This design comes from an exercise in tuning for small area on the open sky130 flow, not from production work. At most, simulation tests tie the RTL to the original design; equivalence was not proved. The series may have gaps, and a smaller design here may also do less where the tests do not look. The RTL of runs 1 and 10 was laid out without a check of its function.

--- flow/constraint.sdc ---
create_clock -name core_clock -period 8.0 [get_ports {clk}]
set_input_delay 1.6000 -clock core_clock [delete_from_list [all_inputs] [get_ports {clk}]]
set_output_delay 1.6000 -clock core_clock [all_outputs]
set_load 0.01 [all_outputs]
--- flow/config.mk ---
export PLATFORM = sky130hd
export DESIGN_NAME = dsp
export DESIGN_NICKNAME = dsp
export VERILOG_FILES = /design/flow/design.v
export SDC_FILE = /design/flow/constraint.sdc
export NUM_CORES = 4
export LEC_CHECK = 0
export CAP_MARGIN = 20
export CORE_MARGIN = 2
export CORE_UTILIZATION = 55
export CTS_BUF_LIST = sky130_fd_sc_hd__clkbuf_16 sky130_fd_sc_hd__clkbuf_8
export CTS_CLUSTER_DIAMETER = 50
export CTS_CLUSTER_SIZE = 24
export SLEW_MARGIN = 20
export SYNTH_HIERARCHICAL = 1
--- flow/design.v ---
module prbs(
            clk,
            rst,
            enable,
            valid,
            bit_out_r,
            bit_out_i
            );
    parameter SEED = 9'h1AA;
    parameter [8:0] MASK_I = 9'b111010101;
    output bit_out_r;
    output bit_out_i;
    input rst;
    input clk;
    input enable;
    input valid;
    reg [8:0] buffer;
    always @(posedge clk or negedge rst) begin
        if (!rst)
            buffer <= SEED;
        else if (enable & valid)
            buffer <= {buffer[0] ^ buffer[4], buffer[8:1]};
    end
    assign bit_out_r = buffer[0];
    assign bit_out_i = ^(buffer & MASK_I);
endmodule
module tx(
          clk,
          rst,
          enable,
          cs,
          started,
          tx_in,
          tx_out
          );
    input clk;
    input rst;
    input enable;
    input [1:0] cs;
    input started;
    input tx_in;
    output [7:0] tx_out;
    reg       pb;        
    reg [5:0] w;         
    always @(posedge clk or negedge rst) begin
        if (!rst) begin
            pb <= 1'b0;
            w <= 6'd0;
        end
        else if (enable) begin
            if (cs == 2'd3)
                pb <= tx_in;
            if (cs == 2'd0)
                w <= {w[4:0], pb};
        end
    end
    wire [1:0] c = cs - 2'd1;
    reg [7:0] sum;
    always @* begin
        case ({c, w})
            8'd0: sum = 8'hc2;
            8'd1: sum = 8'hc2;
            8'd2: sum = 8'hc6;
            8'd3: sum = 8'hc6;
            8'd4: sum = 8'hb4;
            8'd5: sum = 8'hb4;
            8'd6: sum = 8'hb8;
            8'd7: sum = 8'hb8;
            8'd8: sum = 8'h52;
            8'd9: sum = 8'h52;
            8'd10: sum = 8'h56;
            8'd11: sum = 8'h56;
            8'd12: sum = 8'h44;
            8'd13: sum = 8'h44;
            8'd14: sum = 8'h48;
            8'd15: sum = 8'h48;
            8'd16: sum = 8'hb4;
            8'd17: sum = 8'hb4;
            8'd18: sum = 8'hb8;
            8'd19: sum = 8'hb8;
            8'd20: sum = 8'ha6;
            8'd21: sum = 8'ha6;
            8'd22: sum = 8'haa;
            8'd23: sum = 8'haa;
            8'd24: sum = 8'h44;
            8'd25: sum = 8'h44;
            8'd26: sum = 8'h48;
            8'd27: sum = 8'h48;
            8'd28: sum = 8'h36;
            8'd29: sum = 8'h36;
            8'd30: sum = 8'h3a;
            8'd31: sum = 8'h3a;
            8'd32: sum = 8'hc6;
            8'd33: sum = 8'hc6;
            8'd34: sum = 8'hca;
            8'd35: sum = 8'hca;
            8'd36: sum = 8'hb8;
            8'd37: sum = 8'hb8;
            8'd38: sum = 8'hbc;
            8'd39: sum = 8'hbc;
            8'd40: sum = 8'h56;
            8'd41: sum = 8'h56;
            8'd42: sum = 8'h5a;
            8'd43: sum = 8'h5a;
            8'd44: sum = 8'h48;
            8'd45: sum = 8'h48;
            8'd46: sum = 8'h4c;
            8'd47: sum = 8'h4c;
            8'd48: sum = 8'hb8;
            8'd49: sum = 8'hb8;
            8'd50: sum = 8'hbc;
            8'd51: sum = 8'hbc;
            8'd52: sum = 8'haa;
            8'd53: sum = 8'haa;
            8'd54: sum = 8'hae;
            8'd55: sum = 8'hae;
            8'd56: sum = 8'h48;
            8'd57: sum = 8'h48;
            8'd58: sum = 8'h4c;
            8'd59: sum = 8'h4c;
            8'd60: sum = 8'h3a;
            8'd61: sum = 8'h3a;
            8'd62: sum = 8'h3e;
            8'd63: sum = 8'h3e;
            8'd64: sum = 8'hc5;
            8'd65: sum = 8'hc1;
            8'd66: sum = 8'hc5;
            8'd67: sum = 8'hc1;
            8'd68: sum = 8'hd9;
            8'd69: sum = 8'hd5;
            8'd70: sum = 8'hd9;
            8'd71: sum = 8'hd5;
            8'd72: sum = 8'h41;
            8'd73: sum = 8'h3d;
            8'd74: sum = 8'h41;
            8'd75: sum = 8'h3d;
            8'd76: sum = 8'h55;
            8'd77: sum = 8'h51;
            8'd78: sum = 8'h55;
            8'd79: sum = 8'h51;
            8'd80: sum = 8'haf;
            8'd81: sum = 8'hab;
            8'd82: sum = 8'haf;
            8'd83: sum = 8'hab;
            8'd84: sum = 8'hc3;
            8'd85: sum = 8'hbf;
            8'd86: sum = 8'hc3;
            8'd87: sum = 8'hbf;
            8'd88: sum = 8'h2b;
            8'd89: sum = 8'h27;
            8'd90: sum = 8'h2b;
            8'd91: sum = 8'h27;
            8'd92: sum = 8'h3f;
            8'd93: sum = 8'h3b;
            8'd94: sum = 8'h3f;
            8'd95: sum = 8'h3b;
            8'd96: sum = 8'hc5;
            8'd97: sum = 8'hc1;
            8'd98: sum = 8'hc5;
            8'd99: sum = 8'hc1;
            8'd100: sum = 8'hd9;
            8'd101: sum = 8'hd5;
            8'd102: sum = 8'hd9;
            8'd103: sum = 8'hd5;
            8'd104: sum = 8'h41;
            8'd105: sum = 8'h3d;
            8'd106: sum = 8'h41;
            8'd107: sum = 8'h3d;
            8'd108: sum = 8'h55;
            8'd109: sum = 8'h51;
            8'd110: sum = 8'h55;
            8'd111: sum = 8'h51;
            8'd112: sum = 8'haf;
            8'd113: sum = 8'hab;
            8'd114: sum = 8'haf;
            8'd115: sum = 8'hab;
            8'd116: sum = 8'hc3;
            8'd117: sum = 8'hbf;
            8'd118: sum = 8'hc3;
            8'd119: sum = 8'hbf;
            8'd120: sum = 8'h2b;
            8'd121: sum = 8'h27;
            8'd122: sum = 8'h2b;
            8'd123: sum = 8'h27;
            8'd124: sum = 8'h3f;
            8'd125: sum = 8'h3b;
            8'd126: sum = 8'h3f;
            8'd127: sum = 8'h3b;
            8'd128: sum = 8'hc2;
            8'd129: sum = 8'hc0;
            8'd130: sum = 8'hb8;
            8'd131: sum = 8'hb6;
            8'd132: sum = 8'h0c;
            8'd133: sum = 8'h0a;
            8'd134: sum = 8'h02;
            8'd135: sum = 8'h00;
            8'd136: sum = 8'h0c;
            8'd137: sum = 8'h0a;
            8'd138: sum = 8'h02;
            8'd139: sum = 8'h00;
            8'd140: sum = 8'h56;
            8'd141: sum = 8'h54;
            8'd142: sum = 8'h4c;
            8'd143: sum = 8'h4a;
            8'd144: sum = 8'hb8;
            8'd145: sum = 8'hb6;
            8'd146: sum = 8'hae;
            8'd147: sum = 8'hac;
            8'd148: sum = 8'h02;
            8'd149: sum = 8'h00;
            8'd150: sum = 8'hf8;
            8'd151: sum = 8'hf6;
            8'd152: sum = 8'h02;
            8'd153: sum = 8'h00;
            8'd154: sum = 8'hf8;
            8'd155: sum = 8'hf6;
            8'd156: sum = 8'h4c;
            8'd157: sum = 8'h4a;
            8'd158: sum = 8'h42;
            8'd159: sum = 8'h40;
            8'd160: sum = 8'hc0;
            8'd161: sum = 8'hbe;
            8'd162: sum = 8'hb6;
            8'd163: sum = 8'hb4;
            8'd164: sum = 8'h0a;
            8'd165: sum = 8'h08;
            8'd166: sum = 8'h00;
            8'd167: sum = 8'hfe;
            8'd168: sum = 8'h0a;
            8'd169: sum = 8'h08;
            8'd170: sum = 8'h00;
            8'd171: sum = 8'hfe;
            8'd172: sum = 8'h54;
            8'd173: sum = 8'h52;
            8'd174: sum = 8'h4a;
            8'd175: sum = 8'h48;
            8'd176: sum = 8'hb6;
            8'd177: sum = 8'hb4;
            8'd178: sum = 8'hac;
            8'd179: sum = 8'haa;
            8'd180: sum = 8'h00;
            8'd181: sum = 8'hfe;
            8'd182: sum = 8'hf6;
            8'd183: sum = 8'hf4;
            8'd184: sum = 8'h00;
            8'd185: sum = 8'hfe;
            8'd186: sum = 8'hf6;
            8'd187: sum = 8'hf4;
            8'd188: sum = 8'h4a;
            8'd189: sum = 8'h48;
            8'd190: sum = 8'h40;
            8'd191: sum = 8'h3e;
            8'd192: sum = 8'hc5;
            8'd193: sum = 8'hc5;
            8'd194: sum = 8'haf;
            8'd195: sum = 8'haf;
            8'd196: sum = 8'h41;
            8'd197: sum = 8'h41;
            8'd198: sum = 8'h2b;
            8'd199: sum = 8'h2b;
            8'd200: sum = 8'hd9;
            8'd201: sum = 8'hd9;
            8'd202: sum = 8'hc3;
            8'd203: sum = 8'hc3;
            8'd204: sum = 8'h55;
            8'd205: sum = 8'h55;
            8'd206: sum = 8'h3f;
            8'd207: sum = 8'h3f;
            8'd208: sum = 8'hc5;
            8'd209: sum = 8'hc5;
            8'd210: sum = 8'haf;
            8'd211: sum = 8'haf;
            8'd212: sum = 8'h41;
            8'd213: sum = 8'h41;
            8'd214: sum = 8'h2b;
            8'd215: sum = 8'h2b;
            8'd216: sum = 8'hd9;
            8'd217: sum = 8'hd9;
            8'd218: sum = 8'hc3;
            8'd219: sum = 8'hc3;
            8'd220: sum = 8'h55;
            8'd221: sum = 8'h55;
            8'd222: sum = 8'h3f;
            8'd223: sum = 8'h3f;
            8'd224: sum = 8'hc1;
            8'd225: sum = 8'hc1;
            8'd226: sum = 8'hab;
            8'd227: sum = 8'hab;
            8'd228: sum = 8'h3d;
            8'd229: sum = 8'h3d;
            8'd230: sum = 8'h27;
            8'd231: sum = 8'h27;
            8'd232: sum = 8'hd5;
            8'd233: sum = 8'hd5;
            8'd234: sum = 8'hbf;
            8'd235: sum = 8'hbf;
            8'd236: sum = 8'h51;
            8'd237: sum = 8'h51;
            8'd238: sum = 8'h3b;
            8'd239: sum = 8'h3b;
            8'd240: sum = 8'hc1;
            8'd241: sum = 8'hc1;
            8'd242: sum = 8'hab;
            8'd243: sum = 8'hab;
            8'd244: sum = 8'h3d;
            8'd245: sum = 8'h3d;
            8'd246: sum = 8'h27;
            8'd247: sum = 8'h27;
            8'd248: sum = 8'hd5;
            8'd249: sum = 8'hd5;
            8'd250: sum = 8'hbf;
            8'd251: sum = 8'hbf;
            8'd252: sum = 8'h51;
            8'd253: sum = 8'h51;
            8'd254: sum = 8'h3b;
            8'd255: sum = 8'h3b;
            default: sum = 8'h00;
        endcase
    end
    assign tx_out = started ? sum : 8'd0;
endmodule
module rx(
          clk,
          rst,
          enable,
          rx_in,
          sample,
          rx_out,
          rx_bit_out
          );
    input clk;
    input rst;
    input enable;
    input signed [7:0] rx_in;
    input sample;        
    output reg [7:0] rx_out;
    output reg rx_bit_out;
    reg [8*24-1:0] xl;
    wire [7:0] u0 = {~xl[7], xl[6:0]};
    wire [7:0] u1 = {~xl[15], xl[14:8]};
    wire [7:0] u2 = {~xl[23], xl[22:16]};
    wire [7:0] u3 = {~xl[31], xl[30:24]};
    wire [7:0] u4 = {~xl[39], xl[38:32]};
    wire [7:0] u5 = {~xl[47], xl[46:40]};
    wire [7:0] u6 = {~xl[55], xl[54:48]};
    wire [7:0] u7 = {~xl[63], xl[62:56]};
    wire [7:0] u8 = {~xl[71], xl[70:64]};
    wire [7:0] u9 = {~xl[79], xl[78:72]};
    wire [7:0] u10 = {~xl[87], xl[86:80]};
    wire [7:0] u11 = {~xl[95], xl[94:88]};
    wire [7:0] u12 = {~xl[103], xl[102:96]};
    wire [7:0] u13 = {~xl[111], xl[110:104]};
    wire [7:0] u14 = {~xl[119], xl[118:112]};
    wire [7:0] u15 = {~xl[127], xl[126:120]};
    wire [7:0] u16 = {~xl[135], xl[134:128]};
    wire [7:0] u17 = {~xl[143], xl[142:136]};
    wire [7:0] u18 = {~xl[151], xl[150:144]};
    wire [7:0] u19 = {~xl[159], xl[158:152]};
    wire [7:0] u20 = {~xl[167], xl[166:160]};
    wire [7:0] u21 = {~xl[175], xl[174:168]};
    wire [7:0] u22 = {~xl[183], xl[182:176]};
    wire [7:0] u23 = {~xl[191], xl[190:184]};
    wire [8:0] p6 = u6 + u18;
    wire [8:0] p7 = u7 + u17;
    wire [8:0] p8 = u8 + u16;
    wire [8:0] p9 = u9 + u15;
    wire [8:0] p10 = u10 + u14;
    wire [8:0] p11 = u11 + u13;
    wire s1, c2;
    rx_fa u_s1 (.a(1'b1), .b(~u22[0]), .c(~u2[0]), .s(s1), .co(c2));
    wire s3, c4;
    rx_fa u_s3 (.a(s1), .b(p10[0]), .c(p7[0]), .s(s3), .co(c4));
    wire s5, c6;
    rx_fa u_s5 (.a(p8[0]), .b(~p6[0]), .c(s3), .s(s5), .co(c6));
    wire s7, c8;
    rx_fa u_s7 (.a(u20[0]), .b(u4[0]), .c(~u1[0]), .s(s7), .co(c8));
    wire s9, c10;
    rx_fa u_s9 (.a(~u22[1]), .b(~u23[0]), .c(~u2[1]), .s(s9), .co(c10));
    wire s11, c12;
    rx_fa u_s11 (.a(c2), .b(s7), .c(s9), .s(s11), .co(c12));
    wire s13, c14;
    rx_fa u_s13 (.a(s11), .b(p10[1]), .c(p7[1]), .s(s13), .co(c14));
    wire s15, c16;
    rx_fa u_s15 (.a(p8[1]), .b(p9[0]), .c(~p11[0]), .s(s15), .co(c16));
    wire s17, c18;
    rx_fa u_s17 (.a(~p6[1]), .b(c4), .c(s13), .s(s17), .co(c18));
    wire s19, c20;
    rx_fa u_s19 (.a(s15), .b(c6), .c(s17), .s(s19), .co(c20));
    wire s21, c22;
    rx_fa u_s21 (.a(1'b1), .b(u20[1]), .c(u4[1]), .s(s21), .co(c22));
    wire s23, c24;
    rx_fa u_s23 (.a(~u1[1]), .b(~u22[2]), .c(~u23[1]), .s(s23), .co(c24));
    wire s25, c26;
    rx_fa u_s25 (.a(~u2[2]), .b(c10), .c(c8), .s(s25), .co(c26));
    wire s27, c28;
    rx_fa u_s27 (.a(s21), .b(s23), .c(c12), .s(s27), .co(c28));
    wire s29, c30;
    rx_fa u_s29 (.a(s25), .b(p10[0]), .c(p10[2]), .s(s29), .co(c30));
    wire s31, c32;
    rx_fa u_s31 (.a(p7[0]), .b(p7[2]), .c(p8[2]), .s(s31), .co(c32));
    wire s33, c34;
    rx_fa u_s33 (.a(p9[1]), .b(~p11[1]), .c(~p6[0]), .s(s33), .co(c34));
    wire s35, c36;
    rx_fa u_s35 (.a(~p6[2]), .b(s27), .c(c14), .s(s35), .co(c36));
    wire s37, c38;
    rx_fa u_s37 (.a(c16), .b(s29), .c(s31), .s(s37), .co(c38));
    wire s39, c40;
    rx_fa u_s39 (.a(s33), .b(c18), .c(s35), .s(s39), .co(c40));
    wire s41, c42;
    rx_fa u_s41 (.a(s37), .b(c20), .c(s39), .s(s41), .co(c42));
    wire s43, c44;
    rx_fa u_s43 (.a(u12[0]), .b(u20[2]), .c(u4[2]), .s(s43), .co(c44));
    wire s45, c46;
    rx_fa u_s45 (.a(~u1[2]), .b(~u22[3]), .c(~u23[2]), .s(s45), .co(c46));
    wire s47, c48;
    rx_fa u_s47 (.a(~u2[3]), .b(c22), .c(c24), .s(s47), .co(c48));
    wire s49, c50;
    rx_fa u_s49 (.a(s43), .b(s45), .c(c26), .s(s49), .co(c50));
    wire s51, c52;
    rx_fa u_s51 (.a(s47), .b(p10[1]), .c(p10[3]), .s(s51), .co(c52));
    wire s53, c54;
    rx_fa u_s53 (.a(p7[1]), .b(p7[3]), .c(p8[3]), .s(s53), .co(c54));
    wire s55, c56;
    rx_fa u_s55 (.a(p9[0]), .b(p9[2]), .c(~p11[2]), .s(s55), .co(c56));
    wire s57, c58;
    rx_fa u_s57 (.a(~p6[1]), .b(~p6[3]), .c(~p8[0]), .s(s57), .co(c58));
    wire s59, c60;
    rx_fa u_s59 (.a(c28), .b(s49), .c(c30), .s(s59), .co(c60));
    wire s61, c62;
    rx_fa u_s61 (.a(c32), .b(c34), .c(s51), .s(s61), .co(c62));
    wire s63, c64;
    rx_fa u_s63 (.a(s53), .b(s55), .c(s57), .s(s63), .co(c64));
    wire s65, c66;
    rx_fa u_s65 (.a(c36), .b(c38), .c(s59), .s(s65), .co(c66));
    wire s67, c68;
    rx_fa u_s67 (.a(s61), .b(s63), .c(c40), .s(s67), .co(c68));
    wire s69, c70;
    rx_fa u_s69 (.a(s65), .b(c42), .c(s67), .s(s69), .co(c70));
    wire s71, c72;
    rx_fa u_s71 (.a(u12[1]), .b(u20[3]), .c(u4[3]), .s(s71), .co(c72));
    wire s73, c74;
    rx_fa u_s73 (.a(~u1[3]), .b(~u22[4]), .c(~u23[3]), .s(s73), .co(c74));
    wire s75, c76;
    rx_fa u_s75 (.a(~u2[4]), .b(c44), .c(c46), .s(s75), .co(c76));
    wire s77, c78;
    rx_fa u_s77 (.a(s71), .b(s73), .c(c48), .s(s77), .co(c78));
    wire s79, c80;
    rx_fa u_s79 (.a(s75), .b(p10[2]), .c(p10[4]), .s(s79), .co(c80));
    wire s81, c82;
    rx_fa u_s81 (.a(p7[2]), .b(p7[4]), .c(p8[4]), .s(s81), .co(c82));
    wire s83, c84;
    rx_fa u_s83 (.a(p9[1]), .b(p9[3]), .c(~p11[3]), .s(s83), .co(c84));
    wire s85, c86;
    rx_fa u_s85 (.a(~p6[2]), .b(~p6[4]), .c(~p7[0]), .s(s85), .co(c86));
    wire s87, c88;
    rx_fa u_s87 (.a(~p8[1]), .b(c50), .c(s77), .s(s87), .co(c88));
    wire s89, c90;
    rx_fa u_s89 (.a(c52), .b(c54), .c(c56), .s(s89), .co(c90));
    wire s91, c92;
    rx_fa u_s91 (.a(c58), .b(s79), .c(s81), .s(s91), .co(c92));
    wire s93, c94;
    rx_fa u_s93 (.a(s83), .b(s85), .c(s87), .s(s93), .co(c94));
    wire s95, c96;
    rx_fa u_s95 (.a(c60), .b(c62), .c(c64), .s(s95), .co(c96));
    wire s97, c98;
    rx_fa u_s97 (.a(s89), .b(s91), .c(s93), .s(s97), .co(c98));
    wire s99, c100;
    rx_fa u_s99 (.a(c66), .b(s95), .c(s97), .s(s99), .co(c100));
    wire s101, c102;
    rx_fa u_s101 (.a(c68), .b(s99), .c(c70), .s(s101), .co(c102));
    wire s103, c104;
    rx_fa u_s103 (.a(1'b1), .b(u12[2]), .c(u20[4]), .s(s103), .co(c104));
    wire s105, c106;
    rx_fa u_s105 (.a(u4[4]), .b(~u1[4]), .c(~u22[5]), .s(s105), .co(c106));
    wire s107, c108;
    rx_fa u_s107 (.a(~u23[4]), .b(~u2[5]), .c(c72), .s(s107), .co(c108));
    wire s109, c110;
    rx_fa u_s109 (.a(c74), .b(s103), .c(s105), .s(s109), .co(c110));
    wire s111, c112;
    rx_fa u_s111 (.a(c76), .b(s107), .c(s109), .s(s111), .co(c112));
    wire s113, c114;
    rx_fa u_s113 (.a(p10[0]), .b(p10[3]), .c(p10[5]), .s(s113), .co(c114));
    wire s115, c116;
    rx_fa u_s115 (.a(p7[3]), .b(p7[5]), .c(p8[5]), .s(s115), .co(c116));
    wire s117, c118;
    rx_fa u_s117 (.a(p9[2]), .b(p9[4]), .c(~p11[4]), .s(s117), .co(c118));
    wire s119, c120;
    rx_fa u_s119 (.a(~p6[3]), .b(~p6[5]), .c(~p7[1]), .s(s119), .co(c120));
    wire s121, c122;
    rx_fa u_s121 (.a(~p8[2]), .b(c78), .c(s111), .s(s121), .co(c122));
    wire s123, c124;
    rx_fa u_s123 (.a(c80), .b(c82), .c(c84), .s(s123), .co(c124));
    wire s125, c126;
    rx_fa u_s125 (.a(c86), .b(s113), .c(s115), .s(s125), .co(c126));
    wire s127, c128;
    rx_fa u_s127 (.a(s117), .b(s119), .c(c88), .s(s127), .co(c128));
    wire s129, c130;
    rx_fa u_s129 (.a(s121), .b(c90), .c(c92), .s(s129), .co(c130));
    wire s131, c132;
    rx_fa u_s131 (.a(s123), .b(s125), .c(c94), .s(s131), .co(c132));
    wire s133, c134;
    rx_fa u_s133 (.a(s127), .b(c96), .c(s129), .s(s133), .co(c134));
    wire s135, c136;
    rx_fa u_s135 (.a(c98), .b(s131), .c(s133), .s(s135), .co(c136));
    wire s137, c138;
    rx_fa u_s137 (.a(c100), .b(s135), .c(c102), .s(s137), .co(c138));
    wire s139, c140;
    rx_fa u_s139 (.a(u12[0]), .b(u12[3]), .c(u20[5]), .s(s139), .co(c140));
    wire s141, c142;
    rx_fa u_s141 (.a(u4[5]), .b(~u1[5]), .c(~u22[6]), .s(s141), .co(c142));
    wire s143, c144;
    rx_fa u_s143 (.a(~u23[5]), .b(~u2[6]), .c(c104), .s(s143), .co(c144));
    wire s145, c146;
    rx_fa u_s145 (.a(c106), .b(s139), .c(s141), .s(s145), .co(c146));
    wire s147, c148;
    rx_fa u_s147 (.a(c108), .b(s143), .c(c110), .s(s147), .co(c148));
    wire s149, c150;
    rx_fa u_s149 (.a(s145), .b(p10[1]), .c(p10[4]), .s(s149), .co(c150));
    wire s151, c152;
    rx_fa u_s151 (.a(p10[6]), .b(p11[0]), .c(p7[4]), .s(s151), .co(c152));
    wire s153, c154;
    rx_fa u_s153 (.a(p7[6]), .b(p8[6]), .c(p9[3]), .s(s153), .co(c154));
    wire s155, c156;
    rx_fa u_s155 (.a(p9[5]), .b(~p11[5]), .c(~p6[4]), .s(s155), .co(c156));
    wire s157, c158;
    rx_fa u_s157 (.a(~p6[6]), .b(~p7[2]), .c(~p8[3]), .s(s157), .co(c158));
    wire s159, c160;
    rx_fa u_s159 (.a(c112), .b(s147), .c(c114), .s(s159), .co(c160));
    wire s161, c162;
    rx_fa u_s161 (.a(c116), .b(c118), .c(c120), .s(s161), .co(c162));
    wire s163, c164;
    rx_fa u_s163 (.a(s149), .b(s151), .c(s153), .s(s163), .co(c164));
    wire s165, c166;
    rx_fa u_s165 (.a(s155), .b(s157), .c(c122), .s(s165), .co(c166));
    wire s167, c168;
    rx_fa u_s167 (.a(c124), .b(c126), .c(s159), .s(s167), .co(c168));
    wire s169, c170;
    rx_fa u_s169 (.a(s161), .b(s163), .c(c128), .s(s169), .co(c170));
    wire s171, c172;
    rx_fa u_s171 (.a(s165), .b(c130), .c(s167), .s(s171), .co(c172));
    wire s173, c174;
    rx_fa u_s173 (.a(c132), .b(s169), .c(c134), .s(s173), .co(c174));
    wire s175, c176;
    rx_fa u_s175 (.a(s171), .b(c136), .c(s173), .s(s175), .co(c176));
    wire s177, c178;
    rx_fa u_s177 (.a(u12[1]), .b(u12[4]), .c(u20[6]), .s(s177), .co(c178));
    wire s179, c180;
    rx_fa u_s179 (.a(u4[6]), .b(~u1[6]), .c(~u22[7]), .s(s179), .co(c180));
    wire s181, c182;
    rx_fa u_s181 (.a(~u23[6]), .b(~u2[7]), .c(c140), .s(s181), .co(c182));
    wire s183, c184;
    rx_fa u_s183 (.a(c142), .b(s177), .c(s179), .s(s183), .co(c184));
    wire s185, c186;
    rx_fa u_s185 (.a(c144), .b(s181), .c(c146), .s(s185), .co(c186));
    wire s187, c188;
    rx_fa u_s187 (.a(s183), .b(p10[2]), .c(p10[5]), .s(s187), .co(c188));
    wire s189, c190;
    rx_fa u_s189 (.a(p10[7]), .b(p11[1]), .c(p7[5]), .s(s189), .co(c190));
    wire s191, c192;
    rx_fa u_s191 (.a(p7[7]), .b(p8[7]), .c(p9[4]), .s(s191), .co(c192));
    wire s193, c194;
    rx_fa u_s193 (.a(p9[6]), .b(~p11[6]), .c(~p6[5]), .s(s193), .co(c194));
    wire s195, c196;
    rx_fa u_s195 (.a(~p6[7]), .b(~p7[3]), .c(~p8[4]), .s(s195), .co(c196));
    wire s197, c198;
    rx_fa u_s197 (.a(c148), .b(s185), .c(c150), .s(s197), .co(c198));
    wire s199, c200;
    rx_fa u_s199 (.a(c152), .b(c154), .c(c156), .s(s199), .co(c200));
    wire s201, c202;
    rx_fa u_s201 (.a(c158), .b(s187), .c(s189), .s(s201), .co(c202));
    wire s203, c204;
    rx_fa u_s203 (.a(s191), .b(s193), .c(s195), .s(s203), .co(c204));
    wire s205, c206;
    rx_fa u_s205 (.a(c160), .b(c162), .c(c164), .s(s205), .co(c206));
    wire s207, c208;
    rx_fa u_s207 (.a(s197), .b(s199), .c(s201), .s(s207), .co(c208));
    wire s209, c210;
    rx_fa u_s209 (.a(s203), .b(c166), .c(c168), .s(s209), .co(c210));
    wire s211, c212;
    rx_fa u_s211 (.a(s205), .b(s207), .c(c170), .s(s211), .co(c212));
    wire s213, c214;
    rx_fa u_s213 (.a(c172), .b(s209), .c(s211), .s(s213), .co(c214));
    wire s215, c216;
    rx_fa u_s215 (.a(c174), .b(s213), .c(c176), .s(s215), .co(c216));
    wire s217, c218;
    rx_fa u_s217 (.a(1'b1), .b(u12[2]), .c(u12[5]), .s(s217), .co(c218));
    wire s219, c220;
    rx_fa u_s219 (.a(u20[7]), .b(u4[7]), .c(~u1[7]), .s(s219), .co(c220));
    wire s221, c222;
    rx_fa u_s221 (.a(~u23[7]), .b(c178), .c(c180), .s(s221), .co(c222));
    wire s223, c224;
    rx_fa u_s223 (.a(s217), .b(s219), .c(c182), .s(s223), .co(c224));
    wire s225, c226;
    rx_fa u_s225 (.a(c184), .b(s221), .c(p10[3]), .s(s225), .co(c226));
    wire s227, c228;
    rx_fa u_s227 (.a(p10[6]), .b(p10[8]), .c(p11[2]), .s(s227), .co(c228));
    wire s229, c230;
    rx_fa u_s229 (.a(p7[6]), .b(p7[8]), .c(p8[8]), .s(s229), .co(c230));
    wire s231, c232;
    rx_fa u_s231 (.a(p9[5]), .b(p9[7]), .c(~p11[7]), .s(s231), .co(c232));
    wire s233, c234;
    rx_fa u_s233 (.a(~p6[6]), .b(~p6[8]), .c(~p7[4]), .s(s233), .co(c234));
    wire s235, c236;
    rx_fa u_s235 (.a(~p8[5]), .b(s223), .c(c186), .s(s235), .co(c236));
    wire s237, c238;
    rx_fa u_s237 (.a(c188), .b(c190), .c(c192), .s(s237), .co(c238));
    wire s239, c240;
    rx_fa u_s239 (.a(c194), .b(c196), .c(s225), .s(s239), .co(c240));
    wire s241, c242;
    rx_fa u_s241 (.a(s227), .b(s229), .c(s231), .s(s241), .co(c242));
    wire s243, c244;
    rx_fa u_s243 (.a(s233), .b(s235), .c(c198), .s(s243), .co(c244));
    wire s245, c246;
    rx_fa u_s245 (.a(c200), .b(c202), .c(s237), .s(s245), .co(c246));
    wire s247, c248;
    rx_fa u_s247 (.a(c204), .b(s239), .c(s241), .s(s247), .co(c248));
    wire s249, c250;
    rx_fa u_s249 (.a(s243), .b(c206), .c(c208), .s(s249), .co(c250));
    wire s251, c252;
    rx_fa u_s251 (.a(s245), .b(s247), .c(c210), .s(s251), .co(c252));
    wire s253, c254;
    rx_fa u_s253 (.a(s249), .b(c212), .c(s251), .s(s253), .co(c254));
    wire s255, c256;
    rx_fa u_s255 (.a(c214), .b(s253), .c(c216), .s(s255), .co(c256));
    wire s257, c258;
    rx_fa u_s257 (.a(1'b1), .b(u12[3]), .c(u12[6]), .s(s257), .co(c258));
    wire s259, c260;
    rx_fa u_s259 (.a(c218), .b(c220), .c(s257), .s(s259), .co(c260));
    wire s261, c262;
    rx_fa u_s261 (.a(c222), .b(s259), .c(p10[4]), .s(s261), .co(c262));
    wire s263, c264;
    rx_fa u_s263 (.a(p10[7]), .b(p11[3]), .c(p7[7]), .s(s263), .co(c264));
    wire s265, c266;
    rx_fa u_s265 (.a(p9[6]), .b(p9[8]), .c(~p11[8]), .s(s265), .co(c266));
    wire s267, c268;
    rx_fa u_s267 (.a(~p6[7]), .b(~p7[5]), .c(~p8[6]), .s(s267), .co(c268));
    wire s269, c270;
    rx_fa u_s269 (.a(c224), .b(c226), .c(c228), .s(s269), .co(c270));
    wire s271, c272;
    rx_fa u_s271 (.a(c230), .b(c232), .c(c234), .s(s271), .co(c272));
    wire s273, c274;
    rx_fa u_s273 (.a(s261), .b(s263), .c(s265), .s(s273), .co(c274));
    wire s275, c276;
    rx_fa u_s275 (.a(s267), .b(c236), .c(c238), .s(s275), .co(c276));
    wire s277, c278;
    rx_fa u_s277 (.a(c240), .b(s269), .c(c242), .s(s277), .co(c278));
    wire s279, c280;
    rx_fa u_s279 (.a(s271), .b(s273), .c(c244), .s(s279), .co(c280));
    wire s281, c282;
    rx_fa u_s281 (.a(s275), .b(c246), .c(c248), .s(s281), .co(c282));
    wire s283, c284;
    rx_fa u_s283 (.a(s277), .b(s279), .c(c250), .s(s283), .co(c284));
    wire s285, c286;
    rx_fa u_s285 (.a(s281), .b(c252), .c(s283), .s(s285), .co(c286));
    wire s287, c288;
    rx_fa u_s287 (.a(c254), .b(s285), .c(c256), .s(s287), .co(c288));
    wire s289, c290;
    rx_fa u_s289 (.a(u12[4]), .b(u12[7]), .c(c258), .s(s289), .co(c290));
    wire s291, c292;
    rx_fa u_s291 (.a(c260), .b(s289), .c(p10[5]), .s(s291), .co(c292));
    wire s293, c294;
    rx_fa u_s293 (.a(p10[8]), .b(p11[4]), .c(p7[8]), .s(s293), .co(c294));
    wire s295, c296;
    rx_fa u_s295 (.a(p9[7]), .b(~p6[8]), .c(~p7[6]), .s(s295), .co(c296));
    wire s297, c298;
    rx_fa u_s297 (.a(~p8[7]), .b(c262), .c(c264), .s(s297), .co(c298));
    wire s299, c300;
    rx_fa u_s299 (.a(c266), .b(c268), .c(s291), .s(s299), .co(c300));
    wire s301, c302;
    rx_fa u_s301 (.a(s293), .b(s295), .c(c270), .s(s301), .co(c302));
    wire s303, c304;
    rx_fa u_s303 (.a(c272), .b(s297), .c(c274), .s(s303), .co(c304));
    wire s305, c306;
    rx_fa u_s305 (.a(s299), .b(c276), .c(s301), .s(s305), .co(c306));
    wire s307, c308;
    rx_fa u_s307 (.a(c278), .b(s303), .c(c280), .s(s307), .co(c308));
    wire s309, c310;
    rx_fa u_s309 (.a(s305), .b(c282), .c(s307), .s(s309), .co(c310));
    wire s311, c312;
    rx_fa u_s311 (.a(c284), .b(s309), .c(c286), .s(s311), .co(c312));
    wire s313, c314;
    rx_fa u_s313 (.a(u12[5]), .b(c290), .c(p10[6]), .s(s313), .co(c314));
    wire s315, c316;
    rx_fa u_s315 (.a(p11[5]), .b(p9[8]), .c(~p7[7]), .s(s315), .co(c316));
    wire s317, c318;
    rx_fa u_s317 (.a(~p8[8]), .b(c292), .c(c294), .s(s317), .co(c318));
    wire s319, c320;
    rx_fa u_s319 (.a(c296), .b(s313), .c(s315), .s(s319), .co(c320));
    wire s321, c322;
    rx_fa u_s321 (.a(c298), .b(c300), .c(s317), .s(s321), .co(c322));
    wire s323, c324;
    rx_fa u_s323 (.a(s319), .b(c302), .c(c304), .s(s323), .co(c324));
    wire s325, c326;
    rx_fa u_s325 (.a(s321), .b(c306), .c(s323), .s(s325), .co(c326));
    wire s327, c328;
    rx_fa u_s327 (.a(c308), .b(s325), .c(c310), .s(s327), .co(c328));
    wire s329, c330;
    rx_fa u_s329 (.a(u12[6]), .b(p10[7]), .c(p11[6]), .s(s329), .co(c330));
    wire s331, c332;
    rx_fa u_s331 (.a(~p7[8]), .b(c314), .c(c316), .s(s331), .co(c332));
    wire s333, c334;
    rx_fa u_s333 (.a(s329), .b(c318), .c(c320), .s(s333), .co(c334));
    wire s335, c336;
    rx_fa u_s335 (.a(s331), .b(c322), .c(s333), .s(s335), .co(c336));
    wire s337, c338;
    rx_fa u_s337 (.a(c324), .b(s335), .c(c326), .s(s337), .co(c338));
    wire s339, c340;
    rx_fa u_s339 (.a(u12[7]), .b(p10[8]), .c(p11[7]), .s(s339), .co(c340));
    wire s341, c342;
    rx_fa u_s341 (.a(c330), .b(s339), .c(c332), .s(s341), .co(c342));
    wire s343, c344;
    rx_fa u_s343 (.a(c334), .b(s341), .c(c336), .s(s343), .co(c344));
    wire s345, c346;
    rx_fa u_s345 (.a(1'b1), .b(p11[8]), .c(c340), .s(s345), .co(c346));
    wire s347, c348;
    rx_fa u_s347 (.a(s345), .b(c342), .c(c344), .s(s347), .co(c348));
    wire [15:0] ra = {c346, s347, c338, c328, c312, c288, s287, s255, s215, c138, s137, s101, s69, s41, s19, s5};
    wire [15:0] rb = {c348, 1'b0, s343, s337, s327, s311, 1'b0, 1'b0, 1'b0, s175, 1'b0, 1'b0, 1'b0, 1'b0, 1'b0, 1'b0};
    wire [15:0] s = ra + rb;
    wire sat = (s[15:14] != {2{s[15]}});
    wire [7:0] sat_out = sat ? (s[15] ? 8'h80 : 8'h7f) : s[14:7];
    always @(posedge clk or negedge rst) begin
        if (!rst) begin
            xl <= {8*24{1'b0}};
            rx_out <= 8'd0;
            rx_bit_out <= 1'b0;
        end
        else if (enable) begin
            xl <= {xl[8*23-1:0], rx_in};
            rx_out <= sat_out;
            if (sample)
                rx_bit_out <= ~s[15];
        end
    end
endmodule
module rx_fa(a, b, c, s, co);
    input a, b, c;
    output s, co;
    assign s = a ^ b ^ c;
    assign co = (a & b) | (a & c) | (b & c);
endmodule
module rx_ha(a, b, s, co);
    input a, b;
    output s, co;
    assign s = a ^ b;
    assign co = a & b;
endmodule
module ber(
           clk,
           rst,
           enable,
           valid,
           t,
           sx_r,
           dx_r,
           sx_i,
           dx_i,
           error_count_r,
           error_count_i,
           bit_count
           );
    parameter SEQ_LEN = 1022;
    parameter R = 32;                   
    localparam AW = $clog2(SEQ_LEN);    
    localparam RB = $clog2(R);          
    localparam CB = RB - 2;             
    localparam NC = 1 << CB;
    localparam NG = 1 << (AW - CB - RB);
    localparam NR = NG * NC;            
    input clk;
    input rst;
    input enable;
    input valid;
    input [RB-1:0] t;       
    input sx_r;
    input dx_r;
    input sx_i;
    input dx_i;
    output [63:0] error_count_r;
    output [63:0] error_count_i;
    output [63:0] bit_count;
    reg [AW-1:0] counter;
    reg [AW-1:0] shift;
    reg [AW-1:0] wl;
    reg adapt;
    wire step = enable & valid;
    localparam integer NAD = SEQ_LEN * (SEQ_LEN + 1) + 1;
    localparam [AW-1:0] WL0 = (1 << AW) - (NAD % (1 << AW));
    reg [63-AW:0] bc_hi;
    wire [63-AW:0] bc_hi_inc;
    ber_inc #(.W (64 - AW)) inc_bc (.q (bc_hi), .inc (step & ~adapt & (&wl)), .d (bc_hi_inc));
    assign bit_count = {bc_hi, adapt ? {AW{1'b0}} : wl};
    wire counter_full = (counter == SEQ_LEN);
    wire end_adapt = (shift == SEQ_LEN);
    wire adapt_next = adapt & ~end_adapt;
    wire [AW-1:0] shift_next = shift + (adapt & counter_full);
    wire [AW-1:0] wl_next = wl + 1'b1;
    always @(posedge clk or negedge rst) begin
        if (!rst)
            bc_hi <= {64-AW{1'b0}};
        else
            bc_hi <= bc_hi_inc;
    end
    always @(posedge clk or negedge rst) begin
        if (!rst) begin
            counter <= {AW{1'b0}};
            shift <= {AW{1'b0}};
            wl <= WL0;
            adapt <= 1'b1;
        end
        else if (step) begin
            wl <= wl_next;
            if (adapt) begin
                if (!counter_full)
                    counter <= counter + 1'b1;
                else begin
                    counter <= {AW{1'b0}};
                    shift <= shift + 1'b1;
                end
                if (end_adapt)
                    adapt <= 1'b0;
            end
        end
    end
    wire [AW-CB-1:0] blk0 = wl[AW-1:CB];
    wire [AW-CB-1:0] blk1 = wl[AW-1:CB] - 1'b1;
    wire pass0 = (blk0[RB-1:0] == ~t);
    wire pass1 = (blk1[RB-1:0] == ~t);
    wire [NR-1:0] we;
    genvar gg, cc_;
    generate
        for (gg = 0; gg < NG; gg = gg + 1) begin : g_we_g
            for (cc_ = 0; cc_ < NC; cc_ = cc_ + 1) begin : g_we_c
                wire older = (cc_ > wl[CB-1:0]);
                assign we[gg*NC + cc_] = older ? (pass1 & (blk1[AW-CB-1:RB] == gg))
                                               : (pass0 & (blk0[AW-CB-1:RB] == gg));
            end
        end
    endgenerate
    ber_lane #(.SEQ_LEN(SEQ_LEN), .R(R)) lane_r (
        .clk (clk), .rst (rst), .step (step), .t (t), .adapt (adapt),
        .shift (shift), .counter_full (counter_full), .end_adapt (end_adapt),
        .wl_next (wl_next), .adapt_next (adapt_next), .shift_next (shift_next),
        .wl (wl), .we (we), .sx (sx_r), .dx (dx_r), .error_count (error_count_r));
    ber_lane #(.SEQ_LEN(SEQ_LEN), .R(R)) lane_i (
        .clk (clk), .rst (rst), .step (step), .t (t), .adapt (adapt),
        .shift (shift), .counter_full (counter_full), .end_adapt (end_adapt),
        .wl_next (wl_next), .adapt_next (adapt_next), .shift_next (shift_next),
        .wl (wl), .we (we), .sx (sx_i), .dx (dx_i), .error_count (error_count_i));
endmodule
module ber_lane(
                clk,
                rst,
                step,
                t,
                adapt,
                shift,
                counter_full,
                end_adapt,
                wl_next,
                adapt_next,
                shift_next,
                wl,
                we,
                sx,
                dx,
                error_count
                );
    parameter SEQ_LEN = 1022;
    parameter R = 32;
    localparam AW = $clog2(SEQ_LEN);
    localparam RB = $clog2(R);
    localparam CB = RB - 2;
    localparam NC = 1 << CB;
    localparam NG = 1 << (AW - CB - RB);
    localparam NR = NG * NC;
    input clk;
    input rst;
    input step;
    input [RB-1:0] t;
    input adapt;
    input [AW-1:0] shift;
    input counter_full;
    input end_adapt;
    input [AW-1:0] wl_next;
    input adapt_next;
    input [AW-1:0] shift_next;
    input [AW-1:0] wl;
    input [NR-1:0] we;
    input sx;
    input dx;
    output reg [63:0] error_count;
    reg [R*NR-1:0] q;
    reg [NC-1:0] wd;
    reg rd;
    reg [AW-1:0] min_error_count;
    reg [AW-1:0] min_shift;
    integer i;
    always @(posedge clk) begin
        for (i = 0; i < NR; i = i + 1)
            q[R*i +: R] <= {q[R*i +: R-1], we[i] ? wd[i % NC] : q[R*i+R-1]};
    end
    wire [AW-1:0] s = adapt ? shift : min_shift;
    wire [AW-1:0] s_next = adapt_next ? shift_next : min_shift;
    reg [AW-1:0] a;
    always @(posedge clk) begin
        if (step)
            a <= wl_next - s_next;
    end
    wire [CB-1:0] ac = a[CB-1:0];
    wire [RB-1:0] am = a[CB+RB-1:CB];
    wire [AW-CB-RB-1:0] ag = a[AW-1:CB+RB];
    wire [RB-1:0] pos = am + t;                
    wire rpass = (pos[1:0] == 2'b11);          
    localparam NP = R / 4;
    wire [NR*NP-1:0] rq;
    genvar k, j;
    generate
        for (k = 0; k < NR; k = k + 1) begin : g_rq
            for (j = 0; j < NP; j = j + 1) begin : g_rqj
                assign rq[k*NP + j] = q[R*k + 4*j + 3];
            end
        end
    endgenerate
    wire rq_sel;
    ber_sel #(.N (NR*NP)) sel_rq (.d (rq), .s ({ag, ac, pos[RB-1:2]}), .y (rq_sel));
    always @(posedge clk) begin
        if (rpass)
            rd <= rq_sel;
    end
    wire bit_d = (s < NC) ? wd[wl[CB-1:0] - s[CB-1:0]] : (rpass ? rq_sel : rd);
    wire e = bit_d ^ dx;
    wire [AW-1:0] ec_lo = error_count[AW-1:0];
    wire clr = step & adapt & (counter_full | end_adapt);
    wire inc = step & e & ~(adapt & counter_full);
    wire [63:0] ec_inc;
    ber_inc #(.W (64)) inc_ec (.q (error_count), .inc (inc), .d (ec_inc));
    always @(posedge clk or negedge rst) begin
        if (!rst)
            error_count <= 64'd0;
        else begin
            error_count[AW-1:0] <= clr ? {AW{1'b0}} : ec_inc[AW-1:0];
            error_count[63:AW] <= ec_inc[63:AW];
        end
    end
    wire [AW-1:0] wn = wl + 1'b1;
    always @(posedge clk or negedge rst) begin
        if (!rst) begin
            wd <= {NC{1'b0}};
            min_error_count <= {AW{1'b1}};
            min_shift <= {AW{1'b0}};
        end
        else if (step) begin
            wd[wn[CB-1:0]] <= sx;
            if (adapt & counter_full & (ec_lo < min_error_count)) begin
                min_error_count <= ec_lo;
                min_shift <= shift;
            end
        end
    end
endmodule
module ber_inc(q, inc, d);
    parameter W = 64;
    localparam NB = (W + 7) / 8;
    input [W-1:0] q;
    input inc;
    output [W-1:0] d;
    wire [8*NB-1:0] qx = {{8*NB-W{1'b0}}, q};
    wire [8*NB-1:0] dx;
    wire [NB-1:0] all1;      
    wire [NB:0] below;       
    wire [8*NB:0] c;
    assign below[0] = 1'b1;
    genvar b, i;
    generate
        for (b = 0; b < NB; b = b + 1) begin : g_blk
            assign all1[b] = &qx[8*b +: 8];
            assign below[b+1] = below[b] & all1[b];
            assign c[8*b] = inc & below[b];
            for (i = 0; i < 8; i = i + 1) begin : g_bit
                assign dx[8*b+i] = qx[8*b+i] ^ c[8*b+i];
                if (i < 7) begin : g_c
                    assign c[8*b+i+1] = c[8*b+i] & qx[8*b+i];
                end
            end
        end
    endgenerate
    assign d = dx[W-1:0];
endmodule
module ber_sel(d, s, y);
    parameter N = 256;
    localparam SB = $clog2(N);
    input [N-1:0] d;
    input [SB-1:0] s;
    output y;
    generate
        if (N == 4) begin : g_leaf4
            ber_mux4 m (.d (d), .s (s), .y (y));
        end
        else if (N == 2) begin : g_leaf2
            assign y = s[0] ? d[1] : d[0];
        end
        else begin : g_node
            wire [3:0] part;
            genvar i;
            for (i = 0; i < 4; i = i + 1) begin : g_part
                ber_sel #(.N (N / 4)) sub (.d (d[i*(N/4) +: N/4]), .s (s[SB-3:0]), .y (part[i]));
            end
            ber_mux4 m (.d (part), .s (s[SB-1:SB-2]), .y (y));
        end
    endgenerate
endmodule
module ber_mux4(d, s, y);
    input [3:0] d;
    input [1:0] s;
    output y;
    assign y = s[1] ? (s[0] ? d[3] : d[2]) : (s[0] ? d[1] : d[0]);
endmodule
module dsp(
           rst,
           clk,
           i_enable_tx,
           i_enable_rx,
           i_enable_ber,
           i_phase,
           o_error_count_r,
           o_error_count_i,
           o_bit_count_r,
           o_bit_count_i,
           o_tx,
           o_rx,
           o_led
           );
    input rst;
    input clk;
    input i_enable_tx;
    input i_enable_rx;
    input i_enable_ber;
    input [1:0] i_phase;
    output [63:0] o_error_count_r;
    output [63:0] o_error_count_i;
    output [63:0] o_bit_count_r;
    output [63:0] o_bit_count_i;
    output [15:0] o_tx;
    output [15:0] o_rx;
    output [3:0] o_led;
    wire prbs_out_r;
    wire [7:0] tx_out_r;
    wire [7:0] rx_out_r;
    wire rx_bit_out_r;
    wire prbs_out_i;
    wire [7:0] tx_out_i;
    wire [7:0] rx_out_i;
    wire rx_bit_out_i;
    wire [63:0] bit_count;
    reg [4:0] clk_counter;      
    reg [1:0] phase;
    reg ber_rst;
    reg enable_tx;
    reg enable_rx;
    reg [1:0] tx_cs;        
    reg tx_started;         
    reg [1:0] rx_cc;        
    wire valid = (clk_counter[1:0] == 2'd1);
    assign o_led[0] = enable_tx;
    assign o_led[1] = enable_rx;
    assign o_led[2] = 1'b0;
    assign o_led[3] = ~((|o_error_count_r) | (|o_error_count_i));
    assign o_tx = {tx_out_r, tx_out_i};
    assign o_rx = {rx_out_r, rx_out_i};
    assign o_bit_count_r = bit_count;
    assign o_bit_count_i = bit_count;
    always @(posedge clk or negedge rst) begin
        if (!rst) begin
            clk_counter <= 5'd0;
            phase <= 2'd0;
            ber_rst <= 1'b0;
            enable_tx <= 1'b0;
            enable_rx <= 1'b0;
            tx_cs <= 2'd0;
            tx_started <= 1'b0;
            rx_cc <= 2'd0;
        end
        else begin
            clk_counter <= clk_counter + 5'd1;
            phase <= i_phase;
            enable_tx <= i_enable_tx;
            enable_rx <= i_enable_rx;
            ber_rst <= !((i_phase != phase) || (!enable_rx && i_enable_rx));
            if (enable_tx) begin
                tx_cs <= tx_cs + 2'd1;
                tx_started <= 1'b1;
            end
            if (enable_rx)
                rx_cc <= rx_cc + 2'd1;
        end
    end
    prbs #(.SEED (9'h1AA), .MASK_I (9'b111010101)) prbs0 (
        .clk (clk), .rst (rst), .enable (enable_tx), .valid (valid),
        .bit_out_r (prbs_out_r), .bit_out_i (prbs_out_i));
    tx tx_r (
        .clk (clk), .rst (rst), .enable (enable_tx), .cs (tx_cs), .started (tx_started), .tx_in (prbs_out_r),
        .tx_out (tx_out_r));
    tx tx_i (
        .clk (clk), .rst (rst), .enable (enable_tx), .cs (tx_cs), .started (tx_started), .tx_in (prbs_out_i),
        .tx_out (tx_out_i));
    rx rx_r (
        .clk (clk), .rst (rst), .enable (enable_rx), .rx_in (tx_out_r),
        .sample (rx_cc == phase), .rx_out (rx_out_r), .rx_bit_out (rx_bit_out_r));
    rx rx_i (
        .clk (clk), .rst (rst), .enable (enable_rx), .rx_in (tx_out_i),
        .sample (rx_cc == phase), .rx_out (rx_out_i), .rx_bit_out (rx_bit_out_i));
    ber ber0 (
        .clk (clk), .rst (ber_rst), .enable (i_enable_ber), .valid (valid),
        .t (clk_counter),
        .sx_r (prbs_out_r), .dx_r (rx_bit_out_r),
        .sx_i (prbs_out_i), .dx_i (rx_bit_out_i),
        .error_count_r (o_error_count_r), .error_count_i (o_error_count_i),
        .bit_count (bit_count));
endmodule
--- flow/run.sh ---
#!/bin/bash
# synth_recipe.tcl (not shown) runs the flow's synth.tcl, then flattens the netlist and writes it again
# the make line also repeats each setting of config.mk as NAME=value (left out here)
make -C /OpenROAD-flow-scripts/flow DESIGN_CONFIG=/design/flow/config.mk WORK_HOME=/design/flow/orfs CLKGATE_MAP_FILE= SYNTH_SCRIPT=/design/flow/synth_recipe.tcl finish
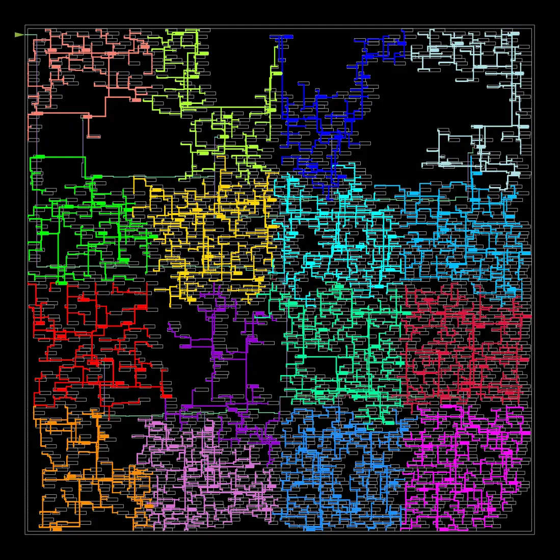
(run_1/cts.png)
clk root buf: clkbuf_16
number of buffers created by CTS: 187
Clock Sinks: 2779
num sequential: 2779

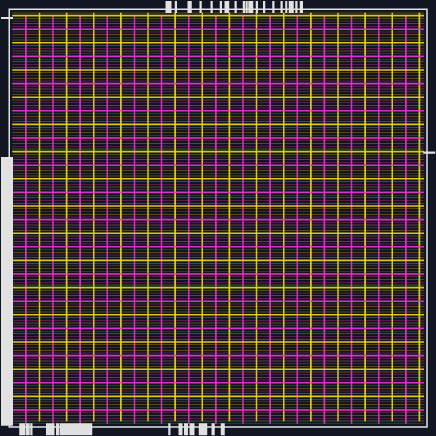
(run_1/floorplan.png)
Scale: 1 px per um. Pins as bars on the die edge.
- VSS: magenta
- VDD: yellow
- signal pins: 299
- met4 straps: 30

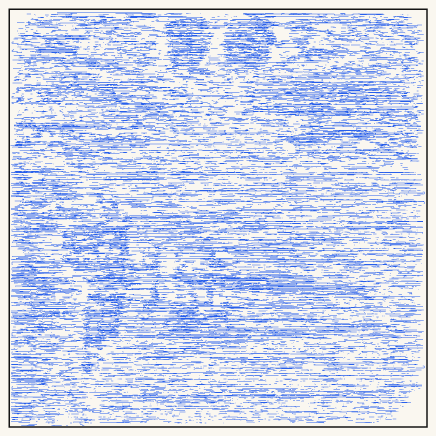
(run_1/m1.png)
Scale: 1 px per um.
- longest straight run: 101 um
- share of all routed wire: 48%
- main direction: horizontal
- nets with wire on the layer: 7006
- wire length on this layer: 88.2 mm

==> impl_metrics.json, run 1 <==
{
  "status": "no timing/DRC/antenna violations",
  "setup.worst_path.start_class": "register",
  "cp_max_fo": 17,
  "dp_cells": 8709,
  "finalWirelength_um": 182000,
  "rrSetupSlack_ns": 0.47,
  "pin_count": 299,
  "place_area_um2": 98600,
  "final_max_slew_viol_count": 0,
  "synth_common_cells": "dfxtp_1, dfrtp_1, ha_1",
  "grt_use_met3_pct": 3.76,
  "synth-xor-area-share_pct": 2.24,
  "grt_max_degree": 198,
  "met3_length_um": 8020,
  "synth_ff_type": "dfxtp_1",
  "yosysMostFrequentCell": "dfxtp_1",
  "critical-path-top-delay-family": "multiplexers",
  "synth_top_cell_area_share_pct": 43.9,
  "first_pass_iters": 8,
  "synthArstFlopShare_pct": 25.5,
  "cts_buffer_depth": 3,
  "layout-drive-gt1-share_pct": 15.4,
  "path_cells": "ha_1 > a21oi_1 > xnor2_4 > buf_4 > mux4_2 > mux4_2 > mux4_2 > mux4_2 > mux2_2 > nor3b_1 > o21a_1 > a211o_1 > nand3_1 > or3_1 > nor4_2 > ha_1 > ha_1 > ha_1 > ha_1 > ha_1 > ha_1 > ha_1 > xor2_1",
  "layout.area.seq_um2": 59400,
  "synth_mux_area_share_pct": 9.37,
  "max-cap-violations": 0,
  "yosys.area.top_type": "dfxtp_1",
  "antenna_found_initial": 4,
  "multi_input_area_um2": 32000,
  "crit_buf_inv": 1
}
## run 1: cell type report
cell class / instances / share of cell area, %
Antenna cell: 2 / 0.00476
Clock inverter: 129 / 1.54
Multi-Input combinational cell: 3136 / 30.4
Timing Repair Buffer: 351 / 3.38
Sequential cell: 2779 / 56.5
Clock buffer: 203 / 4.71
Tap cell: 2218 / 2.64
Inverter: 228 / 0.813
## run 1: modules after synthesis, one instance, submodules excluded, a selection
module | cells | area, um^2
tx | 226 | 1720
dsp | 150 | 1330
rx_fa | 1 | 20.0
ber | 354 | 3950
ber_mux4 | 1 | 22.5
rx | 808 | 9600
## run 1: worst max-delay path by stage
stage                                   to  cells after the start            from  slack (ns)
3_3_place_gp   ber0.lane_r.error_count[39]                     23  clk_counter[2]        0.55
4_1_cts        ber0.lane_i.error_count[63]                     23  clk_counter[2]        0.43
6_report       ber0.lane_r.error_count[63]                     23  clk_counter[2]        0.47
3_5_place_dp   ber0.lane_r.error_count[39]                     23  clk_counter[2]        0.47
2_1_floorplan  ber0.lane_i.error_count[39]                     23  clk_counter[0]        0.22
5_1_grt        ber0.lane_i.error_count[63]                     23  clk_counter[2]        0.11
==> run_1/sizing.png <==
Scale: 1.5 px per um.
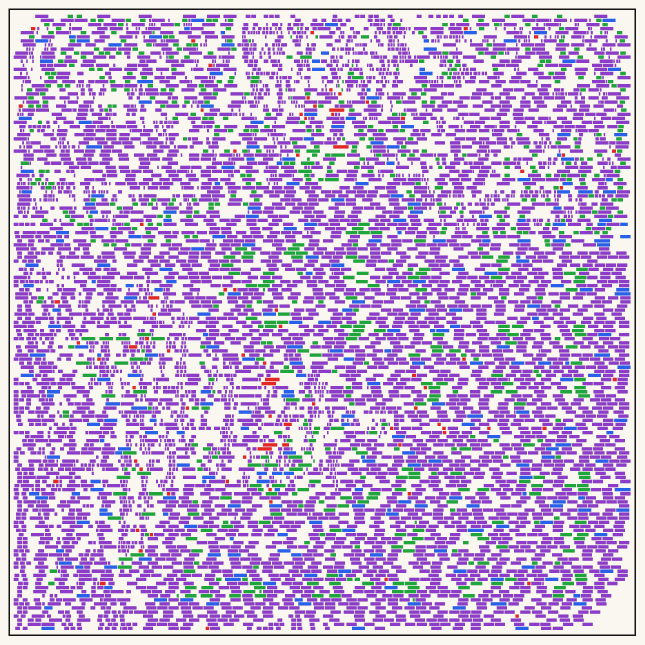

==> run 2, diff against run 1 <==
--- a/flow/design.v
+++ b/flow/design.v
@@ -4,11 +4,8 @@
             enable,
             valid,
-            bit_out_r,
-            bit_out_i
+            bit_out
             );
-    parameter SEED = 9'h1AA;
-    parameter [8:0] MASK_I = 9'b111010101;
-    output bit_out_r;
-    output bit_out_i;
+    parameter SEED = 9'h0;
+    output bit_out;
     input rst;
     input clk;
@@ -22,6 +19,5 @@
             buffer <= {buffer[0] ^ buffer[4], buffer[8:1]};
     end
-    assign bit_out_r = buffer[0];
-    assign bit_out_i = ^(buffer & MASK_I);
+    assign bit_out = buffer[0];
 endmodule
 module tx(
@@ -751,5 +747,4 @@
            enable,
            valid,
-           t,
            sx_r,
            dx_r,
@@ -772,5 +767,4 @@
     input enable;
     input valid;
-    input [RB-1:0] t;       
     input sx_r;
     input dx_r;
@@ -779,16 +773,13 @@
     output [63:0] error_count_r;
     output [63:0] error_count_i;
-    output [63:0] bit_count;
+    output reg [63:0] bit_count;
     reg [AW-1:0] counter;
     reg [AW-1:0] shift;
     reg [AW-1:0] wl;
+    reg [RB-1:0] t;         
     reg adapt;
     wire step = enable & valid;
-    localparam integer NAD = SEQ_LEN * (SEQ_LEN + 1) + 1;
-    localparam [AW-1:0] WL0 = (1 << AW) - (NAD % (1 << AW));
-    reg [63-AW:0] bc_hi;
-    wire [63-AW:0] bc_hi_inc;
-    ber_inc #(.W (64 - AW)) inc_bc (.q (bc_hi), .inc (step & ~adapt & (&wl)), .d (bc_hi_inc));
-    assign bit_count = {bc_hi, adapt ? {AW{1'b0}} : wl};
+    wire [63:0] bit_count_inc;
+    ber_inc inc_bc (.q (bit_count), .inc (1'b1), .d (bit_count_inc));
     wire counter_full = (counter == SEQ_LEN);
     wire end_adapt = (shift == SEQ_LEN);
@@ -798,7 +789,7 @@
     always @(posedge clk or negedge rst) begin
         if (!rst)
-            bc_hi <= {64-AW{1'b0}};
+            t <= {RB{1'b0}};
         else
-            bc_hi <= bc_hi_inc;
+            t <= t + 1'b1;
     end
     always @(posedge clk or negedge rst) begin
@@ -806,6 +797,7 @@
             counter <= {AW{1'b0}};
             shift <= {AW{1'b0}};
-            wl <= WL0;
+            wl <= {AW{1'b0}};
             adapt <= 1'b1;
+            bit_count <= 64'd0;
         end
         else if (step) begin
@@ -821,4 +813,6 @@
                     adapt <= 1'b0;
             end
+            else
+                bit_count <= bit_count_inc;
         end
     end
@@ -932,19 +926,12 @@
     wire e = bit_d ^ dx;
     wire [AW-1:0] ec_lo = error_count[AW-1:0];
-    wire clr = step & adapt & (counter_full | end_adapt);
-    wire inc = step & e & ~(adapt & counter_full);
+    wire clr = adapt & (counter_full | end_adapt);
+    wire inc = e & ~(adapt & counter_full);
     wire [63:0] ec_inc;
-    ber_inc #(.W (64)) inc_ec (.q (error_count), .inc (inc), .d (ec_inc));
-    always @(posedge clk or negedge rst) begin
-        if (!rst)
-            error_count <= 64'd0;
-        else begin
-            error_count[AW-1:0] <= clr ? {AW{1'b0}} : ec_inc[AW-1:0];
-            error_count[63:AW] <= ec_inc[63:AW];
-        end
-    end
+    ber_inc inc_ec (.q (error_count), .inc (inc), .d (ec_inc));
     wire [AW-1:0] wn = wl + 1'b1;
     always @(posedge clk or negedge rst) begin
         if (!rst) begin
+            error_count <= 64'd0;
             wd <= {NC{1'b0}};
             min_error_count <= {AW{1'b1}};
@@ -953,4 +940,6 @@
         else if (step) begin
             wd[wn[CB-1:0]] <= sx;
+            error_count[AW-1:0] <= clr ? {AW{1'b0}} : ec_inc[AW-1:0];
+            error_count[63:AW] <= ec_inc[63:AW];
             if (adapt & counter_full & (ec_lo < min_error_count)) begin
                 min_error_count <= ec_lo;
@@ -961,30 +950,25 @@
 endmodule
 module ber_inc(q, inc, d);
-    parameter W = 64;
-    localparam NB = (W + 7) / 8;
-    input [W-1:0] q;
+    input [63:0] q;
     input inc;
-    output [W-1:0] d;
-    wire [8*NB-1:0] qx = {{8*NB-W{1'b0}}, q};
-    wire [8*NB-1:0] dx;
-    wire [NB-1:0] all1;      
-    wire [NB:0] below;       
-    wire [8*NB:0] c;
+    output [63:0] d;
+    wire [7:0] all1;      
+    wire [8:0] below;     
+    wire [64:0] c;
     assign below[0] = 1'b1;
     genvar b, i;
     generate
-        for (b = 0; b < NB; b = b + 1) begin : g_blk
-            assign all1[b] = &qx[8*b +: 8];
+        for (b = 0; b < 8; b = b + 1) begin : g_blk
+            assign all1[b] = &q[8*b +: 8];
             assign below[b+1] = below[b] & all1[b];
             assign c[8*b] = inc & below[b];
             for (i = 0; i < 8; i = i + 1) begin : g_bit
-                assign dx[8*b+i] = qx[8*b+i] ^ c[8*b+i];
+                assign d[8*b+i] = q[8*b+i] ^ c[8*b+i];
                 if (i < 7) begin : g_c
-                    assign c[8*b+i+1] = c[8*b+i] & qx[8*b+i];
+                    assign c[8*b+i+1] = c[8*b+i] & q[8*b+i];
                 end
             end
         end
     endgenerate
-    assign d = dx[W-1:0];
 endmodule
 module ber_sel(d, s, y);
@@ -995,10 +979,7 @@
     output y;
     generate
-        if (N == 4) begin : g_leaf4
+        if (N == 4) begin : g_leaf
             ber_mux4 m (.d (d), .s (s), .y (y));
         end
-        else if (N == 2) begin : g_leaf2
-            assign y = s[0] ? d[1] : d[0];
-        end
         else begin : g_node
             wire [3:0] part;
@@ -1054,5 +1035,5 @@
     wire rx_bit_out_i;
     wire [63:0] bit_count;
-    reg [4:0] clk_counter;      
+    reg [1:0] clk_counter;
     reg [1:0] phase;
     reg ber_rst;
@@ -1062,5 +1043,5 @@
     reg tx_started;         
     reg [1:0] rx_cc;        
-    wire valid = (clk_counter[1:0] == 2'd1);
+    wire valid = (clk_counter == 2'd1);
     assign o_led[0] = enable_tx;
     assign o_led[1] = enable_rx;
@@ -1073,5 +1054,5 @@
     always @(posedge clk or negedge rst) begin
         if (!rst) begin
-            clk_counter <= 5'd0;
+            clk_counter <= 2'd0;
             phase <= 2'd0;
             ber_rst <= 1'b0;
@@ -1083,5 +1064,5 @@
         end
         else begin
-            clk_counter <= clk_counter + 5'd1;
+            clk_counter <= clk_counter + 2'd1;
             phase <= i_phase;
             enable_tx <= i_enable_tx;
@@ -1096,7 +1077,10 @@
         end
     end
-    prbs #(.SEED (9'h1AA), .MASK_I (9'b111010101)) prbs0 (
+    prbs #(.SEED (9'h1AA)) prbs_r (
+        .clk (clk), .rst (rst), .enable (enable_tx), .valid (valid),
+        .bit_out (prbs_out_r));
+    prbs #(.SEED (9'h1FE)) prbs_i (
         .clk (clk), .rst (rst), .enable (enable_tx), .valid (valid),
-        .bit_out_r (prbs_out_r), .bit_out_i (prbs_out_i));
+        .bit_out (prbs_out_i));
     tx tx_r (
         .clk (clk), .rst (rst), .enable (enable_tx), .cs (tx_cs), .started (tx_started), .tx_in (prbs_out_r),
@@ -1113,5 +1097,4 @@
     ber ber0 (
         .clk (clk), .rst (ber_rst), .enable (i_enable_ber), .valid (valid),
-        .t (clk_counter),
         .sx_r (prbs_out_r), .dx_r (rx_bit_out_r),
         .sx_i (prbs_out_i), .dx_i (rx_bit_out_i),
--- a/flow/config.mk
+++ b/flow/config.mk
@@ -9,7 +9,4 @@
 export CORE_MARGIN = 2
 export CORE_UTILIZATION = 55
-export CTS_BUF_LIST = sky130_fd_sc_hd__clkbuf_16 sky130_fd_sc_hd__clkbuf_8
-export CTS_CLUSTER_DIAMETER = 50
-export CTS_CLUSTER_SIZE = 24
 export SLEW_MARGIN = 20
 export SYNTH_HIERARCHICAL = 1
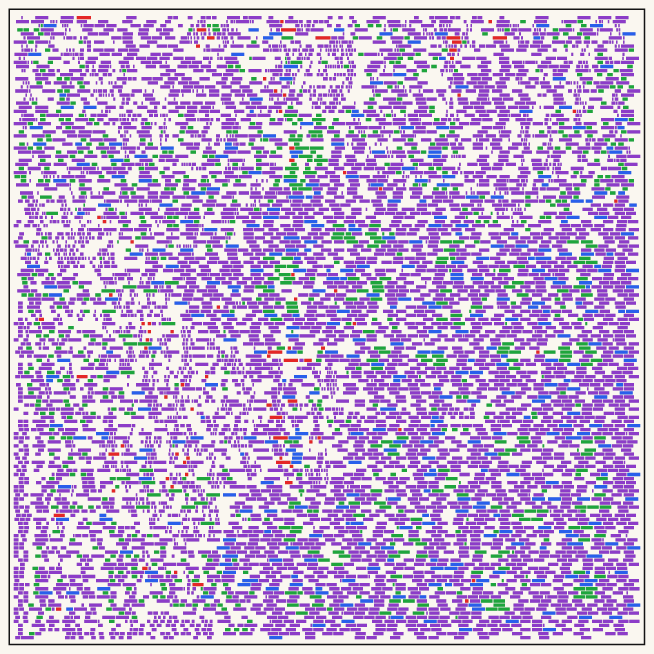
(run_2/sizing.png)
Scale: 1.5 px per um.
- x3 and x4: red (cells 79; share 1.1%)
- x6 and larger: blue (cells 392; share 5.4%)
- x2: green (cells 820; share 11%)
- x1 and smaller: purple (cells 5923; share 82%)

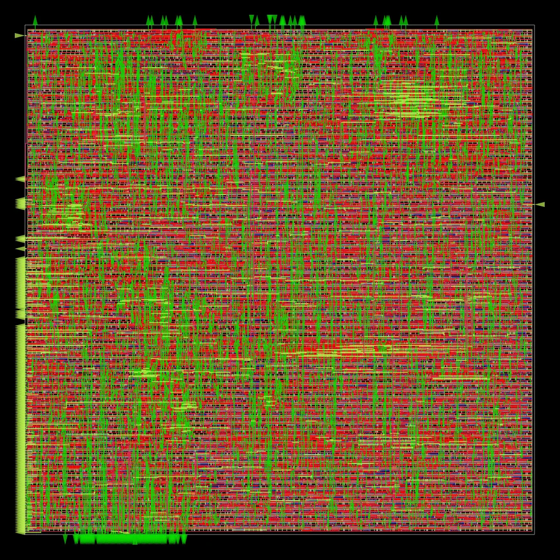
(run_2/routed.png)
M1 WL: 94900 um
WL final: 193000 um
Top Metal Used: met4
metal3 WL: 10100 um

==> run 2 against run 1 <==
  * Setup slack got worse by 0.0096 ns
  * Clock skew increased by 0.025 ns
  * Synthesized cell count increased by 4.0%
  * Sequential share of layout area decreased by 2.4 points
  * Final area increased by 5.3%
  * Critical endpoint is now rx_r.rx_out[5]
  * Wire length increased by 6.0%
  * Hold slack improved by 0.011 ns
  * Fmax decreased by 0.13%
==> impl_metrics.json, run 2 <==
{
  "status": "no timing/DRC/antenna violations",
  "synthArstFlopShare_pct": 26.1,
  "layout-drive-gt1-share_pct": 17.9,
  "antenna_found_initial": 4,
  "crit_buf_inv": 0,
  "r2r_cells": 22,
  "final_max_slew_viol_count": 0,
  "yosysMostFrequentCell": "dfxtp_1",
  "syn2layout_area_growth_pct": 15.0,
  "synth_mux_area_share_pct": 11.5,
  "synth_ff_type": "dfxtp_1",
  "route.vias.total": 50000,
  "place_area_um2": 102000,
  "worst_ep_arrival_time_ns": 8.25,
  "dp_cells": 9054,
  "cp.required_ns": 8.71,
  "critical-path-top-delay-family": "adder cells",
  "synthCells": 6625,
  "pin_count": 299,
  "std_cell_rows": 153,
  "critical_path_depth": 22,
  "setup.worst_path.start_class": "register",
  "clk_pin_slew_ns": 0.06,
  "grt_max_degree": 202,
  "first_pass_iters": 5,
  "die_area_um2": 179000,
  "cp-endpoint": "rx_r.rx_out[5]",
  "cts_buffer_depth": 4,
  "synth_common_cells": "dfxtp_1, dfrtp_1, mux2_2",
  "syn_avg_cell_area_um2": 14.5,
  "yosys.area.top_type": "dfxtp_1",
  "crit_start": "rx_r.xl[56]",
  "drtAntennaViolNets": 0,
  "ys_warn_count": 13,
  "pre_cts_ws_ns": 0.421,
  "cp_max_fo": 7,
  "synth_compound_area_share_pct": 4.08,
  "grtUsageMet1_pct": 33.1,
  "met2_usage_pct": 32.3,
  "grt_use_met3_pct": 4.82,
  "rrSetupSlack_ns": 0.46,
  "max-cap-violations": 0,
  "fmax_ghz": 0.133,
  "synth_top_cell_area_share_pct": 42.6,
  "grt_overflow_total": 0,
  "path_cells": "ha_1 > fa_1 > a21o_1 > a21oi_1 > o21ai_0 > a21oi_1 > xnor2_1 > fa_1 > fa_1 > fa_1 > fa_1 > fa_1 > fa_1 > fa_1 > fa_1 > ha_1 > a21oi_2 > nor3b_4 > a21o_4 > o31ai_2 > a311oi_4 > o22ai_1",
  "synth-xor-area-share_pct": 2.10,
  "tightest_slew_ns": 1.13,
  "clock-root-buffer": "clkbuf_16",
  "utilization_pct": 63.7
}
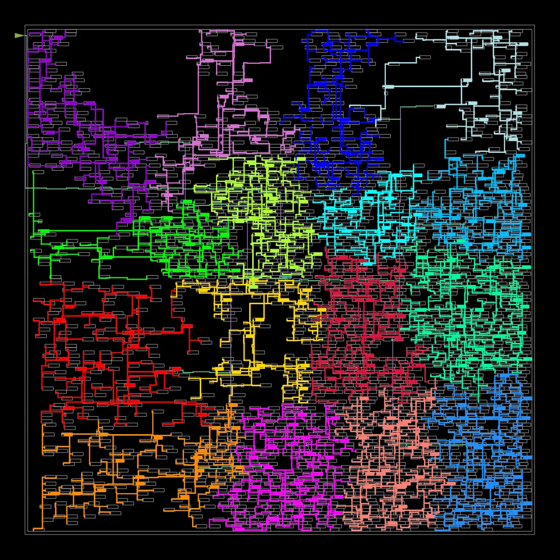
(run_2/cts.png)
num sequential: 2800
number of H-tree levels: 5
number of buffers created by CTS: 287
Clock Sinks: 2800

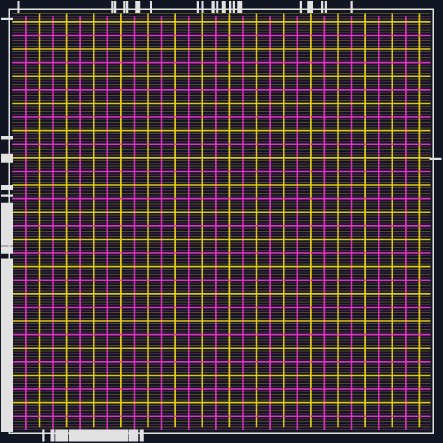
(run_2/floorplan.png)
Scale: 1 px per um. Pins as bars on the die edge.
Die Ht: 423 um
core area: 174000 um^2
die width: 423 um

## run 2: cell count changes after synthesis, moves of 23 or more
cell,change
inv_1,+28
and2_1,-23
buf_1,+24
mux2_1,+28
mux2i_1,+23
a21oi_1,+38
mux2_2,+149
nor2_1,-40
o21ai_0,+27
## run 2: final cells by class
| cell class | count | area, um^2 |
|---|---|---|
| Tap cell | 2325 | 2910 |
| Clock buffer | 419 | 8480 |
| Clock inverter | 63 | 623 |
| Timing Repair Buffer | 353 | 3580 |
| Inverter | 252 | 951 |
| Sequential cell | 2800 | 60000 |
| Antenna cell | 2 | 5.00 |
| Fill cell | 13100 | 63200 |
| Multi-Input combinational cell | 3327 | 34300 |
## run 2: cells by family (layout without fill, tap and decap cells)
kind of cell             after synthesis  count (layout)
flip-flops                          2800            2800
XOR/XNOR                             227             227
buffers and inverters                509            1087
multiplexers                         809             809
AND/OR/NAND/NOR                      901             901
adder cells (fa/ha/maj)              767             767
AO/OA/AOI/OAI                        608             608
other                                  4              17
==> run_2/m1.png <==
Scale: 1 px per um.
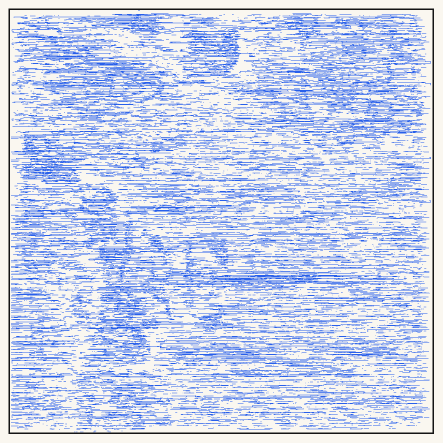

--- run 3 (changed files replaced; the others as in run 2) ---
removed: flow/run.sh
==> flow/design.v <==
module prbs(
            clk,
            rst,
            enable,
            valid,
            bit_out_r,
            bit_out_i
            );
    parameter SEED = 9'h1AA;
    parameter [8:0] MASK_I = 9'b111010101;
    output bit_out_r;
    output bit_out_i;
    input rst;
    input clk;
    input enable;
    input valid;
    reg [8:0] buffer;
    always @(posedge clk or negedge rst) begin
        if (!rst)
            buffer <= SEED;
        else if (enable & valid)
            buffer <= {buffer[0] ^ buffer[4], buffer[8:1]};
    end
    assign bit_out_r = buffer[0];
    assign bit_out_i = ^(buffer & MASK_I);
endmodule
module tx(
          clk,
          rst,
          enable,
          cs,
          started,
          tx_in,
          tx_out
          );
    input clk;
    input rst;
    input enable;
    input [1:0] cs;
    input started;
    input tx_in;
    output [7:0] tx_out;
    reg       pb;        
    reg [5:0] w;         
    always @(posedge clk or negedge rst) begin
        if (!rst) begin
            pb <= 1'b0;
            w <= 6'd0;
        end
        else if (enable) begin
            if (cs == 2'd3)
                pb <= tx_in;
            if (cs == 2'd0)
                w <= {w[4:0], pb};
        end
    end
    wire [1:0] c = cs - 2'd1;
    wire [1:0] s24 = w[2] + w[4];
    wire [1:0] s15 = w[1] + w[5];
    wire [1:0] s23 = w[2] + w[3];
    wire [1:0] s14 = w[1] + w[4];
    wire [1:0] s05 = w[0] + w[5];
    wire [6:0] g0, g2, go;
    tx_fe0 u_f0 (.w3 (w[3]), .s24 (s24), .s15 (s15), .f (g0));
    tx_fe2 u_f2 (.s23 (s23), .s14 (s14), .s05 (s05), .f (g2));
    tx_fo u_fo (.a (c[1] ? w[2] : w[3]), .b (c[1] ? w[3] : w[2]),
                .d (c[1] ? w[1] : w[4]), .e (c[1] ? w[5] : w[0]), .f (go));
    wire [7:0] sum = {c[0] ? go : (c[1] ? g2 : g0), c[0]};
    assign tx_out = started ? sum : 8'd0;
endmodule
module tx_fo(a, b, d, e, f);
    input a;
    input b;
    input d;
    input e;
    output reg [6:0] f;
    always @* begin
        case ({a, b, d, e})
            4'd0: f = 7'h62;
            4'd1: f = 7'h60;
            4'd2: f = 7'h57;
            4'd3: f = 7'h55;
            4'd4: f = 7'h6c;
            4'd5: f = 7'h6a;
            4'd6: f = 7'h61;
            4'd7: f = 7'h5f;
            4'd8: f = 7'h20;
            4'd9: f = 7'h1e;
            4'd10: f = 7'h15;
            4'd11: f = 7'h13;
            4'd12: f = 7'h2a;
            4'd13: f = 7'h28;
            4'd14: f = 7'h1f;
            4'd15: f = 7'h1d;
            default: f = 7'h00;
        endcase
    end
endmodule
module tx_fe0(w3, s24, s15, f);
    input w3;
    input [1:0] s24;
    input [1:0] s15;
    output reg [6:0] f;
    always @* begin
        case ({w3, s24, s15})
            5'd0: f = 7'h61;
            5'd1: f = 7'h63;
            5'd2: f = 7'h65;
            5'd4: f = 7'h5a;
            5'd5: f = 7'h5c;
            5'd6: f = 7'h5e;
            5'd8: f = 7'h53;
            5'd9: f = 7'h55;
            5'd10: f = 7'h57;
            5'd16: f = 7'h29;
            5'd17: f = 7'h2b;
            5'd18: f = 7'h2d;
            5'd20: f = 7'h22;
            5'd21: f = 7'h24;
            5'd22: f = 7'h26;
            5'd24: f = 7'h1b;
            5'd25: f = 7'h1d;
            5'd26: f = 7'h1f;
            default: f = 7'h00;
        endcase
    end
endmodule
module tx_fe2(s23, s14, s05, f);
    input [1:0] s23;
    input [1:0] s14;
    input [1:0] s05;
    output reg [6:0] f;
    always @* begin
        case ({s23, s14, s05})
            6'd0: f = 7'h61;
            6'd1: f = 7'h60;
            6'd2: f = 7'h5f;
            6'd4: f = 7'h5c;
            6'd5: f = 7'h5b;
            6'd6: f = 7'h5a;
            6'd8: f = 7'h57;
            6'd9: f = 7'h56;
            6'd10: f = 7'h55;
            6'd16: f = 7'h06;
            6'd17: f = 7'h05;
            6'd18: f = 7'h04;
            6'd20: f = 7'h01;
            6'd21: f = 7'h00;
            6'd22: f = 7'h7f;
            6'd24: f = 7'h7c;
            6'd25: f = 7'h7b;
            6'd26: f = 7'h7a;
            6'd32: f = 7'h2b;
            6'd33: f = 7'h2a;
            6'd34: f = 7'h29;
            6'd36: f = 7'h26;
            6'd37: f = 7'h25;
            6'd38: f = 7'h24;
            6'd40: f = 7'h21;
            6'd41: f = 7'h20;
            6'd42: f = 7'h1f;
            default: f = 7'h00;
        endcase
    end
endmodule
module rx(
          clk,
          rst,
          enable,
          rx_in,
          sample,
          rx_out,
          rx_bit_out
          );
    input clk;
    input rst;
    input enable;
    input signed [7:0] rx_in;
    input sample;        
    output reg [7:0] rx_out;
    output reg rx_bit_out;
    reg [8*24-1:0] xl;
    wire [7:0] u0 = {~xl[7], xl[6:0]};
    wire [7:0] u1 = {~xl[15], xl[14:8]};
    wire [7:0] u2 = {~xl[23], xl[22:16]};
    wire [7:0] u3 = {~xl[31], xl[30:24]};
    wire [7:0] u4 = {~xl[39], xl[38:32]};
    wire [7:0] u5 = {~xl[47], xl[46:40]};
    wire [7:0] u6 = {~xl[55], xl[54:48]};
    wire [7:0] u7 = {~xl[63], xl[62:56]};
    wire [7:0] u8 = {~xl[71], xl[70:64]};
    wire [7:0] u9 = {~xl[79], xl[78:72]};
    wire [7:0] u10 = {~xl[87], xl[86:80]};
    wire [7:0] u11 = {~xl[95], xl[94:88]};
    wire [7:0] u12 = {~xl[103], xl[102:96]};
    wire [7:0] u13 = {~xl[111], xl[110:104]};
    wire [7:0] u14 = {~xl[119], xl[118:112]};
    wire [7:0] u15 = {~xl[127], xl[126:120]};
    wire [7:0] u16 = {~xl[135], xl[134:128]};
    wire [7:0] u17 = {~xl[143], xl[142:136]};
    wire [7:0] u18 = {~xl[151], xl[150:144]};
    wire [7:0] u19 = {~xl[159], xl[158:152]};
    wire [7:0] u20 = {~xl[167], xl[166:160]};
    wire [7:0] u21 = {~xl[175], xl[174:168]};
    wire [7:0] u22 = {~xl[183], xl[182:176]};
    wire [7:0] u23 = {~xl[191], xl[190:184]};
    wire [8:0] p6;
    wire [7:0] p6_c;
    rx_ha u_p6_0 (.a(u6[0]), .b(u18[0]), .s(p6[0]), .co(p6_c[0]));
    rx_fa u_p6_1 (.a(u6[1]), .b(u18[1]), .c(p6_c[0]), .s(p6[1]), .co(p6_c[1]));
    rx_fa u_p6_2 (.a(u6[2]), .b(u18[2]), .c(p6_c[1]), .s(p6[2]), .co(p6_c[2]));
    rx_fa u_p6_3 (.a(u6[3]), .b(u18[3]), .c(p6_c[2]), .s(p6[3]), .co(p6_c[3]));
    rx_fa u_p6_4 (.a(u6[4]), .b(u18[4]), .c(p6_c[3]), .s(p6[4]), .co(p6_c[4]));
    rx_fa u_p6_5 (.a(u6[5]), .b(u18[5]), .c(p6_c[4]), .s(p6[5]), .co(p6_c[5]));
    rx_fa u_p6_6 (.a(u6[6]), .b(u18[6]), .c(p6_c[5]), .s(p6[6]), .co(p6_c[6]));
    rx_fa u_p6_7 (.a(u6[7]), .b(u18[7]), .c(p6_c[6]), .s(p6[7]), .co(p6_c[7]));
    assign p6[8] = p6_c[7];
    wire [8:0] p7;
    wire [7:0] p7_c;
    rx_ha u_p7_0 (.a(u7[0]), .b(u17[0]), .s(p7[0]), .co(p7_c[0]));
    rx_fa u_p7_1 (.a(u7[1]), .b(u17[1]), .c(p7_c[0]), .s(p7[1]), .co(p7_c[1]));
    rx_fa u_p7_2 (.a(u7[2]), .b(u17[2]), .c(p7_c[1]), .s(p7[2]), .co(p7_c[2]));
    rx_fa u_p7_3 (.a(u7[3]), .b(u17[3]), .c(p7_c[2]), .s(p7[3]), .co(p7_c[3]));
    rx_fa u_p7_4 (.a(u7[4]), .b(u17[4]), .c(p7_c[3]), .s(p7[4]), .co(p7_c[4]));
    rx_fa u_p7_5 (.a(u7[5]), .b(u17[5]), .c(p7_c[4]), .s(p7[5]), .co(p7_c[5]));
    rx_fa u_p7_6 (.a(u7[6]), .b(u17[6]), .c(p7_c[5]), .s(p7[6]), .co(p7_c[6]));
    rx_fa u_p7_7 (.a(u7[7]), .b(u17[7]), .c(p7_c[6]), .s(p7[7]), .co(p7_c[7]));
    assign p7[8] = p7_c[7];
    wire [8:0] p8;
    wire [7:0] p8_c;
    rx_ha u_p8_0 (.a(u8[0]), .b(u16[0]), .s(p8[0]), .co(p8_c[0]));
    rx_fa u_p8_1 (.a(u8[1]), .b(u16[1]), .c(p8_c[0]), .s(p8[1]), .co(p8_c[1]));
    rx_fa u_p8_2 (.a(u8[2]), .b(u16[2]), .c(p8_c[1]), .s(p8[2]), .co(p8_c[2]));
    rx_fa u_p8_3 (.a(u8[3]), .b(u16[3]), .c(p8_c[2]), .s(p8[3]), .co(p8_c[3]));
    rx_fa u_p8_4 (.a(u8[4]), .b(u16[4]), .c(p8_c[3]), .s(p8[4]), .co(p8_c[4]));
    rx_fa u_p8_5 (.a(u8[5]), .b(u16[5]), .c(p8_c[4]), .s(p8[5]), .co(p8_c[5]));
    rx_fa u_p8_6 (.a(u8[6]), .b(u16[6]), .c(p8_c[5]), .s(p8[6]), .co(p8_c[6]));
    rx_fa u_p8_7 (.a(u8[7]), .b(u16[7]), .c(p8_c[6]), .s(p8[7]), .co(p8_c[7]));
    assign p8[8] = p8_c[7];
    wire [8:0] p9;
    wire [7:0] p9_c;
    rx_ha u_p9_0 (.a(u9[0]), .b(u15[0]), .s(p9[0]), .co(p9_c[0]));
    rx_fa u_p9_1 (.a(u9[1]), .b(u15[1]), .c(p9_c[0]), .s(p9[1]), .co(p9_c[1]));
    rx_fa u_p9_2 (.a(u9[2]), .b(u15[2]), .c(p9_c[1]), .s(p9[2]), .co(p9_c[2]));
    rx_fa u_p9_3 (.a(u9[3]), .b(u15[3]), .c(p9_c[2]), .s(p9[3]), .co(p9_c[3]));
    rx_fa u_p9_4 (.a(u9[4]), .b(u15[4]), .c(p9_c[3]), .s(p9[4]), .co(p9_c[4]));
    rx_fa u_p9_5 (.a(u9[5]), .b(u15[5]), .c(p9_c[4]), .s(p9[5]), .co(p9_c[5]));
    rx_fa u_p9_6 (.a(u9[6]), .b(u15[6]), .c(p9_c[5]), .s(p9[6]), .co(p9_c[6]));
    rx_fa u_p9_7 (.a(u9[7]), .b(u15[7]), .c(p9_c[6]), .s(p9[7]), .co(p9_c[7]));
    assign p9[8] = p9_c[7];
    wire [8:0] p10;
    wire [7:0] p10_c;
    rx_ha u_p10_0 (.a(u10[0]), .b(u14[0]), .s(p10[0]), .co(p10_c[0]));
    rx_fa u_p10_1 (.a(u10[1]), .b(u14[1]), .c(p10_c[0]), .s(p10[1]), .co(p10_c[1]));
    rx_fa u_p10_2 (.a(u10[2]), .b(u14[2]), .c(p10_c[1]), .s(p10[2]), .co(p10_c[2]));
    rx_fa u_p10_3 (.a(u10[3]), .b(u14[3]), .c(p10_c[2]), .s(p10[3]), .co(p10_c[3]));
    rx_fa u_p10_4 (.a(u10[4]), .b(u14[4]), .c(p10_c[3]), .s(p10[4]), .co(p10_c[4]));
    rx_fa u_p10_5 (.a(u10[5]), .b(u14[5]), .c(p10_c[4]), .s(p10[5]), .co(p10_c[5]));
    rx_fa u_p10_6 (.a(u10[6]), .b(u14[6]), .c(p10_c[5]), .s(p10[6]), .co(p10_c[6]));
    rx_fa u_p10_7 (.a(u10[7]), .b(u14[7]), .c(p10_c[6]), .s(p10[7]), .co(p10_c[7]));
    assign p10[8] = p10_c[7];
    wire [8:0] p11;
    wire [7:0] p11_c;
    rx_ha u_p11_0 (.a(u11[0]), .b(u13[0]), .s(p11[0]), .co(p11_c[0]));
    rx_fa u_p11_1 (.a(u11[1]), .b(u13[1]), .c(p11_c[0]), .s(p11[1]), .co(p11_c[1]));
    rx_fa u_p11_2 (.a(u11[2]), .b(u13[2]), .c(p11_c[1]), .s(p11[2]), .co(p11_c[2]));
    rx_fa u_p11_3 (.a(u11[3]), .b(u13[3]), .c(p11_c[2]), .s(p11[3]), .co(p11_c[3]));
    rx_fa u_p11_4 (.a(u11[4]), .b(u13[4]), .c(p11_c[3]), .s(p11[4]), .co(p11_c[4]));
    rx_fa u_p11_5 (.a(u11[5]), .b(u13[5]), .c(p11_c[4]), .s(p11[5]), .co(p11_c[5]));
    rx_fa u_p11_6 (.a(u11[6]), .b(u13[6]), .c(p11_c[5]), .s(p11[6]), .co(p11_c[6]));
    rx_fa u_p11_7 (.a(u11[7]), .b(u13[7]), .c(p11_c[6]), .s(p11[7]), .co(p11_c[7]));
    assign p11[8] = p11_c[7];
    wire s1, c2;
    rx_fa u_s1 (.a(1'b1), .b(~u22[0]), .c(~u2[0]), .s(s1), .co(c2));
    wire s3, c4;
    rx_fa u_s3 (.a(p10[0]), .b(p7[0]), .c(p8[0]), .s(s3), .co(c4));
    wire s5, c6;
    rx_fa u_s5 (.a(~p6[0]), .b(s1), .c(s3), .s(s5), .co(c6));
    wire s7, c8;
    rx_fa u_s7 (.a(u20[0]), .b(u4[0]), .c(~u1[0]), .s(s7), .co(c8));
    wire s9, c10;
    rx_fa u_s9 (.a(~u22[1]), .b(~u23[0]), .c(~u2[1]), .s(s9), .co(c10));
    wire s11, c12;
    rx_fa u_s11 (.a(p9[0]), .b(~p11[0]), .c(c2), .s(s11), .co(c12));
    wire s13, c14;
    rx_fa u_s13 (.a(s7), .b(s9), .c(p10[1]), .s(s13), .co(c14));
    wire s15, c16;
    rx_fa u_s15 (.a(p7[1]), .b(p8[1]), .c(c4), .s(s15), .co(c16));
    wire s17, c18;
    rx_fa u_s17 (.a(~p6[1]), .b(s11), .c(s13), .s(s17), .co(c18));
    wire s19, c20;
    rx_fa u_s19 (.a(c6), .b(s15), .c(s17), .s(s19), .co(c20));
    wire s21, c22;
    rx_fa u_s21 (.a(1'b1), .b(u20[1]), .c(u4[1]), .s(s21), .co(c22));
    wire s23, c24;
    rx_fa u_s23 (.a(~u1[1]), .b(~u22[2]), .c(~u23[1]), .s(s23), .co(c24));
    wire s25, c26;
    rx_fa u_s25 (.a(~u2[2]), .b(p10[0]), .c(p7[0]), .s(s25), .co(c26));
    wire s27, c28;
    rx_fa u_s27 (.a(~p6[0]), .b(c10), .c(c8), .s(s27), .co(c28));
    wire s29, c30;
    rx_fa u_s29 (.a(s21), .b(s23), .c(p9[1]), .s(s29), .co(c30));
    wire s31, c32;
    rx_fa u_s31 (.a(~p11[1]), .b(s25), .c(c12), .s(s31), .co(c32));
    wire s33, c34;
    rx_fa u_s33 (.a(s27), .b(p10[2]), .c(p7[2]), .s(s33), .co(c34));
    wire s35, c36;
    rx_fa u_s35 (.a(p8[2]), .b(c14), .c(~p6[2]), .s(s35), .co(c36));
    wire s37, c38;
    rx_fa u_s37 (.a(c16), .b(s29), .c(s31), .s(s37), .co(c38));
    wire s39, c40;
    rx_fa u_s39 (.a(s33), .b(c18), .c(s35), .s(s39), .co(c40));
    wire s41, c42;
    rx_fa u_s41 (.a(s37), .b(c20), .c(s39), .s(s41), .co(c42));
    wire s43, c44;
    rx_fa u_s43 (.a(u12[0]), .b(u20[2]), .c(u4[2]), .s(s43), .co(c44));
    wire s45, c46;
    rx_fa u_s45 (.a(~u1[2]), .b(~u22[3]), .c(~u23[2]), .s(s45), .co(c46));
    wire s47, c48;
    rx_fa u_s47 (.a(~u2[3]), .b(p9[0]), .c(~p8[0]), .s(s47), .co(c48));
    wire s49, c50;
    rx_fa u_s49 (.a(c22), .b(c24), .c(s43), .s(s49), .co(c50));
    wire s51, c52;
    rx_fa u_s51 (.a(s45), .b(p10[1]), .c(p7[1]), .s(s51), .co(c52));
    wire s53, c54;
    rx_fa u_s53 (.a(c26), .b(~p6[1]), .c(s47), .s(s53), .co(c54));
    wire s55, c56;
    rx_fa u_s55 (.a(c28), .b(s49), .c(p9[2]), .s(s55), .co(c56));
    wire s57, c58;
    rx_fa u_s57 (.a(c30), .b(~p11[2]), .c(s51), .s(s57), .co(c58));
    wire s59, c60;
    rx_fa u_s59 (.a(s53), .b(c32), .c(p10[3]), .s(s59), .co(c60));
    wire s61, c62;
    rx_fa u_s61 (.a(p7[3]), .b(p8[3]), .c(c34), .s(s61), .co(c62));
    wire s63, c64;
    rx_fa u_s63 (.a(~p6[3]), .b(c36), .c(s55), .s(s63), .co(c64));
    wire s65, c66;
    rx_fa u_s65 (.a(s57), .b(c38), .c(s59), .s(s65), .co(c66));
    wire s67, c68;
    rx_fa u_s67 (.a(s61), .b(c40), .c(s63), .s(s67), .co(c68));
    wire s69, c70;
    rx_fa u_s69 (.a(s65), .b(c42), .c(s67), .s(s69), .co(c70));
    wire s71, c72;
    rx_fa u_s71 (.a(u12[1]), .b(u20[3]), .c(u4[3]), .s(s71), .co(c72));
    wire s73, c74;
    rx_fa u_s73 (.a(~u1[3]), .b(~u22[4]), .c(~u23[3]), .s(s73), .co(c74));
    wire s75, c76;
    rx_fa u_s75 (.a(~u2[4]), .b(~p7[0]), .c(c44), .s(s75), .co(c76));
    wire s77, c78;
    rx_fa u_s77 (.a(c46), .b(s71), .c(s73), .s(s77), .co(c78));
    wire s79, c80;
    rx_fa u_s79 (.a(p9[1]), .b(~p8[1]), .c(c48), .s(s79), .co(c80));
    wire s81, c82;
    rx_fa u_s81 (.a(c50), .b(s75), .c(s77), .s(s81), .co(c82));
    wire s83, c84;
    rx_fa u_s83 (.a(p10[2]), .b(p7[2]), .c(c52), .s(s83), .co(c84));
    wire s85, c86;
    rx_fa u_s85 (.a(~p6[2]), .b(c54), .c(s79), .s(s85), .co(c86));
    wire s87, c88;
    rx_fa u_s87 (.a(p9[3]), .b(c56), .c(s81), .s(s87), .co(c88));
    wire s89, c90;
    rx_fa u_s89 (.a(~p11[3]), .b(c58), .c(s83), .s(s89), .co(c90));
    wire s91, c92;
    rx_fa u_s91 (.a(s85), .b(p10[4]), .c(p7[4]), .s(s91), .co(c92));
    wire s93, c94;
    rx_fa u_s93 (.a(p8[4]), .b(~p6[4]), .c(c60), .s(s93), .co(c94));
    wire s95, c96;
    rx_fa u_s95 (.a(c62), .b(c64), .c(s87), .s(s95), .co(c96));
    wire s97, c98;
    rx_fa u_s97 (.a(s89), .b(s91), .c(c66), .s(s97), .co(c98));
    wire s99, c100;
    rx_fa u_s99 (.a(s93), .b(s95), .c(c68), .s(s99), .co(c100));
    wire s101, c102;
    rx_fa u_s101 (.a(s97), .b(c70), .c(s99), .s(s101), .co(c102));
    wire s103, c104;
    rx_fa u_s103 (.a(1'b1), .b(u12[2]), .c(u20[4]), .s(s103), .co(c104));
    wire s105, c106;
    rx_fa u_s105 (.a(u4[4]), .b(~u1[4]), .c(~u22[5]), .s(s105), .co(c106));
    wire s107, c108;
    rx_fa u_s107 (.a(~u23[4]), .b(~u2[5]), .c(p10[0]), .s(s107), .co(c108));
    wire s109, c110;
    rx_fa u_s109 (.a(c72), .b(c74), .c(s103), .s(s109), .co(c110));
    wire s111, c112;
    rx_fa u_s111 (.a(s105), .b(~p7[1]), .c(s107), .s(s111), .co(c112));
    wire s113, c114;
    rx_fa u_s113 (.a(c76), .b(c78), .c(s109), .s(s113), .co(c114));
    wire s115, c116;
    rx_fa u_s115 (.a(p9[2]), .b(~p8[2]), .c(c80), .s(s115), .co(c116));
    wire s117, c118;
    rx_fa u_s117 (.a(s111), .b(c82), .c(p10[3]), .s(s117), .co(c118));
    wire s119, c120;
    rx_fa u_s119 (.a(p7[3]), .b(s113), .c(~p6[3]), .s(s119), .co(c120));
    wire s121, c122;
    rx_fa u_s121 (.a(c84), .b(s115), .c(c86), .s(s121), .co(c122));
    wire s123, c124;
    rx_fa u_s123 (.a(p9[4]), .b(~p11[4]), .c(c88), .s(s123), .co(c124));
    wire s125, c126;
    rx_fa u_s125 (.a(s117), .b(s119), .c(c90), .s(s125), .co(c126));
    wire s127, c128;
    rx_fa u_s127 (.a(s121), .b(p10[5]), .c(p7[5]), .s(s127), .co(c128));
    wire s129, c130;
    rx_fa u_s129 (.a(p8[5]), .b(~p6[5]), .c(c92), .s(s129), .co(c130));
    wire s131, c132;
    rx_fa u_s131 (.a(c94), .b(c96), .c(s123), .s(s131), .co(c132));
    wire s133, c134;
    rx_fa u_s133 (.a(s125), .b(s127), .c(s129), .s(s133), .co(c134));
    wire s135, c136;
    rx_fa u_s135 (.a(c98), .b(s131), .c(c100), .s(s135), .co(c136));
    wire s137, c138;
    rx_fa u_s137 (.a(s133), .b(c102), .c(s135), .s(s137), .co(c138));
    wire s139, c140;
    rx_fa u_s139 (.a(u12[0]), .b(u12[3]), .c(u20[5]), .s(s139), .co(c140));
    wire s141, c142;
    rx_fa u_s141 (.a(u4[5]), .b(~u1[5]), .c(~u22[6]), .s(s141), .co(c142));
    wire s143, c144;
    rx_fa u_s143 (.a(~u23[5]), .b(~u2[6]), .c(p11[0]), .s(s143), .co(c144));
    wire s145, c146;
    rx_fa u_s145 (.a(c104), .b(c106), .c(s139), .s(s145), .co(c146));
    wire s147, c148;
    rx_fa u_s147 (.a(s141), .b(p10[1]), .c(c108), .s(s147), .co(c148));
    wire s149, c150;
    rx_fa u_s149 (.a(s143), .b(c110), .c(s145), .s(s149), .co(c150));
    wire s151, c152;
    rx_fa u_s151 (.a(~p7[2]), .b(c112), .c(s147), .s(s151), .co(c152));
    wire s153, c154;
    rx_fa u_s153 (.a(c114), .b(p9[3]), .c(s149), .s(s153), .co(c154));
    wire s155, c156;
    rx_fa u_s155 (.a(~p8[3]), .b(c116), .c(s151), .s(s155), .co(c156));
    wire s157, c158;
    rx_fa u_s157 (.a(p10[4]), .b(p7[4]), .c(~p6[4]), .s(s157), .co(c158));
    wire s159, c160;
    rx_fa u_s159 (.a(c118), .b(c120), .c(s153), .s(s159), .co(c160));
    wire s161, c162;
    rx_fa u_s161 (.a(c122), .b(s155), .c(p9[5]), .s(s161), .co(c162));
    wire s163, c164;
    rx_fa u_s163 (.a(~p11[5]), .b(s157), .c(c124), .s(s163), .co(c164));
    wire s165, c166;
    rx_fa u_s165 (.a(s159), .b(c126), .c(p10[6]), .s(s165), .co(c166));
    wire s167, c168;
    rx_fa u_s167 (.a(p7[6]), .b(p8[6]), .c(c128), .s(s167), .co(c168));
    wire s169, c170;
    rx_fa u_s169 (.a(~p6[6]), .b(s161), .c(c130), .s(s169), .co(c170));
    wire s171, c172;
    rx_fa u_s171 (.a(c132), .b(s163), .c(s165), .s(s171), .co(c172));
    wire s173, c174;
    rx_fa u_s173 (.a(s167), .b(c134), .c(s169), .s(s173), .co(c174));
    wire s175, c176;
    rx_fa u_s175 (.a(c136), .b(s171), .c(s173), .s(s175), .co(c176));
    wire s177, c178;
    rx_fa u_s177 (.a(u12[1]), .b(u12[4]), .c(u20[6]), .s(s177), .co(c178));
    wire s179, c180;
    rx_fa u_s179 (.a(u4[6]), .b(~u1[6]), .c(~u22[7]), .s(s179), .co(c180));
    wire s181, c182;
    rx_fa u_s181 (.a(~u23[6]), .b(~u2[7]), .c(c140), .s(s181), .co(c182));
    wire s183, c184;
    rx_fa u_s183 (.a(c142), .b(s177), .c(s179), .s(s183), .co(c184));
    wire s185, c186;
    rx_fa u_s185 (.a(p11[1]), .b(c144), .c(c146), .s(s185), .co(c186));
    wire s187, c188;
    rx_fa u_s187 (.a(s181), .b(s183), .c(p10[2]), .s(s187), .co(c188));
    wire s189, c190;
    rx_fa u_s189 (.a(c148), .b(c150), .c(s185), .s(s189), .co(c190));
    wire s191, c192;
    rx_fa u_s191 (.a(~p7[3]), .b(s187), .c(c152), .s(s191), .co(c192));
    wire s193, c194;
    rx_fa u_s193 (.a(p9[4]), .b(s189), .c(~p8[4]), .s(s193), .co(c194));
    wire s195, c196;
    rx_fa u_s195 (.a(c154), .b(c156), .c(s191), .s(s195), .co(c196));
    wire s197, c198;
    rx_fa u_s197 (.a(p10[5]), .b(p7[5]), .c(~p6[5]), .s(s197), .co(c198));
    wire s199, c200;
    rx_fa u_s199 (.a(c158), .b(s193), .c(c160), .s(s199), .co(c200));
    wire s201, c202;
    rx_fa u_s201 (.a(s195), .b(p9[6]), .c(c162), .s(s201), .co(c202));
    wire s203, c204;
    rx_fa u_s203 (.a(~p11[6]), .b(s197), .c(c164), .s(s203), .co(c204));
    wire s205, c206;
    rx_fa u_s205 (.a(s199), .b(p10[7]), .c(p7[7]), .s(s205), .co(c206));
    wire s207, c208;
    rx_fa u_s207 (.a(p8[7]), .b(~p6[7]), .c(c166), .s(s207), .co(c208));
    wire s209, c210;
    rx_fa u_s209 (.a(c168), .b(s201), .c(c170), .s(s209), .co(c210));
    wire s211, c212;
    rx_fa u_s211 (.a(s203), .b(s205), .c(c172), .s(s211), .co(c212));
    wire s213, c214;
    rx_fa u_s213 (.a(s207), .b(c174), .c(s209), .s(s213), .co(c214));
    wire s215, c216;
    rx_fa u_s215 (.a(s211), .b(c176), .c(s213), .s(s215), .co(c216));
    wire s217, c218;
    rx_fa u_s217 (.a(1'b1), .b(u12[2]), .c(u12[5]), .s(s217), .co(c218));
    wire s219, c220;
    rx_fa u_s219 (.a(u20[7]), .b(u4[7]), .c(~u1[7]), .s(s219), .co(c220));
    wire s221, c222;
    rx_fa u_s221 (.a(~u23[7]), .b(c178), .c(c180), .s(s221), .co(c222));
    wire s223, c224;
    rx_fa u_s223 (.a(s217), .b(s219), .c(c182), .s(s223), .co(c224));
    wire s225, c226;
    rx_fa u_s225 (.a(c184), .b(s221), .c(p11[2]), .s(s225), .co(c226));
    wire s227, c228;
    rx_fa u_s227 (.a(c186), .b(s223), .c(p10[3]), .s(s227), .co(c228));
    wire s229, c230;
    rx_fa u_s229 (.a(c188), .b(s225), .c(c190), .s(s229), .co(c230));
    wire s231, c232;
    rx_fa u_s231 (.a(~p7[4]), .b(s227), .c(c192), .s(s231), .co(c232));
    wire s233, c234;
    rx_fa u_s233 (.a(p9[5]), .b(~p8[5]), .c(c194), .s(s233), .co(c234));
    wire s235, c236;
    rx_fa u_s235 (.a(s229), .b(c196), .c(s231), .s(s235), .co(c236));
    wire s237, c238;
    rx_fa u_s237 (.a(p10[6]), .b(p7[6]), .c(~p6[6]), .s(s237), .co(c238));
    wire s239, c240;
    rx_fa u_s239 (.a(c198), .b(s233), .c(c200), .s(s239), .co(c240));
    wire s241, c242;
    rx_fa u_s241 (.a(p9[7]), .b(s235), .c(~p11[7]), .s(s241), .co(c242));
    wire s243, c244;
    rx_fa u_s243 (.a(c202), .b(s237), .c(c204), .s(s243), .co(c244));
    wire s245, c246;
    rx_fa u_s245 (.a(s239), .b(p10[8]), .c(p7[8]), .s(s245), .co(c246));
    wire s247, c248;
    rx_fa u_s247 (.a(p8[8]), .b(~p6[8]), .c(c206), .s(s247), .co(c248));
    wire s249, c250;
    rx_fa u_s249 (.a(c208), .b(s241), .c(c210), .s(s249), .co(c250));
    wire s251, c252;
    rx_fa u_s251 (.a(s243), .b(s245), .c(s247), .s(s251), .co(c252));
    wire s253, c254;
    rx_fa u_s253 (.a(c212), .b(c214), .c(s249), .s(s253), .co(c254));
    wire s255, c256;
    rx_fa u_s255 (.a(s251), .b(c216), .c(s253), .s(s255), .co(c256));
    wire s257, c258;
    rx_fa u_s257 (.a(1'b1), .b(u12[3]), .c(u12[6]), .s(s257), .co(c258));
    wire s259, c260;
    rx_fa u_s259 (.a(c218), .b(c220), .c(s257), .s(s259), .co(c260));
    wire s261, c262;
    rx_fa u_s261 (.a(c222), .b(s259), .c(c224), .s(s261), .co(c262));
    wire s263, c264;
    rx_fa u_s263 (.a(p11[3]), .b(c226), .c(s261), .s(s263), .co(c264));
    wire s265, c266;
    rx_fa u_s265 (.a(p10[4]), .b(c228), .c(~p7[5]), .s(s265), .co(c266));
    wire s267, c268;
    rx_fa u_s267 (.a(c230), .b(s263), .c(c232), .s(s267), .co(c268));
    wire s269, c270;
    rx_fa u_s269 (.a(p9[6]), .b(~p8[6]), .c(s265), .s(s269), .co(c270));
    wire s271, c272;
    rx_fa u_s271 (.a(c234), .b(c236), .c(p10[7]), .s(s271), .co(c272));
    wire s273, c274;
    rx_fa u_s273 (.a(p7[7]), .b(s267), .c(~p6[7]), .s(s273), .co(c274));
    wire s275, c276;
    rx_fa u_s275 (.a(c238), .b(s269), .c(c240), .s(s275), .co(c276));
    wire s277, c278;
    rx_fa u_s277 (.a(p9[8]), .b(~p11[8]), .c(c242), .s(s277), .co(c278));
    wire s279, c280;
    rx_fa u_s279 (.a(s271), .b(s273), .c(c244), .s(s279), .co(c280));
    wire s281, c282;
    rx_fa u_s281 (.a(s275), .b(c246), .c(c248), .s(s281), .co(c282));
    wire s283, c284;
    rx_fa u_s283 (.a(s277), .b(c250), .c(s279), .s(s283), .co(c284));
    wire s285, c286;
    rx_fa u_s285 (.a(c252), .b(s281), .c(c254), .s(s285), .co(c286));
    wire s287, c288;
    rx_fa u_s287 (.a(s283), .b(c256), .c(s285), .s(s287), .co(c288));
    wire s289, c290;
    rx_fa u_s289 (.a(u12[4]), .b(u12[7]), .c(c258), .s(s289), .co(c290));
    wire s291, c292;
    rx_fa u_s291 (.a(c260), .b(s289), .c(c262), .s(s291), .co(c292));
    wire s293, c294;
    rx_fa u_s293 (.a(p11[4]), .b(p10[5]), .c(s291), .s(s293), .co(c294));
    wire s295, c296;
    rx_fa u_s295 (.a(c264), .b(~p7[6]), .c(c266), .s(s295), .co(c296));
    wire s297, c298;
    rx_fa u_s297 (.a(s293), .b(c268), .c(p9[7]), .s(s297), .co(c298));
    wire s299, c300;
    rx_fa u_s299 (.a(~p8[7]), .b(c270), .c(s295), .s(s299), .co(c300));
    wire s301, c302;
    rx_fa u_s301 (.a(p10[8]), .b(p7[8]), .c(~p6[8]), .s(s301), .co(c302));
    wire s303, c304;
    rx_fa u_s303 (.a(c272), .b(c274), .c(s297), .s(s303), .co(c304));
    wire s305, c306;
    rx_fa u_s305 (.a(c276), .b(s299), .c(c278), .s(s305), .co(c306));
    wire s307, c308;
    rx_fa u_s307 (.a(s301), .b(s303), .c(c280), .s(s307), .co(c308));
    wire s309, c310;
    rx_fa u_s309 (.a(c282), .b(s305), .c(c284), .s(s309), .co(c310));
    wire s311, c312;
    rx_fa u_s311 (.a(s307), .b(c286), .c(s309), .s(s311), .co(c312));
    wire s313, c314;
    rx_fa u_s313 (.a(u12[5]), .b(c290), .c(c292), .s(s313), .co(c314));
    wire s315, c316;
    rx_fa u_s315 (.a(p11[5]), .b(p10[6]), .c(c294), .s(s315), .co(c316));
    wire s317, c318;
    rx_fa u_s317 (.a(s313), .b(~p7[7]), .c(c296), .s(s317), .co(c318));
    wire s319, c320;
    rx_fa u_s319 (.a(s315), .b(p9[8]), .c(~p8[8]), .s(s319), .co(c320));
    wire s321, c322;
    rx_fa u_s321 (.a(c298), .b(c300), .c(s317), .s(s321), .co(c322));
    wire s323, c324;
    rx_fa u_s323 (.a(c302), .b(c304), .c(s319), .s(s323), .co(c324));
    wire s325, c326;
    rx_fa u_s325 (.a(s321), .b(c306), .c(s323), .s(s325), .co(c326));
    wire s327, c328;
    rx_fa u_s327 (.a(c308), .b(s325), .c(c310), .s(s327), .co(c328));
    wire s329, c330;
    rx_fa u_s329 (.a(u12[6]), .b(c314), .c(p11[6]), .s(s329), .co(c330));
    wire s331, c332;
    rx_fa u_s331 (.a(p10[7]), .b(c316), .c(s329), .s(s331), .co(c332));
    wire s333, c334;
    rx_fa u_s333 (.a(~p7[8]), .b(c318), .c(s331), .s(s333), .co(c334));
    wire s335, c336;
    rx_fa u_s335 (.a(c320), .b(c322), .c(s333), .s(s335), .co(c336));
    wire s337, c338;
    rx_fa u_s337 (.a(c324), .b(s335), .c(c326), .s(s337), .co(c338));
    wire s339, c340;
    rx_fa u_s339 (.a(u12[7]), .b(p11[7]), .c(c330), .s(s339), .co(c340));
    wire s341, c342;
    rx_fa u_s341 (.a(p10[8]), .b(c332), .c(s339), .s(s341), .co(c342));
    wire s343, c344;
    rx_fa u_s343 (.a(s341), .b(c334), .c(c336), .s(s343), .co(c344));
    wire s345, c346;
    rx_fa u_s345 (.a(1'b1), .b(p11[8]), .c(c340), .s(s345), .co(c346));
    wire s347, c348;
    rx_fa u_s347 (.a(c342), .b(s345), .c(c344), .s(s347), .co(c348));
    wire [15:0] ra = {c346, s347, c338, c328, c312, c288, s287, s255, s215, c138, s137, s101, s69, s41, s19, s5};
    wire [15:0] rb = {c348, 1'b0, s343, s337, s327, s311, 1'b0, 1'b0, 1'b0, s175, 1'b0, 1'b0, 1'b0, 1'b0, 1'b0, 1'b0};
    wire [15:0] s = ra + rb;
    wire sat = (s[15:14] != {2{s[15]}});
    wire [7:0] sat_out = sat ? (s[15] ? 8'h80 : 8'h7f) : s[14:7];
    always @(posedge clk or negedge rst) begin
        if (!rst) begin
            xl <= {8*24{1'b0}};
            rx_out <= 8'd0;
            rx_bit_out <= 1'b0;
        end
        else if (enable) begin
            xl <= {xl[8*23-1:0], rx_in};
            rx_out <= sat_out;
            if (sample)
                rx_bit_out <= ~s[15];
        end
    end
endmodule
module rx_fa(a, b, c, s, co);
    input a, b, c;
    output s, co;
    assign s = a ^ b ^ c;
    assign co = (a & b) | (a & c) | (b & c);
endmodule
module rx_ha(a, b, s, co);
    input a, b;
    output s, co;
    assign s = a ^ b;
    assign co = a & b;
endmodule
module ber(
           clk,
           rst,
           enable,
           valid,
           t,
           sx_r,
           dx_r,
           sx_i,
           dx_i,
           error_count_r,
           error_count_i,
           bit_count
           );
    parameter SEQ_LEN = 1022;
    parameter R = 32;                   
    localparam AW = $clog2(SEQ_LEN);    
    localparam RB = $clog2(R);          
    localparam CB = RB - 2;             
    localparam NC = 1 << CB;
    localparam NG = 1 << (AW - CB - RB);
    localparam NR = NG * NC;            
    input clk;
    input rst;
    input enable;
    input valid;
    input [RB-1:0] t;       
    input sx_r;
    input dx_r;
    input sx_i;
    input dx_i;
    output [63:0] error_count_r;
    output [63:0] error_count_i;
    output [63:0] bit_count;
    reg [AW-1:0] counter;
    reg [AW-1:0] shift;
    reg [AW-1:0] wl;
    reg adapt;
    wire step = enable & valid;
    localparam integer NAD = SEQ_LEN * (SEQ_LEN + 1) + 1;
    localparam [AW-1:0] WL0 = (1 << AW) - (NAD % (1 << AW));
    reg [63-AW:0] bc_hi;
    wire [63-AW:0] bc_hi_inc;
    ber_inc #(.W (64 - AW)) inc_bc (.q (bc_hi), .inc (step & ~adapt & (&wl)), .d (bc_hi_inc));
    assign bit_count = {bc_hi, adapt ? {AW{1'b0}} : wl};
    wire counter_full = (counter == SEQ_LEN);
    wire end_adapt = (shift == SEQ_LEN);
    wire adapt_next = adapt & ~end_adapt;
    wire [AW-1:0] shift_next = shift + (adapt & counter_full);
    wire [AW-1:0] wl_next = wl + 1'b1;
    always @(posedge clk or negedge rst) begin
        if (!rst)
            bc_hi <= {64-AW{1'b0}};
        else
            bc_hi <= bc_hi_inc;
    end
    always @(posedge clk or negedge rst) begin
        if (!rst) begin
            counter <= {AW{1'b0}};
            shift <= {AW{1'b0}};
            wl <= WL0;
            adapt <= 1'b1;
        end
        else if (step) begin
            wl <= wl_next;
            if (adapt) begin
                if (!counter_full)
                    counter <= counter + 1'b1;
                else begin
                    counter <= {AW{1'b0}};
                    shift <= shift + 1'b1;
                end
                if (end_adapt)
                    adapt <= 1'b0;
            end
        end
    end
    wire [AW-CB-1:0] blk0 = wl[AW-1:CB];
    wire [AW-CB-1:0] blk1 = wl[AW-1:CB] - 1'b1;
    wire pass0 = (blk0[RB-1:0] == ~t);
    wire pass1 = (blk1[RB-1:0] == ~t);
    wire [NR-1:0] we;
    genvar gg, cc_;
    generate
        for (gg = 0; gg < NG; gg = gg + 1) begin : g_we_g
            for (cc_ = 0; cc_ < NC; cc_ = cc_ + 1) begin : g_we_c
                wire older = (cc_ > wl[CB-1:0]);
                assign we[gg*NC + cc_] = older ? (pass1 & (blk1[AW-CB-1:RB] == gg))
                                               : (pass0 & (blk0[AW-CB-1:RB] == gg));
            end
        end
    endgenerate
    ber_lane #(.SEQ_LEN(SEQ_LEN), .R(R)) lane_r (
        .clk (clk), .rst (rst), .step (step), .t (t), .adapt (adapt),
        .shift (shift), .counter_full (counter_full), .end_adapt (end_adapt),
        .wl_next (wl_next), .adapt_next (adapt_next), .shift_next (shift_next),
        .wl (wl), .we (we), .sx (sx_r), .dx (dx_r), .error_count (error_count_r));
    ber_lane #(.SEQ_LEN(SEQ_LEN), .R(R)) lane_i (
        .clk (clk), .rst (rst), .step (step), .t (t), .adapt (adapt),
        .shift (shift), .counter_full (counter_full), .end_adapt (end_adapt),
        .wl_next (wl_next), .adapt_next (adapt_next), .shift_next (shift_next),
        .wl (wl), .we (we), .sx (sx_i), .dx (dx_i), .error_count (error_count_i));
endmodule
module ber_lane(
                clk,
                rst,
                step,
                t,
                adapt,
                shift,
                counter_full,
                end_adapt,
                wl_next,
                adapt_next,
                shift_next,
                wl,
                we,
                sx,
                dx,
                error_count
                );
    parameter SEQ_LEN = 1022;
    parameter R = 32;
    localparam AW = $clog2(SEQ_LEN);
    localparam RB = $clog2(R);
    localparam CB = RB - 2;
    localparam NC = 1 << CB;
    localparam NG = 1 << (AW - CB - RB);
    localparam NR = NG * NC;
    input clk;
    input rst;
    input step;
    input [RB-1:0] t;
    input adapt;
    input [AW-1:0] shift;
    input counter_full;
    input end_adapt;
    input [AW-1:0] wl_next;
    input adapt_next;
    input [AW-1:0] shift_next;
    input [AW-1:0] wl;
    input [NR-1:0] we;
    input sx;
    input dx;
    output reg [63:0] error_count;
    reg [R*NR-1:0] q;
    reg [NC-1:0] wd_n;      
    reg wd_c0;
    wire [NC-1:0] wd;
    reg rd;
    reg [AW-1:0] min_error_count;
    reg [AW-1:0] min_shift;
    integer i;
    always @(posedge clk) begin
        for (i = 0; i < NR; i = i + 1)
            q[R*i +: R] <= {q[R*i +: R-1], we[i] ? wd[i % NC] : q[R*i+R-1]};
    end
    wire [AW-1:0] s = adapt ? shift : min_shift;
    wire [AW-1:0] s_next = adapt_next ? shift_next : min_shift;
    reg [AW-1:0] a;
    always @(posedge clk) begin
        if (step)
            a <= wl_next - s_next;
    end
    wire [CB-1:0] ac = a[CB-1:0];
    wire [RB-1:0] am = a[CB+RB-1:CB];
    wire [AW-CB-RB-1:0] ag = a[AW-1:CB+RB];
    wire [RB-1:0] pos = am + t;                
    wire rpass = (pos[1:0] == 2'b11);          
    localparam NP = R / 4;
    wire [NR*NP-1:0] rq;
    genvar k, j;
    generate
        for (k = 0; k < NR; k = k + 1) begin : g_rq
            for (j = 0; j < NP; j = j + 1) begin : g_rqj
                assign rq[k*NP + j] = q[R*k + 4*j + 3];
            end
        end
    endgenerate
    wire rq_sel;
    ber_sel #(.N (NR*NP)) sel_rq (.d (rq), .s ({ag, ac, pos[RB-1:2]}), .y (rq_sel));
    always @(posedge clk) begin
        if (rpass)
            rd <= rq_sel;
    end
    wire bit_d = (s < NC) ? wd[wl[CB-1:0] - s[CB-1:0]] : (rpass ? rq_sel : rd);
    wire e = bit_d ^ dx;
    wire [AW-1:0] ec_lo = error_count[AW-1:0];
    wire clr = step & adapt & (counter_full | end_adapt);
    wire inc = step & e & ~(adapt & counter_full);
    wire [63:0] ec_inc;
    ber_inc #(.W (64)) inc_ec (.q (error_count), .inc (inc), .d (ec_inc));
    always @(posedge clk or negedge rst) begin
        if (!rst)
            error_count <= 64'd0;
        else begin
            error_count[AW-1:0] <= clr ? {AW{1'b0}} : ec_inc[AW-1:0];
            error_count[63:AW] <= ec_inc[63:AW];
        end
    end
    wire [AW-1:0] wn = wl + 1'b1;
    localparam integer NAD = SEQ_LEN * (SEQ_LEN + 1) + 1;
    localparam integer C0 = ((1 << AW) - (NAD % (1 << AW))) % NC;
    genvar g;
    generate
        for (g = 0; g < NC; g = g + 1) begin : g_wd
            if (g == C0) begin : g_r
                assign wd[g] = wd_c0;
            end
            else begin : g_n
                assign wd[g] = wd_n[g];
            end
        end
    endgenerate
    always @(posedge clk or negedge rst) begin
        if (!rst) begin
            wd_c0 <= 1'b0;
            min_error_count <= {AW{1'b1}};
        end
        else if (step) begin
            if (wn[CB-1:0] == C0)
                wd_c0 <= sx;
            if (adapt & counter_full & (ec_lo < min_error_count))
                min_error_count <= ec_lo;
        end
    end
    always @(posedge clk) begin
        if (step) begin
            for (i = 0; i < NC; i = i + 1)
                if (i != C0 && wn[CB-1:0] == i)
                    wd_n[i] <= sx;
            if (adapt & counter_full & (ec_lo < min_error_count))
                min_shift <= shift;
        end
    end
endmodule
module ber_inc(q, inc, d);
    parameter W = 64;
    localparam NB = (W + 7) / 8;
    input [W-1:0] q;
    input inc;
    output [W-1:0] d;
    wire [8*NB-1:0] qx = {{8*NB-W{1'b0}}, q};
    wire [8*NB-1:0] dx;
    wire [NB-1:0] all1;      
    wire [NB:0] below;       
    wire [8*NB:0] c;
    assign below[0] = 1'b1;
    genvar b, i;
    generate
        for (b = 0; b < NB; b = b + 1) begin : g_blk
            assign all1[b] = &qx[8*b +: 8];
            assign below[b+1] = below[b] & all1[b];
            assign c[8*b] = inc & below[b];
            for (i = 0; i < 8; i = i + 1) begin : g_bit
                assign dx[8*b+i] = qx[8*b+i] ^ c[8*b+i];
                if (i < 7) begin : g_c
                    assign c[8*b+i+1] = c[8*b+i] & qx[8*b+i];
                end
            end
        end
    endgenerate
    assign d = dx[W-1:0];
endmodule
module ber_sel(d, s, y);
    parameter N = 256;
    localparam SB = $clog2(N);
    input [N-1:0] d;
    input [SB-1:0] s;
    output y;
    generate
        if (N == 4) begin : g_leaf4
            ber_mux4 m (.d (d), .s (s), .y (y));
        end
        else if (N == 2) begin : g_leaf2
            assign y = s[0] ? d[1] : d[0];
        end
        else begin : g_node
            wire [3:0] part;
            genvar i;
            for (i = 0; i < 4; i = i + 1) begin : g_part
                ber_sel #(.N (N / 4)) sub (.d (d[i*(N/4) +: N/4]), .s (s[SB-3:0]), .y (part[i]));
            end
            ber_mux4 m (.d (part), .s (s[SB-1:SB-2]), .y (y));
        end
    endgenerate
endmodule
module ber_mux4(d, s, y);
    input [3:0] d;
    input [1:0] s;
    output y;
    assign y = s[1] ? (s[0] ? d[3] : d[2]) : (s[0] ? d[1] : d[0]);
endmodule
module dsp(
           rst,
           clk,
           i_enable_tx,
           i_enable_rx,
           i_enable_ber,
           i_phase,
           o_error_count_r,
           o_error_count_i,
           o_bit_count_r,
           o_bit_count_i,
           o_tx,
           o_rx,
           o_led
           );
    input rst;
    input clk;
    input i_enable_tx;
    input i_enable_rx;
    input i_enable_ber;
    input [1:0] i_phase;
    output [63:0] o_error_count_r;
    output [63:0] o_error_count_i;
    output [63:0] o_bit_count_r;
    output [63:0] o_bit_count_i;
    output [15:0] o_tx;
    output [15:0] o_rx;
    output [3:0] o_led;
    wire prbs_out_r;
    wire [7:0] tx_out_r;
    wire [7:0] rx_out_r;
    wire rx_bit_out_r;
    wire prbs_out_i;
    wire [7:0] tx_out_i;
    wire [7:0] rx_out_i;
    wire rx_bit_out_i;
    wire [63:0] bit_count;
    reg [4:0] clk_counter;      
    reg [1:0] phase;
    reg ber_rst;
    reg enable_tx;
    reg enable_rx;
    reg [1:0] tx_cs;        
    reg tx_started;         
    reg [1:0] rx_cc;        
    wire valid = (clk_counter[1:0] == 2'd1);
    assign o_led[0] = enable_tx;
    assign o_led[1] = enable_rx;
    assign o_led[2] = 1'b0;
    assign o_led[3] = ~((|o_error_count_r) | (|o_error_count_i));
    assign o_tx = {tx_out_r, tx_out_i};
    assign o_rx = {rx_out_r, rx_out_i};
    assign o_bit_count_r = bit_count;
    assign o_bit_count_i = bit_count;
    always @(posedge clk or negedge rst) begin
        if (!rst) begin
            clk_counter <= 5'd0;
            phase <= 2'd0;
            ber_rst <= 1'b0;
            enable_tx <= 1'b0;
            enable_rx <= 1'b0;
            tx_cs <= 2'd0;
            tx_started <= 1'b0;
            rx_cc <= 2'd0;
        end
        else begin
            clk_counter <= clk_counter + 5'd1;
            phase <= i_phase;
            enable_tx <= i_enable_tx;
            enable_rx <= i_enable_rx;
            ber_rst <= !((i_phase != phase) || (!enable_rx && i_enable_rx));
            if (enable_tx) begin
                tx_cs <= tx_cs + 2'd1;
                tx_started <= 1'b1;
            end
            if (enable_rx)
                rx_cc <= rx_cc + 2'd1;
        end
    end
    prbs #(.SEED (9'h1AA), .MASK_I (9'b111010101)) prbs0 (
        .clk (clk), .rst (rst), .enable (enable_tx), .valid (valid),
        .bit_out_r (prbs_out_r), .bit_out_i (prbs_out_i));
    tx tx_r (
        .clk (clk), .rst (rst), .enable (enable_tx), .cs (tx_cs), .started (tx_started), .tx_in (prbs_out_r),
        .tx_out (tx_out_r));
    tx tx_i (
        .clk (clk), .rst (rst), .enable (enable_tx), .cs (tx_cs), .started (tx_started), .tx_in (prbs_out_i),
        .tx_out (tx_out_i));
    rx rx_r (
        .clk (clk), .rst (rst), .enable (enable_rx), .rx_in (tx_out_r),
        .sample (rx_cc == phase), .rx_out (rx_out_r), .rx_bit_out (rx_bit_out_r));
    rx rx_i (
        .clk (clk), .rst (rst), .enable (enable_rx), .rx_in (tx_out_i),
        .sample (rx_cc == phase), .rx_out (rx_out_i), .rx_bit_out (rx_bit_out_i));
    ber ber0 (
        .clk (clk), .rst (ber_rst), .enable (i_enable_ber), .valid (valid),
        .t (clk_counter),
        .sx_r (prbs_out_r), .dx_r (rx_bit_out_r),
        .sx_i (prbs_out_i), .dx_i (rx_bit_out_i),
        .error_count_r (o_error_count_r), .error_count_i (o_error_count_i),
        .bit_count (bit_count));
endmodule
==> flow/flow/run.sh <==
#!/bin/bash
# Layout: the standard ORFS flow (standard.sh), with two changes to how
# the layout is built: the clock tree uses sink clusters of up to 22
# flip-flops and no dummy loads, and the port buffers are the smallest
# buffer cell.  Every tool's output stays in orfs/logs; make's own output
# goes to flow_make.log in this folder.
set -euo pipefail
export CTS_ARGS="-sink_clustering_enable -repair_clock_nets -sink_clustering_size 22 -sink_clustering_max_diameter 60 -buf_list {sky130_fd_sc_hd__clkbuf_8} -dont_use_dummy_load"
export BUFFER_PORTS_ARGS="-buffer_cell sky130_fd_sc_hd__buf_1"
bash standard.sh > flow_make.log 2>&1
==> flow/standard.sh <==
#!/bin/bash
# synth_recipe.tcl (not shown) runs the flow's synth.tcl, then flattens the netlist and writes it again
# the make line also repeats each setting of config.mk as NAME=value (left out here)
make -C /OpenROAD-flow-scripts/flow DESIGN_CONFIG=/design/flow/config.mk WORK_HOME=/design/flow/orfs CLKGATE_MAP_FILE= SYNTH_SCRIPT=/design/flow/synth_recipe.tcl "${@:-finish}"
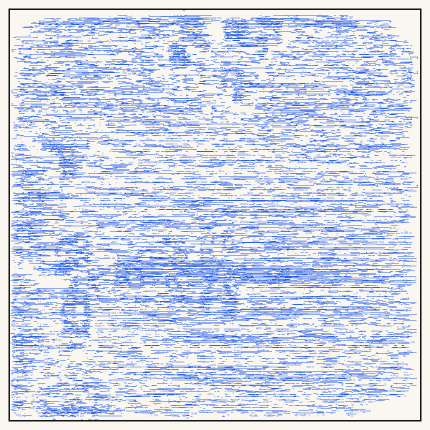
(run_3/m1.png)
Scale: 1 px per um.
- main direction: horizontal
- wire length on this layer: 79.9 mm

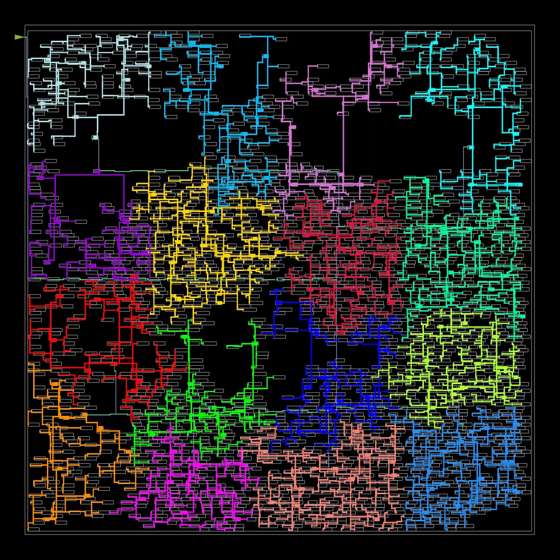
(run_3/cts.png)
number of H-tree levels: 4
Clock Sinks: 2779
number of buffers created by CTS: 170
clk root buf: clkbuf_8
num sequential: 2779

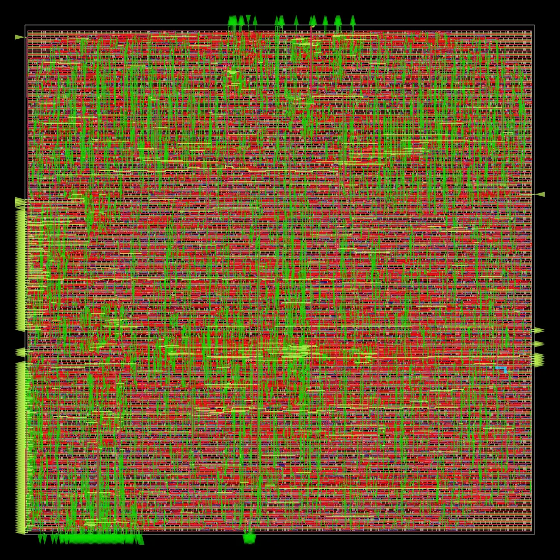
(run_3/routed.png)
WL final: 165000 um
metal3 WL: 7070 um

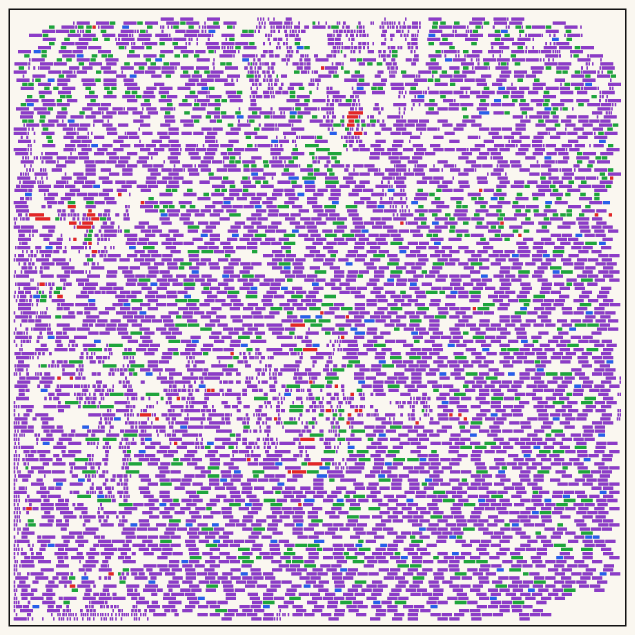
(run_3/sizing.png)
Scale: 1.5 px per um.
- x1 and smaller: purple (cells 5210; share 85%)
- x6 and larger: blue (cells 180; share 2.9%)
- x2: green (cells 671; share 11%)
- x3 and x4: red (cells 67; share 1.1%)

==> run 3 against run 2 <==
  * Synthesized cell count shrank 13%
  * Largest cell class unchanged
  * Register-to-register slack lost 0.13 ns
  * Synthesized area shrank 5.9%
==> impl_metrics.json, run 3 <==
{
  "synthArstFlopShare_pct": 24.3,
  "tightest_slew_ns": 1.13,
  "clkCellAreaFrac_pct": 2.43,
  "synth_top_cell_area_share_pct": 45.3,
  "layout.area.seq_um2": 59600,
  "dp_cells": 8131,
  "setup.worst_path.start_class": "register",
  "std_cell_rows": 148,
  "die_height_um": 410,
  "syn2layout_area_growth_pct": 6.37,
  "yosysMostFrequentCell": "dfxtp_1",
  "max-cap-violations": 0,
  "pre_cts_ws_ns": 0.171,
  "cp.required_ns": 8.74,
  "n_clock_buffer": 170,
  "die_w_um": 410,
  "synth_ff_type": "dfxtp_1",
  "syn_avg_cell_area_um2": 15.7,
  "synthCells": 5789,
  "path_cells": "ha_1 > fa_1 > inv_1 > fa_1 > fa_1 > fa_1 > fa_1 > fa_1 > fa_1 > fa_1 > fa_1 > fa_1 > fa_1 > ha_1 > a211oi_1 > o22ai_1 > or3_4 > a22oi_2 > o31ai_1",
  "drtAntennaViolNets": 0,
  "cp_max_fo": 8,
  "worst_ep_arrival_time_ns": 8.41,
  "critical_path_depth": 19,
  "largest_class": "sequential cells",
  "final_max_slew_viol_count": 0,
  "core-area_um2": 163000,
  "multi_input_area_share_pct": 30.3,
  "utilization_pct": 59.1,
  "yosys.area.top_type": "dfxtp_1",
  "first_pass_iters": 7,
  "fmax_ghz": 0.130,
  "die_area_um2": 168000,
  "critical-path-top-delay-family": "adder cells",
  "multi_input_area_um2": 29200,
  "route.vias.total": 43100,
  "pin_count": 299,
  "status": "no timing/DRC/antenna violations",
  "synth_mux_area_share_pct": 10.0,
  "grt_max_degree": 186,
  "nonClockBufferCount": 347,
  "cts_buffer_depth": 3
}
run 3: cell types whose count changed after synthesis, sizes merged, moves of 41 or more:
cell | previous run | this run
buf | 182 | 134
a21o | 66 | 15
nand3 | 148 | 89
dfrtp | 696 | 640
a21oi | 112 | 61
fa | 366 | 438
xnor2 | 110 | 69
xor2 | 117 | 62
ha | 401 | 285
nand2 | 307 | 178
mux2 | 561 | 407
o21ai | 219 | 145
run 3: per-layer routing:
layer  wire length (um)  up-vias  part of all wire (%)  GRT usage (%)
met2              74100      782                    45           30.6
met1              79900    21900                    48           29.9
met5                 10        -                0.0060              0
met4               4210        2                   2.5           5.60
met3               7070      249                   4.3           3.65
li1                   -    20200                     -              -
run 3: cells by family after synthesis:
kind of cell             Yosys count
flip-flops                      2779
adder cells (fa/ha/maj)          723
AND/OR/NAND/NOR                  689
multiplexers                     637
buffers and inverters            426
AO/OA/AOI/OAI                    400
XOR/XNOR                         132
other                              3
run 3: stage by stage:
stage / hold slack (ns) / instance area [um^2]
2_1_floorplan: 0.310 / 90700
3_3_place_gp: 0.268 / 94000
3_5_place_dp: 0.268 / 94000
4_1_cts: 0.223 / 96300
5_1_grt: 0.230 / 96400
6_report: 0.216 / 96400
==> run_3/m4.png <==
Scale: 1.5 px per um. Cells faint in the background.
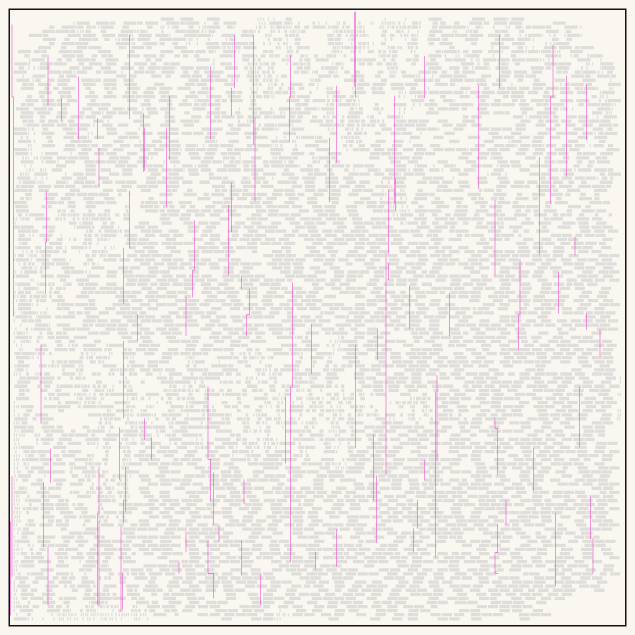

==> run 4, diff against run 3 <==
==> flow/flow/run.sh (replaced) <==
#!/bin/bash
# Layout: the standard ORFS flow (standard.sh), with two changes to how
# the layout is built: the clock tree uses sink clusters of up to 24
# flip-flops and no dummy loads, and the port buffers are the smallest
# buffer cell.  Every tool's output stays in orfs/logs; make's own output
# goes to flow_make.log in this folder.
set -euo pipefail
export CTS_ARGS="-sink_clustering_enable -repair_clock_nets -sink_clustering_size 24 -sink_clustering_max_diameter 50 -buf_list {sky130_fd_sc_hd__clkbuf_16 sky130_fd_sc_hd__clkbuf_8} -dont_use_dummy_load"
export BUFFER_PORTS_ARGS="-buffer_cell sky130_fd_sc_hd__buf_1"
bash standard.sh > flow_make.log 2>&1
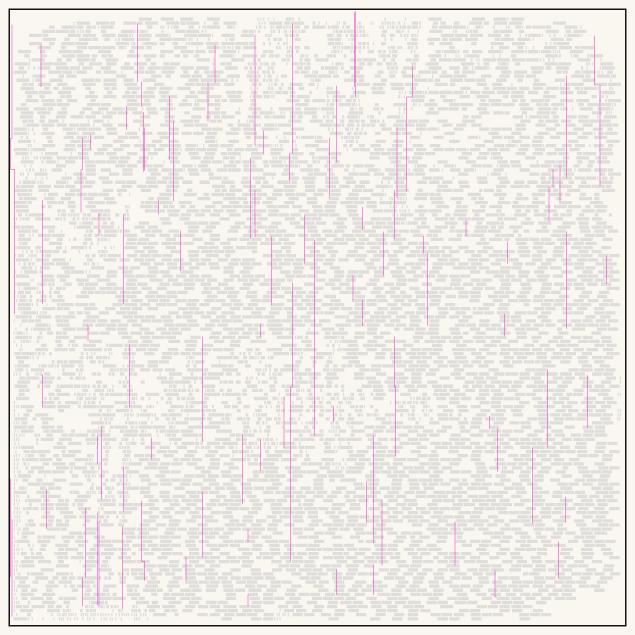
(run_4/m4.png)
Scale: 1.5 px per um. Cells faint in the background.
- share of all routed wire: 2.2%
- longest straight run: 131 um
- nets with wire on the layer: 37
- wire length on this layer: 3690 um
- main direction: vertical

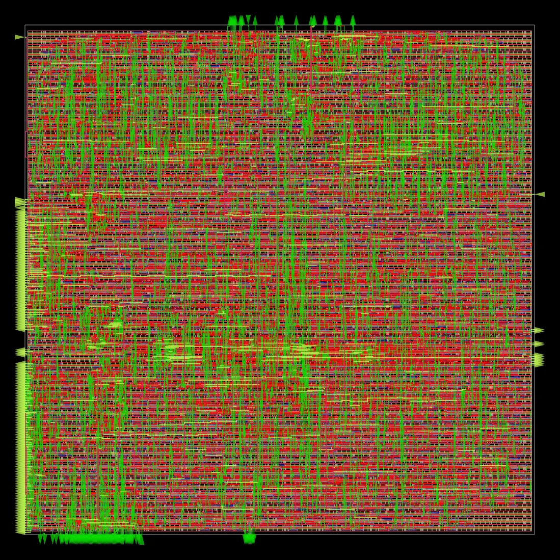
(run_4/routed.png)
overall routing resource usage: 20.2%
metal3 WL: 7390 um
mean routed wirelength per cell: 19.9 um
WL final: 166000 um

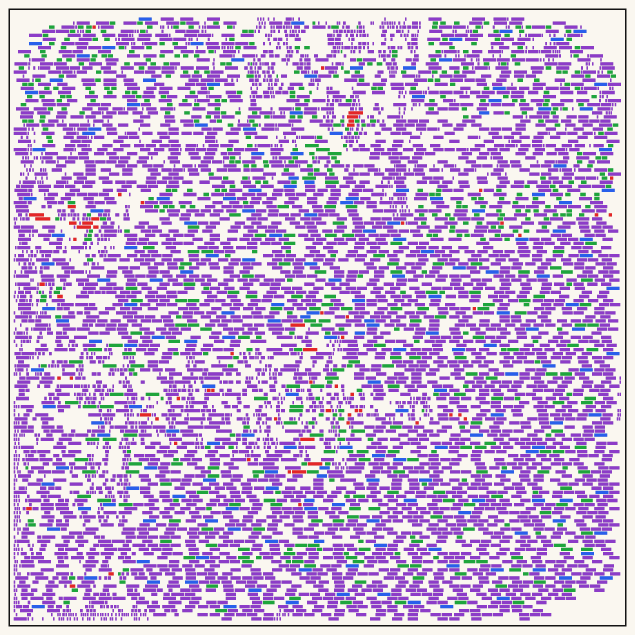
(run_4/sizing.png)
Scale: 1.5 px per um.
- x6 and larger: blue (cells 196; share 3.2%)
- x3 and x4: red (cells 63; share 1.0%)
- x2: green (cells 672; share 11%)
- x1 and smaller: purple (cells 5211; share 85%)

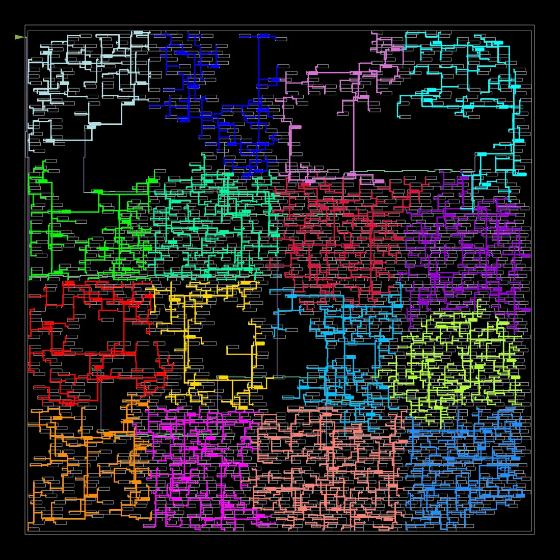
(run_4/cts.png)
clk root buf: clkbuf_16
number of buffers created by CTS: 186

==> run 4 against run 3 <==
  * Global-route usage grew 0.078 points
  * Clock-buffer cell count grew 16
  * Critical path depth did not move
  * Die area unchanged
  * Hold slack improved by 0.034 ns
  * Synthesized area unchanged
  * Fmax shrank 0.12%
  * Critical path type unchanged
==> impl_metrics.json, run 4 <==
{
  "fillCellCount": 12600,
  "met2_usage_pct": 31.0,
  "cp.required_ns": 8.65,
  "nFlopsAndLatches": 2779,
  "die_height_um": 410,
  "largest_class": "sequential cells",
  "synthArstFlopShare_pct": 24.3,
  "clk_pin_slew_ns": 0.06,
  "syn2layout_area_growth_pct": 8.88,
  "grt_use_met3_pct": 3.71,
  "cts_buffer_depth": 3,
  "multi_input_area_share_pct": 29.6,
  "utilization_pct": 60.5,
  "critical-path-top-delay-family": "adder cells",
  "synth_common_cells": "dfxtp_1, dfrtp_1, fa_1",
  "cp_max_fo": 9,
  "yosys.area.top_type": "dfxtp_1",
  "std_cell_rows": 148,
  "num-nonclk-inverters": 238,
  "clock_sinks": 2779,
  "top_layer": "met4",
  "n_clock_buffer": 186,
  "grtUsageMet1_pct": 29.9,
  "seq_share_pct": 60.4,
  "design_area_um2": 98700,
  "setup.worst_path.start_class": "register",
  "status": "no timing/DRC/antenna violations",
  "drtAntennaViolNets": 0,
  "hold_ws_ns": 0.251,
  "final_max_slew_viol_count": 0,
  "fmax_ghz": 0.130,
  "max-cap-violations": 0,
  "n_antenna_cell": 2,
  "m1WireLength_um": 79600,
  "path_cells": "ha_1 > fa_1 > fa_1 > fa_1 > fa_1 > fa_1 > fa_1 > fa_1 > fa_1 > fa_1 > fa_1 > fa_1 > fa_1 > ha_1 > a21oi_2 > mux2_4 > a41oi_4 > a41oi_1 > o31ai_1",
  "crit_buf_inv": 0,
  "die_w_um": 410,
  "r2r_cells": 19,
  "first_pass_iters": 5,
  "place_area_um2": 94000,
  "worst_ep_arrival_time_ns": 8.34,
  "multi_input_area_um2": 29200,
  "grt_busiest_layer": "met2",
  "layout-drive-gt1-share_pct": 15.2,
  "synthCells": 5789,
  "die_area_um2": 168000,
  "h-tree-depth": 4,
  "syn_avg_cell_area_um2": 15.7,
  "tightest_slew_ns": 1.04,
  "clkCellAreaFrac_pct": 4.72,
  "pre_cts_ws_ns": 0.171,
  "ys_warn_count": 15,
  "grt_max_degree": 186,
  "antenna_found_initial": 5,
  "num_tap_cells": 2175
}
==> run 4: cell families (layout without fill, tap and decap cells) <==
group | count (synthesis) | after routing | share of synthesized area (%)
DFF | 2779 | 2779 | 65.7
adders and majority gates | 723 | 723 | 13.6
and+or+nand+nor | 689 | 689 | 4.06
muxes | 637 | 637 | 10.0
buffers and inverters | 426 | 769 | 2.25
AOI/OAI and AO/OA | 400 | 400 | 3.02
xor gates and xnor gates | 132 | 132 | 1.29
other | 3 | 15 | 0.0124
==> run 4: worst max path at each step <==
stage | from | end | slack [ns] | cells past startpoint
6_report | rx_r.xl[80] | rx_r.rx_out[5] | 0.31 | 19
5_1_grt | rx_r.xl[56] | rx_r.rx_out[5] | 0.005 | 19
4_1_cts | rx_r.xl[72] | rx_r.rx_out[5] | 0.14 | 19
3_5_place_dp | rx_i.xl[80] | rx_i.rx_out[5] | 0.17 | 19
3_3_place_gp | rx_r.xl[72] | rx_r.rx_out[6] | 0.31 | 19
2_1_floorplan | clk_counter[0] | ber0.lane_r.error_count[47] | 0.10 | 23
==> run_4/m1.png <==
Scale: 1 px per um.
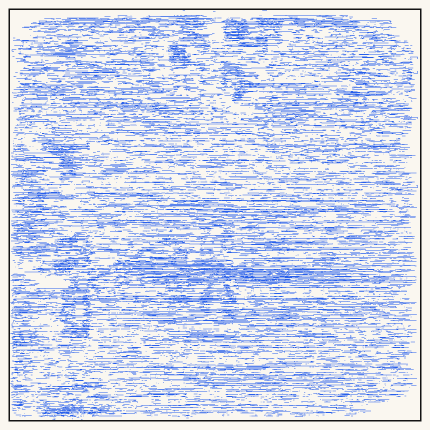

==> run 5, diff against run 4 <==
==> flow/flow/run.sh (replaced) <==
#!/bin/bash
# Layout: the standard ORFS flow (standard.sh), with two changes to how
# the layout is built: the clock tree uses sink clusters of up to 18
# flip-flops and no dummy loads, and the port buffers are the smallest
# buffer cell.  Every tool's output stays in orfs/logs; make's own output
# goes to flow_make.log in this folder.
set -euo pipefail
export CTS_ARGS="-sink_clustering_enable -repair_clock_nets -sink_clustering_size 18 -sink_clustering_max_diameter 50 -buf_list {sky130_fd_sc_hd__clkbuf_8} -dont_use_dummy_load"
export BUFFER_PORTS_ARGS="-buffer_cell sky130_fd_sc_hd__buf_1"
bash standard.sh > flow_make.log 2>&1
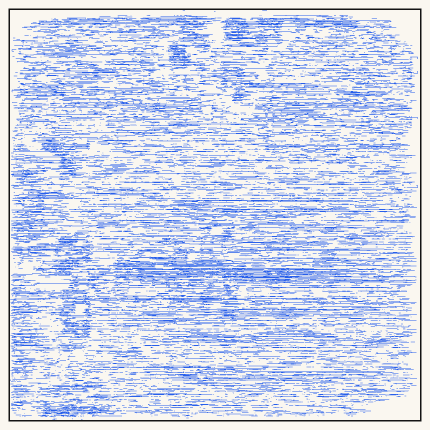
(run_5/m1.png)
Scale: 1 px per um.
via count: 43400
WL final: 166000 um
met1 usage: 29.9%

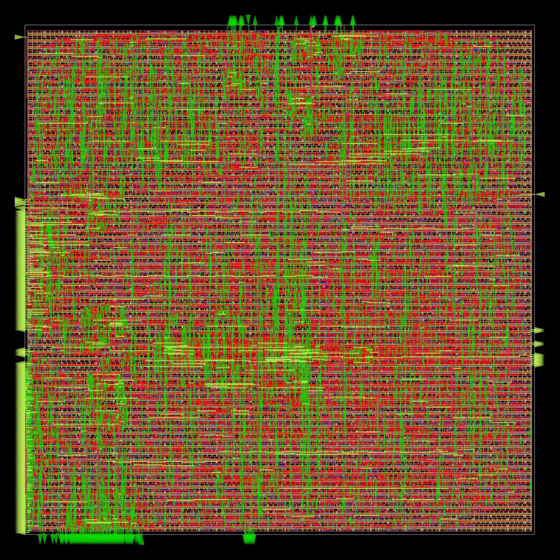
(run_5/routed.png)
overall routing resource usage: 20.2%
mean routed wirelength per cell: 19.9 um

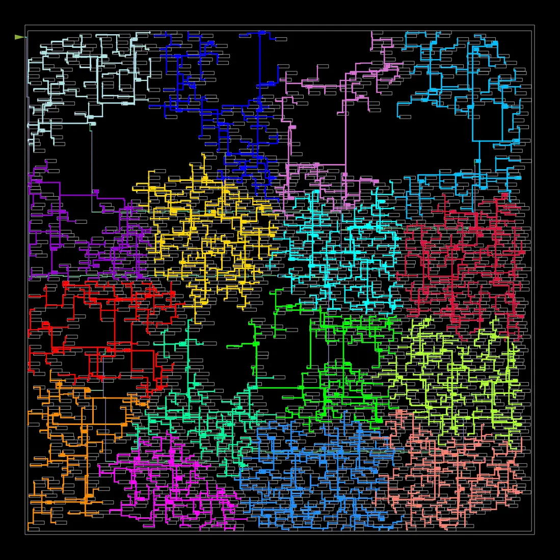
(run_5/cts.png)
number of buffers created by CTS: 205
clk root buf: clkbuf_8

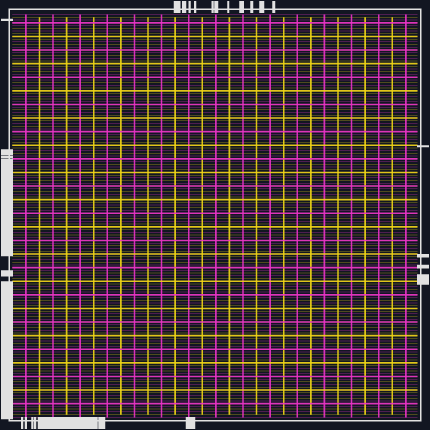
(run_5/floorplan.png)
Scale: 1 px per um. Pins as bars on the die edge.
- VDD: yellow
- VSS: magenta
- met5 straps: 29
- rows: 148

==> run 5 against run 4 <==
  * Global-route usage is essentially flat
  * Synthesized area stayed put
  * Register-to-register slack is essentially flat
  * Cell count grew 0.30%
==> impl_metrics.json, run 5 <==
{
  "bufAreaShareNonClock_pct": 1.68,
  "multi_input_cells": 2595,
  "tightest_slew_ns": 1.10,
  "yosys.area.top_type": "dfxtp_1",
  "die_w_um": 410,
  "cp.required_ns": 8.79,
  "rrSetupSlack_ns": 0.30,
  "largest_class": "sequential cells",
  "setup.worst_path.start_class": "register",
  "top_layer": "met4",
  "cp-endpoint": "rx_r.rx_out[5]",
  "n_clock_buffer": 205,
  "pre_cts_ws_ns": 0.171,
  "dp_cells": 8131,
  "worst_ep_arrival_time_ns": 8.49,
  "synth_common_cells": "dfxtp_1, dfrtp_1, fa_1",
  "clkCellAreaFrac_pct": 2.91,
  "syn_avg_cell_area_um2": 15.7,
  "n_antenna_cell": 4,
  "ys_warn_count": 15,
  "path_cells": "ha_1 > fa_1 > fa_1 > fa_1 > fa_1 > fa_1 > fa_1 > fa_1 > fa_1 > fa_1 > fa_1 > fa_1 > fa_1 > ha_1 > a21oi_2 > o22ai_1 > a31oi_4 > a41oi_1 > o31ai_1",
  "drtAntennaViolNets": 0,
  "final_nets": 6897,
  "final_max_slew_viol_count": 0,
  "synthArstFlopShare_pct": 24.3,
  "synthCells": 5789,
  "status": "no timing/DRC/antenna violations",
  "m1WireLength_um": 79700,
  "cts_buffer_depth": 3,
  "layout-drive-gt1-share_pct": 15.5,
  "hold_ws_ns": 0.242,
  "design_area_um2": 96900,
  "synth_ff_type": "dfxtp_1",
  "num-nonclk-inverters": 238,
  "yosysMostFrequentCell": "dfxtp_1",
  "die_area_um2": 168000,
  "layout.area.seq_um2": 59600,
  "grt_max_degree": 186,
  "fillCellCount": 12800,
  "multi_input_area_share_pct": 30.2,
  "crit_buf_inv": 0,
  "first_pass_iters": 5,
  "fmax_ghz": 0.130,
  "clock_sinks": 2779,
  "multi_input_area_um2": 29300,
  "ys_types": 96,
  "nFlopsAndLatches": 2779,
  "met2_length_um": 74300,
  "nonClockBufferCount": 348,
  "num_tap_cells": 2175,
  "seq_share_pct": 61.5,
  "antenna_found_initial": 7,
  "clk_pin_slew_ns": 0.10,
  "grt_overflow_total": 0,
  "critical_path_depth": 19
}
run 5: cell counts after synthesis:
No cell type changed its count.
run 5: per-layer routing:
metal,vias up,track usage (%)
met5,-,0
met4,0,5.53
met3,268,3.82
met2,834,30.8
met1,21900,29.9
li1,20300,-
run 5: what timing repair did:
| item | in CTS | in global routing |
|---|---|---|
| endpoints found under the setup margin | 0 | 15 |
| setup buffers | 0 | 3 |
| resized for setup | 0 | 14 |
run 5: cell families (layout without fill, tap and decap cells):
kind of cell,Yosys count,after routing,share of synthesized area [%]
flops,2779,2779,65.7
compound gates,400,401,3.02
fa+ha+maj,723,723,13.6
mux,637,637,10.0
buf+inv,426,791,2.25
other cells,3,17,0.0124
xor+xnor,132,132,1.29
simple gates,689,689,4.06
==> run_5/m4.png <==
Scale: 1.5 px per um. Cells faint in the background.
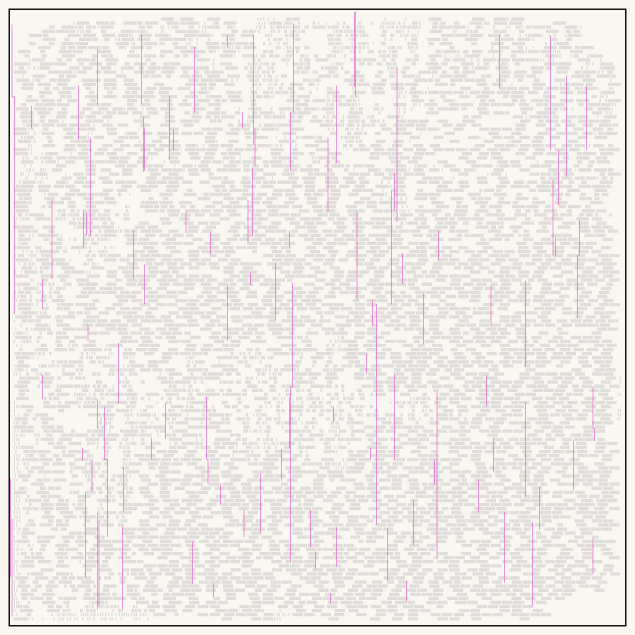

==> run 6, diff against run 5 <==
--- a/flow/design.v
+++ b/flow/design.v
@@ -684,5 +684,4 @@
     output [63:0] error_count_i;
     output [63:0] bit_count;
-    reg [AW-1:0] counter;
     reg [AW-1:0] shift;
     reg [AW-1:0] wl;
@@ -695,4 +694,5 @@
     ber_inc #(.W (64 - AW)) inc_bc (.q (bc_hi), .inc (step & ~adapt & (&wl)), .d (bc_hi_inc));
     assign bit_count = {bc_hi, adapt ? {AW{1'b0}} : wl};
+    wire [AW-1:0] counter = wl - WL0 - (SEQ_LEN + 1) * shift;
     wire counter_full = (counter == SEQ_LEN);
     wire end_adapt = (shift == SEQ_LEN);
@@ -708,5 +708,4 @@
     always @(posedge clk or negedge rst) begin
         if (!rst) begin
-            counter <= {AW{1'b0}};
             shift <= {AW{1'b0}};
             wl <= WL0;
@@ -716,10 +715,6 @@
             wl <= wl_next;
             if (adapt) begin
-                if (!counter_full)
-                    counter <= counter + 1'b1;
-                else begin
-                    counter <= {AW{1'b0}};
+                if (counter_full)
                     shift <= shift + 1'b1;
-                end
                 if (end_adapt)
                     adapt <= 1'b0;
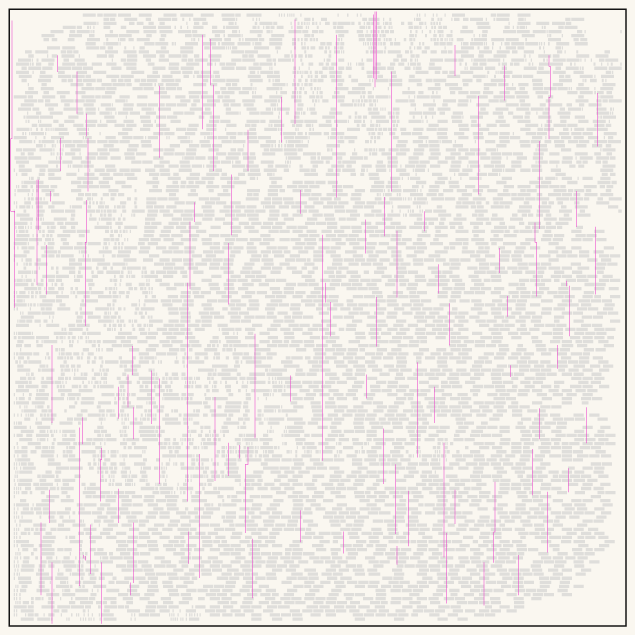
(run_6/m4.png)
Scale: 1.5 px per um. Cells faint in the background.
- share of all routed wire: 2.4%
- wire length on this layer: 4010 um

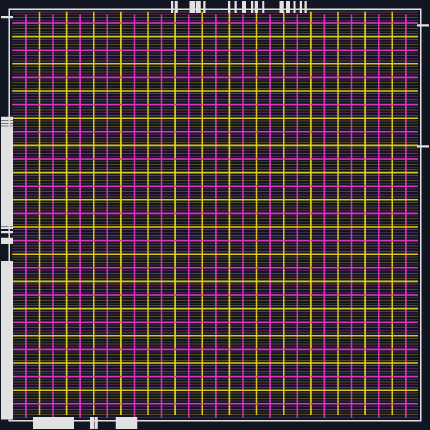
(run_6/floorplan.png)
Scale: 1 px per um. Pins as bars on the die edge.
- VSS: magenta
- VDD: yellow
- signal pins: 299
- met1 rails: 150
- rows: 149
- met5 straps: 29

==> run 6 against run 5 <==
  * Sequential share of layout area shrank 0.37 points
  * Synthesized cell count rose by 0.60%
  * Critical endpoint unchanged
  * Largest cell class unchanged
  * Highest routed layer unchanged
  * Critical path depth grew 1
  * Die area about the same
  * Core utilization decreased by 0.36 points
  * Cell count is 0.62% higher
==> impl_metrics.json, run 6 <==
{
  "status": "no timing/DRC/antenna violations",
  "finalWirelength_um": 165000,
  "antenna_found_initial": 3,
  "path_cells": "ha_1 > fa_1 > fa_1 > fa_1 > fa_1 > fa_1 > fa_1 > fa_1 > inv_1 > fa_1 > fa_1 > fa_1 > fa_1 > fa_1 > ha_1 > a21oi_2 > mux2_4 > a41oi_4 > a41oi_1 > o31ai_1",
  "hold_ws_ns": 0.184,
  "multi_input_area_um2": 29500,
  "yosysMostFrequentCell": "dfxtp_1",
  "clock-root-buffer": "clkbuf_8",
  "synth-simple-area-share_pct": 4.05,
  "layout-drive-gt1-share_pct": 15.3,
  "cts_buffer_depth": 3,
  "grt_max_degree": 169,
  "synth_top_family_by_area": "adder cells",
  "synth_mux_area_share_pct": 9.84,
  "cp.required_ns": 8.79,
  "die_w_um": 410,
  "grt_usage_pct": 20.1,
  "tightest_slew_ns": 1.12,
  "fillCellCount": 12900,
  "synthArstFlopShare_pct": 24.0,
  "synth_ff_type": "dfxtp_1",
  "std_cell_rows": 149,
  "cp-endpoint": "rx_r.rx_out[5]",
  "synth-xor-area-share_pct": 1.34,
  "die_height_um": 410,
  "rrSetupSlack_ns": 0.31,
  "pin_count": 299,
  "numCtsBuffers": 211,
  "place_area_um2": 94100,
  "setup.worst_path.start_class": "register",
  "cp_max_fo": 9,
  "synth_common_cells": "dfxtp_1, dfrtp_1, fa_1",
  "yosys.area.top_type": "dfxtp_1",
  "final_max_slew_viol_count": 0,
  "dp_cells": 8180,
  "synth_top_cell_area_share_pct": 45.2,
  "final_nets": 6956,
  "ys_types": 100,
  "clock_sinks": 2769,
  "pre_cts_ws_ns": 0.181,
  "core-area_um2": 164000,
  "r2r_cells": 20,
  "first_pass_iters": 6,
  "cts-resized-gates": 0,
  "layout.area.seq_um2": 59400,
  "synthCells": 5824
}
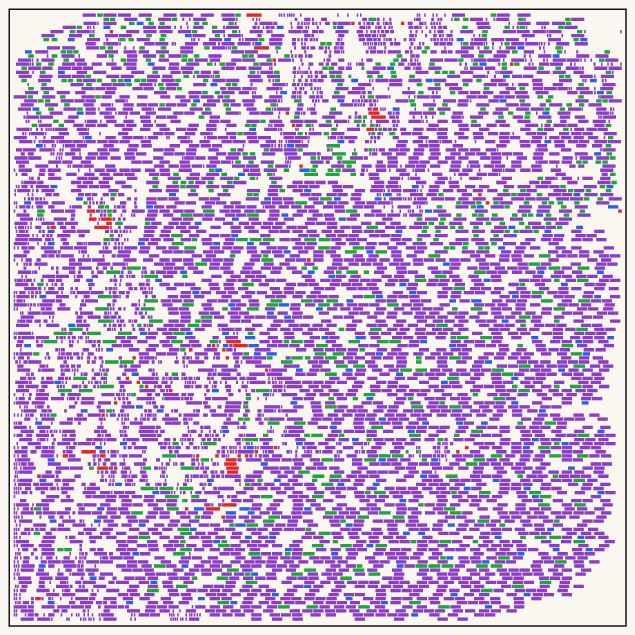
(run_6/sizing.png)
Scale: 1.5 px per um.
final non-filler cell area: 97100 um^2
final setup margin: 0.311 ns
Layout area overhead: 7.05%
non-clock buffer count: 345

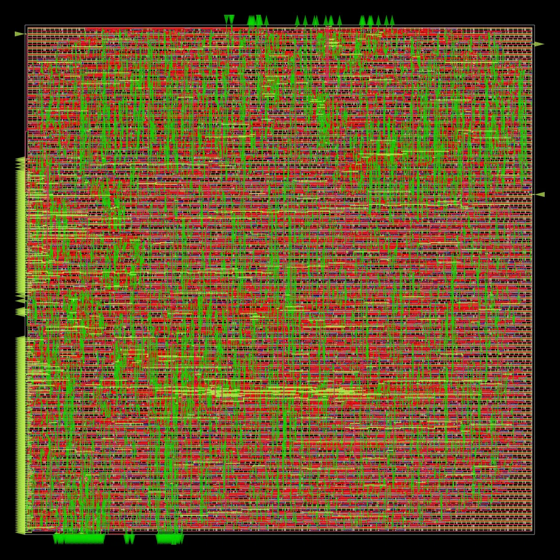
(run_6/routed.png)
metal3 WL: 7170 um
WL met2: 74100 um
mean routed wirelength per cell: 19.6 um
M1 WL: 79300 um

[run 6: changes by cell type after synthesis, moves of 5 or more]
cell | before | now
mux2i_1 | 56 | 43
nand4_1 | 66 | 72
inv_1 | 231 | 252
o31ai_1 | 24 | 36
ha_1 | 285 | 304
nand2_1 | 174 | 182
nor2_1 | 111 | 106
dfrtp_1 | 640 | 630
clkbuf_1 | 51 | 58
nor4_1 | 45 | 40
[run 6: metal layers]
layer  share of wire [%]  global-route usage (%)  up-vias
met1                  48                    29.6    21900
met4                 2.4                    5.62        0
met5                   0                       0        -
met3                 4.4                    3.79      260
met2                  45                    30.8      785
li1                    -                       -    20400
[run 6: worst max-delay path, delay by kind of cell, from the launching register on]
kind / cells / cell delay, ns
multiplexers: 1 / 0.35
buffers and inverters: 1 / 0.08
flip-flops: 1 / 0.39
AO/OA/AOI/OAI: 4 / 1.09
adder cells (fa/ha/maj): 14 / 5.65
[run 6: area by class of cell]
type / instances / share of cell area (%)
antenna: 4 / 0.0103
clock buffer: 211 / 2.99
inverter: 262 / 1.01
multi-input combinational: 2616 / 30.4
sequential: 2769 / 61.1
tap: 2189 / 2.82
timing repair buffer: 345 / 1.68
==> run_6/cts.png <==
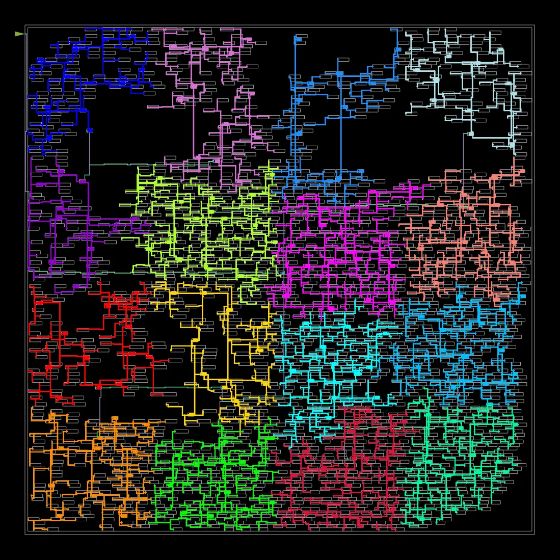

==> run 7, diff against run 6 <==
--- a/flow/config.mk
+++ b/flow/config.mk
@@ -8,5 +8,5 @@
 export CAP_MARGIN = 20
 export CORE_MARGIN = 2
-export CORE_UTILIZATION = 55
+export CORE_UTILIZATION = 75
 export SLEW_MARGIN = 20
 export SYNTH_HIERARCHICAL = 1
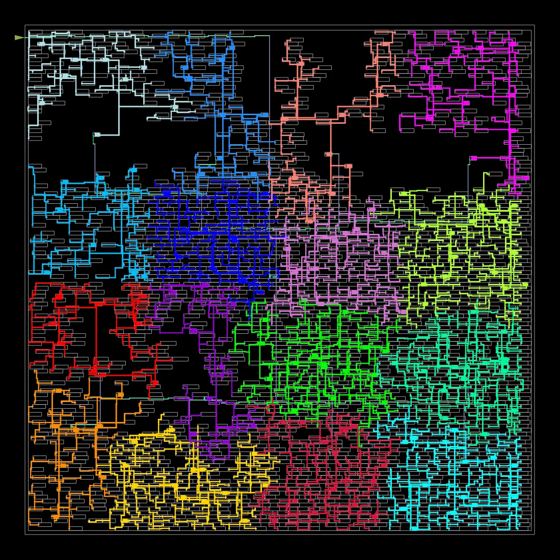
(run_7/cts.png)
Clock Sinks: 2769
num sequential: 2769
number of buffers created by CTS: 194

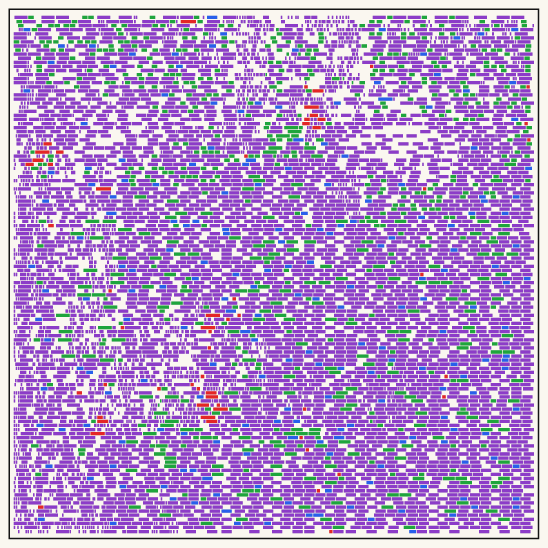
(run_7/sizing.png)
Scale: 1.5 px per um.
non-clock buffer count: 337
Layout area overhead: 5.98%

==> run 7 against run 6 <==
  * Still clean
  * Non-clock buffer count fell by 8
  * Cell count fell by 7.2%
  * First-iteration DRC count grew 12%
  * Flip-flop and latch count unchanged
  * Hold slack improved by 0.082 ns
  * Register-to-register slack worse by 0.08 ns
  * Clock skew shrank 0.022 ns
  * Synthesized area stayed put
  * Largest cell class unchanged
  * Highest routed layer unchanged
==> impl_metrics.json, run 7 <==
{
  "ys_warn_count": 15,
  "final_max_slew_viol_count": 0,
  "met2_length_um": 84900,
  "setup_ws_ns": 0.228,
  "yosys.area.top_type": "dfxtp_1",
  "hold_ws_ns": 0.266,
  "yosysMostFrequentCell": "dfxtp_1",
  "postCtsSetupRepairBufs": 0,
  "synthCells": 5824,
  "critical_path_depth": 19,
  "synth_compound_area_share_pct": 3.10,
  "r2r_cells": 19,
  "path_cells": "ha_1 > fa_1 > fa_1 > fa_1 > fa_1 > fa_1 > fa_1 > fa_1 > fa_1 > fa_1 > fa_1 > fa_1 > fa_1 > ha_1 > nand4_2 > nor3_4 > nor3_1 > or2_1 > mux2_2",
  "crit_start": "rx_i.xl[64]",
  "pre_cts_ws_ns": 0.163,
  "crit_buf_inv": 0,
  "top_layer": "met4",
  "fillCellCount": 6325,
  "worst_ep_arrival_time_ns": 8.53,
  "synth_top_cell_area_share_pct": 45.2,
  "core-area_um2": 120000,
  "cts-resized-gates": 0,
  "status": "no timing/DRC/antenna violations",
  "grtUsageMet1_pct": 40.7,
  "grt_busiest_layer": "met2",
  "antenna_found_initial": 7,
  "clk_pin_slew_ns": 0.10,
  "grt_max_degree": 241
}
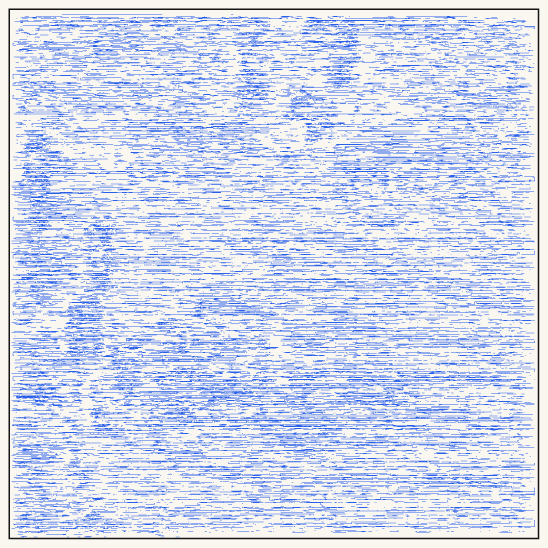
(run_7/m1.png)
Scale: 1.5 px per um.
- wire length on this layer: 74.7 mm
- nets with wire on the layer: 6524
- longest straight run: 91.1 um

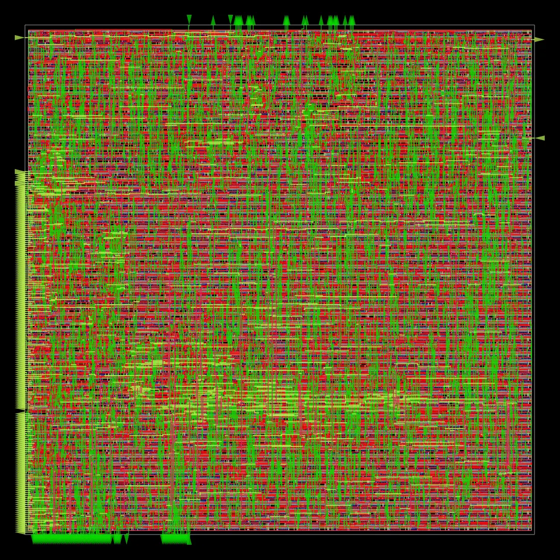
(run_7/routed.png)
metal3 WL: 8610 um
M1 WL: 74700 um

-- run 7: cell counts after synthesis --
No cell type changed its count.
-- run 7: Yosys stat by module, one instance, submodules excluded, excerpt --
| module | cells inside | copies in the design |
|---|---|---|
| ber | 396 | 1 |
| tx_fe2 | 64 | 2 |
| tx_fo | 30 | 2 |
| dsp | 150 | 1 |
| tx_fe0 | 21 | 2 |
| rx | 629 | 2 |
| rx_ha | 1 | 12 |
| rx_fa | 1 | 432 |
| tx | 53 | 2 |
| ber_mux4 | 1 | 170 |
-- run 7: per-stage QoR --
step / util [%] / cell area [um^2]
after floorplan: - / 90800
after global placement: 77.8 / 93300
after detailed placement: 77.8 / 93300
after CTS: 80.0 / 96000
after global routing: 80.1 / 96100
final: 80.1 / 96100
-- run 7: layout make-up --
type                    instances  area share, %
diodes                          5         0.0130
well taps                    1612           2.10
repair buffers                337           1.64
inverters                     262           1.02
clock buffers                 194           2.78
flip-flops and latches       2769           61.7
multi-input cells            2616           30.7
==> run_7/m4.png <==
Scale: 2 px per um. Cells faint in the background.
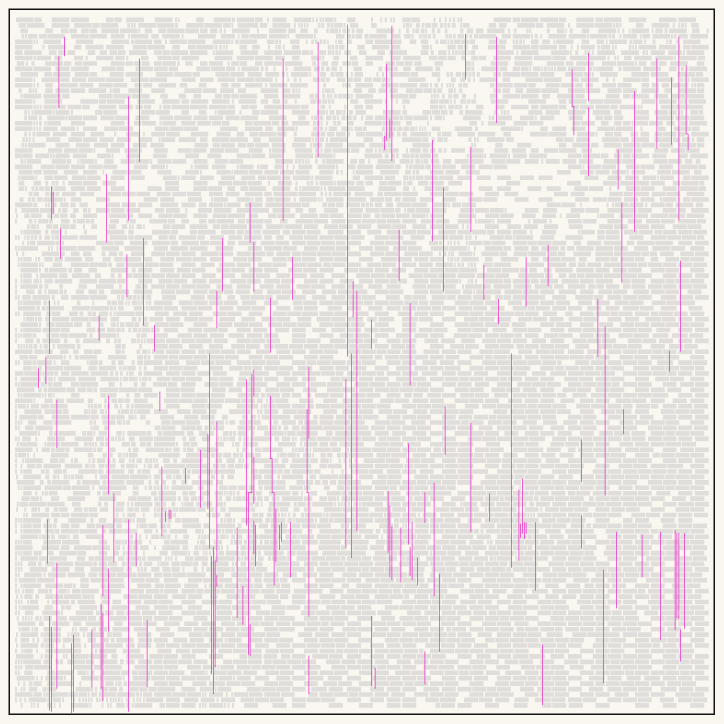

==> run 8, diff against run 7 <==
--- a/flow/config.mk
+++ b/flow/config.mk
@@ -8,5 +8,5 @@
 export CAP_MARGIN = 20
 export CORE_MARGIN = 2
-export CORE_UTILIZATION = 75
+export CORE_UTILIZATION = 68
 export SLEW_MARGIN = 20
 export SYNTH_HIERARCHICAL = 1
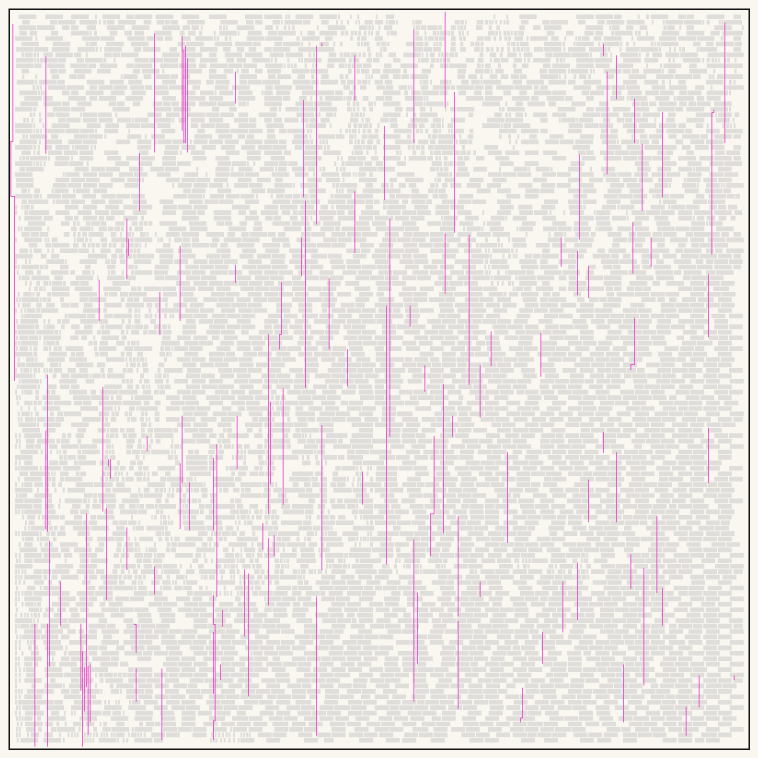
(run_8/m4.png)
Scale: 2 px per um. Cells faint in the background.
- share of all routed wire: 2.8%
- wire length on this layer: 4620 um
- nets with wire on the layer: 64
- main direction: vertical
- longest straight run: 129 um

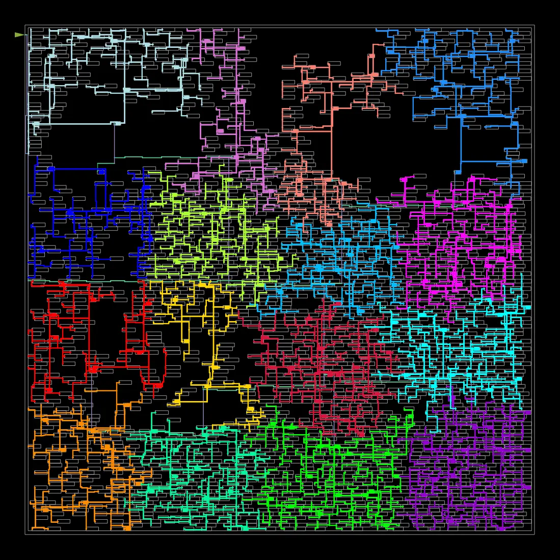
(run_8/cts.png)
number of buffers created by CTS: 197

==> run 8 against run 7 <==
  * Clock skew is 0.017 ns higher
  * Synthesized cell count stayed put
  * Setup slack better by 0.11 ns
  * Final area grew 0.22%
  * Fmax is 1.4% higher
  * Via count is 2.5% lower
  * Wire length shrank 6.1%
  * Die area grew 10%
  * Critical path type unchanged
  * Non-clock buffer count grew 3
==> impl_metrics.json, run 8 <==
{
  "yosysMostFrequentCell": "dfxtp_1",
  "cp_max_fo": 8,
  "synth_common_cells": "dfxtp_1, dfrtp_1, fa_1",
  "grt_usage_pct": 24.8,
  "cts_buffer_depth": 3,
  "setup.worst_path.start_class": "register",
  "max-cap-violations": 0,
  "synth_ff_type": "dfxtp_1",
  "layout.area.seq_um2": 59400,
  "final_max_slew_viol_count": 0,
  "core-area_um2": 133000,
  "crit_buf_inv": 1,
  "fillCellCount": 8650,
  "status": "no timing/DRC/antenna violations",
  "path_cells": "ha_1 > fa_1 > fa_1 > fa_1 > fa_1 > fa_1 > fa_1 > fa_1 > inv_1 > fa_1 > fa_1 > fa_1 > fa_1 > fa_1 > ha_1 > a211oi_1 > o22ai_1 > or3_4 > a22oi_2 > o31ai_1",
  "setup_ws_ns": 0.334,
  "antenna_found_initial": 6,
  "ys_warn_count": 15,
  "synthCells": 5824,
  "clock_sinks": 2769,
  "rrSetupSlack_ns": 0.33,
  "route.vias.total": 43700,
  "cts-resized-gates": 0,
  "worst_ep_arrival_time_ns": 8.35,
  "multi_input_area_um2": 29500,
  "layout-drive-gt1-share_pct": 15.1,
  "tightest_slew_ns": 1.15,
  "postCtsSetupRepairBufs": 0,
  "h-tree-depth": 4,
  "final_nets": 6937,
  "utilization_pct": 72.5,
  "design_area_um2": 96300,
  "crit_start": "rx_i.xl[48]",
  "critical-path-top-delay-family": "adder cells",
  "cp-endpoint": "rx_i.rx_out[0]",
  "pre_cts_ws_ns": 0.207,
  "syn2layout_area_growth_pct": 6.22,
  "pin_count": 299,
  "hold_ws_ns": 0.257,
  "die_area_um2": 136000,
  "drtAntennaViolNets": 0,
  "die_w_um": 369,
  "place_area_um2": 93500,
  "yosys.area.top_type": "dfxtp_1",
  "critical_path_depth": 20,
  "finalWirelength_um": 163000,
  "r2r_cells": 20,
  "clk_pin_slew_ns": 0.10,
  "die_height_um": 369
}
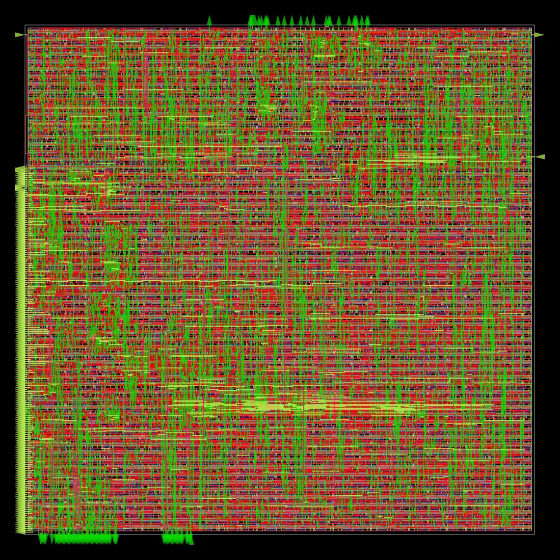
(run_8/routed.png)
mean routed wirelength per cell: 20.5 um
M1 WL: 74400 um

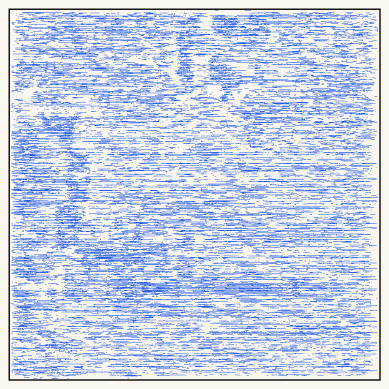
(run_8/m1.png)
Scale: 1 px per um.
- main direction: horizontal
- longest straight run: 80.0 um
- share of all routed wire: 46%

## run 8: cell counts after synthesis
No cell type changed its count.
## run 8: final cells by class
class	count	share of cell area, %
multi-input combinational	2616	30.6
inverter	262	1.02
antenna	2	0.00519
tap	1768	2.30
timing repair buffer	340	1.64
clock buffer	197	2.81
sequential	2769	61.6
## run 8: logic make-up after synthesis
kind of cell / Yosys count / share of synthesized area, %
fa+ha+maj: 744 / 13.9
xor+xnor: 134 / 1.34
compound gates: 411 / 3.10
buf+inv: 449 / 2.32
mux: 623 / 9.84
simple gates: 691 / 4.05
flops: 2769 / 65.4
other cells: 3 / 0.0124
## run 8: per-layer routing
| metal | GRT usage (%) | vias to the layer above | share of wire (%) |
|---|---|---|---|
| met3 | 5.01 | 287 | 5.2 |
| met1 | 35.8 | 22200 | 46 |
| met5 | 0 | - | 0 |
| li1 | - | 20400 | - |
| met2 | 38.4 | 950 | 46 |
| met4 | 7.37 | 0 | 2.8 |
==> run_8/sizing.png <==
Scale: 1.5 px per um.
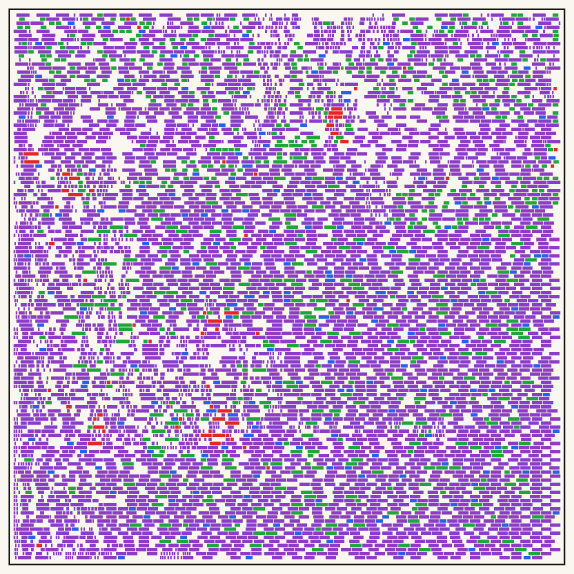

==> run 9, diff against run 8 <==
==> flow/flow/run.sh (replaced) <==
#!/bin/bash
# Layout: the standard ORFS flow (standard.sh), with two changes to how
# the layout is built: the clock tree uses sink clusters of up to 20
# flip-flops and no dummy loads, and the port buffers are the smallest
# buffer cell.  Every tool's output stays in orfs/logs; make's own output
# goes to flow_make.log in this folder.
set -euo pipefail
export CTS_ARGS="-sink_clustering_enable -repair_clock_nets -sink_clustering_size 20 -sink_clustering_max_diameter 50 -buf_list {sky130_fd_sc_hd__clkbuf_8} -dont_use_dummy_load"
export BUFFER_PORTS_ARGS="-buffer_cell sky130_fd_sc_hd__buf_1"
bash standard.sh > flow_make.log 2>&1
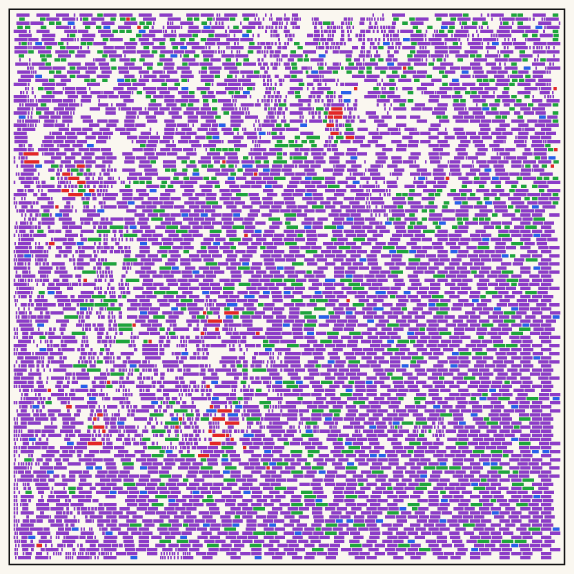
(run_9/sizing.png)
Scale: 1.5 px per um.
- x3 and x4: red (cells 63; share 1.0%)
- x2: green (cells 664; share 11%)
- x6 and larger: blue (cells 199; share 3.2%)
- x1 and smaller: purple (cells 5249; share 85%)

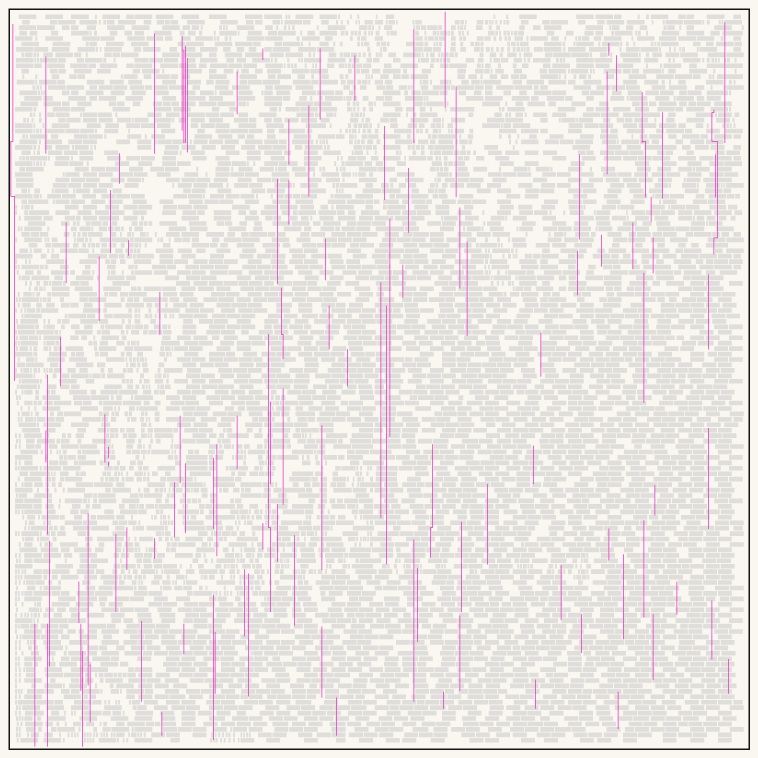
(run_9/m4.png)
Scale: 2 px per um. Cells faint in the background.
- wire length on this layer: 4430 um
- nets with wire on the layer: 60
- main direction: vertical
- share of all routed wire: 2.7%

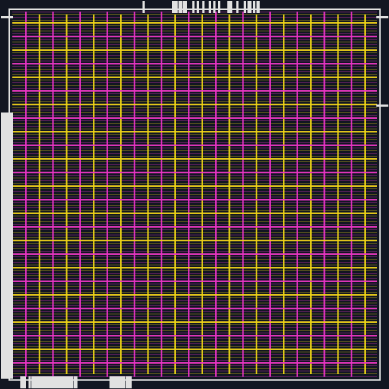
(run_9/floorplan.png)
Scale: 1 px per um. Pins as bars on the die edge.
- VSS: magenta
- VDD: yellow
- signal pins: 299
- met1 rails: 135

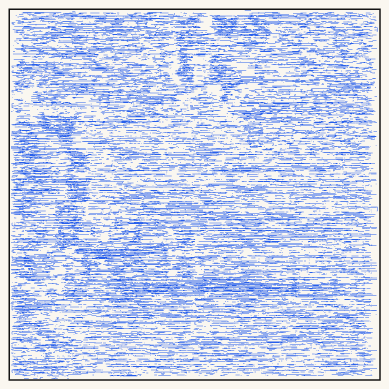
(run_9/m1.png)
Scale: 1 px per um.
- share of all routed wire: 46%
- nets with wire on the layer: 6509

==> run 9 against run 8 <==
  * First-iteration DRC count down 1.8%
  * Synthesized cell count unchanged
  * Via count down 0.23%
  * Flip-flop and latch count unchanged
  * Final area down 0.11%
  * Die area unchanged
  * Fmax about the same
  * Critical path depth down 1
  * Sequential share of layout area up 0.069 points
  * Hold slack better by 0.012 ns
==> impl_metrics.json, run 9 <==
{
  "synth_top_family_by_area": "adder cells",
  "cp.required_ns": 8.72,
  "die_w_um": 369,
  "yosysMostFrequentCell": "dfxtp_1",
  "clkCellAreaFrac_pct": 2.69,
  "h-tree-depth": 4,
  "pin_count": 299,
  "numCtsBuffers": 188,
  "ys_types": 100,
  "setup.worst_path.start_class": "register",
  "num_tap_cells": 1768,
  "antenna_found_initial": 6,
  "syn_avg_cell_area_um2": 15.6,
  "drtAntennaViolNets": 0,
  "std_cell_rows": 134,
  "core-area_um2": 133000,
  "synth-xor-area-share_pct": 1.34,
  "r2r_cells": 19,
  "met3_length_um": 7710,
  "clock-root-buffer": "clkbuf_8",
  "grt_max_degree": 236,
  "status": "no timing/DRC/antenna violations",
  "clock_sinks": 2769,
  "largest_class": "sequential cells",
  "grt_usage_pct": 24.6,
  "max-cap-violations": 0,
  "dp_cells": 7755,
  "cts_buffer_depth": 3,
  "tightest_slew_ns": 1.11,
  "worst_ep_arrival_time_ns": 8.39,
  "synth_ff_type": "dfxtp_1"
}
## run 9: per-module statistics from Yosys (local to each module, per instance), excerpt
module | times used | cells inside | area [um^2]
tx_fe0 | 2 | 21 | 150
rx | 2 | 629 | 8150
tx | 2 | 53 | 573
rx_fa | 432 | 1 | 20.0
tx_fe2 | 2 | 64 | 419
ber_mux4 | 170 | 1 | 22.5
tx_fo | 2 | 30 | 221
rx_ha | 12 | 1 | 12.5
ber | 1 | 396 | 4070
dsp | 1 | 150 | 1330
## run 9: logic make-up after synthesis
kind of cell	after synthesis
buf+inv	449
flops	2769
simple gates	691
fa+ha+maj	744
other cells	3
compound gates	411
xor+xnor	134
mux	623
## run 9: critical path, stage by stage (launching register included)
cell     delay, ns
dfrtp_1       0.41
ha_1          0.20
fa_1          0.41
fa_1          0.40
fa_1          0.39
fa_1          0.42
fa_1          0.39
fa_1          0.42
fa_1          0.58
fa_1          0.45
fa_1          0.43
fa_1          0.54
fa_1          0.45
fa_1          0.48
ha_2          0.42
nand4_2       0.19
nor3_4        0.27
nor3_1        0.11
or2_1         0.26
mux2_2        0.27
==> run_9/routed.png <==
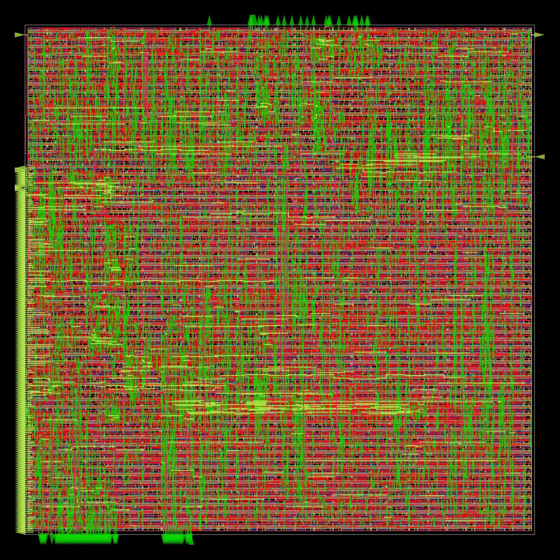

==> run 10, diff against run 9 <==
--- a/flow/design.v
+++ b/flow/design.v
@@ -130,37 +130,6 @@
     input [1:0] s14;
     input [1:0] s05;
-    output reg [6:0] f;
-    always @* begin
-        case ({s23, s14, s05})
-            6'd0: f = 7'h61;
-            6'd1: f = 7'h60;
-            6'd2: f = 7'h5f;
-            6'd4: f = 7'h5c;
-            6'd5: f = 7'h5b;
-            6'd6: f = 7'h5a;
-            6'd8: f = 7'h57;
-            6'd9: f = 7'h56;
-            6'd10: f = 7'h55;
-            6'd16: f = 7'h06;
-            6'd17: f = 7'h05;
-            6'd18: f = 7'h04;
-            6'd20: f = 7'h01;
-            6'd21: f = 7'h00;
-            6'd22: f = 7'h7f;
-            6'd24: f = 7'h7c;
-            6'd25: f = 7'h7b;
-            6'd26: f = 7'h7a;
-            6'd32: f = 7'h2b;
-            6'd33: f = 7'h2a;
-            6'd34: f = 7'h29;
-            6'd36: f = 7'h26;
-            6'd37: f = 7'h25;
-            6'd38: f = 7'h24;
-            6'd40: f = 7'h21;
-            6'd41: f = 7'h20;
-            6'd42: f = 7'h1f;
-            default: f = 7'h00;
-        endcase
-    end
+    output [6:0] f;
+    assign f = 7'd37 * s23 - 7'd5 * s14 - s05 - 7'd31;
 endmodule
 module rx(
==> flow/flow/run.sh (replaced) <==
#!/bin/bash
# Layout: the standard ORFS flow (standard.sh), with two changes to how
# the layout is built: the clock tree uses sink clusters of up to 18
# flip-flops and no dummy loads, and the port buffers are the smallest
# buffer cell.  Every tool's output stays in orfs/logs; make's own output
# goes to flow_make.log in this folder.
set -euo pipefail
export CTS_ARGS="-sink_clustering_enable -repair_clock_nets -sink_clustering_size 18 -sink_clustering_max_diameter 50 -buf_list {sky130_fd_sc_hd__clkbuf_8} -dont_use_dummy_load"
export BUFFER_PORTS_ARGS="-buffer_cell sky130_fd_sc_hd__buf_1"
bash standard.sh > flow_make.log 2>&1
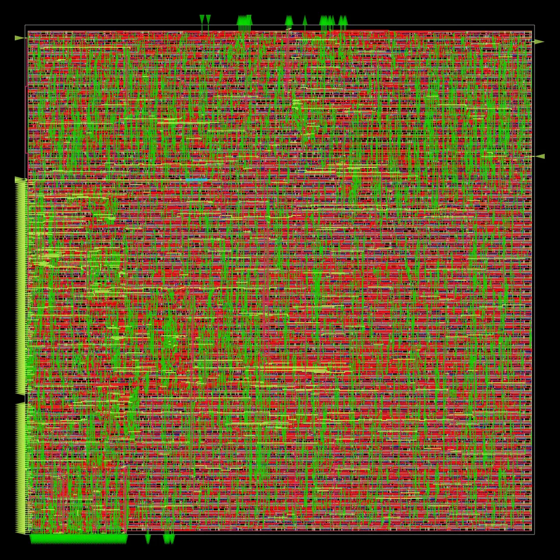
(run_10/routed.png)
metal3 WL: 7080 um
Top Metal Used: met5

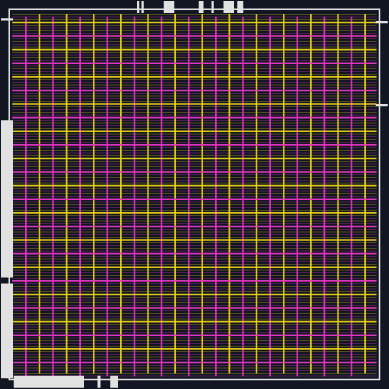
(run_10/floorplan.png)
Scale: 1 px per um. Pins as bars on the die edge.
core area: 132000 um^2
die width: 369 um

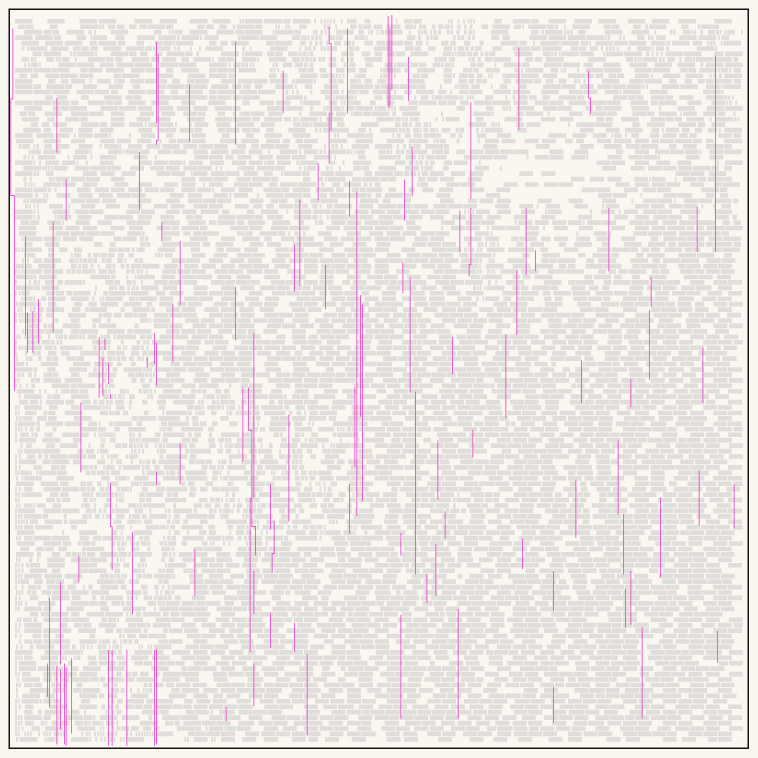
(run_10/m4.png)
Scale: 2 px per um. Cells faint in the background.
via count: 43200
WL final: 162000 um

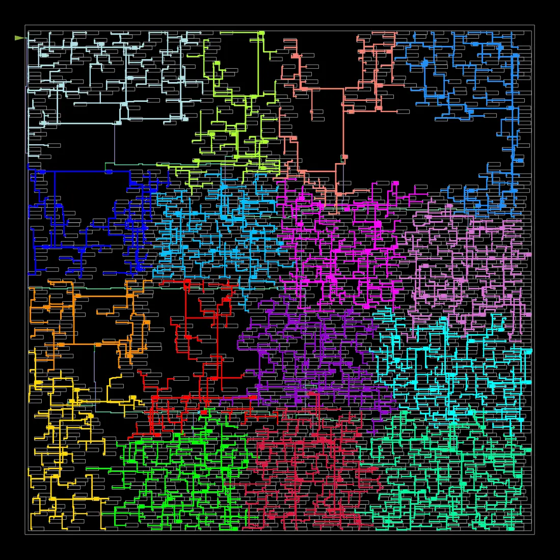
(run_10/cts.png)
number of buffers created by CTS: 199

==> run 10 against run 9 <==
  * First-iteration DRC count is 15% higher
  * Highest routed layer is now met5
  * Synthesized cell count is 1.4% lower
  * Die area is 0.25% lower
  * Setup slack worse by 0.052 ns
  * Cell count is 0.84% lower
  * Via count is 1.0% lower
==> impl_metrics.json, run 10 <==
{
  "status": "no timing/DRC/antenna violations",
  "setup_ws_ns": 0.276,
  "cp.required_ns": 8.72,
  "place_area_um2": 93300,
  "syn_avg_cell_area_um2": 15.7,
  "antenna_found_initial": 8,
  "dp_cells": 7672,
  "worst_ep_arrival_time_ns": 8.44,
  "met2_length_um": 75500,
  "grt_use_met3_pct": 4.09,
  "synth_compound_area_share_pct": 2.51,
  "tightest_slew_ns": 1.15,
  "first_pass_iters": 5,
  "fmax_ghz": 0.129,
  "synth_ff_type": "dfxtp_1",
  "clock_sinks": 2769,
  "m1WireLength_um": 75100,
  "synth_fa_ha_area_share_pct": 14.2,
  "final_max_slew_viol_count": 0,
  "crit_buf_inv": 0,
  "clk_pin_slew_ns": 0.10,
  "design_area_um2": 96100,
  "postCtsSetupRepairBufs": 0,
  "grt_usage_pct": 24.7,
  "cts_buffer_depth": 3,
  "pin_count": 299,
  "cp_max_fo": 6,
  "path_cells": "ha_1 > fa_1 > fa_1 > fa_1 > fa_1 > fa_1 > fa_1 > fa_1 > fa_1 > fa_1 > fa_1 > fa_1 > fa_1 > ha_1 > nand4_2 > nor3_2 > nor3_1 > or2_1 > mux2_2",
  "std_cell_rows": 133,
  "final_nets": 6886,
  "yosysMostFrequentCell": "dfxtp_1",
  "synth-xor-area-share_pct": 1.39,
  "drtAntennaViolNets": 0,
  "setup_tns_ns": 0,
  "ys_types": 89,
  "synthArstFlopShare_pct": 24.0,
  "met2_usage_pct": 38.4,
  "pre_cts_ws_ns": 0.206,
  "synth_top_family_by_area": "adder cells",
  "grtUsageMet1_pct": 36.4,
  "hold_ws_ns": 0.246,
  "wl_per_cell_um": 20.5,
  "setup.worst_path.start_class": "register",
  "yosys.area.top_type": "dfxtp_1",
  "cts-resized-gates": 0,
  "crit_top_cell": "fa_1",
  "syn2layout_area_growth_pct": 6.27,
  "synth_mux_area_share_pct": 10.2
}
## run 10: changes by cell type after synthesis, sizes merged, moves of 12 or more
| cell | change |
|---|---|
| inv | +18 |
| mux2i | +31 |
| and4 | +12 |
| nand2 | -35 |
| o31ai | -31 |
| nand4 | -20 |
## run 10: worst paths after layout
kind / cells past startpoint / startpoint / slack, ns / to
worst max-delay path: 19 / rx_r.xl[120] / 0.28 / rx_r.rx_bit_out
worst min-delay path: 0 / ber0.lane_r.q[697] / 0.25 / ber0.lane_r.q[698]
worst max register to register: 19 / rx_r.xl[120] / 0.28 / rx_r.rx_bit_out
worst min register to register: 0 / ber0.lane_r.q[697] / 0.25 / ber0.lane_r.q[698]
max in group asynchronous: 3 / rst / 5.39 / rx_i.xl[111]
min in group asynchronous: 0 / ber_rst / 0.30 / ber0.lane_r.wd_c0
## run 10: area by class of cell
type	instances	area (um^2)
sequential	2769	59400
fill	8526	35600
multi-input combinational	2530	29200
clock buffer	199	2740
tap	1755	2200
timing repair buffer	342	1610
inverter	277	1040
antenna	5	12.5
==> run_10/m1.png <==
Scale: 1 px per um.
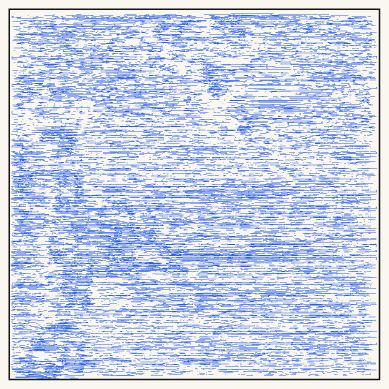

==> run 11, diff against run 10 <==
--- a/flow/design.v
+++ b/flow/design.v
@@ -884,4 +884,20 @@
     input [SB-1:0] s;
     output y;
+    wire [3:0] oh = {s[1:0] == 2'd3, s[1:0] == 2'd2, s[1:0] == 2'd1, s[1:0] == 2'd0};
+    wire [N/4-1:0] l1;
+    genvar i;
+    generate
+        for (i = 0; i < N / 4; i = i + 1) begin : g_l1
+            ber_ao4 m (.d (d[4*i +: 4]), .oh (oh), .y (l1[i]));
+        end
+    endgenerate
+    ber_tree #(.N (N / 4)) t (.d (l1), .s (s[SB-1:2]), .y (y));
+endmodule
+module ber_tree(d, s, y);
+    parameter N = 64;
+    localparam SB = $clog2(N);
+    input [N-1:0] d;
+    input [SB-1:0] s;
+    output y;
     generate
         if (N == 4) begin : g_leaf4
@@ -895,5 +911,5 @@
             genvar i;
             for (i = 0; i < 4; i = i + 1) begin : g_part
-                ber_sel #(.N (N / 4)) sub (.d (d[i*(N/4) +: N/4]), .s (s[SB-3:0]), .y (part[i]));
+                ber_tree #(.N (N / 4)) sub (.d (d[i*(N/4) +: N/4]), .s (s[SB-3:0]), .y (part[i]));
             end
             ber_mux4 m (.d (part), .s (s[SB-1:SB-2]), .y (y));
@@ -901,4 +917,10 @@
     endgenerate
 endmodule
+module ber_ao4(d, oh, y);
+    input [3:0] d;
+    input [3:0] oh;
+    output y;
+    assign y = |(d & oh);
+endmodule
 module ber_mux4(d, s, y);
     input [3:0] d;
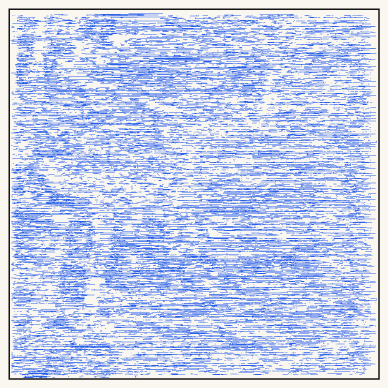
(run_11/m1.png)
Scale: 1 px per um.
via count: 45200
met1 usage: 38.7%

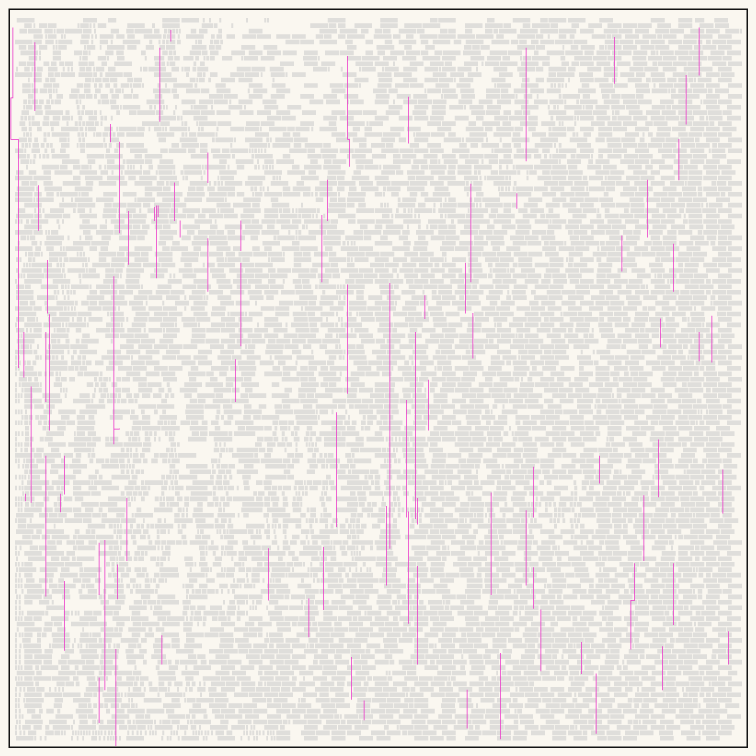
(run_11/m4.png)
Scale: 2 px per um. Cells faint in the background.
- share of all routed wire: 1.7%
- nets with wire on the layer: 42
- main direction: vertical
- longest straight run: 133 um
- wire length on this layer: 2890 um

==> run 11 against run 10 <==
  * Sequential share of layout area rose by 0.27 points
  * Still clean on timing, DRC and antenna
  * Register-to-register slack improved by 0.05 ns
  * Wire length rose by 6.6%
  * Via count rose by 4.7%
  * Global-route usage rose by 1.4 points
  * Synthesized cell count rose by 4.9%
==> impl_metrics.json, run 11 <==
{
  "syn_avg_cell_area_um2": 15.0,
  "status": "no timing/DRC/antenna violations",
  "dp_cells": 7951,
  "synth-xor-area-share_pct": 1.42,
  "synth_top_family_by_area": "adder cells",
  "pin_count": 299,
  "cp-endpoint": "rx_i.rx_out[5]",
  "synthArstFlopShare_pct": 24.0,
  "cp.required_ns": 8.77,
  "place_area_um2": 92900,
  "final_max_slew_viol_count": 0,
  "synth_compound_area_share_pct": 4.94,
  "synth_mux_area_share_pct": 6.72,
  "first_pass_iters": 7,
  "worst_path_max_delay_cell": "fa_1",
  "postCtsSetupRepairBufs": 0,
  "synth_fa_ha_area_share_pct": 14.3,
  "grt_overflow_total": 0,
  "design_area_um2": 95700,
  "fmax_ghz": 0.130,
  "cts-resized-gates": 0,
  "critical-path-top-delay-family": "adder cells",
  "yosysMostFrequentCell": "dfxtp_1",
  "clk_pin_slew_ns": 0.10,
  "setup.worst_path.start_class": "register",
  "critPathMaxStageDelay_ns": 0.55,
  "crit_top_cell": "fa_1",
  "numCtsBuffers": 198,
  "synthCells": 6027,
  "synth-simple-area-share_pct": 4.47,
  "final_nets": 7163,
  "hold_path_depth": 0,
  "cp_max_fo": 9,
  "grt_usage_pct": 26.1,
  "syn2layout_area_growth_pct": 6.12,
  "ys_warn_count": 14,
  "grt_max_degree": 194,
  "drtAntennaViolNets": 0,
  "worst_ep_arrival_time_ns": 8.45,
  "tightest_slew_ns": 1.13,
  "r2r_cells": 19,
  "die_height_um": 368,
  "crit_start": "rx_i.xl[112]",
  "h-tree-depth": 4,
  "critical_path_depth": 19,
  "synth_common_cells": "dfxtp_1, dfrtp_1, fa_1",
  "max-cap-violations": 0,
  "layout-drive-gt1-share_pct": 12.9,
  "crit_buf_inv": 0,
  "cts_buffer_depth": 3,
  "pre_cts_ws_ns": 0.174,
  "setup_tns_ns": 0,
  "core-area_um2": 132000
}
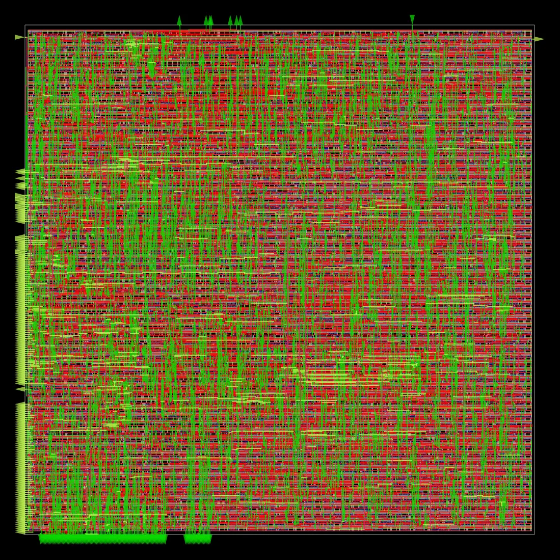
(run_11/routed.png)
metal3 WL: 7030 um
mean routed wirelength per cell: 21.1 um
WL final: 172000 um

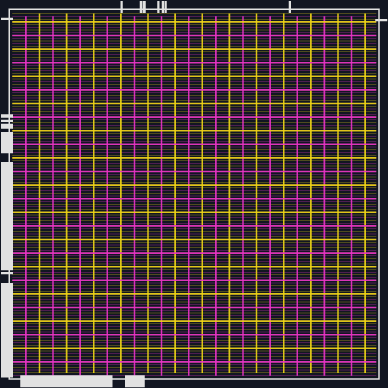
(run_11/floorplan.png)
Scale: 1 px per um. Pins as bars on the die edge.
- VDD: yellow
- VSS: magenta
- met4 straps: 26
- signal pins: 299
- rows: 133
- met1 rails: 134

[run 11: cell types whose count changed after synthesis, moves of 24 or more]
cell / delta
mux2i_1: -27
nand2_1: +122
o21ai_0: +24
a22oi_1: +256
mux4_2: -128
nand3_1: +25
[run 11: worst min path at each step]
stage | slack, ns | endpoint
global route | 0.26 | ber0.lane_r.q[949]
detailed placement | 0.31 | ber0.lane_i.q[149]
finish | 0.26 | ber0.lane_r.q[951]
global placement | 0.31 | ber0.lane_i.q[855]
floorplan | 0.31 | ber0.lane_i.q[1001]
CTS | 0.26 | ber0.lane_r.q[951]
[run 11: layout make-up]
cell class | instances | area (um^2)
Sequential cell | 2769 | 59400
Clock buffer | 198 | 2730
Timing Repair Buffer | 338 | 1530
Tap cell | 1755 | 2200
Fill cell | 8558 | 35900
Antenna cell | 6 | 15.0
Inverter | 281 | 1060
Multi-Input combinational cell | 2808 | 28900
[run 11: metal layers]
metal / routed length [um] / global-route usage, % / up-vias
li1: - / - / 21000
met1: 81100 / 38.7 / 23000
met2: 81400 / 41.5 / 953
met3: 7030 / 3.71 / 205
met4: 2890 / 5.58 / 0
met5: 0 / 0 / -
==> run_11/sizing.png <==
Scale: 1.5 px per um.
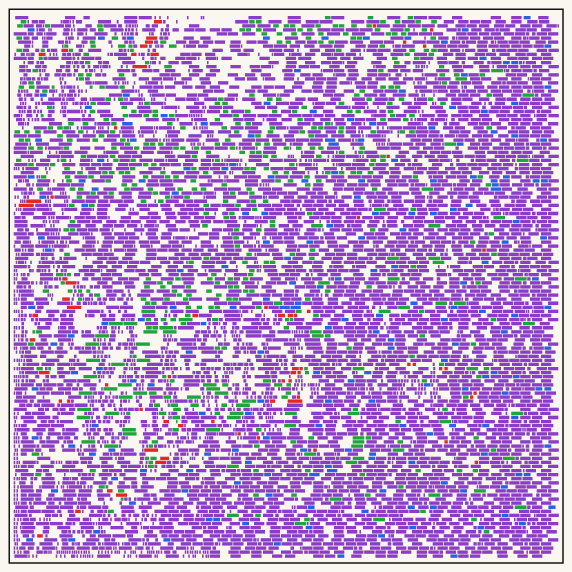

==> run 12, diff against run 11 <==
--- a/flow/design.v
+++ b/flow/design.v
@@ -884,13 +884,23 @@
     input [SB-1:0] s;
     output y;
-    wire [3:0] oh = {s[1:0] == 2'd3, s[1:0] == 2'd2, s[1:0] == 2'd1, s[1:0] == 2'd0};
+    wire [3:0] oh1 = {s[1:0] == 2'd3, s[1:0] == 2'd2, s[1:0] == 2'd1, s[1:0] == 2'd0};
+    wire [3:0] oh2 = {s[3:2] == 2'd3, s[3:2] == 2'd2, s[3:2] == 2'd1, s[3:2] == 2'd0};
     wire [N/4-1:0] l1;
+    wire [N/16-1:0] l2;
     genvar i;
     generate
         for (i = 0; i < N / 4; i = i + 1) begin : g_l1
-            ber_ao4 m (.d (d[4*i +: 4]), .oh (oh), .y (l1[i]));
+            ber_ao4 m (.d (d[4*i +: 4]), .oh (oh1), .y (l1[i]));
+        end
+        for (i = 0; i < N / 16; i = i + 1) begin : g_l2
+            ber_ao4 m (.d (l1[4*i +: 4]), .oh (oh2), .y (l2[i]));
+        end
+        if (N == 16) begin : g_one
+            assign y = l2[0];
+        end
+        else begin : g_more
+            ber_tree #(.N (N / 16)) t (.d (l2), .s (s[SB-1:4]), .y (y));
         end
     endgenerate
-    ber_tree #(.N (N / 4)) t (.d (l1), .s (s[SB-1:2]), .y (y));
 endmodule
 module ber_tree(d, s, y);
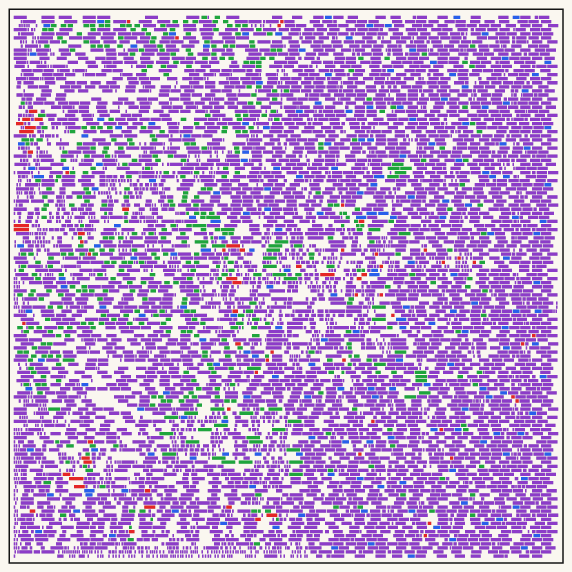
(run_12/sizing.png)
Scale: 1.5 px per um.
- x2: green (cells 529; share 8.2%)
- x1 and smaller: purple (cells 5661; share 88%)
- x6 and larger: blue (cells 208; share 3.2%)
- x3 and x4: red (cells 70; share 1.1%)

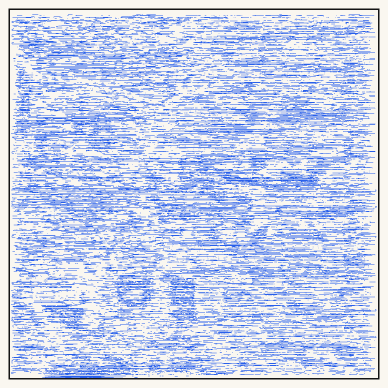
(run_12/m1.png)
Scale: 1 px per um.
- main direction: horizontal
- share of all routed wire: 45%
- nets with wire on the layer: 6799

==> run 12 against run 11 <==
  * Hold slack worse by 0.030 ns
  * Critical path depth is the same
  * Core utilization up 0.083 points
==> impl_metrics.json, run 12 <==
{
  "setup_ws_ns": 0.241,
  "seq_share_pct": 62.0,
  "largest_class": "sequential cells",
  "status": "no timing/DRC/antenna violations",
  "hold_ws_ns": 0.227,
  "tightest_slew_ns": 1.24,
  "worst_ep_arrival_time_ns": 8.51,
  "setup.worst_path.start_class": "register",
  "synth_common_cells": "dfxtp_1, dfrtp_1, fa_1",
  "path_cells": "ha_1 > fa_1 > fa_1 > fa_1 > fa_1 > fa_1 > fa_1 > fa_1 > fa_1 > fa_1 > fa_1 > fa_1 > fa_1 > ha_1 > a21oi_2 > mux2_4 > a41oi_4 > o2111ai_2 > nand4_1",
  "multi_input_area_um2": 28800,
  "clk_pin_slew_ns": 0.10,
  "cts-resized-gates": 0,
  "pin_count": 299,
  "antenna_found_initial": 6,
  "crit_top_cell": "fa_1",
  "fmax_ghz": 0.129,
  "met3_length_um": 7730,
  "critPathMaxStageDelay_ns": 0.57,
  "final_max_slew_viol_count": 0,
  "h-tree-depth": 4,
  "place_area_um2": 92900,
  "grt_use_met3_pct": 4.34,
  "r2r_cells": 19,
  "layout-drive-gt1-share_pct": 12.5,
  "clkCellAreaFrac_pct": 2.83,
  "max-cap-violations": 0,
  "fillCellCount": 8711,
  "crit_buf_inv": 0,
  "grt_busiest_layer": "met2",
  "grt_max_degree": 194,
  "postCtsSetupRepairBufs": 0,
  "grtUsageMet1_pct": 35.9,
  "setup_tns_ns": 0,
  "num_tap_cells": 1755,
  "syn_avg_cell_area_um2": 14.8,
  "nFlopsAndLatches": 2769,
  "multi_input_cells": 2880,
  "std_cell_rows": 133
}
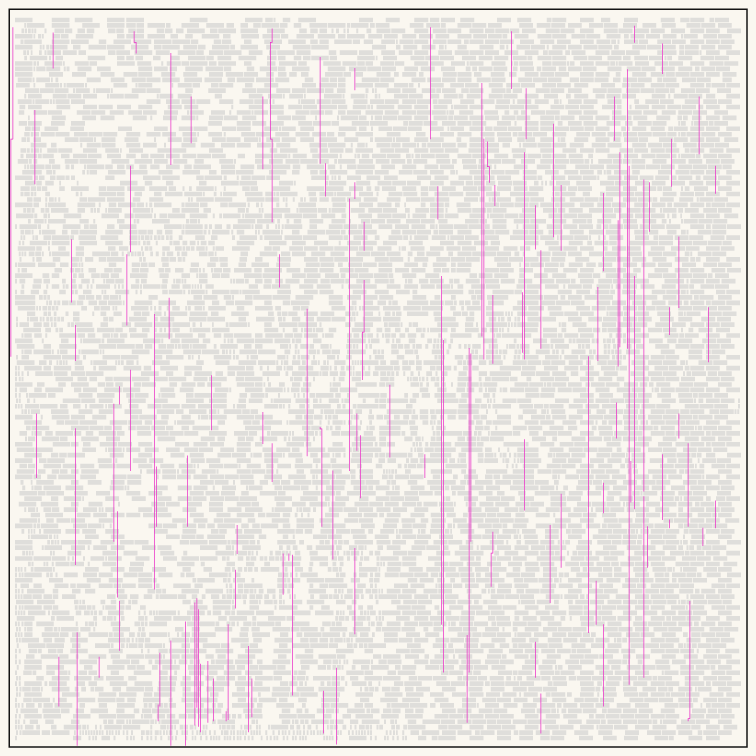
(run_12/m4.png)
Scale: 2 px per um. Cells faint in the background.
- main direction: vertical
- share of all routed wire: 3.4%
- nets with wire on the layer: 77
- longest straight run: 259 um
- wire length on this layer: 5770 um

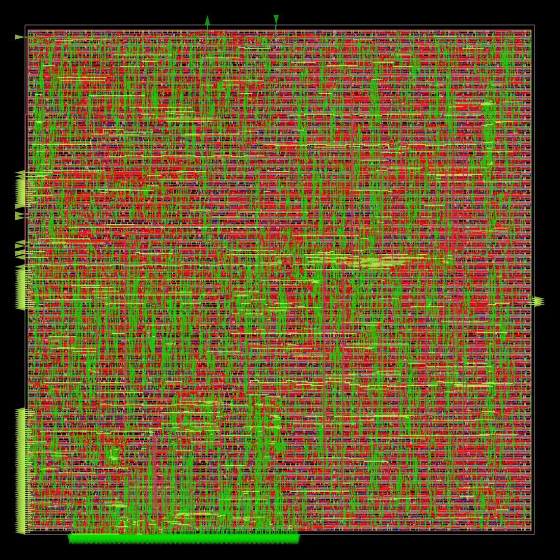
(run_12/routed.png)
overall routing resource usage: 25.5%
mean routed wirelength per cell: 20.5 um

run 12: changes by cell type after synthesis, moves of 6 or more:
cell     change
a22oi_1     +64
mux4_2      -32
nand2_1     +32
and2b_2      +6
run 12: how the worst max path moves through the flow:
| stage | start | endpoint | depth (start not counted) |
|---|---|---|---|
| final | rx_r.xl[72] | rx_r.rx_out[4] | 19 |
| after floorplan | rx_i.xl[80] | rx_i.rx_out[6] | 21 |
| after global routing | rx_i.xl[136] | rx_i.rx_out[6] | 19 |
| after global placement | rx_r.xl[80] | rx_r.rx_out[6] | 19 |
| after detailed placement | rx_r.xl[80] | rx_r.rx_out[0] | 19 |
| after CTS | rx_r.xl[80] | rx_r.rx_out[6] | 19 |
run 12: cells by family (layout without fill, tap and decap cells):
family                   Yosys count  count (layout)  share of synthesized area [%]
AO/OA/AOI/OAI                    690             690                           5.48
XOR/XNOR                         141             141                           1.42
adder cells (fa/ha/maj)          760             760                           14.3
buffers and inverters            460             819                           2.40
flip-flops                      2769            2769                           65.8
multiplexers                     465             465                           5.93
other                              3              20                         0.0125
AND/OR/NAND/NOR                  811             811                           4.67

separate check: timing with driven ports:
No port has a modelled driver above. Below, the same layouts with a new extraction and two added sets of constraints. Step 1: set_driving_cell puts a clkbuf_16 on clk and a buf_2 on each other input, an assumption about the parent block. Step 2 adds t to the input delays and takes it off the output delays; t is the mean of the earliest and latest rising clock arrival at the registers after step 1. Input paths then give back, and output paths get back, about the clock's delay inside the block. Slacks: ideal / step 1 / step 2; pairs: ideal / step 1.
run | t (ns) | setup WS [ns] | worst hold slack (ns) | latest minus earliest clock arrival (ns) | pins driven straight from the clock port
run 1 | 0.909 | 0.467 / 0.467 / 0.467 | 0.245 / 0.245 / 0.245 | 0.067 / 0.067 | 1
run 2 | 0.960 | 0.458 / 0.458 / 0.458 | 0.256 / 0.256 / 0.256 | 0.105 / 0.105 | 1
run 3 | 0.991 | 0.323 / 0.323 / 0.323 | 0.216 / 0.216 / 0.216 | 0.119 / 0.119 | 1
run 4 | 0.872 | 0.314 / 0.314 / 0.314 | 0.251 / 0.251 / 0.251 | 0.116 / 0.116 | 1
run 5 | 1.006 | 0.304 / 0.304 / 0.304 | 0.242 / 0.242 / 0.242 | 0.120 / 0.120 | 1
run 6 | 0.991 | 0.311 / 0.311 / 0.311 | 0.184 / 0.184 / 0.184 | 0.142 / 0.143 | 1
run 7 | 0.986 | 0.228 / 0.228 / 0.228 | 0.266 / 0.266 / 0.266 | 0.124 / 0.124 | 1
run 8 | 0.965 | 0.334 / 0.334 / 0.334 | 0.257 / 0.257 / 0.257 | 0.139 / 0.139 | 1
run 9 | 0.960 | 0.328 / 0.328 / 0.328 | 0.269 / 0.269 / 0.269 | 0.150 / 0.150 | 1
run 10 | 0.957 | 0.276 / 0.276 / 0.276 | 0.246 / 0.246 / 0.246 | 0.160 / 0.160 | 1
run 11 | 0.957 | 0.323 / 0.323 / 0.323 | 0.257 / 0.257 / 0.257 | 0.159 / 0.159 | 1
run 12 | 0.960 | 0.241 / 0.241 / 0.241 | 0.227 / 0.227 / 0.227 | 0.158 / 0.159 | 1
After both steps every run listed still meets setup and hold.
